From an optimization exercise on the open Yosys and OpenROAD flow, aimed at small area; shortcuts taken in it are not production practice.
The RTL was checked by simulation tests, not by an equivalence proof against the original design.
The series may have gaps, and a smaller design here may also do less where the tests do not look.
Power and IR drop assume default switching activity.

### Supply network, run 1

Pins as bars on the die edge.
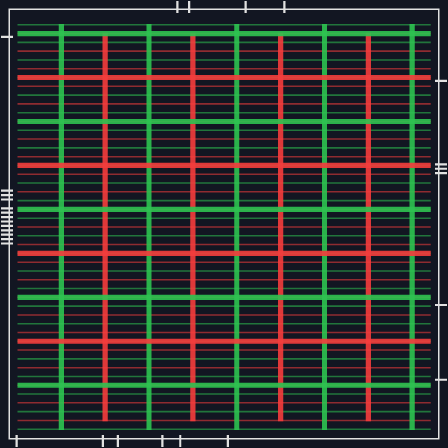
### Cell classes on the final placement, run 1

Bar = 50 um.
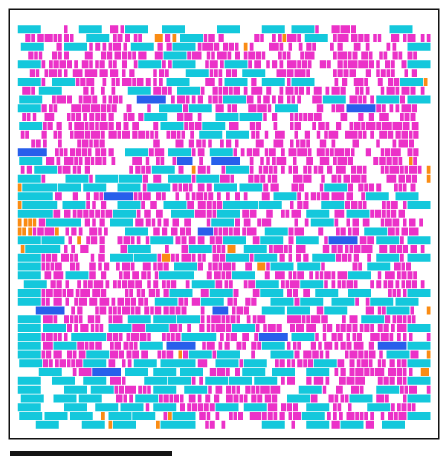
### Clock network drawn from the DEF, run 1

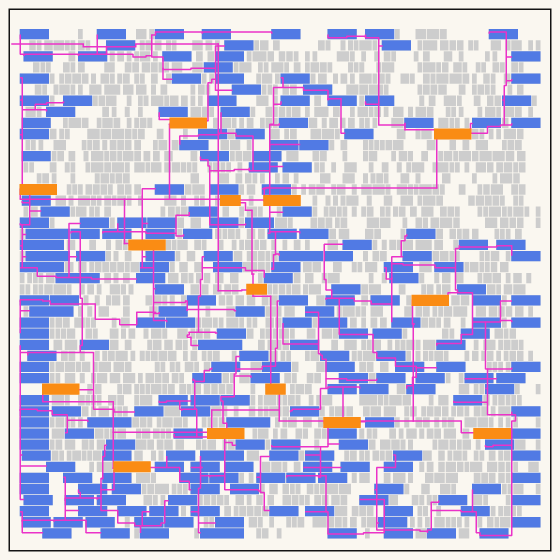
===== flow/config.mk =====
export PLATFORM = sky130hd
export DESIGN_NAME = HitTheMouse
export DESIGN_NICKNAME = HitTheMouse
export VERILOG_FILES = /design/flow/design.v
export SDC_FILE = /design/flow/constraint.sdc
export NUM_CORES = 8
export LEC_CHECK = 0
export ABC_AREA = 1
export CAP_MARGIN = 20
export CORE_MARGIN = 2
export CORE_UTILIZATION = 70
export SLEW_MARGIN = 20

===== flow/constraint.sdc =====
create_clock -name core_clock -period 60.0 [get_ports {mclk}]
set_input_delay 12.0000 -clock core_clock [delete_from_list [all_inputs] [get_ports {mclk}]]
set_output_delay 12.0000 -clock core_clock [all_outputs]
set_load 0.01 [all_outputs]

===== flow/design.v =====
`timescale 1ns / 1ps
module HitTheMouse(
	input        mclk,       
	input        rst,        
	input  [7:0] btn,        
	output [7:0] led,        
	input  [3:0] fpgabtn,    
	output       OutBlue,
	output       OutGreen,
	output       OutRed,
	output       HS,
	output       VS,
	output       soundwave,  
	output       bgm         
);
reg       p;
reg [3:0] hr;
reg [6:0] hq;
reg [3:0] vr;
reg [5:0] vq;
reg [2:0] lm5;
wire hend = (hq==7'd79) && (hr==4'd9);
wire vend = (vq==6'd52) && (vr==4'd0);
always @(posedge mclk)
	if(rst) begin
		p<=1'b0; hr<=4'd0; hq<=7'd0; vr<=4'd0; vq<=6'd0; lm5<=3'd0;
	end else begin
		p<=~p;
		if(!p) begin
			if(hr==4'd9) begin
				hr<=4'd0;
				hq<=hend ? 7'd0 : hq+1'b1;
			end else hr<=hr+1'b1;
			if(hend) begin
				lm5<=(lm5==3'd4) ? 3'd0 : lm5+1'b1;
				if(vend) begin
					vr<=4'd0; vq<=6'd0;
				end else if(vr==4'd9) begin
					vr<=4'd0; vq<=vq+1'b1;
				end else vr<=vr+1'b1;
			end
		end
	end
wire th = (hr==4'd0) &&
          ((lm5==3'd0 && (hq==7'd25 || hq==7'd75)) ||
           (lm5==3'd1 &&  hq==7'd45) ||
           (lm5==3'd2 && (hq==7'd15 || hq==7'd65)) ||
           (lm5==3'd3 &&  hq==7'd35) ||
           (lm5==3'd4 && (hq==7'd5  || hq==7'd55)));
wire tick  = th & p;
wire tick1 = th & ~p;
assign HS = !(((hq>7'd65) || (hq==7'd65 && hr>=4'd6)) && ((hq<7'd75) || (hq==7'd75 && hr<=4'd1)));
wire h0 = (hq==7'd0) && (hr==4'd0);
assign VS = !((vq==6'd48 && vr==4'd9 && !h0) || (vq==6'd49 && vr==4'd0) || (vq==6'd49 && vr==4'd1 && h0));
wire [7:0] up;
wire sc2, mx2;
wire [3:0] sc1, sc0, mx1, mx0;
wire [2:0] life;
wire [4:0] bq;
wire [3:0] brm;
wire [1:0] mission, sit;
wire hs, fs, ls;
game u_game(.clk(mclk), .rst(rst), .tick(tick), .tick1(tick1), .p(p), .btn(btn),
	.reset(fpgabtn[0]), .pause(fpgabtn[1]), .start(fpgabtn[2]),
	.up(up), .sc2(sc2), .sc1(sc1), .sc0(sc0), .mx2(mx2), .mx1(mx1), .mx0(mx0),
	.life(life), .bq(bq), .brm(brm), .mission(mission), .sit(sit), .hs(hs), .fs(fs), .ls(ls));
assign led = up;
sfx u_sfx(.clk(mclk), .rst(rst), .tick(tick), .hs(hs), .fs(fs), .ls(ls), .wave(soundwave));
music u_music(.clk(mclk), .rst(rst), .tick(tick), .sit(sit), .mission(mission), .wave(bgm));
vga u_vga(.hq(hq), .hr(hr), .vq(vq), .vr(vr), .up(up), .sc2(sc2), .sc1(sc1), .sc0(sc0),
	.mx2(mx2), .mx1(mx1), .mx0(mx0), .bq(bq), .brm(brm), .life(life), .mission(mission),
	.rgb({OutRed, OutGreen, OutBlue}));
endmodule
module game(
	input            clk, rst, tick, tick1,
	input            p,
	input      [7:0] btn,
	input            reset, pause, start,
	output reg [7:0] up,
	output reg       sc2, mx2,    
	output reg [3:0] sc1, sc0, mx1, mx0,
	output reg [2:0] life,
	output reg [4:0] bq,      
	output reg [3:0] brm,
	output reg [1:0] mission, sit,
	output reg       hs, fs, ls
);
reg [3:0] sdp;
always @(posedge clk)
	if(rst) sdp<=4'd9;
	else if(tick) sdp<=(sdp>=4'd7) ? sdp-4'd7 : sdp+4'd6;
reg [3:0] ph;
always @(posedge clk)
	if(rst) ph<=4'd0;
	else if(p) ph<=(ph==4'd14) ? 4'd0 : ph+1'b1;
wire last = (ph==4'd14) & p;                   
wire ph15 = (ph==4'd7) & p;                    
reg [29:0] rg;
reg        rq, act, ld, init;
reg        d1, c1, e1, r1, c2;
wire a = rg[0];                                
wire w = a ^ d1 ^ c1;                          
wire xr = rg[14] ^ e1 ^ r1;                    
wire u = ph15 | (ph[3] & xr);                  
wire y = w ^ u ^ c2;                           
wire sbit = (ph==4'd0) ? (p ? sdp[1] : sdp[0]) : (ph==4'd1) ? (p ? sdp[3] : sdp[2]) : 1'b0;
always @(posedge clk) begin
	rg<={ (act ? (ld ? sbit : y) : a), rg[29:1] };
	d1<=last | a;
	c1<=!last & ((a&d1)|(a&c1)|(d1&c1));
	e1<=ph15 | xr;
	r1<=!ph15 & ((xr&e1)|(xr&r1)|(e1&r1));
	c2<=!last & ((w&u)|(w&c2)|(u&c2));
end
reg [7:0]  old_btn;
reg        old_pause;
reg        hit;
reg [8:0]  ac;           
reg [6:0]  tc;           
reg [5:0]  dc;           
reg [4:0]  lb;           
reg [23:0] mouse;        
reg        clr_p, linc_p;
wire play = (sit==2'd0);
wire [7:0] rise = btn & ~old_btn;
wire [7:0] mup;
genvar gi;
generate for(gi=0;gi<8;gi=gi+1) begin: g_mup
	assign mup[gi] = |mouse[3*gi+2:3*gi];
end endgenerate
wire [7:0] hitv  = rise & up;       
wire anyhit  = |hitv;
wire anymiss = |(rise & ~up);
reg lasthit;
integer k;
always @* begin
	lasthit=1'b0;
	for(k=0;k<8;k=k+1)
		if(rise[k]) lasthit=up[k];
end
wire ge20 = sc2 || (sc1>=4'd2);
wire ge50 = sc2 || (sc1>=4'd5);
wire spawn = (ac==9'd299 && mission==2'd0) || (ac>=9'd249 && mission==2'd1) ||
             (ac>=9'd149 && mission==2'd2) || (hit && ac==9'd49);
wire [2:0] idx = (ph==4'd9) ? rg[10:8] : (ph==4'd14) ? {rg[0],rg[29:28]} : rg[20:18];
wire dis = (dc==6'd49);
wire tcw = (tc==7'd99);
wire cd0 = (bq==5'd1) && (brm==4'd0);    
wire mup_g = (ge20 && mission==2'd0) || (ge50 && mission==2'd1);
wire newgame = start && sit!=2'd3 && sit!=2'd0;
wire clr = reset || newgame;
wire linc = play && life<3'd5 && lb==5'd10;
wire pedge = !old_pause && pause;
always @(posedge clk) begin
	if(last) begin
		act<=rq;
		rq<=1'b0;
		if(act) ld<=1'b0;
	end
	if(tick) begin
		if(newgame) begin
			rq<=1'b1; ld<=1'b1; init<=1'b1;
		end else if(play && (spawn || (init && tc<7'd22))) begin
			rq<=1'b1;
			if(tc==7'd21) init<=1'b0;
		end
	end
end
reg [2:0] nm;
integer i;
wire tplay = tick & play;
wire tclr = tick & (reset | newgame);
always @(posedge clk) begin
	ac<=(tclr | (tplay & (spawn | anyhit))) ? 9'd0 : ac+{8'd0,tplay};
	dc<=(tclr | (tplay & (dis | anyhit))) ? 6'd0 : dc+{5'd0,tplay};
	tc<=(tclr | (tplay & tcw)) ? 7'd0 : tc+{6'd0,tplay};
	if(tick) begin
		if(play) begin
			if(spawn) hit<=1'b0;
			if(anyhit) hit<=1'b1;
		end
		if(reset) hit<=1'b0;
		if(newgame) hit<=1'b1;
		old_btn<=btn;
		old_pause<=pause;
	end
	clr_p<=tick && clr;
	linc_p<=tick && linc;
	up<=mup;
end
always @(posedge clk)
if(rst) begin
	lb<=5'd0; bq<=5'd29; brm<=4'd0;
	mission<=2'd0; sit<=2'd2; hs<=1'b0; fs<=1'b0; ls<=1'b0;
	mouse<=24'd0;
end else if(tick) begin
	hs<=play && anyhit;
	fs<=play && anymiss;
	ls<=play && life==3'd0;
	if(play) begin
		if(tcw && !cd0) begin
			if(brm>=4'd7) brm<=brm-4'd7;
			else begin
				brm<=brm+4'd3; bq<=bq-1'b1;
			end
		end
		if(|rise) lb<=lasthit ? lb+1'b1 : 5'd0;
		if(linc) lb<=5'd0;
		if(mup_g) begin
			mission<=mission+1'b1;
			bq<=5'd29; brm<=4'd0;
		end
	end
	for(i=0;i<8;i=i+1) begin
		nm=mouse[3*i+:3];
		if(play && spawn && idx==i) nm=(mission==2'd0) ? 3'b101 : 3'b011;
		if(play && dis && up[i]) nm={mouse[3*i+:2], mouse[3*i]&~(mouse[3*i+1]&mouse[3*i+2])};
		if(play && hitv[i]) nm=3'd0;
		if(clr) nm=3'd0;
		mouse[3*i+:3]<=nm;
	end
	if(reset) begin
		lb<=5'd0; bq<=5'd29; brm<=4'd0; mission<=2'd0;
	end
	if(newgame) begin
		bq<=5'd29; brm<=4'd0; mission<=2'd0;
	end
	if(start && sit!=2'd0) sit<=2'd0;
	else if(pedge && sit==2'd0) sit<=2'd3;
	else if(pedge && sit==2'd3) sit<=2'd0;
	else if(reset) sit<=2'd2;
	else if(play && ((tcw && cd0) || life==3'd0)) sit<=2'd1;
end
always @(posedge clk)
if(rst) begin
	sc2<=1'b0; sc1<=4'd0; sc0<=4'd0;
	mx2<=1'b0; mx1<=4'd0; mx0<=4'd0;
	life<=3'd5;
end else begin
	if(tick1 && {sc2,sc1,sc0}>{mx2,mx1,mx0}) begin
		mx2<=sc2; mx1<=sc1; mx0<=sc0;
	end
	if(clr_p) begin
		sc2<=1'b0; sc1<=4'd0; sc0<=4'd0;
	end else if(tick1 && hs) begin
		if(sc0==4'd9) begin
			sc0<=4'd0;
			if(sc1==4'd9) begin
				sc1<=4'd0;
				sc2<=1'b1;
			end else sc1<=sc1+1'b1;
		end else sc0<=sc0+1'b1;
	end
	if(clr_p) life<=3'd5;
	else if(linc_p) life<=life+1'b1;
	else if(tick1 && fs) life<=life-1'b1;
end
endmodule
module tone(
	input         clk, rst,
	input         silent,
	input  [15:0] thr,
	output reg    wave
);
reg [15:0] cnt;
always @(posedge clk)
if(rst) begin
	cnt<=16'd0; wave<=1'b0;
end else if(silent) wave<=1'b0;
else if(cnt>=thr) begin
	cnt<=16'd0; wave<=~wave;
end else cnt<=cnt+1'b1;
endmodule
module sfx(
	input  clk, rst, tick, hs, fs, ls,
	output wave
);
reg [1:0] play, lastplay;
reg [6:0] nl;
always @(posedge clk)
	nl<=(tick && play==2'd0 && (hs|fs|ls)) ? 7'd0 : nl+{6'd0,tick && play!=2'd0};
always @(posedge clk)
if(rst) begin
	play<=2'd0; lastplay<=2'd0;
end else if(tick) begin
	lastplay<=play;
	if((play==2'd1 && nl>=7'd49) || (play==2'd2 && nl>=7'd19) || (play==2'd3 && nl==7'd127))
		play<=2'd0;
	else if(ls) play<=2'd3;
	else if(fs) play<=2'd2;
	else if(hs) play<=2'd1;
end
wire [2:0] blk = nl[6:4];
wire nl0 = (nl==7'd0);
wire [3:0] tune3 = (blk==3'd0) ? 4'd2 : (blk==3'd2) ? 4'd0 : (blk==3'd5) ? 4'd5 :
                   (blk==3'd6) ? 4'd4 : (blk==3'd7) ? 4'd3 : 4'd6;
wire [3:0] scode = nl0 ? 4'd0 :
                   (lastplay==2'd1) ? ((nl<=7'd9) ? 4'd7 : (nl<=7'd49) ? 4'd8 : 4'd0) :
                   (lastplay==2'd2) ? ((nl<=7'd19) ? 4'd1 : 4'd0) :
                   (lastplay==2'd3 && (nl[3:0]!=4'd0 || blk==3'd3)) ? tune3 : 4'd0;
wire [3:0] sthr_i = scode;
wire [15:0] sthr =
	({16{sthr_i==4'd1}} & 16'hbab8) |
	({16{sthr_i==4'd2}} & 16'h62f0) |
	({16{sthr_i==4'd3}} & 16'h5d5b) |
	({16{sthr_i==4'd4}} & 16'h532e) |
	({16{sthr_i==4'd5}} & 16'h4a17) |
	({16{sthr_i==4'd6}} & 16'h45f4) |
	({16{sthr_i==4'd7}} & 16'h3178) |
	({16{sthr_i==4'd8}} & 16'h250c);
tone u_tone(.clk(clk), .rst(rst), .silent(scode==4'd0), .thr(sthr), .wave(wave));
endmodule
module music(
	input       clk, rst, tick,
	input [1:0] sit, mission,
	output      wave
);
reg [1:0] bc;
reg [6:0] bi;
reg [3:0] bj;
reg       muted;
wire [6:0] song_i = bi;
wire [4:0] song =
	({5{song_i==7'd0}} & 5'h3) |
	({5{song_i==7'd1}} & 5'h9) |
	({5{song_i==7'd2}} & 5'hb) |
	({5{song_i==7'd3}} & 5'h13) |
	({5{song_i==7'd4}} & 5'h4) |
	({5{song_i==7'd5}} & 5'h5) |
	({5{song_i==7'd6}} & 5'h5) |
	({5{song_i==7'd7}} & 5'hb) |
	({5{song_i==7'd8}} & 5'hb) |
	({5{song_i==7'd9}} & 5'h3) |
	({5{song_i==7'd10}} & 5'h5) |
	({5{song_i==7'd11}} & 5'hc) |
	({5{song_i==7'd12}} & 5'ha) |
	({5{song_i==7'd13}} & 5'ha) |
	({5{song_i==7'd14}} & 5'ha) |
	({5{song_i==7'd15}} & 5'h4) |
	({5{song_i==7'd16}} & 5'h4) |
	({5{song_i==7'd17}} & 5'hb) |
	({5{song_i==7'd18}} & 5'h13) |
	({5{song_i==7'd19}} & 5'h3) |
	({5{song_i==7'd20}} & 5'h9) |
	({5{song_i==7'd21}} & 5'hb) |
	({5{song_i==7'd22}} & 5'h13) |
	({5{song_i==7'd23}} & 5'h4) |
	({5{song_i==7'd24}} & 5'h5) |
	({5{song_i==7'd25}} & 5'h5) |
	({5{song_i==7'd26}} & 5'hb) |
	({5{song_i==7'd27}} & 5'hb) |
	({5{song_i==7'd28}} & 5'h3) |
	({5{song_i==7'd29}} & 5'h5) |
	({5{song_i==7'd30}} & 5'h7) |
	({5{song_i==7'd31}} & 5'h7) |
	({5{song_i==7'd32}} & 5'h7) |
	({5{song_i==7'd33}} & 5'h6) |
	({5{song_i==7'd34}} & 5'h5) |
	({5{song_i==7'd35}} & 5'h5) |
	({5{song_i==7'd36}} & 5'h4) |
	({5{song_i==7'd37}} & 5'h4) |
	({5{song_i==7'd38}} & 5'hd) |
	({5{song_i==7'd39}} & 5'h3) |
	({5{song_i==7'd40}} & 5'h3) |
	({5{song_i==7'd41}} & 5'hb) |
	({5{song_i==7'd42}} & 5'h3) |
	({5{song_i==7'd43}} & 5'h5) |
	({5{song_i==7'd44}} & 5'hf) |
	({5{song_i==7'd45}} & 5'hf) |
	({5{song_i==7'd46}} & 5'he) |
	({5{song_i==7'd47}} & 5'hd) |
	({5{song_i==7'd48}} & 5'hc) |
	({5{song_i==7'd49}} & 5'ha) |
	({5{song_i==7'd50}} & 5'ha) |
	({5{song_i==7'd51}} & 5'h2) |
	({5{song_i==7'd52}} & 5'h4) |
	({5{song_i==7'd53}} & 5'h6) |
	({5{song_i==7'd54}} & 5'h6) |
	({5{song_i==7'd55}} & 5'h6) |
	({5{song_i==7'd56}} & 5'h6) |
	({5{song_i==7'd57}} & 5'hd) |
	({5{song_i==7'd58}} & 5'hc) |
	({5{song_i==7'd59}} & 5'hd) |
	({5{song_i==7'd60}} & 5'h3) |
	({5{song_i==7'd61}} & 5'h3) |
	({5{song_i==7'd62}} & 5'hb) |
	({5{song_i==7'd64}} & 5'h3) |
	({5{song_i==7'd65}} & 5'hf) |
	({5{song_i==7'd66}} & 5'hf) |
	({5{song_i==7'd67}} & 5'he) |
	({5{song_i==7'd68}} & 5'hd) |
	({5{song_i==7'd69}} & 5'hc) |
	({5{song_i==7'd70}} & 5'ha) |
	({5{song_i==7'd71}} & 5'ha) |
	({5{song_i==7'd72}} & 5'h2) |
	({5{song_i==7'd73}} & 5'h4) |
	({5{song_i==7'd74}} & 5'h6) |
	({5{song_i==7'd75}} & 5'h6) |
	({5{song_i==7'd76}} & 5'h6) |
	({5{song_i==7'd77}} & 5'h6) |
	({5{song_i==7'd78}} & 5'hd) |
	({5{song_i==7'd79}} & 5'hc) |
	({5{song_i==7'd80}} & 5'hd) |
	({5{song_i==7'd81}} & 5'h3) |
	({5{song_i==7'd82}} & 5'h3) |
	({5{song_i==7'd83}} & 5'hb) |
	({5{song_i==7'd84}} & 5'h8);
wire [1:0] blen = song[4:3];
wire adv = (blen==2'd0) ? (bj>=4'd4) : (blen==2'd1) ? (bj>=4'd9) : (bj>=4'd14);
wire beat = (bc>=2'd3 && mission==2'd0) || (bc>=2'd2 && mission==2'd1) || (bc>=2'd1 && mission==2'd2);
always @(posedge clk)
	if(tick && beat && sit==2'd0 && bi<7'd85) muted<=1'b0;
	else if(tick && beat && sit==2'd3) muted<=1'b1;
always @(posedge clk)
if(rst) begin
	bc<=2'd0; bi<=7'd0; bj<=4'd0;
end else if(tick) begin
	if(beat) begin
		bc<=2'd0;
		if(sit==2'd0) begin
			if(bi<7'd85) begin
				if(adv) begin
					bj<=4'd0; bi<=bi+1'b1;
				end else bj<=bj+1'b1;
			end else bi<=7'd0;
		end else if(sit!=2'd3) begin
			bi<=7'd0; bj<=4'd0;
		end
	end else bc<=bc+1'b1;
end
wire [2:0] bcode = song[2:0];
wire [2:0] bthr_i = bcode;
wire [15:0] bthr =
	({16{bthr_i==3'd1}} & 16'hb045) |
	({16{bthr_i==3'd2}} & 16'h942f) |
	({16{bthr_i==3'd3}} & 16'h8424) |
	({16{bthr_i==3'd4}} & 16'h75a7) |
	({16{bthr_i==3'd5}} & 16'h6ef8) |
	({16{bthr_i==3'd6}} & 16'h62f0) |
	({16{bthr_i==3'd7}} & 16'h5822);
tone u_tone(.clk(clk), .rst(rst), .silent(bj==4'd0 || muted || bcode==3'd0), .thr(bthr), .wave(wave));
endmodule
module vga(
	input  [6:0] hq,
	input  [3:0] hr,
	input  [5:0] vq,
	input  [3:0] vr,
	input  [7:0] up,
	input        sc2, mx2,
	input  [3:0] sc1, sc0, mx1, mx0,
	input  [4:0] bq,
	input  [3:0] brm,
	input  [2:0] life,
	input  [1:0] mission,
	output [2:0] rgb
);
wire act = !hq[6] && (vq<6'd48);
wire [3:0] C = hq[3:0];
wire [3:0] R = vq[3:0];
wire mu = up[~{vq[4],hq[5:4]}];
wire [3:0] mrow_i = R;
wire [15:0] mrow =
	({16{mrow_i==4'd1}} & 16'h7e0) |
	({16{mrow_i==4'd2}} & 16'hff0) |
	({16{mrow_i==4'd3}} & 16'h1ff8) |
	({16{mrow_i==4'd4}} & 16'h1bd8) |
	({16{mrow_i==4'd5}} & 16'h1bd8) |
	({16{mrow_i==4'd6}} & 16'h1bd8) |
	({16{mrow_i==4'd7}} & 16'h1ff8) |
	({16{mrow_i==4'd8}} & 16'h1e78) |
	({16{mrow_i==4'd9}} & 16'h1ff8) |
	({16{mrow_i==4'd10}} & 16'h1998) |
	({16{mrow_i==4'd11}} & 16'h1998) |
	({16{mrow_i==4'd12}} & 16'h1c38) |
	({16{mrow_i==4'd13}} & 16'h7ffe) |
	({16{mrow_i==4'd14}} & 16'h7ffe);
wire hole  = (C!=4'd0) && (C!=4'd15) && (R==4'd13 || R==4'd14);
wire mid   = (C==4'd7 || C==4'd8);
wire [2:0] mrgb = hole ? 3'b111 :
                  !mu ? 3'b000 :
                  (mid && R==4'd8) ? 3'b101 :
                  (mid && (R==4'd10 || R==4'd11)) ? 3'b111 :
                  mrow[C] ? 3'b011 : 3'b000;
wire vbar = (vq>=6'd42 && vq<=6'd45) || (vq==6'd46 && vr==4'd0);
wire hbar = (hq!=7'd0) && ((hq<{2'b00,bq}) || (hq=={2'b00,bq} && hr<=brm));
wire srow = (vq>=6'd33 && vq<=6'd38);
wire brow = (vq>=6'd41 && vq<=6'd46);
wire g2 = (hq>=7'd34 && hq<=7'd38);
wire g1 = (hq>=7'd41 && hq<=7'd45);
wire g0 = (hq>=7'd48 && hq<=7'd52);
wire [2:0] dr = vq[2:0]-3'd1;
wire [2:0] dc = g2 ? hq[2:0]-3'd2 : g1 ? hq[2:0]-3'd1 : hq[2:0];
wire [3:0] digit = srow ? (g2 ? {3'b000,sc2} : g1 ? sc1 : sc0) : (g2 ? {3'b000,mx2} : g1 ? mx1 : mx0);
wire [3:0] font_i = digit;
wire [29:0] font =
	({30{font_i==4'd0}} & 30'h1d18c62e) |
	({30{font_i==4'd1}} & 30'h1c4210c4) |
	({30{font_i==4'd2}} & 30'h3e22222e) |
	({30{font_i==4'd3}} & 30'h1d08321f) |
	({30{font_i==4'd4}} & 30'h11f4a988) |
	({30{font_i==4'd5}} & 30'h1d083c3f) |
	({30{font_i==4'd6}} & 30'h1d18bc2e) |
	({30{font_i==4'd7}} & 30'h842221f) |
	({30{font_i==4'd8}} & 30'h1d18ba2e) |
	({30{font_i==4'd9}} & 30'h1d0f462e);
wire [4:0] frow = (dr==3'd0) ? font[4:0] : (dr==3'd1) ? font[9:5] : (dr==3'd2) ? font[14:10] :
                  (dr==3'd3) ? font[19:15] : (dr==3'd4) ? font[24:20] : font[29:25];
wire dpix = (srow | brow) && (g2 | g1 | g0) && frow[dc];
wire hlev = (hq>=7'd56 && hq<=7'd61) || (hq==7'd62 && hr==4'd0);
wire lv1 = (vq>=6'd43 && vq<=6'd45) || (vq==6'd46 && vr==4'd0);
wire lv2 = (vq>=6'd39 && vq<=6'd41) || (vq==6'd42 && vr==4'd0);
wire lv3 = (vq>=6'd35 && vq<=6'd37) || (vq==6'd38 && vr==4'd0);
wire [6:0] hh_i = hq;
wire [5:0] hh =
	({6{hh_i==7'd0}} & 6'h3f) |
	({6{hh_i==7'd2}} & 6'h1) |
	({6{hh_i==7'd3}} & 6'h2) |
	({6{hh_i==7'd4}} & 6'h3) |
	({6{hh_i==7'd5}} & 6'h4) |
	({6{hh_i==7'd6}} & 6'h5) |
	({6{hh_i==7'd7}} & 6'h8) |
	({6{hh_i==7'd8}} & 6'h9) |
	({6{hh_i==7'd9}} & 6'ha) |
	({6{hh_i==7'd10}} & 6'hb) |
	({6{hh_i==7'd11}} & 6'hc) |
	({6{hh_i==7'd12}} & 6'hd) |
	({6{hh_i==7'd13}} & 6'h10) |
	({6{hh_i==7'd14}} & 6'h11) |
	({6{hh_i==7'd15}} & 6'h12) |
	({6{hh_i==7'd16}} & 6'h13) |
	({6{hh_i==7'd17}} & 6'h14) |
	({6{hh_i==7'd18}} & 6'h15) |
	({6{hh_i==7'd19}} & 6'h18) |
	({6{hh_i==7'd20}} & 6'h19) |
	({6{hh_i==7'd21}} & 6'h1a) |
	({6{hh_i==7'd22}} & 6'h1b) |
	({6{hh_i==7'd23}} & 6'h1c) |
	({6{hh_i==7'd24}} & 6'h1d) |
	({6{hh_i==7'd25}} & 6'h20) |
	({6{hh_i==7'd26}} & 6'h21) |
	({6{hh_i==7'd27}} & 6'h22) |
	({6{hh_i==7'd28}} & 6'h23) |
	({6{hh_i==7'd29}} & 6'h24) |
	({6{hh_i==7'd30}} & 6'h25) |
	({6{hh_i==7'd31}} & 6'h3f) |
	({6{hh_i==7'd32}} & 6'h3f) |
	({6{hh_i==7'd33}} & 6'h3f) |
	({6{hh_i==7'd34}} & 6'h3f) |
	({6{hh_i==7'd35}} & 6'h3f) |
	({6{hh_i==7'd36}} & 6'h3f) |
	({6{hh_i==7'd37}} & 6'h3f) |
	({6{hh_i==7'd38}} & 6'h3f) |
	({6{hh_i==7'd39}} & 6'h3f) |
	({6{hh_i==7'd40}} & 6'h3f) |
	({6{hh_i==7'd41}} & 6'h3f) |
	({6{hh_i==7'd42}} & 6'h3f) |
	({6{hh_i==7'd43}} & 6'h3f) |
	({6{hh_i==7'd44}} & 6'h3f) |
	({6{hh_i==7'd45}} & 6'h3f) |
	({6{hh_i==7'd46}} & 6'h3f) |
	({6{hh_i==7'd47}} & 6'h3f) |
	({6{hh_i==7'd48}} & 6'h3f) |
	({6{hh_i==7'd49}} & 6'h3f) |
	({6{hh_i==7'd50}} & 6'h3f) |
	({6{hh_i==7'd51}} & 6'h3f) |
	({6{hh_i==7'd52}} & 6'h3f) |
	({6{hh_i==7'd53}} & 6'h3f) |
	({6{hh_i==7'd54}} & 6'h3f) |
	({6{hh_i==7'd55}} & 6'h3f) |
	({6{hh_i==7'd56}} & 6'h3f) |
	({6{hh_i==7'd57}} & 6'h3f) |
	({6{hh_i==7'd58}} & 6'h3f) |
	({6{hh_i==7'd59}} & 6'h3f) |
	({6{hh_i==7'd60}} & 6'h3f) |
	({6{hh_i==7'd61}} & 6'h3f) |
	({6{hh_i==7'd62}} & 6'h3f) |
	({6{hh_i==7'd63}} & 6'h3f) |
	({6{hh_i==7'd64}} & 6'h3f) |
	({6{hh_i==7'd65}} & 6'h3f) |
	({6{hh_i==7'd66}} & 6'h3f) |
	({6{hh_i==7'd67}} & 6'h3f) |
	({6{hh_i==7'd68}} & 6'h3f) |
	({6{hh_i==7'd69}} & 6'h3f) |
	({6{hh_i==7'd70}} & 6'h3f) |
	({6{hh_i==7'd71}} & 6'h3f) |
	({6{hh_i==7'd72}} & 6'h3f) |
	({6{hh_i==7'd73}} & 6'h3f) |
	({6{hh_i==7'd74}} & 6'h3f) |
	({6{hh_i==7'd75}} & 6'h3f) |
	({6{hh_i==7'd76}} & 6'h3f) |
	({6{hh_i==7'd77}} & 6'h3f) |
	({6{hh_i==7'd78}} & 6'h3f) |
	({6{hh_i==7'd79}} & 6'h3f) |
	({6{hh_i==7'd80}} & 6'h3f) |
	({6{hh_i==7'd81}} & 6'h3f) |
	({6{hh_i==7'd82}} & 6'h3f) |
	({6{hh_i==7'd83}} & 6'h3f) |
	({6{hh_i==7'd84}} & 6'h3f) |
	({6{hh_i==7'd85}} & 6'h3f) |
	({6{hh_i==7'd86}} & 6'h3f) |
	({6{hh_i==7'd87}} & 6'h3f) |
	({6{hh_i==7'd88}} & 6'h3f) |
	({6{hh_i==7'd89}} & 6'h3f) |
	({6{hh_i==7'd90}} & 6'h3f) |
	({6{hh_i==7'd91}} & 6'h3f) |
	({6{hh_i==7'd92}} & 6'h3f) |
	({6{hh_i==7'd93}} & 6'h3f) |
	({6{hh_i==7'd94}} & 6'h3f) |
	({6{hh_i==7'd95}} & 6'h3f) |
	({6{hh_i==7'd96}} & 6'h3f) |
	({6{hh_i==7'd97}} & 6'h3f) |
	({6{hh_i==7'd98}} & 6'h3f) |
	({6{hh_i==7'd99}} & 6'h3f) |
	({6{hh_i==7'd100}} & 6'h3f) |
	({6{hh_i==7'd101}} & 6'h3f) |
	({6{hh_i==7'd102}} & 6'h3f) |
	({6{hh_i==7'd103}} & 6'h3f) |
	({6{hh_i==7'd104}} & 6'h3f) |
	({6{hh_i==7'd105}} & 6'h3f) |
	({6{hh_i==7'd106}} & 6'h3f) |
	({6{hh_i==7'd107}} & 6'h3f) |
	({6{hh_i==7'd108}} & 6'h3f) |
	({6{hh_i==7'd109}} & 6'h3f) |
	({6{hh_i==7'd110}} & 6'h3f) |
	({6{hh_i==7'd111}} & 6'h3f) |
	({6{hh_i==7'd112}} & 6'h3f) |
	({6{hh_i==7'd113}} & 6'h3f) |
	({6{hh_i==7'd114}} & 6'h3f) |
	({6{hh_i==7'd115}} & 6'h3f) |
	({6{hh_i==7'd116}} & 6'h3f) |
	({6{hh_i==7'd117}} & 6'h3f) |
	({6{hh_i==7'd118}} & 6'h3f) |
	({6{hh_i==7'd119}} & 6'h3f) |
	({6{hh_i==7'd120}} & 6'h3f) |
	({6{hh_i==7'd121}} & 6'h3f) |
	({6{hh_i==7'd122}} & 6'h3f) |
	({6{hh_i==7'd123}} & 6'h3f) |
	({6{hh_i==7'd124}} & 6'h3f) |
	({6{hh_i==7'd125}} & 6'h3f) |
	({6{hh_i==7'd126}} & 6'h3f) |
	({6{hh_i==7'd127}} & 6'h3f);
wire [2:0] hi = hh[5:3];
wire [2:0] hj = hh[2:0];
wire [6:0] hc_i = {hj,hr};
wire [4:0] hc =
	({5{hc_i==7'd4}} & 5'h10) |
	({5{hc_i==7'd5}} & 5'h10) |
	({5{hc_i==7'd6}} & 5'h10) |
	({5{hc_i==7'd7}} & 5'h10) |
	({5{hc_i==7'd8}} & 5'h11) |
	({5{hc_i==7'd9}} & 5'h11) |
	({5{hc_i==7'd16}} & 5'h11) |
	({5{hc_i==7'd17}} & 5'h11) |
	({5{hc_i==7'd18}} & 5'h12) |
	({5{hc_i==7'd19}} & 5'h12) |
	({5{hc_i==7'd20}} & 5'h12) |
	({5{hc_i==7'd21}} & 5'h12) |
	({5{hc_i==7'd22}} & 5'h13) |
	({5{hc_i==7'd23}} & 5'h13) |
	({5{hc_i==7'd24}} & 5'h13) |
	({5{hc_i==7'd25}} & 5'h13) |
	({5{hc_i==7'd32}} & 5'h14) |
	({5{hc_i==7'd33}} & 5'h14) |
	({5{hc_i==7'd34}} & 5'h14) |
	({5{hc_i==7'd35}} & 5'h14) |
	({5{hc_i==7'd36}} & 5'h15) |
	({5{hc_i==7'd37}} & 5'h15) |
	({5{hc_i==7'd38}} & 5'h15) |
	({5{hc_i==7'd39}} & 5'h15) |
	({5{hc_i==7'd40}} & 5'h16) |
	({5{hc_i==7'd41}} & 5'h16) |
	({5{hc_i==7'd48}} & 5'h16) |
	({5{hc_i==7'd49}} & 5'h16) |
	({5{hc_i==7'd50}} & 5'h17) |
	({5{hc_i==7'd51}} & 5'h17) |
	({5{hc_i==7'd52}} & 5'h17) |
	({5{hc_i==7'd53}} & 5'h17) |
	({5{hc_i==7'd54}} & 5'h18) |
	({5{hc_i==7'd55}} & 5'h18) |
	({5{hc_i==7'd56}} & 5'h18) |
	({5{hc_i==7'd57}} & 5'h18) |
	({5{hc_i==7'd64}} & 5'h19) |
	({5{hc_i==7'd65}} & 5'h19) |
	({5{hc_i==7'd66}} & 5'h19) |
	({5{hc_i==7'd67}} & 5'h19) |
	({5{hc_i==7'd68}} & 5'h1a) |
	({5{hc_i==7'd69}} & 5'h1a) |
	({5{hc_i==7'd70}} & 5'h1a) |
	({5{hc_i==7'd71}} & 5'h1a) |
	({5{hc_i==7'd72}} & 5'h1b) |
	({5{hc_i==7'd73}} & 5'h1b) |
	({5{hc_i==7'd80}} & 5'h1b) |
	({5{hc_i==7'd81}} & 5'h1b) |
	({5{hc_i==7'd82}} & 5'h1c) |
	({5{hc_i==7'd83}} & 5'h1c) |
	({5{hc_i==7'd84}} & 5'h1c) |
	({5{hc_i==7'd85}} & 5'h1c);
wire [9:0] hv_i = {vq,vr};
wire [4:0] hv =
	({5{hv_i==10'd534}} & 5'h10) |
	({5{hv_i==10'd535}} & 5'h10) |
	({5{hv_i==10'd536}} & 5'h10) |
	({5{hv_i==10'd537}} & 5'h10) |
	({5{hv_i==10'd544}} & 5'h11) |
	({5{hv_i==10'd545}} & 5'h11) |
	({5{hv_i==10'd546}} & 5'h11) |
	({5{hv_i==10'd547}} & 5'h11) |
	({5{hv_i==10'd548}} & 5'h12) |
	({5{hv_i==10'd549}} & 5'h12) |
	({5{hv_i==10'd550}} & 5'h12) |
	({5{hv_i==10'd551}} & 5'h12) |
	({5{hv_i==10'd552}} & 5'h13) |
	({5{hv_i==10'd553}} & 5'h13) |
	({5{hv_i==10'd560}} & 5'h13) |
	({5{hv_i==10'd561}} & 5'h13) |
	({5{hv_i==10'd562}} & 5'h14) |
	({5{hv_i==10'd563}} & 5'h14) |
	({5{hv_i==10'd564}} & 5'h14) |
	({5{hv_i==10'd565}} & 5'h14) |
	({5{hv_i==10'd566}} & 5'h15) |
	({5{hv_i==10'd567}} & 5'h15) |
	({5{hv_i==10'd568}} & 5'h15) |
	({5{hv_i==10'd569}} & 5'h15) |
	({5{hv_i==10'd576}} & 5'h16) |
	({5{hv_i==10'd577}} & 5'h16) |
	({5{hv_i==10'd578}} & 5'h16) |
	({5{hv_i==10'd579}} & 5'h16) |
	({5{hv_i==10'd580}} & 5'h17) |
	({5{hv_i==10'd581}} & 5'h17) |
	({5{hv_i==10'd582}} & 5'h17) |
	({5{hv_i==10'd583}} & 5'h17) |
	({5{hv_i==10'd584}} & 5'h18) |
	({5{hv_i==10'd585}} & 5'h18) |
	({5{hv_i==10'd592}} & 5'h18) |
	({5{hv_i==10'd593}} & 5'h18) |
	({5{hv_i==10'd594}} & 5'h19) |
	({5{hv_i==10'd595}} & 5'h19) |
	({5{hv_i==10'd596}} & 5'h19) |
	({5{hv_i==10'd597}} & 5'h19) |
	({5{hv_i==10'd598}} & 5'h1a) |
	({5{hv_i==10'd599}} & 5'h1a) |
	({5{hv_i==10'd600}} & 5'h1a) |
	({5{hv_i==10'd601}} & 5'h1a) |
	({5{hv_i==10'd608}} & 5'h1b) |
	({5{hv_i==10'd609}} & 5'h1b) |
	({5{hv_i==10'd610}} & 5'h1b) |
	({5{hv_i==10'd611}} & 5'h1b) |
	({5{hv_i==10'd612}} & 5'h1c) |
	({5{hv_i==10'd613}} & 5'h1c) |
	({5{hv_i==10'd614}} & 5'h1c) |
	({5{hv_i==10'd615}} & 5'h1c);
wire [3:0] hrow = hv[3:0];
wire [3:0] hcol = hc[3:0];
wire [3:0] hrowa_i = hrow;
wire [12:0] hrowa =
	({13{hrowa_i==4'd0}} & 13'h208) |
	({13{hrowa_i==4'd1}} & 13'hf1e) |
	({13{hrowa_i==4'd2}} & 13'h1fbf) |
	({13{hrowa_i==4'd3}} & 13'h1fff) |
	({13{hrowa_i==4'd4}} & 13'h1fff) |
	({13{hrowa_i==4'd5}} & 13'h1fff) |
	({13{hrowa_i==4'd6}} & 13'h1fff) |
	({13{hrowa_i==4'd7}} & 13'hffe) |
	({13{hrowa_i==4'd8}} & 13'h7fc) |
	({13{hrowa_i==4'd9}} & 13'h3f8) |
	({13{hrowa_i==4'd10}} & 13'h1f0) |
	({13{hrowa_i==4'd11}} & 13'he0) |
	({13{hrowa_i==4'd12}} & 13'h40);
wire [3:0] hrowb_i = hrow;
wire [12:0] hrowb =
	({13{hrowb_i==4'd0}} & 13'h208) |
	({13{hrowb_i==4'd1}} & 13'hf1e) |
	({13{hrowb_i==4'd2}} & 13'h1f9f) |
	({13{hrowb_i==4'd3}} & 13'h1fcf) |
	({13{hrowb_i==4'd4}} & 13'h1f07) |
	({13{hrowb_i==4'd5}} & 13'h1c0f) |
	({13{hrowb_i==4'd6}} & 13'h1c3f) |
	({13{hrowb_i==4'd7}} & 13'he3e) |
	({13{hrowb_i==4'd8}} & 13'h73c) |
	({13{hrowb_i==4'd9}} & 13'h398) |
	({13{hrowb_i==4'd10}} & 13'h190) |
	({13{hrowb_i==4'd11}} & 13'hc0) |
	({13{hrowb_i==4'd12}} & 13'h40);
wire alive = (life<=3'd5) && (life>hi);
wire hpix = hv[4] && hc[4] && (alive ? hrowa[hcol] : hrowb[hcol]);
wire [2:0] lower = (vbar && hbar) ? 3'b010 :
                   dpix ? (srow ? 3'b111 : 3'b100) :
                   (hlev && lv1) ? 3'b011 :
                   (hlev && lv2 && (mission==2'd1 || mission==2'd2)) ? 3'b010 :
                   (hlev && lv3 && mission==2'd2) ? 3'b110 :
                   hpix ? (alive ? 3'b100 : 3'b111) : 3'b000;
assign rgb = !act ? 3'b000 : !vq[5] ? mrgb : lower;
endmodule

===== flow/flow/run.sh =====
#!/bin/bash
# Own layout flow: the standard synthesis; then the logic between its registers is
# mapped again for area (ABC: deepsyn, the area-oriented mapper amap, then stochastic remapping
# of overlapping parts with amap), keeping every
# register as the standard synthesis made it; then the standard layout steps.
set -euo pipefail
R=orfs/results/${FLOW_PLATFORM}/HitTheMouse/base
bash standard.sh synth > synth.log 2>&1
cp $R/1_2_yosys.v $R/1_2_yosys_standard.v
export REMAP_LIB=${FLOW_HOME}/platforms/${FLOW_PLATFORM}/lib/sky130_fd_sc_hd__tt_025C_1v80.lib
export REMAP_MAPLIB=$PWD/remap.lib
export REMAP_SCRIPT=$PWD/flow/remap.abc
export REMAP_IN=$PWD/$R/1_2_yosys_standard.v
export REMAP_OUT=$PWD/$R/1_2_yosys.v
python3 flow/filterlib.py $REMAP_LIB $REMAP_MAPLIB > filterlib.log 2>&1
${FLOW_HOME}/../tools/install/yosys/bin/yosys -c flow/remap.tcl > remap.log 2>&1
# ports buffered with the smallest buffer; a clock tree of clkbuf_16 leaves for at most 25 registers
# each (clkbuf_8 above them), without dummy loads
bash standard.sh BUFFER_PORTS_ARGS="-buffer_cell sky130_fd_sc_hd__buf_1" \
  CTS_ARGS="-sink_clustering_enable -repair_clock_nets -sink_clustering_size 25 -sink_clustering_max_diameter 80 -buf_list sky130_fd_sc_hd__clkbuf_8 -sink_clustering_buffer sky130_fd_sc_hd__clkbuf_16 -dont_use_dummy_load" \
  finish > layout.log 2>&1

===== flow/flow/filterlib.py =====
# Writes a copy of a Liberty file that keeps only plain logic cells, for the remapping step:
# usage: python3 filterlib.py IN.lib OUT.lib
import re, sys
KEEP = re.compile(r'sky130_fd_sc_hd__(a\d|o\d|and\d|or\d|nand\d|nor\d|xor\d|xnor\d|inv_|mux2|mux4|maj3|buf_1$)')
DROP = re.compile(r'lpflow|probe|clk|dly')
src = open(sys.argv[1]).read()
out = []
pos = 0
kept = dropped = 0
for m in re.finditer(r'\n\s*cell\s*\(\s*"?([\w]+)"?\s*\)\s*\{', src):
    if m.start() < pos:
        continue
    # find the end of this cell group
    depth = 0
    i = m.end() - 1
    while True:
        c = src[i]
        if c == '{':
            depth += 1
        elif c == '}':
            depth -= 1
            if depth == 0:
                break
        i += 1
    name = m.group(1)
    out.append(src[pos:m.start()])
    if KEEP.match(name) and not DROP.search(name):
        out.append(src[m.start():i + 1])
        kept += 1
    else:
        dropped += 1
    pos = i + 1
out.append(src[pos:])
open(sys.argv[2], 'w').write(''.join(out))
print('kept %d cells, dropped %d' % (kept, dropped))

===== flow/flow/remap.abc =====
strash
&get -n
&deepsyn -T 400 -S 1
&put
dch
amap
stochmap -N 14 -T 300 -I 1000000 -S 1 -o "strash; dch; amap"

===== flow/flow/remap.tcl =====
# Maps the logic between the registers of the standard synthesis again, for area.
# The registers (their cells, instance names and output nets) are kept as they are.
# Environment: REMAP_IN, REMAP_OUT (netlists), REMAP_LIB (the platform's Liberty file),
# REMAP_MAPLIB (the cells to map to), REMAP_SCRIPT (ABC script), FLOW_TOP.
set f [open $::env(REMAP_IN)]
set text [read $f]
close $f
# sequential cell types used in the netlist
set seq {}
foreach {m t} [regexp -all -inline {(sky130_fd_sc_hd__(?:e?s?df|dl|sedf)[a-z0-9_]*)\s} $text] {
  if {[lsearch $seq $t] < 0} { lappend seq $t }
}
puts "sequential cells: $seq"
yosys read_liberty -ignore_miss_func -ignore_miss_dir $::env(REMAP_LIB)
yosys read_verilog $::env(REMAP_IN)
yosys hierarchy -top $::env(FLOW_TOP)
set sel {}
foreach t $seq {
  yosys setattr -mod -set blackbox 1 $t
  lappend sel t:$t %d
}
# hidden names for the cells that are flattened, so that nets keep their original names
yosys rename -hide t:sky130_fd_sc_hd__* {*}$sel
yosys flatten
yosys hierarchy -top $::env(FLOW_TOP)
# the platform's cells as black boxes, so that the mapped cells have known ports
yosys read_liberty -lib -ignore_redef -ignore_miss_func -ignore_miss_dir $::env(REMAP_LIB)
yosys opt_clean
yosys stat
yosys abc -liberty $::env(REMAP_MAPLIB) -script $::env(REMAP_SCRIPT)
yosys setundef -zero
yosys splitnets
yosys opt_clean -purge
yosys hilomap -singleton -hicell sky130_fd_sc_hd__conb_1 HI -locell sky130_fd_sc_hd__conb_1 LO
yosys insbuf -buf sky130_fd_sc_hd__buf_4 A X
yosys opt_clean -purge
yosys check -assert
yosys stat -liberty $::env(REMAP_LIB)
yosys write_verilog -noattr -noexpr -nohex -nodec $::env(REMAP_OUT)

===== flow/standard.sh =====
#!/bin/bash
# synth_recipe.tcl (not shown) runs the flow's synth.tcl, then flattens the netlist and writes it again
# the make line also repeats each setting of config.mk as NAME=value (left out here)
make -C /OpenROAD-flow-scripts/flow DESIGN_CONFIG=/design/flow/config.mk WORK_HOME=/design/flow/orfs CLKGATE_MAP_FILE= SYNTH_SCRIPT=/design/flow/synth_recipe.tcl "${@:-finish}"

==> summary.txt, run 1 <==
* Worst R2R Setup Slack at 53.65 ns
* Die area at 17500 um^2
* Pre-CTS setup slack at 43.53 ns
* Met3 Wirelength at 2600 um
* Initial antenna violation count at 0
* Worst setup path startpoint: hq[2]
* Max reg flops at 30
* DRT antenna net count at 0
* # IOs at 29
* Gpl congestion at 0.995
* Crit path required time at 48.00 ns
* MaxCap Viol Count at 0
* Die width at 132 um
* Hold EP: u_game.rg[15]
* Class of the worst hold path: reg -> reg
* H-Tree Depth at 1
* Run status: finished clean
* Residual DRC at 0
* Layout cells sized above 1 at 1.31%
* Placed cell area at 12000 um^2
* Metal2 WL at 13700 um
* CTS tree: done
* Uppermost layer routed: met4
* Grt ovf at 0
* HPWL Detailed at 22100 um
* Setup TNS at 0 ns
* Final Critical Period at 17.21 ns
* Worst-Margin Slew at 1.01 ns
* Vias in the first global route at 10607
* Reg2reg end: u_game.bq[4]
* R2R Path Start: hq[2]
* Pins Over Slew Limit at 0
* Fin worst setup slack at 42.79 ns
* Register-to-Register Path Depth at 25
* Total Power at 260 uW
* Post-Route WL at 30300 um
* Synth Instances at 1561
* Clock root cell: clkbuf_8
* CP startpoint kind: flip-flop
* Most common cell after layout, fill and taps aside: nor2_1
* Via Count at 11726
About 'Supply network':
Key: VDD = red; VSS = green
29 signal pins sit on the boundary. 9 straps on met4. 47 met1 rails follow the rows. The core has 46 rows. 9 straps on met5.

About 'Cell classes on the final placement':
Key: all other logic = magenta [cells 1322]; other buffers and delay cells = orange [cells 32]; flip-flops = cyan [cells 239]; cells driving clock nets = blue [cells 14]

About 'Clock network drawn from the DEF':
Key: flip-flops = blue [count 239]; clock wires = magenta [length 2360 um]; cells driving clock nets = orange [count 14]
There are 15 routed clock nets.

-- run 1: where the power goes --
part	switching, uW	internal [uW]
logic	7.26	3.47
registers	1.48	161
clock network	48.7	37.3
-- run 1: cell type report --
cell class	instances	area (um^2)	share of cell area (%)
multi-input combinational	1135	5940	48.4
sequential	239	4900	40.0
inverter	187	702	5.72
clock buffer	14	317	2.58
tap	216	270	2.20
timing repair buffer	32	139	1.13
-- run 1: metal layers --
metal | vias up | GRT usage, %
met5 | - | 0
li1 | 5718 | -
met4 | 0 | 12.2
met1 | 5310 | 45.3
met2 | 615 | 54.7
met3 | 83 | 4.67
-- run 1: worst max-delay path, cell delays in order, from the launching register on --
cell	delay, ns
dfxtp_1	0.44
inv_1	0.38
nor2_1	0.17
nor2_1	0.34
nand2_1	0.13
a311oi_1	0.59
nor2_1	0.10
a21oi_1	0.31
a21oi_1	0.08
a21oi_1	0.24
a21oi_1	0.11
nor3_1	0.31
o21ai_0	0.14
o32ai_1	0.15
o221ai_1	0.15
nor4_1	0.43
a221oi_1	0.20
a21oi_1	0.24
buf_1	0.18
--- run 2 (diff from run 1) ---
--- a/flow/design.v
+++ b/flow/design.v
@@ -143,13 +143,13 @@
 wire spawn = (ac==9'd299 && mission==2'd0) || (ac>=9'd249 && mission==2'd1) ||
              (ac>=9'd149 && mission==2'd2) || (hit && ac==9'd49);
 wire [2:0] idx = (ph==4'd9) ? rg[10:8] : (ph==4'd14) ? {rg[0],rg[29:28]} : rg[20:18];
-wire dis = (dc==6'd49);
-wire tcw = (tc==7'd99);
+wire dis = (dc==6'd26);                     
+wire tcw = (tc==7'd93);                     
 wire cd0 = (bq==5'd1) && (brm==4'd0);    
 wire mup_g = (ge20 && mission==2'd0) || (ge50 && mission==2'd1);
 wire newgame = start && sit!=2'd3 && sit!=2'd0;
 wire clr = reset || newgame;
-wire linc = play && life<3'd5 && lb==5'd10;
+wire linc = play && life<3'd5 && lb==5'd25;       
 wire pedge = !old_pause && pause;
 always @(posedge clk) begin
 	if(last) begin
@@ -160,9 +160,9 @@
 	if(tick) begin
 		if(newgame) begin
 			rq<=1'b1; ld<=1'b1; init<=1'b1;
-		end else if(play && (spawn || (init && tc<7'd22))) begin
+		end else if(play && (spawn || init)) begin
 			rq<=1'b1;
-			if(tc==7'd21) init<=1'b0;
+			if(tc==7'd15) init<=1'b0;             
 		end
 	end
 end
@@ -172,8 +172,8 @@
 wire tclr = tick & (reset | newgame);
 always @(posedge clk) begin
 	ac<=(tclr | (tplay & (spawn | anyhit))) ? 9'd0 : ac+{8'd0,tplay};
-	dc<=(tclr | (tplay & (dis | anyhit))) ? 6'd0 : dc+{5'd0,tplay};
-	tc<=(tclr | (tplay & tcw)) ? 7'd0 : tc+{6'd0,tplay};
+	dc<=(tclr | (tplay & (dis | anyhit))) ? 6'd1 : tplay ? {dc[4:0],dc[5]^dc[4]} : dc;
+	tc<=(tclr | (tplay & tcw)) ? 7'd1 : tplay ? {tc[5:0],tc[6]^tc[5]} : tc;
 	if(tick) begin
 		if(play) begin
 			if(spawn) hit<=1'b0;
@@ -204,7 +204,7 @@
 				brm<=brm+4'd3; bq<=bq-1'b1;
 			end
 		end
-		if(|rise) lb<=lasthit ? lb+1'b1 : 5'd0;
+		if(|rise) lb<=lasthit ? {lb[3:0],lb[4]^lb[2]^(lb[3:0]==4'd0)} : 5'd0;
 		if(linc) lb<=5'd0;
 		if(mup_g) begin
 			mission<=mission+1'b1;
@@ -317,7 +317,7 @@
 );
 reg [1:0] bc;
 reg [6:0] bi;
-reg [3:0] bj;
+reg [3:0] bj;       
 reg       muted;
 wire [6:0] song_i = bi;
 wire [4:0] song =
@@ -406,25 +406,25 @@
 	({5{song_i==7'd83}} & 5'hb) |
 	({5{song_i==7'd84}} & 5'h8);
 wire [1:0] blen = song[4:3];
-wire adv = (blen==2'd0) ? (bj>=4'd4) : (blen==2'd1) ? (bj>=4'd9) : (bj>=4'd14);
+wire adv = (blen==2'd0) ? (bj==4'd3) : (blen==2'd1) ? (bj==4'd11) : (bj==4'd8);
 wire beat = (bc>=2'd3 && mission==2'd0) || (bc>=2'd2 && mission==2'd1) || (bc>=2'd1 && mission==2'd2);
 always @(posedge clk)
 	if(tick && beat && sit==2'd0 && bi<7'd85) muted<=1'b0;
 	else if(tick && beat && sit==2'd3) muted<=1'b1;
 always @(posedge clk)
 if(rst) begin
-	bc<=2'd0; bi<=7'd0; bj<=4'd0;
+	bc<=2'd0; bi<=7'd0; bj<=4'd1;
 end else if(tick) begin
 	if(beat) begin
 		bc<=2'd0;
 		if(sit==2'd0) begin
 			if(bi<7'd85) begin
 				if(adv) begin
-					bj<=4'd0; bi<=bi+1'b1;
-				end else bj<=bj+1'b1;
+					bj<=4'd1; bi<=bi+1'b1;
+				end else bj<={bj[2:0],bj[3]^bj[2]};
 			end else bi<=7'd0;
 		end else if(sit!=2'd3) begin
-			bi<=7'd0; bj<=4'd0;
+			bi<=7'd0; bj<=4'd1;
 		end
 	end else bc<=bc+1'b1;
 end
@@ -438,7 +438,7 @@
 	({16{bthr_i==3'd5}} & 16'h6ef8) |
 	({16{bthr_i==3'd6}} & 16'h62f0) |
 	({16{bthr_i==3'd7}} & 16'h5822);
-tone u_tone(.clk(clk), .rst(rst), .silent(bj==4'd0 || muted || bcode==3'd0), .thr(bthr), .wave(wave));
+tone u_tone(.clk(clk), .rst(rst), .silent(bj==4'd1 || muted || bcode==3'd0), .thr(bthr), .wave(wave));
 endmodule
 module vga(
 	input  [6:0] hq,
==> run 2 against run 1 <==
Effect of this change:
- still clean
- synthesized area grew 0.73%
- clock-buffer cell count did not move
- worst setup slack got worse by 0.062 ns
- sequential power about the same
- global-route usage increased by 1.1 points
- fmax is 0.36% lower
- register-to-register slack improved by 0.18 ns
- total power increased by 0.97%
- wire length grew 3.7%
- highest routed layer is now met5
==> summary.txt, run 2 <==
* Run status: finished clean
* Synthesized area at 11600 um^2
* Fin worst setup slack at 42.73 ns
* Die area at 17700 um^2
* Post-Route WL at 31400 um
* Layout cells sized above 1 at 1.48%
* Final Critical Period at 17.27 ns
* CP startpoint kind: flip-flop
* Reg2reg end: u_music.u_tone.cnt[0]
* MaxCap Viol Count at 0
* H-Tree Depth at 1
* DRT antenna net count at 0
* # IOs at 29
* Register-to-Register Path Depth at 28
* Die width at 133 um
* CTS tree: done
* Setup TNS at 0 ns
* Critical path, cell by cell: inv_1 > nor2_1 > inv_1 > a21oi_1 > o22ai_1 > inv_1 > o22ai_1 > a211oi_1 > nor2_1 > a21oi_1 > a211oi_1 > a31oi_1 > inv_1 > nand2_1 > o21ai_0 > o221ai_1 > a31oi_1 > nor4_1 > o21ai_0 > o21bai_1 > nor2_1 > o41ai_1 > buf_1
* Grt ovf at 0
* Crit path required time at 48.00 ns
* HPWL Detailed at 22900 um
* CP max stage delay at 0.65 ns
* Clock root cell: clkbuf_8
* Family with the most delay on the worst path: compound AO/OA/AOI/OAI gates
* R2R Path Start: u_music.bi[1]
* Gpl congestion at 0.976
* Class of the worst hold path: reg -> reg
* Synth Instances at 1574
* Critical Path Sink Type: output port
* Total Power at 262 uW
* Slowest CP cell: dfxtp_1
* Most used cell, CP: inv_1
* Max reg flops at 30
* Most common cell after layout, fill and taps aside: nor2_1
* Worst-Margin Slew at 1.09 ns
-- run 2: area by class of cell --
class	instances	area, um^2	area share (%)
Inverter	225	845	6.82
Tap cell	220	275	2.22
Clock buffer	14	317	2.56
Sequential cell	239	4900	39.6
Multi-Input combinational cell	1109	5870	47.4
Timing Repair Buffer	36	170	1.37
-- run 2: power breakdown --
part	total [uW]	switching [uW]	internal [uW]
logic	12.0	8.10	3.91
registers	164	1.77	162
clock network	86.7	49.4	37.3
total	262	59.2	203
-- run 2: routing by layer --
layer  vias to the layer above  GRT usage (%)  part of all wire [%]
met5                         -              0                 0.035
met4                         2           12.2                   3.1
met3                       118           5.59                   9.1
met2                       632           56.4                    46
met1                      5442           46.6                    42
li1                       5776              -                     -
-- run 2: worst max-delay path by stage --
stage,startpoint,to,cells past startpoint
after CTS,hq[4],OutGreen,23
after detailed placement,hq[4],OutGreen,23
final,hq[4],OutGreen,23
after global placement,hq[4],OutGreen,23
after global routing,hq[4],OutGreen,23
after floorplan,hq[4],OutBlue,21
-- run 2: through the flow --
step	utilization, %	area (um^2)
floorplan	-	11600
global placement	73.6	12100
detailed placement	73.6	12100
CTS	75.5	12400
global route	75.5	12400
finish	75.5	12400
### Supply network, run 2

Pins as bars on the die edge.
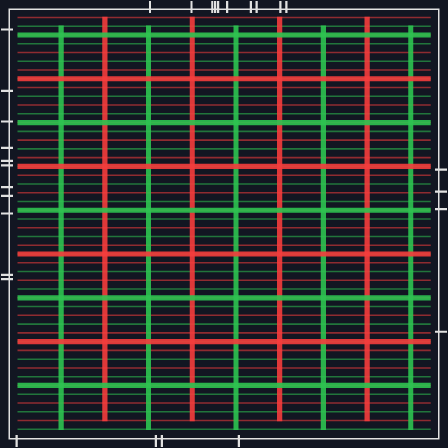
Key: VDD = red; VSS = green
9 straps on met5. 48 met1 rails follow the rows. 29 signal pins sit on the boundary. The core has 47 rows.

### Cell classes on the final placement, run 2

Bar = 50 um.
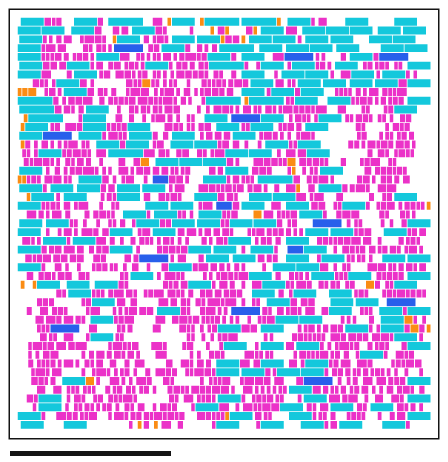
Key: flip-flops = cyan [cells 239]; all other logic = magenta [cells 1334]; other buffers and delay cells = orange [cells 36]; cells driving clock nets = blue [cells 14]

--- run 3 (diff from run 2) ---
--- a/flow/design.v
+++ b/flow/design.v
@@ -32,7 +32,7 @@
 				hq<=hend ? 7'd0 : hq+1'b1;
 			end else hr<=hr+1'b1;
 			if(hend) begin
-				lm5<=(lm5==3'd4) ? 3'd0 : lm5+1'b1;
+				lm5<={lm5[1:0], ~(lm5[2]|lm5[1])};
 				if(vend) begin
 					vr<=4'd0; vq<=6'd0;
 				end else if(vr==4'd9) begin
@@ -42,11 +42,11 @@
 		end
 	end
 wire th = (hr==4'd0) &&
-          ((lm5==3'd0 && (hq==7'd25 || hq==7'd75)) ||
-           (lm5==3'd1 &&  hq==7'd45) ||
-           (lm5==3'd2 && (hq==7'd15 || hq==7'd65)) ||
-           (lm5==3'd3 &&  hq==7'd35) ||
-           (lm5==3'd4 && (hq==7'd5  || hq==7'd55)));
+          ((lm5==3'b000 && (hq==7'd25 || hq==7'd75)) ||
+           (lm5==3'b001 &&  hq==7'd45) ||
+           (lm5==3'b011 && (hq==7'd15 || hq==7'd65)) ||
+           (lm5==3'b110 &&  hq==7'd35) ||
+           (lm5==3'b100 && (hq==7'd5  || hq==7'd55)));
 wire tick  = th & p;
 wire tick1 = th & ~p;
 assign HS = !(((hq>7'd65) || (hq==7'd65 && hr>=4'd6)) && ((hq<7'd75) || (hq==7'd75 && hr<=4'd1)));
@@ -85,10 +85,25 @@
 	output reg [1:0] mission, sit,
 	output reg       hs, fs, ls
 );
-reg [3:0] sdp;
+reg [3:0] sz;
 always @(posedge clk)
-	if(rst) sdp<=4'd9;
-	else if(tick) sdp<=(sdp>=4'd7) ? sdp-4'd7 : sdp+4'd6;
+	if(rst) sz<=4'd0;
+	else if(tick) sz<={sz[2:0], sz[1]^sz[3]^(~sz[0]&~sz[1])};
+wire [3:0] seedtab_i = sz;
+wire [3:0] seedtab =
+	({4{seedtab_i==4'd0}} & 4'h9) |
+	({4{seedtab_i==4'd1}} & 4'h2) |
+	({4{seedtab_i==4'd2}} & 4'h8) |
+	({4{seedtab_i==4'd3}} & 4'hc) |
+	({4{seedtab_i==4'd5}} & 4'h1) |
+	({4{seedtab_i==4'd7}} & 4'h5) |
+	({4{seedtab_i==4'd8}} & 4'h3) |
+	({4{seedtab_i==4'd9}} & 4'h6) |
+	({4{seedtab_i==4'd10}} & 4'h7) |
+	({4{seedtab_i==4'd12}} & 4'ha) |
+	({4{seedtab_i==4'd14}} & 4'h4) |
+	({4{seedtab_i==4'd15}} & 4'hb);
+wire [3:0] sdp = seedtab;
 reg [3:0] ph;
 always @(posedge clk)
 	if(rst) ph<=4'd0;
@@ -213,8 +228,8 @@
 	end
 	for(i=0;i<8;i=i+1) begin
 		nm=mouse[3*i+:3];
-		if(play && spawn && idx==i) nm=(mission==2'd0) ? 3'b101 : 3'b011;
-		if(play && dis && up[i]) nm={mouse[3*i+:2], mouse[3*i]&~(mouse[3*i+1]&mouse[3*i+2])};
+		if(play && spawn && idx==i) nm=(mission==2'd0) ? 3'b111 : 3'b110;
+		if(play && dis && up[i]) nm={mouse[3*i+:2], mouse[3*i+2]&mouse[3*i+1]&~mouse[3*i]};
 		if(play && hitv[i]) nm=3'd0;
 		if(clr) nm=3'd0;
 		mouse[3*i+:3]<=nm;
==> run 3 against run 2 <==
Effect of this change:
- largest cell class unchanged
- worst hold slack better by 0.0029 ns
- clock-buffer cell count unchanged
- sequential power is essentially flat
- sequential share of layout area rose by 0.75 points
- synthesized cell count down 2.9%
- critical path depth shrank 2
- synthesized area shrank 2.0%
- wire length is 1.9% lower
==> summary.txt, run 3 <==
* Capture point of the worst path: OutBlue
* Worst R2R Setup Slack at 52.04 ns
* Pins Over Slew Limit at 0
* HPWL Detailed at 22300 um
* Max reg flops at 30
* DRT antenna net count at 0
* Die area at 17300 um^2
* Crit path required time at 48.00 ns
* CP max stage delay at 0.63 ns
* Register Area at 4900 um^2
* Synthesized area at 11400 um^2
* Multi-input logic area at 5740 um^2
* Run status: finished clean
* Slowest CP cell: dfxtp_1
* Worst path bufs/invs at 2
* Family with the most delay on the worst path: compound AO/OA/AOI/OAI gates
* Most common cell after layout, fill and taps aside: nor2_1
* Final core occ at 76.5%
* R2R Path Start: u_music.bi[5]
* Residual DRC at 0
* Grt ovf at 0
* Clock root cell: clkbuf_8
* WP depth at 21
* # IOs at 29
* Synth Instances at 1529
* H-Tree Depth at 1
* Pre-CTS setup slack at 43.70 ns
* Critical Path Sink Type: output port
* Worst setup path startpoint: vq[3]
* Worst-Margin Slew at 1.18 ns
* Critical path, cell by cell: inv_1 > a221oi_1 > a31oi_1 > nor2_1 > a21oi_1 > nor2_1 > a22oi_1 > a211oi_1 > nand2_1 > o21ai_0 > o21ai_0 > o21ai_0 > a31oi_1 > a21oi_1 > a21oi_1 > nor3_1 > a31oi_1 > nor4_1 > a222oi_1 > a22oi_1 > buf_1
* Final Critical Period at 17.04 ns
* CP startpoint kind: flip-flop
* Register-to-Register Path Depth at 35
* Via Count at 11756
[run 3: worst min path at each step]
stage	from	endpoint	slack, ns	depth (start not counted)
after floorplan	u_game.rg[1]	u_game.rg[0]	0.31	0
after global placement	u_game.rg[4]	u_game.rg[3]	0.31	0
after detailed placement	u_game.rg[17]	u_game.rg[16]	0.31	0
after CTS	u_game.rg[22]	u_game.rg[21]	0.33	0
after global routing	u_game.rg[22]	u_game.rg[21]	0.33	0
final	u_game.rg[22]	u_game.rg[21]	0.33	0
[run 3: layer usage]
layer / vias to the layer above / wire length, um / GRT usage, %
met1: 5345 / 12400 / 43.7
met5: - / 0 / 0
li1: 5624 / - / -
met2: 649 / 14100 / 57.4
met4: 0 / 1510 / 17.4
met3: 138 / 2670 / 5.40
[run 3: where the power goes]
part           leakage (uW)  total (uW)  internal [uW]  switching [uW]
logic               0.00219        10.5           3.33            7.15
clock network      0.000157        87.8           37.3            50.6
registers           0.00195         163            162            1.46
[run 3: cell type report]
type,instances,area share [%]
multi-input combinational,1088,47.3
sequential,239,40.4
inverter,202,6.24
clock buffer,14,2.60
tap,216,2.22
timing repair buffer,35,1.33
### Supply network, run 3

Pins as bars on the die edge.
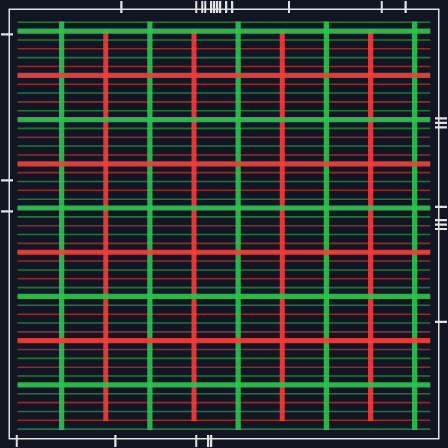
Key: VDD = red; VSS = green
9 straps on met5. 29 signal pins sit on the boundary. 9 straps on met4. The core has 46 rows. 47 met1 rails follow the rows.

### Cell classes on the final placement, run 3

Bar = 50 um.
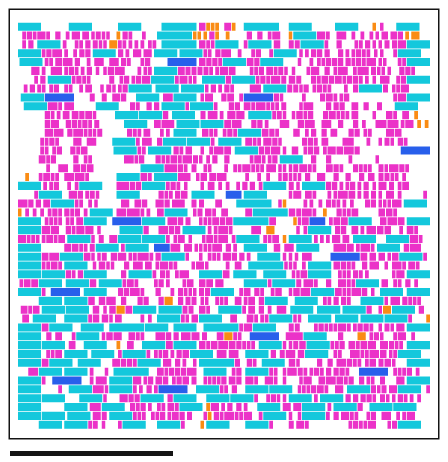
Key: flip-flops = cyan [cells 239]; all other logic = magenta [cells 1290]; other buffers and delay cells = orange [cells 35]; cells driving clock nets = blue [cells 14]

--- run 4 (diff from run 3) ---
--- a/flow/design.v
+++ b/flow/design.v
@@ -331,115 +331,93 @@
 	output      wave
 );
 reg [1:0] bc;
-reg [6:0] bi;
+reg [2:0] bs;
+reg [4:0] bo;
+wire bend = (bs==3'd6);    
 reg [3:0] bj;       
 reg       muted;
-wire [6:0] song_i = bi;
-wire [4:0] song =
-	({5{song_i==7'd0}} & 5'h3) |
-	({5{song_i==7'd1}} & 5'h9) |
-	({5{song_i==7'd2}} & 5'hb) |
-	({5{song_i==7'd3}} & 5'h13) |
-	({5{song_i==7'd4}} & 5'h4) |
-	({5{song_i==7'd5}} & 5'h5) |
-	({5{song_i==7'd6}} & 5'h5) |
-	({5{song_i==7'd7}} & 5'hb) |
-	({5{song_i==7'd8}} & 5'hb) |
-	({5{song_i==7'd9}} & 5'h3) |
-	({5{song_i==7'd10}} & 5'h5) |
-	({5{song_i==7'd11}} & 5'hc) |
-	({5{song_i==7'd12}} & 5'ha) |
-	({5{song_i==7'd13}} & 5'ha) |
-	({5{song_i==7'd14}} & 5'ha) |
-	({5{song_i==7'd15}} & 5'h4) |
-	({5{song_i==7'd16}} & 5'h4) |
-	({5{song_i==7'd17}} & 5'hb) |
-	({5{song_i==7'd18}} & 5'h13) |
-	({5{song_i==7'd19}} & 5'h3) |
-	({5{song_i==7'd20}} & 5'h9) |
-	({5{song_i==7'd21}} & 5'hb) |
-	({5{song_i==7'd22}} & 5'h13) |
-	({5{song_i==7'd23}} & 5'h4) |
-	({5{song_i==7'd24}} & 5'h5) |
-	({5{song_i==7'd25}} & 5'h5) |
-	({5{song_i==7'd26}} & 5'hb) |
-	({5{song_i==7'd27}} & 5'hb) |
-	({5{song_i==7'd28}} & 5'h3) |
-	({5{song_i==7'd29}} & 5'h5) |
-	({5{song_i==7'd30}} & 5'h7) |
-	({5{song_i==7'd31}} & 5'h7) |
-	({5{song_i==7'd32}} & 5'h7) |
-	({5{song_i==7'd33}} & 5'h6) |
-	({5{song_i==7'd34}} & 5'h5) |
-	({5{song_i==7'd35}} & 5'h5) |
-	({5{song_i==7'd36}} & 5'h4) |
-	({5{song_i==7'd37}} & 5'h4) |
-	({5{song_i==7'd38}} & 5'hd) |
-	({5{song_i==7'd39}} & 5'h3) |
-	({5{song_i==7'd40}} & 5'h3) |
-	({5{song_i==7'd41}} & 5'hb) |
-	({5{song_i==7'd42}} & 5'h3) |
-	({5{song_i==7'd43}} & 5'h5) |
-	({5{song_i==7'd44}} & 5'hf) |
-	({5{song_i==7'd45}} & 5'hf) |
-	({5{song_i==7'd46}} & 5'he) |
-	({5{song_i==7'd47}} & 5'hd) |
-	({5{song_i==7'd48}} & 5'hc) |
-	({5{song_i==7'd49}} & 5'ha) |
-	({5{song_i==7'd50}} & 5'ha) |
-	({5{song_i==7'd51}} & 5'h2) |
-	({5{song_i==7'd52}} & 5'h4) |
-	({5{song_i==7'd53}} & 5'h6) |
-	({5{song_i==7'd54}} & 5'h6) |
-	({5{song_i==7'd55}} & 5'h6) |
-	({5{song_i==7'd56}} & 5'h6) |
-	({5{song_i==7'd57}} & 5'hd) |
-	({5{song_i==7'd58}} & 5'hc) |
-	({5{song_i==7'd59}} & 5'hd) |
-	({5{song_i==7'd60}} & 5'h3) |
-	({5{song_i==7'd61}} & 5'h3) |
-	({5{song_i==7'd62}} & 5'hb) |
-	({5{song_i==7'd64}} & 5'h3) |
-	({5{song_i==7'd65}} & 5'hf) |
-	({5{song_i==7'd66}} & 5'hf) |
-	({5{song_i==7'd67}} & 5'he) |
-	({5{song_i==7'd68}} & 5'hd) |
-	({5{song_i==7'd69}} & 5'hc) |
-	({5{song_i==7'd70}} & 5'ha) |
-	({5{song_i==7'd71}} & 5'ha) |
-	({5{song_i==7'd72}} & 5'h2) |
-	({5{song_i==7'd73}} & 5'h4) |
-	({5{song_i==7'd74}} & 5'h6) |
-	({5{song_i==7'd75}} & 5'h6) |
-	({5{song_i==7'd76}} & 5'h6) |
-	({5{song_i==7'd77}} & 5'h6) |
-	({5{song_i==7'd78}} & 5'hd) |
-	({5{song_i==7'd79}} & 5'hc) |
-	({5{song_i==7'd80}} & 5'hd) |
-	({5{song_i==7'd81}} & 5'h3) |
-	({5{song_i==7'd82}} & 5'h3) |
-	({5{song_i==7'd83}} & 5'hb) |
-	({5{song_i==7'd84}} & 5'h8);
+wire [1:0] part = (bs==3'd1) ? 2'd1 : (bs==3'd3) ? 2'd2 : (bs[2]) ? 2'd3 : 2'd0;
+wire [6:0] songrom_i = {part,bo};
+wire [4:0] songrom =
+	({5{songrom_i==7'd0}} & 5'h3) |
+	({5{songrom_i==7'd1}} & 5'h9) |
+	({5{songrom_i==7'd2}} & 5'hb) |
+	({5{songrom_i==7'd3}} & 5'h13) |
+	({5{songrom_i==7'd4}} & 5'h4) |
+	({5{songrom_i==7'd5}} & 5'h5) |
+	({5{songrom_i==7'd6}} & 5'h5) |
+	({5{songrom_i==7'd7}} & 5'hb) |
+	({5{songrom_i==7'd8}} & 5'hb) |
+	({5{songrom_i==7'd9}} & 5'h3) |
+	({5{songrom_i==7'd10}} & 5'h5) |
+	({5{songrom_i==7'd32}} & 5'hc) |
+	({5{songrom_i==7'd33}} & 5'ha) |
+	({5{songrom_i==7'd34}} & 5'ha) |
+	({5{songrom_i==7'd35}} & 5'ha) |
+	({5{songrom_i==7'd36}} & 5'h4) |
+	({5{songrom_i==7'd37}} & 5'h4) |
+	({5{songrom_i==7'd38}} & 5'hb) |
+	({5{songrom_i==7'd39}} & 5'h13) |
+	({5{songrom_i==7'd64}} & 5'h7) |
+	({5{songrom_i==7'd65}} & 5'h7) |
+	({5{songrom_i==7'd66}} & 5'h7) |
+	({5{songrom_i==7'd67}} & 5'h6) |
+	({5{songrom_i==7'd68}} & 5'h5) |
+	({5{songrom_i==7'd69}} & 5'h5) |
+	({5{songrom_i==7'd70}} & 5'h4) |
+	({5{songrom_i==7'd71}} & 5'h4) |
+	({5{songrom_i==7'd72}} & 5'hd) |
+	({5{songrom_i==7'd73}} & 5'h3) |
+	({5{songrom_i==7'd74}} & 5'h3) |
+	({5{songrom_i==7'd75}} & 5'hb) |
+	({5{songrom_i==7'd76}} & 5'h3) |
+	({5{songrom_i==7'd96}} & 5'h5) |
+	({5{songrom_i==7'd97}} & 5'hf) |
+	({5{songrom_i==7'd98}} & 5'hf) |
+	({5{songrom_i==7'd99}} & 5'he) |
+	({5{songrom_i==7'd100}} & 5'hd) |
+	({5{songrom_i==7'd101}} & 5'hc) |
+	({5{songrom_i==7'd102}} & 5'ha) |
+	({5{songrom_i==7'd103}} & 5'ha) |
+	({5{songrom_i==7'd104}} & 5'h2) |
+	({5{songrom_i==7'd105}} & 5'h4) |
+	({5{songrom_i==7'd106}} & 5'h6) |
+	({5{songrom_i==7'd107}} & 5'h6) |
+	({5{songrom_i==7'd108}} & 5'h6) |
+	({5{songrom_i==7'd109}} & 5'h6) |
+	({5{songrom_i==7'd110}} & 5'hd) |
+	({5{songrom_i==7'd111}} & 5'hc) |
+	({5{songrom_i==7'd112}} & 5'hd) |
+	({5{songrom_i==7'd113}} & 5'h3) |
+	({5{songrom_i==7'd114}} & 5'h3) |
+	({5{songrom_i==7'd115}} & 5'hb);
+wire [4:0] song = (bs==3'd5 && bo==5'd0) ? 5'd3 : (bs==3'd5 && bo==5'd20) ? 5'd8 : songrom;
+wire plast = (bs==3'd0 || bs==3'd2) ? (bo==5'd10) : (bs==3'd1) ? (bo==5'd7) : (bs==3'd3) ? (bo==5'd12) : (bo==5'd20);
 wire [1:0] blen = song[4:3];
 wire adv = (blen==2'd0) ? (bj==4'd3) : (blen==2'd1) ? (bj==4'd11) : (bj==4'd8);
 wire beat = (bc>=2'd3 && mission==2'd0) || (bc>=2'd2 && mission==2'd1) || (bc>=2'd1 && mission==2'd2);
 always @(posedge clk)
-	if(tick && beat && sit==2'd0 && bi<7'd85) muted<=1'b0;
+	if(tick && beat && sit==2'd0 && !bend) muted<=1'b0;
 	else if(tick && beat && sit==2'd3) muted<=1'b1;
 always @(posedge clk)
 if(rst) begin
-	bc<=2'd0; bi<=7'd0; bj<=4'd1;
+	bc<=2'd0; bs<=3'd0; bo<=5'd0; bj<=4'd1;
 end else if(tick) begin
 	if(beat) begin
 		bc<=2'd0;
 		if(sit==2'd0) begin
-			if(bi<7'd85) begin
+			if(!bend) begin
 				if(adv) begin
-					bj<=4'd1; bi<=bi+1'b1;
+					bj<=4'd1;
+					if(plast) begin
+						bs<=bs+1'b1; bo<=5'd0;
+					end else bo<=bo+1'b1;
 				end else bj<={bj[2:0],bj[3]^bj[2]};
-			end else bi<=7'd0;
+			end else begin
+				bs<=3'd0; bo<=5'd0;
+			end
 		end else if(sit!=2'd3) begin
-			bi<=7'd0; bj<=4'd1;
+			bs<=3'd0; bo<=5'd0; bj<=4'd1;
 		end
 	end else bc<=bc+1'b1;
 end
==> run 4 against run 3 <==
Effect of this change:
- total power increased by 2.5%
- core utilization fell by 0.20 points
- still clean on timing, DRC and antenna
- largest power group unchanged
- highest routed layer unchanged
- via count decreased by 1.7%
==> summary.txt, run 4 <==
* Critical path, cell by cell: inv_1 > nand2_1 > o22ai_1 > nor2_1 > inv_1 > nor2_1 > a21oi_1 > a21oi_1 > nor2_1 > a222oi_1 > o21ai_0 > nor2_1 > a21oi_1 > o21ai_0 > o31ai_1 > o21ai_0 > nand2_1 > a2111oi_0 > a221o_1 > o21a_1 > buf_1
* MaxCap Viol Count at 0
* Signal buffers at 34
* Crit path required time at 48.00 ns
* Seq pwr at 166 uW
* Area-dominant class: multi-input combinational cells
* FFs & Latches at 240
* Grt ovf at 0
* Combinational power share at 6.2%
* Worst path bufs/invs at 3
* Metal2 WL at 13200 um
* Die width at 132 um
* Worst-Margin Slew at 1.05 ns
* Synth Instances at 1531
* Via Count at 11552
* Power share of the clock group at 31.9%
* Class of the worst hold path: reg -> reg
* Die area at 17400 um^2
* Psw at 61.7 uW
* CTS tree: done
* HPWL Detailed at 21800 um
* Run status: finished clean
* Clk power at 85.4 uW
* Fraction of area in multi-input gates at 46.5%
* Register-to-Register Path Depth at 31
* Synthesized area at 11400 um^2
* Final core occ at 76.3%
* Multi-input comb cells at 1067
* # IOs at 29
* CP max stage delay at 0.64 ns
## run 4: changes by cell type in the layout (fill, tap and decap cells not counted), moves of 9 or more
cell | previous run | this run
a21oi_1 | 102 | 88
inv_1 | 202 | 224
nor2_1 | 296 | 270
nor2b_1 | 5 | 14
nor3_1 | 79 | 67
o21ai_0 | 108 | 125
o22ai_1 | 77 | 86
## run 4: how the worst min path moves through the flow
stage / start / cells after the start / end / slack, ns
2_1_floorplan: u_game.rg[1] / 0 / u_game.rg[0] / 0.31
3_3_place_gp: u_game.rg[26] / 0 / u_game.rg[25] / 0.31
3_5_place_dp: u_game.rg[27] / 0 / u_game.rg[26] / 0.31
4_1_cts: u_game.rg[27] / 0 / u_game.rg[26] / 0.33
5_1_grt: u_game.rg[6] / 0 / u_game.rg[5] / 0.33
6_report: u_game.rg[25] / 0 / u_game.rg[24] / 0.33
## run 4: per-stage QoR
stage	setup slack, ns	total power (uW)
3_5_place_dp	43.34	186
2_1_floorplan	44.41	180
6_report	42.61	268
4_1_cts	42.77	269
5_1_grt	42.10	277
3_3_place_gp	43.40	185
## run 4: metal layers
layer  track usage, %  vias up
li1                 -     5604
met2             54.0      589
met3             4.15       94
met5                0        -
met4             12.1        0
met1             46.7     5265
### Supply network, run 4

Pins as bars on the die edge.
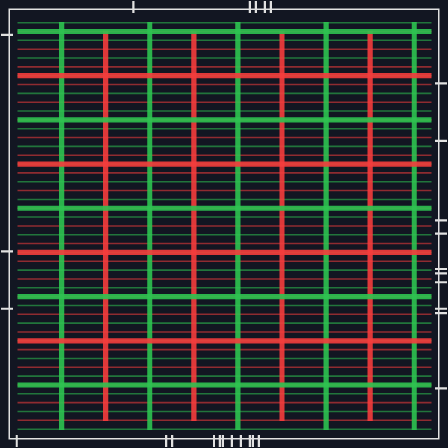
Key: VSS = green; VDD = red
29 signal pins sit on the boundary. 9 straps on met5. 47 met1 rails follow the rows.

### Cell classes on the final placement, run 4

Bar = 50 um.
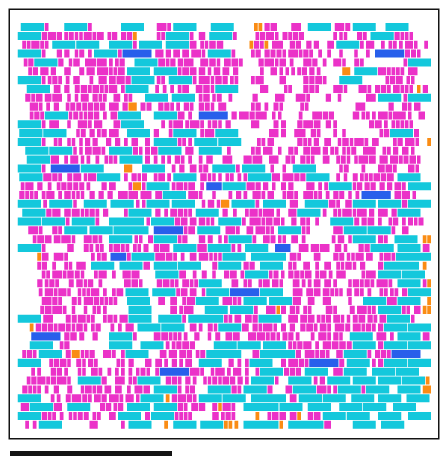
Key: other buffers and delay cells = orange [cells 34]; flip-flops = cyan [cells 240]; all other logic = magenta [cells 1291]; cells driving clock nets = blue [cells 14]

--- run 5 (diff from run 4) ---
--- a/flow/flow/run.sh
+++ b/flow/flow/run.sh
@@ -14,8 +14,8 @@
 export REMAP_OUT=$PWD/$R/1_2_yosys.v
 python3 flow/filterlib.py $REMAP_LIB $REMAP_MAPLIB > filterlib.log 2>&1
 ${FLOW_HOME}/../tools/install/yosys/bin/yosys -c flow/remap.tcl > remap.log 2>&1
-# ports buffered with the smallest buffer; a clock tree of clkbuf_16 leaves for at most 25 registers
-# each (clkbuf_8 above them), without dummy loads
+# ports buffered with the smallest buffer; a clock tree of clkbuf_16 leaves for at most 28 registers
+# each (clkbuf_4 above them), without dummy loads
 bash standard.sh BUFFER_PORTS_ARGS="-buffer_cell sky130_fd_sc_hd__buf_1" \
-  CTS_ARGS="-sink_clustering_enable -repair_clock_nets -sink_clustering_size 25 -sink_clustering_max_diameter 80 -buf_list sky130_fd_sc_hd__clkbuf_8 -sink_clustering_buffer sky130_fd_sc_hd__clkbuf_16 -dont_use_dummy_load" \
+  CTS_ARGS="-sink_clustering_enable -repair_clock_nets -sink_clustering_size 28 -sink_clustering_max_diameter 80 -buf_list sky130_fd_sc_hd__clkbuf_4 -sink_clustering_buffer sky130_fd_sc_hd__clkbuf_16 -dont_use_dummy_load" \
   finish > layout.log 2>&1
==> run 5 against run 4 <==
Effect of this change:
- non-clock buffer count fell by 1
- sequential share of layout area rose by 0.39 points
- still clean
- synthesized cell count fell by 0.65%
- largest cell class unchanged
==> summary.txt, run 5 <==
* Worst-Margin Slew at 1.20 ns
* Pint at 200 uW
* Synth Instances at 1521
* Residual DRC at 0
* Pins Over Slew Limit at 0
* Power share of the clock group at 30.8%
* Critical Path Sink Type: output port
* Slowest CP cell: a2111oi_0
* MaxCap Viol Count at 0
* Setup TNS at 0 ns
* Layout cells sized above 1 at 1.21%
* Comb power at 15.1 uW
* Most common cell after layout, fill and taps aside: nor2_1
* CTS tree: done
* CP max stage delay at 0.76 ns
* Run status: finished clean
* Combinational power share at 5.8%
* Psw at 60.8 uW
* Crit path required time at 48.00 ns
* Clock root cell: clkbuf_4
* DRT antenna net count at 0
* Most used cell, CP: o21ai_0
* # IOs at 29
* Worst path bufs/invs at 3
* Total Power at 261 uW
* Die width at 131 um
* Final Critical Period at 17.68 ns
* Via Count at 11386
* Max reg flops at 30
* Seq pwr at 165 uW
* Die area at 17300 um^2
* Grt ovf at 0
* Final core occ at 75.9%
* Class of the worst hold path: reg -> reg
* Clk power at 80.4 uW
* Net Sw Frac at 23.3%
* CP startpoint kind: flip-flop
* Fin worst setup slack at 42.32 ns
* Post-Route WL at 29300 um
* Vias in the first global route at 10219
* Synthesized area at 11400 um^2
[run 5: per-stage QoR]
| step | std cells | area (um^2) |
|---|---|---|
| after detailed placement | 1770 | 11800 |
| after global placement | 1770 | 11800 |
| final | 1784 | 12100 |
| after global routing | 1784 | 12100 |
| after floorplan | 1521 | 11400 |
| after CTS | 1783 | 12000 |
[run 5: layout make-up]
class | count | area (um^2)
antenna | 1 | 2.50
clock buffer | 13 | 273
fill | 1279 | 3830
inverter | 222 | 833
multi-input combinational | 1059 | 5600
sequential | 240 | 4920
tap | 216 | 270
timing repair buffer | 33 | 146
[run 5: final timing paths]
path | from | end | slack [ns] | depth (start not counted)
max | hq[3] | OutBlue | 42.32 | 18
min | u_game.rg[5] | u_game.rg[4] | 0.33 | 0
max reg2reg | u_music.bo[1] | u_music.u_tone.cnt[0] | 54.06 | 25
min reg2reg | u_game.rg[5] | u_game.rg[4] | 0.33 | 0
[run 5: routing by layer]
metal  vias up  wire [um]  global-route usage (%)  share of wire (%)
li1       5555          -                       -                  -
met1      5177      12600                    44.4                 43
met2       562      13100                    52.5                 45
met3        92       2530                    3.90                8.6
met4         0       1020                    12.6                3.5
met5         -          0                       0                  0
### Cell classes on the final placement, run 5

Bar = 50 um.
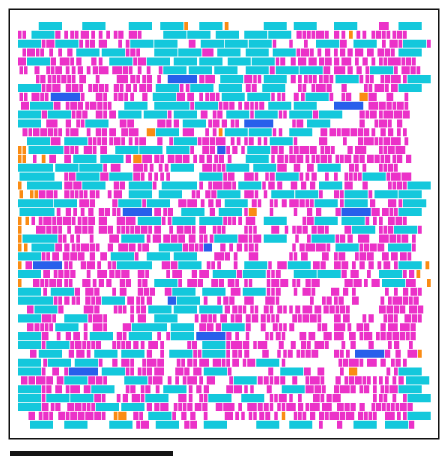
Key: other buffers and delay cells = orange [cells 33]; all other logic = magenta [cells 1281]; flip-flops = cyan [cells 240]; cells driving clock nets = blue [cells 13]

### Metal layers overlaid, run 5

Bar = 50 um.
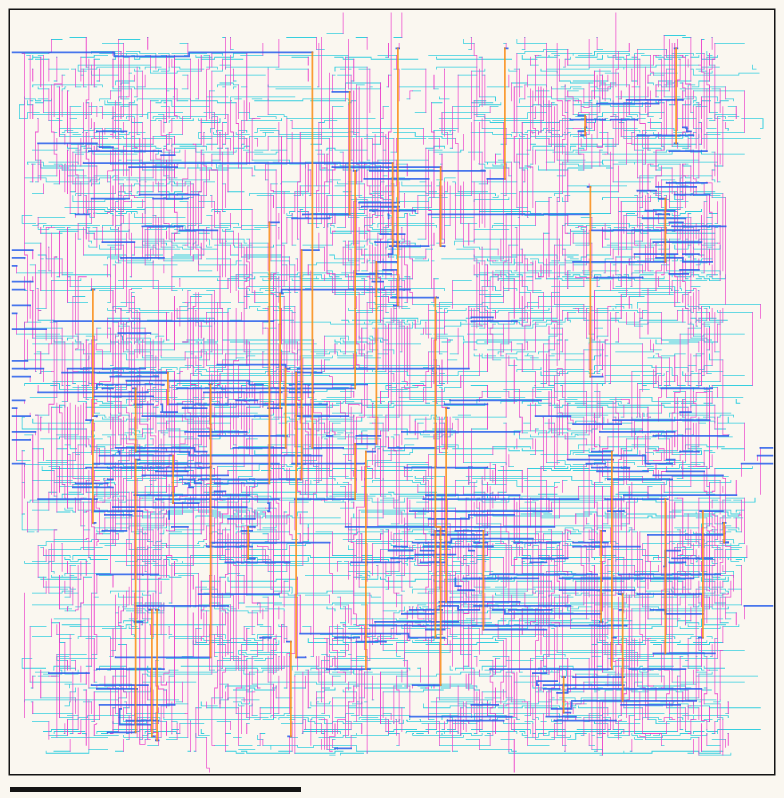
Key: met3 = blue [wire length 2530 um]; met4 = orange [wire length 1020 um]; met1 = cyan [wire length 12600 um]; met2 = magenta [wire length 13100 um]

--- run 6 (diff from run 5) ---
--- a/flow/design.v
+++ b/flow/design.v
@@ -452,28 +452,28 @@
 wire [3:0] R = vq[3:0];
 wire mu = up[~{vq[4],hq[5:4]}];
 wire [3:0] mrow_i = R;
-wire [15:0] mrow =
-	({16{mrow_i==4'd1}} & 16'h7e0) |
-	({16{mrow_i==4'd2}} & 16'hff0) |
-	({16{mrow_i==4'd3}} & 16'h1ff8) |
-	({16{mrow_i==4'd4}} & 16'h1bd8) |
-	({16{mrow_i==4'd5}} & 16'h1bd8) |
-	({16{mrow_i==4'd6}} & 16'h1bd8) |
-	({16{mrow_i==4'd7}} & 16'h1ff8) |
-	({16{mrow_i==4'd8}} & 16'h1e78) |
-	({16{mrow_i==4'd9}} & 16'h1ff8) |
-	({16{mrow_i==4'd10}} & 16'h1998) |
-	({16{mrow_i==4'd11}} & 16'h1998) |
-	({16{mrow_i==4'd12}} & 16'h1c38) |
-	({16{mrow_i==4'd13}} & 16'h7ffe) |
-	({16{mrow_i==4'd14}} & 16'h7ffe);
+wire [7:0] mrow =
+	({8{mrow_i==4'd1}} & 8'he0) |
+	({8{mrow_i==4'd2}} & 8'hf0) |
+	({8{mrow_i==4'd3}} & 8'hf8) |
+	({8{mrow_i==4'd4}} & 8'hd8) |
+	({8{mrow_i==4'd5}} & 8'hd8) |
+	({8{mrow_i==4'd6}} & 8'hd8) |
+	({8{mrow_i==4'd7}} & 8'hf8) |
+	({8{mrow_i==4'd8}} & 8'h78) |
+	({8{mrow_i==4'd9}} & 8'hf8) |
+	({8{mrow_i==4'd10}} & 8'h98) |
+	({8{mrow_i==4'd11}} & 8'h98) |
+	({8{mrow_i==4'd12}} & 8'h38) |
+	({8{mrow_i==4'd13}} & 8'hfe) |
+	({8{mrow_i==4'd14}} & 8'hfe);
 wire hole  = (C!=4'd0) && (C!=4'd15) && (R==4'd13 || R==4'd14);
 wire mid   = (C==4'd7 || C==4'd8);
 wire [2:0] mrgb = hole ? 3'b111 :
                   !mu ? 3'b000 :
                   (mid && R==4'd8) ? 3'b101 :
                   (mid && (R==4'd10 || R==4'd11)) ? 3'b111 :
-                  mrow[C] ? 3'b011 : 3'b000;
+                  mrow[C[3] ? ~C[2:0] : C[2:0]] ? 3'b011 : 3'b000;
 wire vbar = (vq>=6'd42 && vq<=6'd45) || (vq==6'd46 && vr==4'd0);
 wire hbar = (hq!=7'd0) && ((hq<{2'b00,bq}) || (hq=={2'b00,bq} && hr<=brm));
 wire srow = (vq>=6'd33 && vq<=6'd38);
==> run 6 against run 5 <==
Effect of this change:
- clock-buffer cell count unchanged
- first-iteration DRC count shrank 1.4%
- register-to-register slack lost 0.16 ns
- cell area up 0.23%
- flip-flop and latch count is the same
- worst setup slack improved by 0.78 ns
- critical path type unchanged
- final cell count increased by 0.17%
- still clean on timing, DRC and antenna
- combinational power shrank 7%
- sequential share of layout area down 0.093 points
- wire length rose by 1.9%
- sequential power is essentially flat
==> summary.txt, run 6 <==
* Setup TNS at 0 ns
* Run status: finished clean
* ClkCell Share at 2.26%
* Worst path bufs/invs at 2
* Final Critical Period at 16.90 ns
* Gpl congestion at 0.984
* Worst R2R Setup Slack at 53.90 ns
* Logic inverters at 204
* Multi-input comb cells at 1077
* Most used cell, CP: nor2_1
* Slowest CP cell: dfxtp_1
* CP startpoint kind: flip-flop
* Signal buffers at 36
* Final core occ at 76.0%
* Area-dominant class: multi-input combinational cells
* Reg2reg end: u_music.u_tone.cnt[14]
* Layout cells sized above 1 at 1.40%
* Clock root cell: clkbuf_4
* Vias in the first global route at 10649
* Register-to-Register Path Depth at 33
* Fin worst setup slack at 43.10 ns
* Pins Over Slew Limit at 0
* Antenna cells at 1
* Hold EP: u_game.rg[10]
* Sequential cell area share at 40.8%
* Fillcell total at 1248
* MaxCap Viol Count at 0
* Origin of the worst min-delay path: u_game.rg[11]
* Buffering overhead at 1.40%
* Synthesized area at 11400 um^2
* Tapcell count at 216
* FFs & Latches at 240
* CP max stage delay at 0.62 ns
* Die width at 131 um
* Most common cell after layout, fill and taps aside: nor2_1
* Die area at 17300 um^2
* Synth Instances at 1521
[run 6: per-layer routing]
| layer | up-vias | part of all wire, % | global-route usage, % |
|---|---|---|---|
| li1 | 5576 | - | - |
| met3 | 116 | 7.5 | 4.67 |
| met5 | - | 0 | 0 |
| met1 | 5323 | 42 | 43.2 |
| met2 | 555 | 46 | 55.6 |
| met4 | 0 | 4.5 | 15.6 |
[run 6: power breakdown]
| group | internal (uW) | switching, uW |
|---|---|---|
| clock | 31.9 | 48.3 |
| sequential | 163 | 1.91 |
| combinational | 4.57 | 9.54 |
| total | 199 | 59.8 |
[run 6: stage by stage]
step,std cells,instance area (um^2)
CTS,1786,12100
detailed placement,1773,11800
global route,1787,12100
finish,1787,12100
global placement,1773,11800
floorplan,1521,11400
[run 6: worst max path at each step]
stage	startpoint	endpoint	slack, ns	depth (start not counted)
2_1_floorplan	vq[3]	OutGreen	44.69	17
3_3_place_gp	vq[3]	OutGreen	43.92	18
3_5_place_dp	vq[3]	OutRed	43.92	18
4_1_cts	hq[4]	OutRed	43.21	18
5_1_grt	vq[3]	OutBlue	42.61	19
6_report	hq[4]	OutRed	43.10	18
### Cell classes on the final placement, run 6

Bar = 50 um.
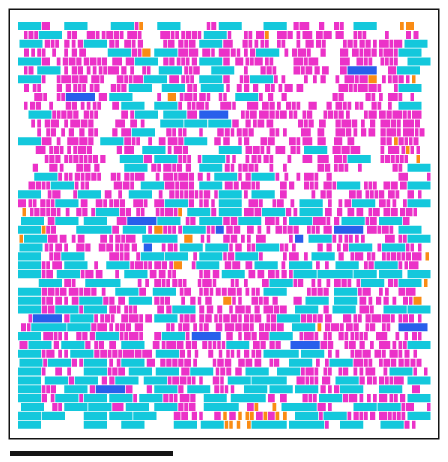
Key: all other logic = magenta [cells 1281]; other buffers and delay cells = orange [cells 36]; cells driving clock nets = blue [cells 13]; flip-flops = cyan [cells 240]

### Metal layers overlaid, run 6

Bar = 50 um.
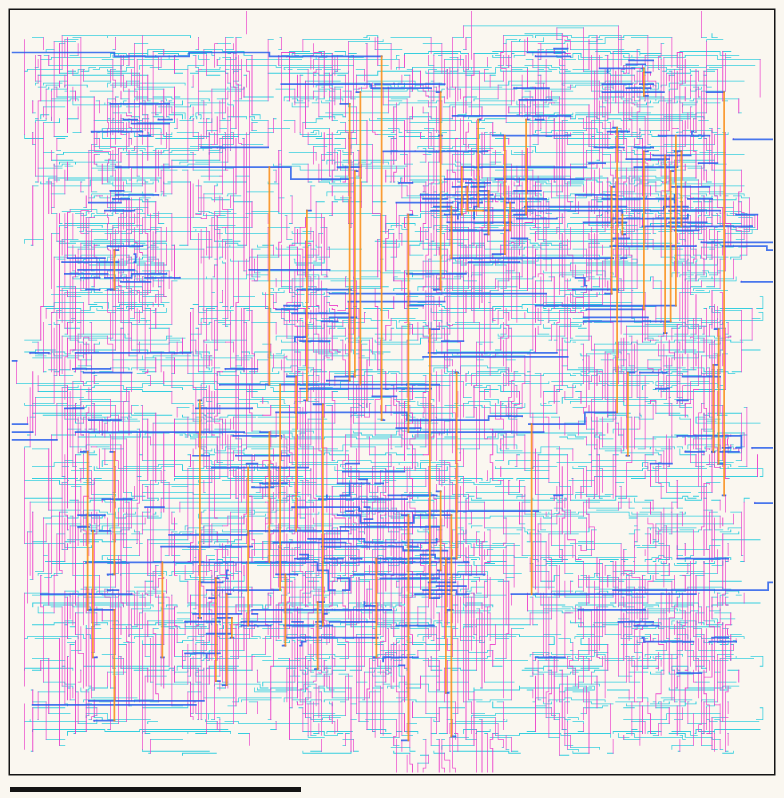
Key: met2 = magenta [wire length 13700 um]; met1 = cyan [wire length 12500 um]; met4 = orange [wire length 1350 um]; met3 = blue [wire length 2240 um]

--- run 7 (diff from run 6) ---
--- a/flow/design.v
+++ b/flow/design.v
@@ -141,7 +141,7 @@
 wire [7:0] mup;
 genvar gi;
 generate for(gi=0;gi<8;gi=gi+1) begin: g_mup
-	assign mup[gi] = |mouse[3*gi+2:3*gi];
+	assign mup[gi] = mouse[3*gi+2] | mouse[3*gi+1];    
 end endgenerate
 wire [7:0] hitv  = rise & up;       
 wire anyhit  = |hitv;
==> flow/flow/run.sh (replaced) <==
#!/bin/bash
# Own layout flow: the standard synthesis; then the logic between its registers is
# mapped again for area (ABC: deepsyn, the area-oriented mapper amap, then stochastic remapping
# of overlapping parts with amap), four times with different random seeds in parallel, keeping
# the smallest; every register stays as the standard synthesis made it; then the standard
# layout steps.
set -euo pipefail
R=orfs/results/${FLOW_PLATFORM}/HitTheMouse/base
bash standard.sh synth > synth.log 2>&1
cp $R/1_2_yosys.v $R/1_2_yosys_standard.v
export REMAP_LIB=${FLOW_HOME}/platforms/${FLOW_PLATFORM}/lib/sky130_fd_sc_hd__tt_025C_1v80.lib
export REMAP_MAPLIB=$PWD/remap.lib
export REMAP_IN=$PWD/$R/1_2_yosys_standard.v
python3 flow/filterlib.py $REMAP_LIB $REMAP_MAPLIB > filterlib.log 2>&1
for s in 1 2 3 4; do
  sed "s/@S@/$s/g" flow/remap.abc > remap_$s.abc
  REMAP_SCRIPT=$PWD/remap_$s.abc REMAP_OUT=$PWD/remap_$s.v \
    ${FLOW_HOME}/../tools/install/yosys/bin/yosys -c flow/remap.tcl > remap_$s.log 2>&1 &
done
wait
best=$(for s in 1 2 3 4; do
  a=$(grep "Chip area for module" remap_$s.log | tail -1 | awk '{print $NF}')
  [ -n "$a" ] && [ -s remap_$s.v ] && echo "$a $s"
done | sort -g | head -1 | awk '{print $2}')
echo "remap areas:" > remap.log
grep -H "Chip area for module" remap_*.log >> remap.log
echo "kept seed $best" >> remap.log
cp remap_$best.v $R/1_2_yosys.v
# ports buffered with the smallest buffer; a clock tree of clkbuf_16 leaves for at most 28 registers
# each (clkbuf_4 above them), without dummy loads
bash standard.sh BUFFER_PORTS_ARGS="-buffer_cell sky130_fd_sc_hd__buf_1" \
  CTS_ARGS="-sink_clustering_enable -repair_clock_nets -sink_clustering_size 28 -sink_clustering_max_diameter 80 -buf_list sky130_fd_sc_hd__clkbuf_4 -sink_clustering_buffer sky130_fd_sc_hd__clkbuf_16 -dont_use_dummy_load" \
  finish > layout.log 2>&1
==> flow/flow/remap.abc (replaced) <==
strash
&get -n
&deepsyn -T 400 -S @S@
&put
dch
amap
stochmap -N 14 -T 300 -I 1000000 -S @S@ -o "strash; dch; amap"
==> run 7 against run 6 <==
Effect of this change:
- still clean
- first-iteration DRC count up 18%
- via count shrank 1.1%
- fmax rose by 1.7%
- synthesized area decreased by 0.90%
- flip-flop and latch count is the same
- non-clock buffer count decreased by 5
- critical path depth decreased by 2
==> summary.txt, run 7 <==
* R2R Path Start: hq[1]
* Final core occ at 75.6%
* Family with the most delay on the worst path: compound AO/OA/AOI/OAI gates
* Hold Path Depth at 0
* Final Critical Period at 16.62 ns
* Die width at 131 um
* Slowest CP cell: dfxtp_1
* H-Tree Depth at 1
* Pins Over Slew Limit at 0
* Initial antenna violation count at 1
* Placed cell area at 11700 um^2
* Design Area, Final at 12000 um^2
* Worst-Margin Slew at 0.924 ns
* Gpl congestion at 0.989
* Total Power at 264 uW
* Pre-CTS setup slack at 44.20 ns
* Crit path required time at 48.00 ns
* Post-Route WL at 30000 um
* Vias in the first global route at 10170
* WP depth at 16
* Worst path bufs/invs at 2
* CP max stage delay at 0.57 ns
* Capture point of the worst path: OutBlue
* Via Count at 11437
* Critical path, cell by cell: inv_1 > o22ai_1 > nor2_1 > a21oi_1 > o22a_1 > nand2_1 > o221ai_1 > o221a_1 > nor3_1 > a2111oi_0 > a31oi_1 > a211oi_1 > a21oi_1 > o221ai_1 > o21a_1 > buf_1
* Clock root cell: clkbuf_4
* Residual DRC at 0
* Synthesized area at 11300 um^2
* Critical Path Sink Type: output port
* DRT antenna net count at 0
* # IOs at 29
* Class of the worst hold path: reg -> reg
* Antenna cells at 0
* Fillcell total at 1235
* HPWL Detailed at 21800 um
* Placed cells at 1746
* Most common cell after layout, fill and taps aside: nor2_1
* MaxCap Viol Count at 0
* Die area at 17100 um^2
* Worst setup path startpoint: hq[1]
* CTS tree: done
* Run status: finished clean
* Synth Instances at 1499
run 7: cell type report:
type / count / area [um^2] / area share [%]
multi-input combinational: 1064 / 5610 / 46.9
sequential: 240 / 4920 / 41.2
inverter: 195 / 732 / 6.12
clock buffer: 14 / 298 / 2.49
tap: 216 / 270 / 2.26
timing repair buffer: 31 / 131 / 1.10
run 7: routing by layer:
layer | vias to the layer above | GRT usage (%) | wire (um)
li1 | 5505 | - | -
met1 | 5296 | 44.9 | 12600
met2 | 551 | 56.8 | 13900
met3 | 83 | 4.80 | 2550
met4 | 2 | 11.2 | 880
met5 | - | 0 | 10
run 7: worst min path at each step:
stage                         end  slack [ns]
global placement     u_game.rg[4]        0.31
CTS                 u_game.rg[16]        0.34
detailed placement  u_game.rg[16]        0.31
finish              u_game.rg[21]        0.34
global route        u_game.rg[24]        0.34
floorplan            u_game.rg[0]        0.31
run 7: power breakdown:
group          switching (uW)  internal (uW)
registers                1.87            163
logic                    9.69           4.51
clock network            50.4           34.7
total                    62.0            202
### The clock tree on the layout, run 7

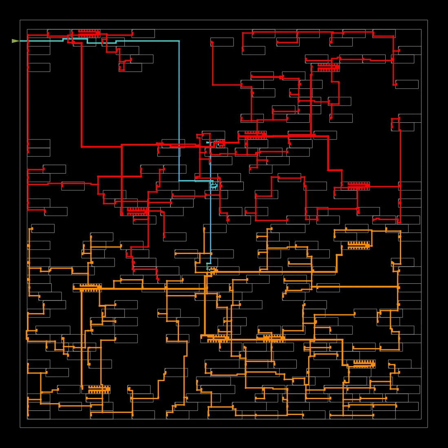
Sink Count: 240
FFs & Latches: 240

### Clock network drawn from the DEF, run 7

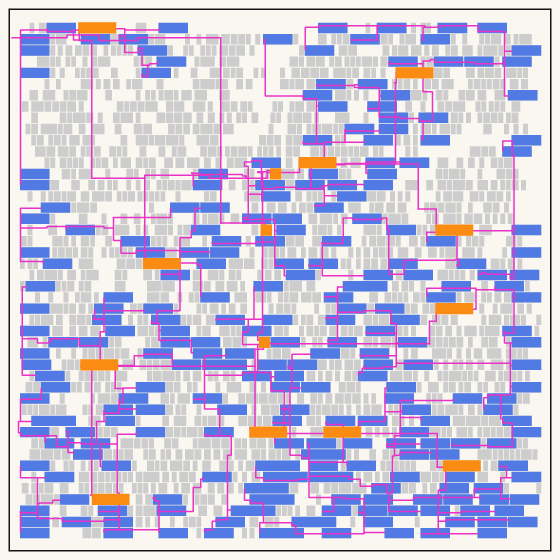
Key: flip-flops = blue [count 240]; clock wires = magenta [length 2520 um]; cells driving clock nets = orange [count 14]
There are 15 routed clock nets. Position of the flops: all over the die.

--- run 8 (diff from run 7) ---
--- a/flow/flow/run.sh
+++ b/flow/flow/run.sh
@@ -1,7 +1,7 @@
 #!/bin/bash
 # Own layout flow: the standard synthesis; then the logic between its registers is
 # mapped again for area (ABC: deepsyn, the area-oriented mapper amap, then stochastic remapping
-# of overlapping parts with amap), four times with different random seeds in parallel, keeping
+# of overlapping parts with amap), six times with different random seeds in parallel, keeping
 # the smallest; every register stays as the standard synthesis made it; then the standard
 # layout steps.
 set -euo pipefail
@@ -12,13 +12,13 @@
 export REMAP_MAPLIB=$PWD/remap.lib
 export REMAP_IN=$PWD/$R/1_2_yosys_standard.v
 python3 flow/filterlib.py $REMAP_LIB $REMAP_MAPLIB > filterlib.log 2>&1
-for s in 1 2 3 4; do
+for s in 1 2 3 4 5 6; do
   sed "s/@S@/$s/g" flow/remap.abc > remap_$s.abc
   REMAP_SCRIPT=$PWD/remap_$s.abc REMAP_OUT=$PWD/remap_$s.v \
     ${FLOW_HOME}/../tools/install/yosys/bin/yosys -c flow/remap.tcl > remap_$s.log 2>&1 &
 done
 wait
-best=$(for s in 1 2 3 4; do
+best=$(for s in 1 2 3 4 5 6; do
   a=$(grep "Chip area for module" remap_$s.log | tail -1 | awk '{print $NF}')
   [ -n "$a" ] && [ -s remap_$s.v ] && echo "$a $s"
 done | sort -g | head -1 | awk '{print $2}')
--- a/flow/config.mk
+++ b/flow/config.mk
@@ -9,4 +9,5 @@
 export CAP_MARGIN = 20
 export CORE_MARGIN = 2
 export CORE_UTILIZATION = 70
+export GPL_TIMING_DRIVEN = 0
 export SLEW_MARGIN = 20
==> run 8 against run 7 <==
Effect of this change:
- global-route usage fell by 0.44 points
- largest power group unchanged
- worst hold slack got worse by 0.0013 ns
- synthesized area barely moved
- clock skew fell by 0.031 ns
- cell area fell by 0.30%
- critical path type unchanged
- worst setup slack improved by 0.0044 ns
- still clean on timing, DRC and antenna
- critical endpoint unchanged
- non-clock buffer count fell by 3
- wire length fell by 4.0%
- die area barely moved
==> summary.txt, run 8 <==
* Fin cells at 1758
* H-Tree Depth at 1
* Pre-CTS setup slack at 44.20 ns
* Fin worst setup slack at 43.38 ns
* MaxCap Viol Count at 0
* R2R Path Start: hq[3]
* Sink Count at 240
* Net Sw Frac at 23.1%
* Setup TNS at 0 ns
* Worst path bufs/invs at 2
* Run status: finished clean
* Pins Over Slew Limit at 0
* Comb power at 14.4 uW
* Power share of the clock group at 30.9%
* CP startpoint kind: flip-flop
* Seq pwr at 164 uW
* Grt ovf at 0
* Via Count at 11159
* Crit path required time at 48.00 ns
* Origin of the worst min-delay path: u_game.rg[24]
* Pint at 199 uW
* Most common cell after layout, fill and taps aside: nor2_1
* Vias in the first global route at 9932
* Clk power at 79.9 uW
* Max reg flops at 30
* CP max stage delay at 0.57 ns
* Final core occ at 75.4%
* Placed cells at 1744
* HPWL Detailed at 21300 um
* Die area at 17100 um^2
* Sequential share of power at 63.5%
* Family with the most delay on the worst path: compound AO/OA/AOI/OAI gates
* DRT antenna net count at 0
* Slowest CP cell: dfxtp_1
* Combinational power share at 5.6%
* Layout cells sized above 1 at 1.10%
* Worst setup path startpoint: hq[3]
* Synth Instances at 1500
* Clock root cell: clkbuf_4
* Critical Path Sink Type: output port
* Initial antenna violation count at 1
* Psw at 59.8 uW
* Post-Route WL at 28800 um
* Top Consumer: sequential cells
* Die width at 131 um
* Most used cell, CP: a21oi_1
## run 8: layout make-up
type / count / area (um^2)
Sequential cell: 240 / 4920
Multi-Input combinational cell: 1064 / 5610
Clock buffer: 13 / 273
Inverter: 196 / 736
Timing Repair Buffer: 28 / 110
Antenna cell: 1 / 2.50
Fill cell: 1256 / 3900
Tap cell: 216 / 270
## run 8: per-layer routing
| metal | vias to the layer above | global-route usage, % | routed length, um | part of all wire (%) |
|---|---|---|---|---|
| met1 | 5070 | 46.1 | 12500 | 44 |
| met2 | 502 | 55.0 | 13200 | 46 |
| li1 | 5507 | - | - | - |
| met3 | 80 | 4.44 | 2250 | 7.8 |
| met5 | - | 0 | 0 | 0 |
| met4 | 0 | 9.20 | 808 | 2.8 |
## run 8: stage by stage
stage               hold slack (ns)  cell area [um^2]
global placement              0.311             11600
detailed placement            0.315             11700
finish                        0.336             11900
CTS                           0.337             11900
global route                  0.344             11900
floorplan                     0.310             11300
## run 8: final timing paths
| kind | slack [ns] | cells after the start | end |
|---|---|---|---|
| max reg2reg | 53.62 | 25 | u_game.ac[8] |
| min | 0.34 | 0 | u_game.rg[23] |
| max | 43.38 | 18 | OutBlue |
| min reg2reg | 0.34 | 0 | u_game.rg[23] |
### Supply network, run 8

Pins as bars on the die edge.
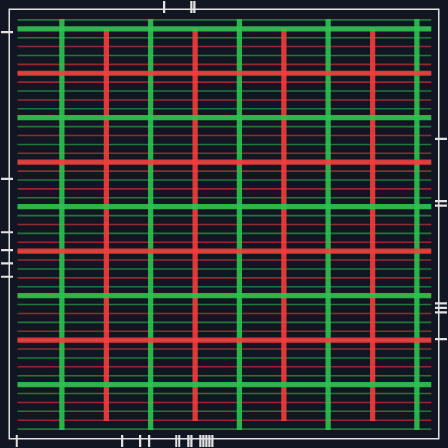
Key: VSS = green; VDD = red
47 met1 rails follow the rows. 9 straps on met5. 29 signal pins sit on the boundary. 9 straps on met4. The core has 46 rows.

### Metal layers overlaid, run 8

Bar = 50 um.
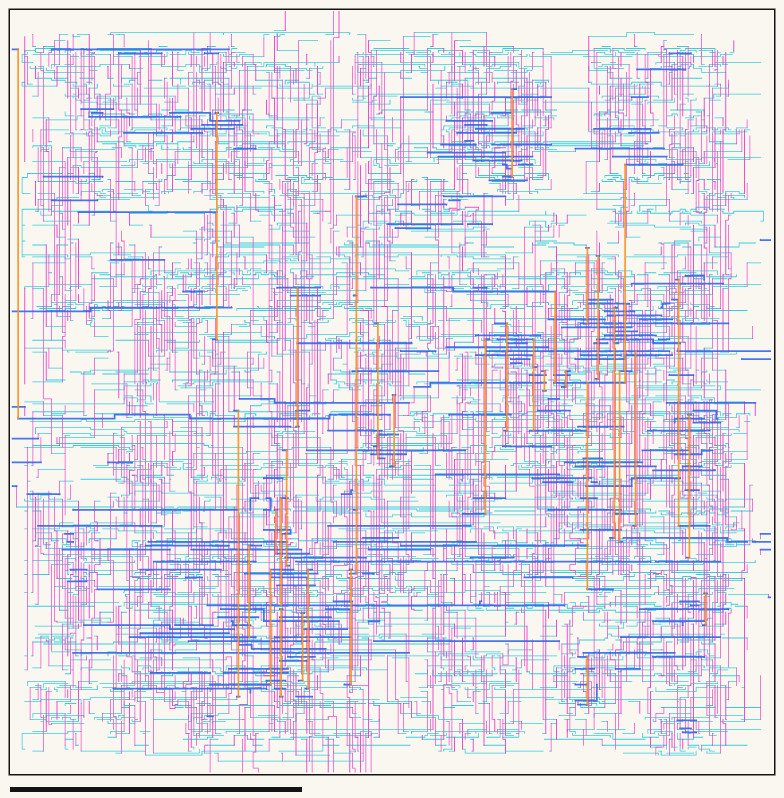
Key: met4 = orange [wire length 809 um]; met1 = cyan [wire length 12500 um]; met2 = magenta [wire length 13200 um]; met3 = blue [wire length 2250 um]

--- run 9 (diff from run 8) ---
--- a/flow/flow/run.sh
+++ b/flow/flow/run.sh
@@ -1,7 +1,7 @@
 #!/bin/bash
 # Own layout flow: the standard synthesis; then the logic between its registers is
 # mapped again for area (ABC: deepsyn, the area-oriented mapper amap, then stochastic remapping
-# of overlapping parts with amap), six times with different random seeds in parallel, keeping
+# of overlapping parts with amap), eight times with different random seeds in parallel, keeping
 # the smallest; every register stays as the standard synthesis made it; then the standard
 # layout steps.
 set -euo pipefail
@@ -12,13 +12,13 @@
 export REMAP_MAPLIB=$PWD/remap.lib
 export REMAP_IN=$PWD/$R/1_2_yosys_standard.v
 python3 flow/filterlib.py $REMAP_LIB $REMAP_MAPLIB > filterlib.log 2>&1
-for s in 1 2 3 4 5 6; do
+for s in 1 2 3 4 5 6 7 8; do
   sed "s/@S@/$s/g" flow/remap.abc > remap_$s.abc
   REMAP_SCRIPT=$PWD/remap_$s.abc REMAP_OUT=$PWD/remap_$s.v \
     ${FLOW_HOME}/../tools/install/yosys/bin/yosys -c flow/remap.tcl > remap_$s.log 2>&1 &
 done
 wait
-best=$(for s in 1 2 3 4 5 6; do
+best=$(for s in 1 2 3 4 5 6 7 8; do
   a=$(grep "Chip area for module" remap_$s.log | tail -1 | awk '{print $NF}')
   [ -n "$a" ] && [ -s remap_$s.v ] && echo "$a $s"
 done | sort -g | head -1 | awk '{print $2}')
==> flow/flow/remap.abc (replaced) <==
strash
&get -n
&deepsyn -T 900 -S @S@
&put
dch
amap
stochmap -N 14 -T 400 -I 1000000 -S @S@ -o "strash; dch; amap"
==> run 9 against run 8 <==
Effect of this change:
- register-to-register slack better by 0.37 ns
- clock-buffer cell count unchanged
- non-clock buffer count up 1
- core utilization about the same
- cell area is essentially flat
- die area barely moved
- sequential power barely moved
- wire length is 0.90% lower
- largest power group unchanged
==> summary.txt, run 9 <==
* Run status: finished clean
* WP depth at 18
* Vias in the first global route at 9868
* Sink Count at 240
* Max reg flops at 30
* H-Tree Depth at 1
* Tapcell count at 216
* Final core occ at 75.4%
* DRT antenna net count at 0
* Residual DRC at 0
* Slowest CP cell: dfxtp_1
* Global Route met2 Usage at 56.7%
* Metal2 WL at 13600 um
* Most common cell after layout, fill and taps aside: nor2_1
* Net Sw Frac at 22.3%
* MaxCap Viol Count at 0
* FFs & Latches at 240
* Met3 Wirelength at 2050 um
* Worst hold slack at 0.262 ns
* Hold Path Depth at 0
* ClkCell Share at 2.29%
* Clock buffers at 13
* Signal buffers at 29
* Power share of the clock group at 31.8%
* Pint at 197 uW
* Grt ovf at 0
* Via Count at 11113
* Layout cells sized above 1 at 1.16%
* Sequential share of power at 64.4%
* Placed cell area at 11600 um^2
* Setup TNS at 0 ns
* Die width at 131 um
* Worst path bufs/invs at 4
* Synth Instances at 1507
* # IOs at 29
* Antenna cells at 2
* CTS tree: done
* Gpl congestion at 1.01
* Uppermost layer routed: met4
==> run 9: power by group through the flow <==
stage	sequential [uW]	clock (uW)	combinational (uW)
after floorplan	166	0	6.31
after global placement	167	0	8.86
after detailed placement	167	0	9.31
after CTS	163	81.7	9.38
after global routing	163	86.0	10.5
final	163	80.5	9.52
==> run 9: path summary, 6_finish.rpt <==
kind                     start            end
setup reg to reg         hq[4]  u_music.bo[4]
setup / recovery         vq[3]        OutBlue
hold reg to reg   u_game.rg[5]   u_game.rg[4]
hold / removal    u_game.rg[5]   u_game.rg[4]
==> run 9: worst register-to-register path: stages, from the launching register on <==
cell and delay [ns]:
dfxtp_1 0.57, inv_1 0.33, nand2_1 0.20, o21ai_0 0.12
inv_1 0.16, nand3_1 0.11, o32a_1 0.30, nor2_1 0.09
nor2_1 0.05, o22a_1 0.14, or4_1 0.52, nor2_2 0.68
inv_1 0.42, a2111oi_2 0.84, inv_1 0.17, nor3_1 0.35
nand2_1 0.14, nor2_1 0.20, nand2_1 0.12, nor2_1 0.20
nor2_1 0.07, a211oi_1 0.19
### Metal layers overlaid, run 9

Bar = 50 um.
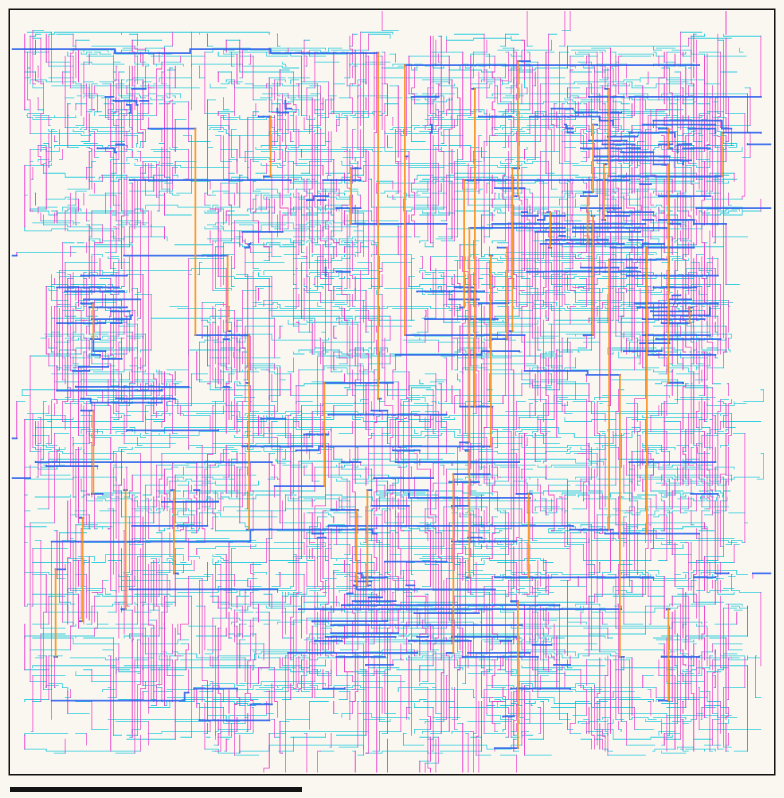
Key: met3 = blue [wire length 2050 um]; met1 = cyan [wire length 12000 um]; met4 = orange [wire length 926 um]; met2 = magenta [wire length 13600 um]

### Clock network drawn from the DEF, run 9

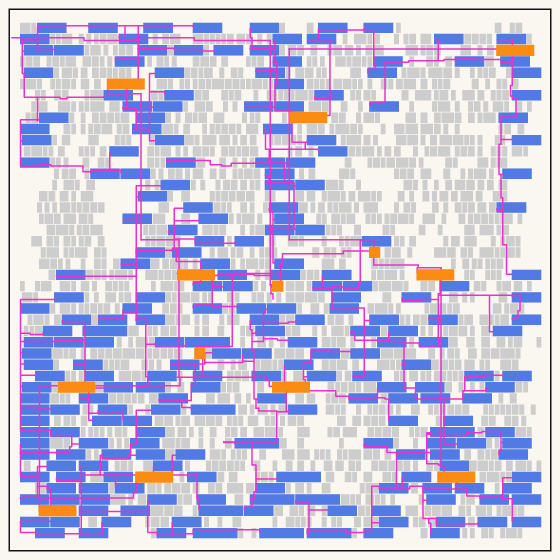
Key: cells driving clock nets = orange [count 13]; clock wires = magenta [length 2450 um]; flip-flops = blue [count 240]
There are 14 routed clock nets.

## Run 10: large edit since run 9, in outline
flow/design.v: 786 -> 5043 lines; modules unchanged: 0
  HitTheMouse: edited, 72 -> 5043 lines
  removed: game, tone, sfx, music, vga
==> flow/run.sh (new file) <==
#!/bin/bash
# synth_recipe.tcl (not shown) runs the flow's synth.tcl, then flattens the netlist and writes it again
# the make line also repeats each setting of config.mk as NAME=value (left out here)
make -C /OpenROAD-flow-scripts/flow DESIGN_CONFIG=/design/flow/config.mk WORK_HOME=/design/flow/orfs CLKGATE_MAP_FILE= SYNTH_SCRIPT=/design/flow/synth_recipe.tcl finish
--- a/flow/config.mk
+++ b/flow/config.mk
@@ -9,5 +9,4 @@
 export CAP_MARGIN = 20
 export CORE_MARGIN = 2
-export CORE_UTILIZATION = 70
-export GPL_TIMING_DRIVEN = 0
+export CORE_UTILIZATION = 60
 export SLEW_MARGIN = 20
removed: flow/flow/run.sh
removed: flow/flow/filterlib.py
removed: flow/flow/remap.abc
removed: flow/flow/remap.tcl
removed: flow/standard.sh
==> run 10 against run 9 <==
Effect of this change:
- clock-buffer cell count up 25
- via count up 19%
- non-clock buffer count up 1
- total power up 43%
- sequential share of layout area down 9.5 points
- clock power up 130%
- global-route usage down 3.2 points
- clock skew down 0.077 ns
- still clean on timing, DRC and antenna
- combinational power up 34%
- worst setup slack better by 0.14 ns
==> summary.txt, run 10 <==
* Run status: finished clean
* Combinational power share at 3.5%
* Critical Path Sink Type: output port
* Class of the worst hold path: reg -> reg
* Global Route met2 Usage at 48.5%
* Final Critical Period at 16.62 ns
* Fin cells at 2366
* Worst-Margin Slew at 0.903 ns
* Vias in the first global route at 12365
* Fillcell total at 2120
* Layout cells sized above 1 at 6.30%
* Signal buffers at 30
* Design Area, Final at 15700 um^2
* Setup TNS at 0 ns
* Max reg flops at 24
* # IOs at 29
* Crit path required time at 48.00 ns
* ClkCell Share at 6.45%
* MaxCap Viol Count at 0
* Initial antenna violation count at 0
* Via Count at 13241
* Die area at 24800 um^2
* Buffering overhead at 1.87%
* Multi-input comb cells at 1388
* GR Util met1 at 38.9%
* Slowest CP cell: dfxtp_1
* Net Sw Frac at 21.9%
* Pint at 282 uW
* Grt ovf at 0
* Synthesized area at 14100 um^2
* Clock buffers at 38
* GR peak layer: met2
* Family with the most delay on the worst path: buffers and inverters
* Sequential share of power at 45.7%
* Worst path bufs/invs at 5
* Fraction of area in multi-input gates at 49.1%
* Met3 Use GR at 5.04%
* DRT antenna net count at 0
-- run 10: power by group through the flow --
stage	logic, uW	clock network [uW]	registers, uW
after floorplan	8.40	0	168
after global placement	12.2	0	169
after detailed placement	12.5	0	169
after CTS	12.8	186	165
after global routing	14.5	192	165
final	12.8	183	165
-- run 10: logic make-up (layout without fill, tap and decap cells) --
family                   count (synthesis)  in the layout  synth area share [%]
AO/OA/AOI/OAI                          400            400                  17.3
adder cells (fa/ha/maj)                 93             93                  8.40
flip-flops                             240            240                  35.3
AND/OR/NAND/NOR                        881            881                  27.9
buffers and inverters                  371            419                  10.2
XOR/XNOR                                14             14                 0.869
-- run 10: path summary, 6_finish.rpt --
kind                startpoint                endpoint  depth (start not counted)  slack, ns
max                      hq[3]                 OutBlue                         23      43.38
min          u_game_rg_reg_15_       u_game_rg_reg_14_                          0       0.33
min reg2reg  u_game_rg_reg_15_       u_game_rg_reg_14_                          0       0.33
max reg2reg      u_music_bi[3]  u_music_u_tone_cnt[14]                         34      53.48
### Clock network drawn from the DEF, run 10

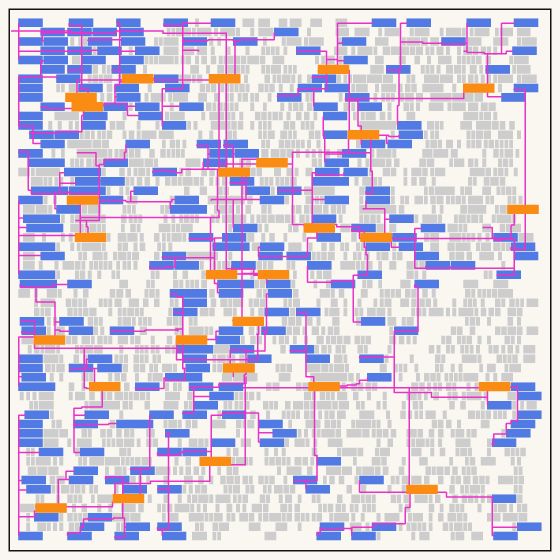
Key: cells driving clock nets = orange [count 27]; flip-flops = blue [count 240]; clock wires = magenta [length 3010 um]
Position of the flops: all over the die. There are 28 routed clock nets.

### The clock tree on the layout, run 10

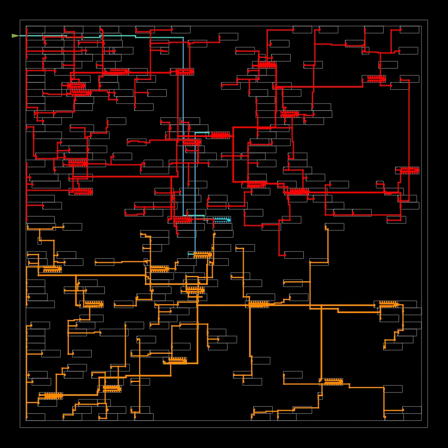
Inserted Clock Buffers: 27
clock root cell: clkbuf_16

--- run 11 (diff from run 10) ---
--- a/flow/config.mk
+++ b/flow/config.mk
@@ -8,5 +8,8 @@
 export ABC_AREA = 1
 export CAP_MARGIN = 20
 export CORE_MARGIN = 2
-export CORE_UTILIZATION = 60
+export CORE_UTILIZATION = 70
+export CTS_BUF_LIST = sky130_fd_sc_hd__clkbuf_16 sky130_fd_sc_hd__clkbuf_8 sky130_fd_sc_hd__clkbuf_4
+export CTS_CLUSTER_DIAMETER = 100
+export CTS_CLUSTER_SIZE = 30
 export SLEW_MARGIN = 20
==> run 11 against run 10 <==
Effect of this change:
- still clean
- critical endpoint unchanged
- critical path type unchanged
- worst setup slack gained 0.068 ns
- wire length is 2.0% lower
- die area down 14%
- final cell count fell by 3.5%
- via count grew 1.6%
- first-iteration DRC count is 19% higher
- highest routed layer unchanged
==> summary.txt, run 11 <==
* Family with the most delay on the worst path: simple AND/OR/NAND/NOR gates
* Final core occ at 76.2%
* Multi-input comb cells at 1388
* R2R Path Start: u_music_bi[3]
* CP startpoint kind: flip-flop
* Critical Path Sink Type: output port
* Clock root cell: clkbuf_16
* Tapcell count at 265
* Xor and xnor area share after synthesis at 0.869%
* Gpl congestion at 0.961
* Initial antenna violation count at 0
* Combinational power share at 4.7%
* Clk power at 95.9 uW
* MaxCap Viol Count at 0
* Reg2reg end: u_music_u_tone_cnt[14]
* Synthesized area at 14100 um^2
* Fin worst setup slack at 43.45 ns
* Sequential cell area share at 33.3%
* Buffering overhead at 1.95%
* Die area at 21300 um^2
* Sink Count at 240
* Most used cell, CP: nand2_1
* Run status: finished clean
* Placed cells at 2264
* Hold Path Depth at 0
* Synth Area in Adders at 8.40%
* Total Power at 274 uW
## run 11: cell counts after synthesis
No cell type changed its count.
## run 11: worst max-delay path by stage
| stage | endpoint | cells past startpoint |
|---|---|---|
| 5_1_grt | OutGreen | 27 |
| 2_1_floorplan | OutBlue | 29 |
| 3_3_place_gp | OutBlue | 29 |
| 3_5_place_dp | OutGreen | 29 |
| 6_report | OutBlue | 29 |
| 4_1_cts | OutGreen | 29 |
## run 11: layer usage
layer / vias to the layer above / share of wire [%] / global-route usage, %
met1: 6116 / 42 / 43.4
met2: 597 / 48 / 56.8
met3: 86 / 7.8 / 3.97
li1: 6658 / - / -
met4: 0 / 2.7 / 9.42
met5: - / 0 / 0
## run 11: cells by family (layout without fill, tap and decap cells)
| logic type | after synthesis | after routing |
|---|---|---|
| and+or+nand+nor | 881 | 881 |
| AOI/OAI and AO/OA | 400 | 400 |
| buffers and inverters | 371 | 391 |
| DFF | 240 | 240 |
| adders and majority gates | 93 | 93 |
| xor gates and xnor gates | 14 | 14 |
## run 11: worst reg2reg max path, delay by kind of cell, from the launching register on
kind            cells  cell delay, ns
fa+ha+maj          14            3.09
simple gates       16            1.97
flops               1            0.67
buf+inv             4            0.49
compound gates      1            0.20
### Clock network drawn from the DEF, run 11

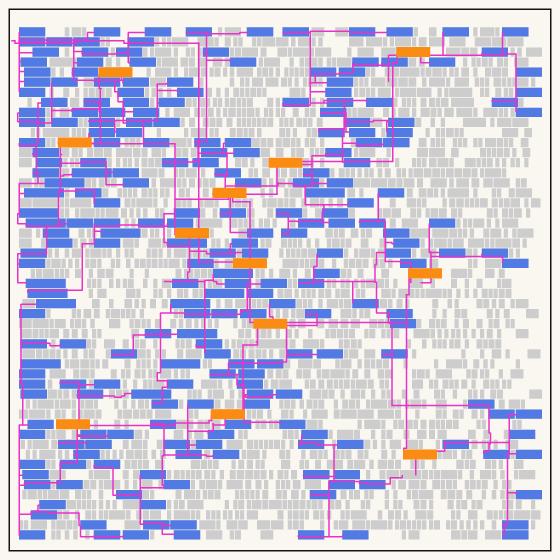
Key: clock wires = magenta [length 2450 um]; cells driving clock nets = orange [count 12]; flip-flops = blue [count 240]
Position of the flops: all over the die.

### Metal layers overlaid, run 11

Bar = 50 um.
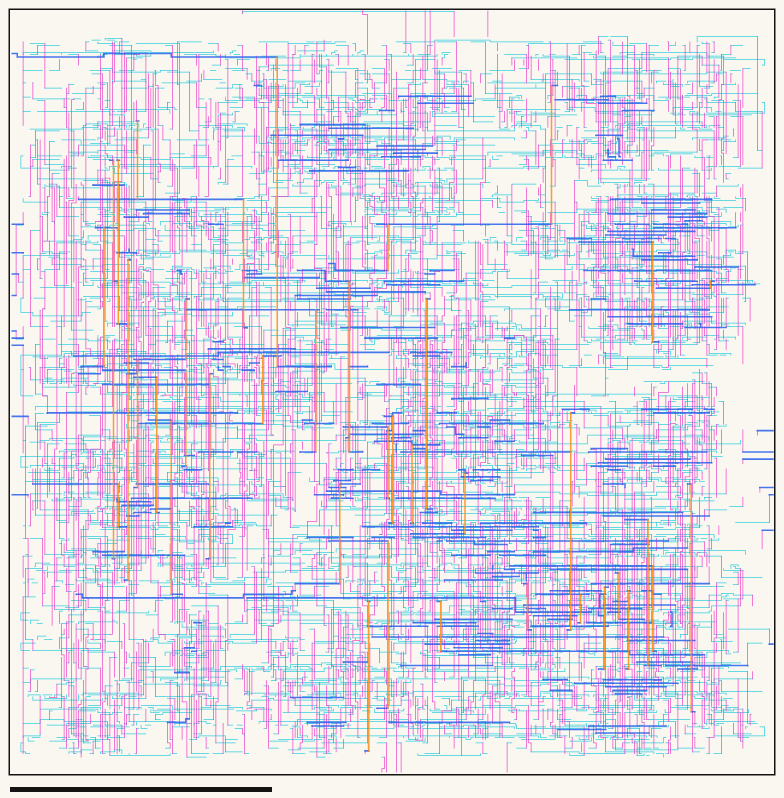
Key: met2 = magenta [wire length 16700 um]; met4 = orange [wire length 938 um]; met1 = cyan [wire length 14800 um]; met3 = blue [wire length 2750 um]

--- run 12 (diff from run 11) ---
==> flow/flow/run.sh (new file) <==
#!/bin/bash
# Own layout flow: the standard synthesis; then the logic between its registers is
# mapped again for area (ABC: deepsyn, then the area-oriented mapper amap), keeping every
# register as the standard synthesis made it; then the standard layout steps.
set -euo pipefail
R=orfs/results/${FLOW_PLATFORM}/HitTheMouse/base
bash standard.sh synth > synth.log 2>&1
cp $R/1_2_yosys.v $R/1_2_yosys_standard.v
export REMAP_LIB=${FLOW_HOME}/platforms/${FLOW_PLATFORM}/lib/sky130_fd_sc_hd__tt_025C_1v80.lib
export REMAP_MAPLIB=$PWD/remap.lib
export REMAP_SCRIPT=$PWD/flow/remap.abc
export REMAP_IN=$PWD/$R/1_2_yosys_standard.v
export REMAP_OUT=$PWD/$R/1_2_yosys.v
python3 flow/filterlib.py $REMAP_LIB $REMAP_MAPLIB > filterlib.log 2>&1
${FLOW_HOME}/../tools/install/yosys/bin/yosys -c flow/remap.tcl > remap.log 2>&1
bash standard.sh BUFFER_PORTS_ARGS="-buffer_cell sky130_fd_sc_hd__buf_1" finish > layout.log 2>&1
==> flow/flow/filterlib.py (new file) <==
# Writes a copy of a Liberty file that keeps only plain logic cells, for the remapping step:
# usage: python3 filterlib.py IN.lib OUT.lib
import re, sys
KEEP = re.compile(r'sky130_fd_sc_hd__(a\d|o\d|and\d|or\d|nand\d|nor\d|xor\d|xnor\d|inv_|mux2|mux4|maj3|buf_1$)')
DROP = re.compile(r'lpflow|probe|clk|dly')
src = open(sys.argv[1]).read()
out = []
pos = 0
kept = dropped = 0
for m in re.finditer(r'\n\s*cell\s*\(\s*"?([\w]+)"?\s*\)\s*\{', src):
    if m.start() < pos:
        continue
    # find the end of this cell group
    depth = 0
    i = m.end() - 1
    while True:
        c = src[i]
        if c == '{':
            depth += 1
        elif c == '}':
            depth -= 1
            if depth == 0:
                break
        i += 1
    name = m.group(1)
    out.append(src[pos:m.start()])
    if KEEP.match(name) and not DROP.search(name):
        out.append(src[m.start():i + 1])
        kept += 1
    else:
        dropped += 1
    pos = i + 1
out.append(src[pos:])
open(sys.argv[2], 'w').write(''.join(out))
print('kept %d cells, dropped %d' % (kept, dropped))
==> flow/flow/remap.abc (new file) <==
strash
&get -n
&deepsyn -T 120 -S 1
&put
dch
amap
==> flow/flow/remap.tcl (new file) <==
# Maps the logic between the registers of the standard synthesis again, for area.
# The registers (their cells, instance names and output nets) are kept as they are.
# Environment: REMAP_IN, REMAP_OUT (netlists), REMAP_LIB (the platform's Liberty file),
# REMAP_MAPLIB (the cells to map to), REMAP_SCRIPT (ABC script), FLOW_TOP.
set f [open $::env(REMAP_IN)]
set text [read $f]
close $f
# sequential cell types used in the netlist
set seq {}
foreach {m t} [regexp -all -inline {(sky130_fd_sc_hd__(?:e?s?df|dl|sedf)[a-z0-9_]*)\s} $text] {
  if {[lsearch $seq $t] < 0} { lappend seq $t }
}
puts "sequential cells: $seq"
yosys read_liberty -ignore_miss_func -ignore_miss_dir $::env(REMAP_LIB)
yosys read_verilog $::env(REMAP_IN)
yosys hierarchy -top $::env(FLOW_TOP)
set sel {}
foreach t $seq {
  yosys setattr -mod -set blackbox 1 $t
  lappend sel t:$t %d
}
# hidden names for the cells that are flattened, so that nets keep their original names
yosys rename -hide t:sky130_fd_sc_hd__* {*}$sel
yosys flatten
yosys hierarchy -top $::env(FLOW_TOP)
# the platform's cells as black boxes, so that the mapped cells have known ports
yosys read_liberty -lib -ignore_redef -ignore_miss_func -ignore_miss_dir $::env(REMAP_LIB)
yosys opt_clean
yosys stat
yosys abc -liberty $::env(REMAP_MAPLIB) -script $::env(REMAP_SCRIPT)
yosys setundef -zero
yosys splitnets
yosys opt_clean -purge
yosys hilomap -singleton -hicell sky130_fd_sc_hd__conb_1 HI -locell sky130_fd_sc_hd__conb_1 LO
yosys insbuf -buf sky130_fd_sc_hd__buf_4 A X
yosys opt_clean -purge
yosys check -assert
yosys stat -liberty $::env(REMAP_LIB)
yosys write_verilog -noattr -noexpr -nohex -nodec $::env(REMAP_OUT)
==> flow/standard.sh (new file) <==
#!/bin/bash
# synth_recipe.tcl (not shown) runs the flow's synth.tcl, then flattens the netlist and writes it again
# the make line also repeats each setting of config.mk as NAME=value (left out here)
make -C /OpenROAD-flow-scripts/flow DESIGN_CONFIG=/design/flow/config.mk WORK_HOME=/design/flow/orfs CLKGATE_MAP_FILE= SYNTH_SCRIPT=/design/flow/synth_recipe.tcl "${@:-finish}"
removed: flow/run.sh
==> run 12 against run 11 <==
Effect of this change:
- non-clock buffer count up 3
- die area down 11%
- first-iteration DRC count up 5.5%
- wire length down 1.3%
- synthesized area down 11%
- core utilization up 0.56 points
- clock-buffer cell count down 1
- worst setup slack worse by 1.0 ns
- combinational power up 31%
==> summary.txt, run 12 <==
* Run status: finished clean
* Setup TNS at 0 ns
* Sink Count at 240
* Site Rows at 48
* Die width at 138 um
* Crit path required time at 48.00 ns
* CP startpoint kind: flip-flop
* CP max stage delay at 0.59 ns
* Worst R2R Setup Slack at 53.11 ns
* Final Critical Period at 17.55 ns
* Origin of the worst min-delay path: u_game_rg_reg_13_
* DR WL/cell at 17.0 um
* Final setup viols at 0
* Critical Path Sink Type: output port
* Post-Route WL at 34700 um
* Class of the worst hold path: reg -> reg
* RSZ-0062 raised after global routing: no
* CTS max path bufs at 3
* Synthesized area at 12500 um^2
* Final core occ at 76.8%
* Vias in the first global route at 12077
* Max_slew headroom at 35.0%
* # hold bufs at CTS at 0
* H-Tree Depth at 1
* Pins Over Slew Limit at 0
* Gpl congestion at 0.977
* Residual DRC at 0
* Antenna cells at 0
* DRT antenna net count at 0
* CTS tree: done
* HPWL Detailed at 25600 um
* Hold Path Depth at 0
* # IOs at 29
* Via Count at 13124
* Total Power at 278 uW
* Reg2reg end: u_music_u_tone_cnt[14]
* Grt ovf at 0
* Max reg flops at 24
* Register-to-Register Path Depth at 35
* WP depth at 24
* Fillcell total at 1333
* Clock root cell: clkbuf_16
* Worst path bufs/invs at 3
* Initial antenna violation count at 1
* Hold EP: u_game_rg_reg_12_
* Inserted Clock Buffers at 12
* Synth Instances at 1761
* Die area at 19000 um^2
* Layout cells sized above 1 at 1.54%
* Slowest CP cell: o311ai_0
* MaxCap Viol Count at 0
* R2R Path Start: u_music_bi[3]
* Family with the most delay on the worst path: compound AO/OA/AOI/OAI gates
* Worst-Margin Slew at 0.965 ns
* Critical path, cell by cell: inv_1 > nor2_1 > nand2_1 > o22ai_1 > nor2_1 > o21ai_0 > nor2_1 > o311ai_0 > inv_1 > a21oi_1 > nor2_1 > nor2_1 > o21ai_0 > a21oi_1 > a31oi_1 > nor4_1 > nor3_1 > o21ai_0 > nand2_1 > o21a_1 > o22ai_1 > nor2_1 > o21ai_0 > buf_1
* Worst setup path startpoint: u_vga_hv_i_reg_9_
* Most used cell, CP: nor2_1
* Worst hold slack at 0.336 ns
* Most common cell after layout, fill and taps aside: nor2_1
* Capture point of the worst path: OutBlue
[run 12: per-stage QoR]
stage / cells / worst slack (ns) / area, um^2
2_1_floorplan: 1761 / 44.06 / 12500
3_3_place_gp: 2019 / 43.14 / 12900
3_5_place_dp: 2019 / 43.08 / 12900
4_1_cts: 2039 / 42.54 / 13300
5_1_grt: 2039 / 41.83 / 13300
6_report: 2039 / 42.45 / 13300
[run 12: routing by layer]
metal / vias up / routed length [um] / GRT usage, %
met5: - / 0 / 0
met4: 0 / 1580 / 16.9
met3: 141 / 3120 / 4.71
met2: 688 / 15700 / 60.2
met1: 5992 / 14300 / 47.8
li1: 6303 / - / -
[run 12: cell type report]
cell class | count | area (um^2) | area share, %
inverter | 270 | 1010 | 7.61
sequential | 240 | 4980 | 37.4
clock buffer | 16 | 348 | 2.61
clock inverter | 4 | 35.0 | 0.263
timing repair buffer | 33 | 148 | 1.11
multi-input combinational | 1251 | 6510 | 48.9
tap | 225 | 282 | 2.11
[run 12: report_power, final]
| group | leakage (uW) | internal, uW | switching (uW) |
|---|---|---|---|
| Combinational | 0.00273 | 5.46 | 11.4 |
| Clock | 0.000192 | 42.6 | 52.7 |
| Sequential | 0.00197 | 164 | 2.04 |
### Cell classes on the final placement, run 12

Bar = 50 um.
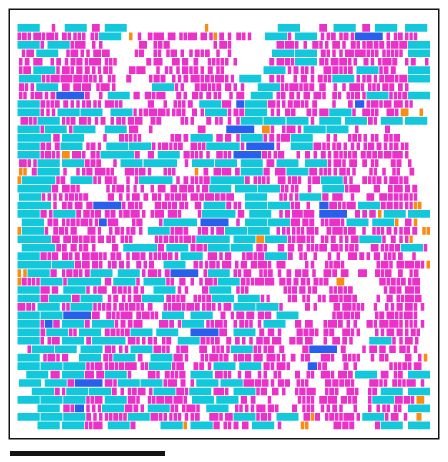
Key: all other logic = magenta [cells 1521]; flip-flops = cyan [cells 240]; clock drivers and dummy loads = blue [cells 20]; other buffers and delay cells = orange [cells 33]

### Metal layers overlaid, run 12

Bar = 50 um.
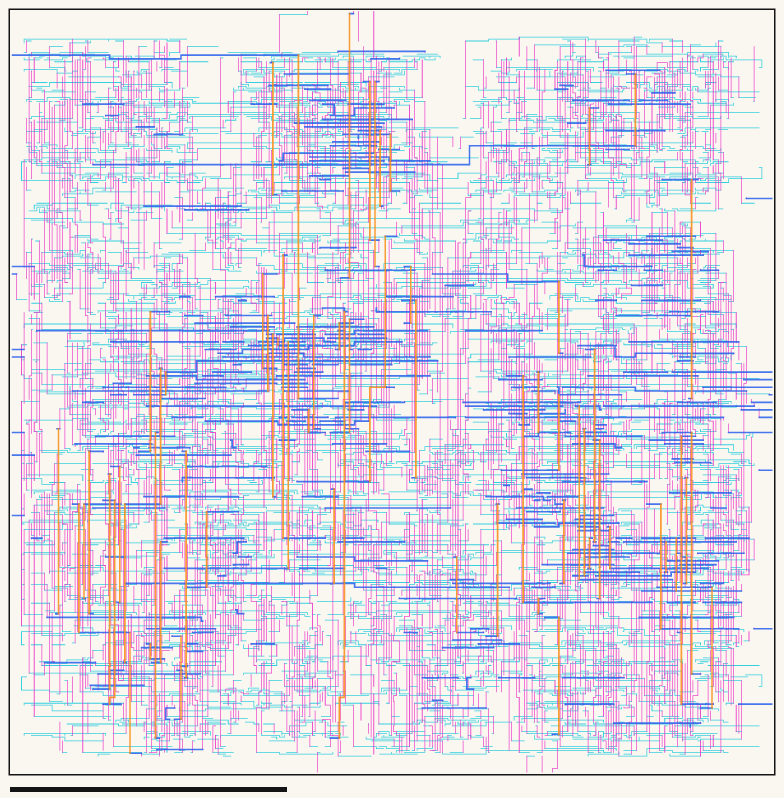
Key: met1 = cyan [wire length 14300 um]; met4 = orange [wire length 1580 um]; met3 = blue [wire length 3120 um]; met2 = magenta [wire length 15700 um]


## Gallery

Supply network.
Pins as bars on the die edge.
image #1
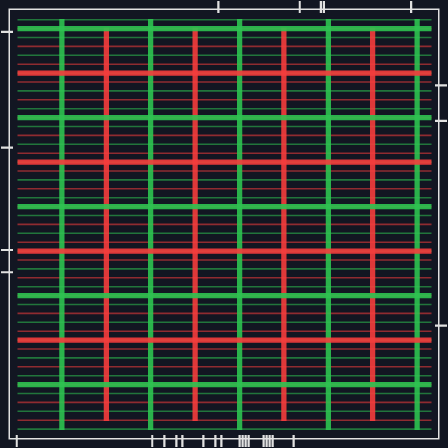
image #2
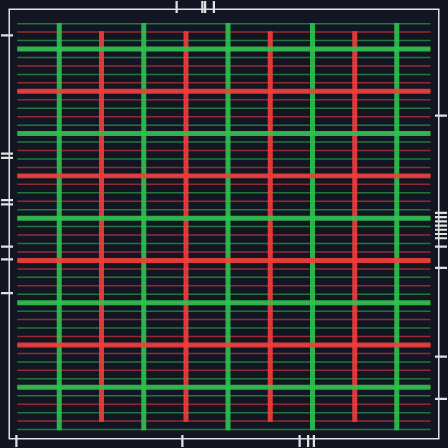
image #3
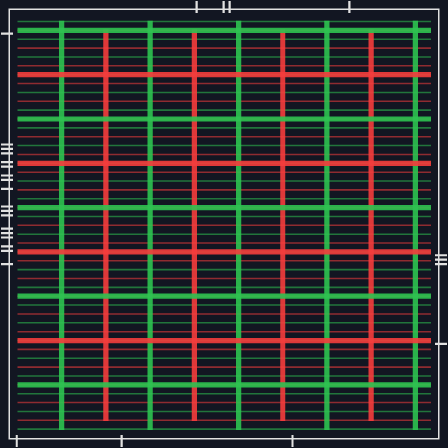
image #4
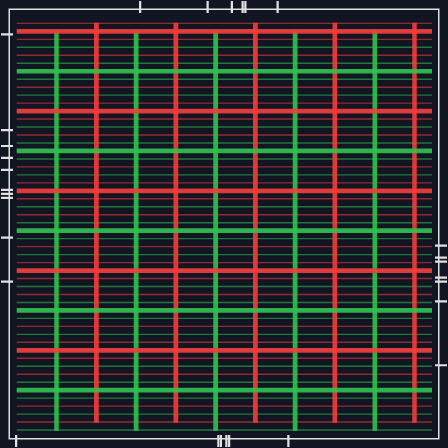
Image #4 is run 11.
Image #2 is run 12.
Image #1 is run 9.
Image #3 is run 5.


==> screenshots <==
Supply network.
Pins as bars on the die edge.
Plate I
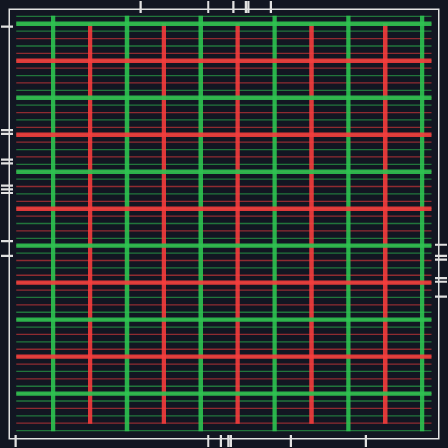
Plate II
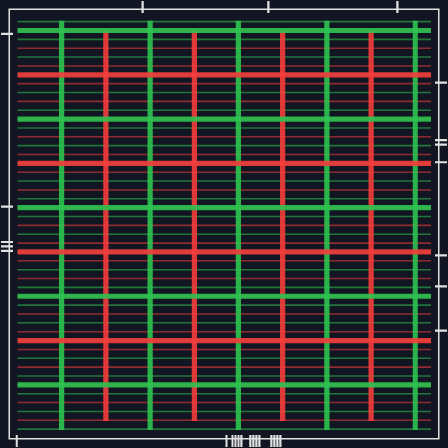
Plate I is run 10.
Plate II is run 6.
Of these, largest die: Plate I

Key to Plate I:
Key: VDD = red; VSS = green
11 straps on met4. 11 straps on met5. 57 met1 rails follow the rows. The core has 56 rows. 29 signal pins sit on the boundary.

[port drivers added, routing unchanged]
The results above use ideal ports. As a check the final layouts listed here were re-extracted and re-timed, cells and wires unchanged.
Step 1 assumes that a clkbuf_16 drives the clock port and a buf_2 every other input.
Step 2 moves the port delays by t, midway between the first and last clock arrival at a register: inputs arrive t later, outputs are due t later. That takes back most of the time a late clock gives input paths.
Slacks: ideal / step 1 / step 2; pairs: ideal / step 1.
| run | t (ns) | setup WS [ns] | latest minus earliest clock arrival (ns) | worst slew at a driven data input, ns |
|---|---|---|---|---|
| run 1 | 0.545 | 42.793 / 42.754 / 43.299 | 0.048 / 0.048 | 0.06 |
| run 2 | 0.556 | 42.731 / 42.690 / 43.246 | 0.030 / 0.030 | 0.06 |
| run 3 | 0.571 | 42.956 / 42.914 / 43.485 | 0.054 / 0.054 | 0.07 |
| run 4 | 0.561 | 42.607 / 42.569 / 43.130 | 0.050 / 0.050 | 0.03 |
| run 5 | 0.668 | 42.320 / 42.280 / 42.948 | 0.055 / 0.056 | 0.05 |
| run 6 | 0.648 | 43.103 / 43.063 / 43.711 | 0.116 / 0.116 | 0.03 |
| run 7 | 0.669 | 43.379 / 43.340 / 44.009 | 0.073 / 0.073 | 0.07 |
| run 8 | 0.659 | 43.383 / 43.345 / 44.004 | 0.042 / 0.041 | 0.05 |
| run 9 | 0.665 | 43.240 / 43.196 / 43.861 | 0.092 / 0.092 | 0.04 |
| run 10 | 0.592 | 43.384 / 43.335 / 43.927 | 0.016 / 0.016 | 0.03 |
| run 11 | 0.522 | 43.451 / 43.405 / 43.927 | 0.021 / 0.020 | 0.04 |
| run 12 | 0.528 | 42.450 / 42.405 / 42.933 | 0.022 / 0.022 | 0.06 |
After both steps setup and hold are still met in every run listed.
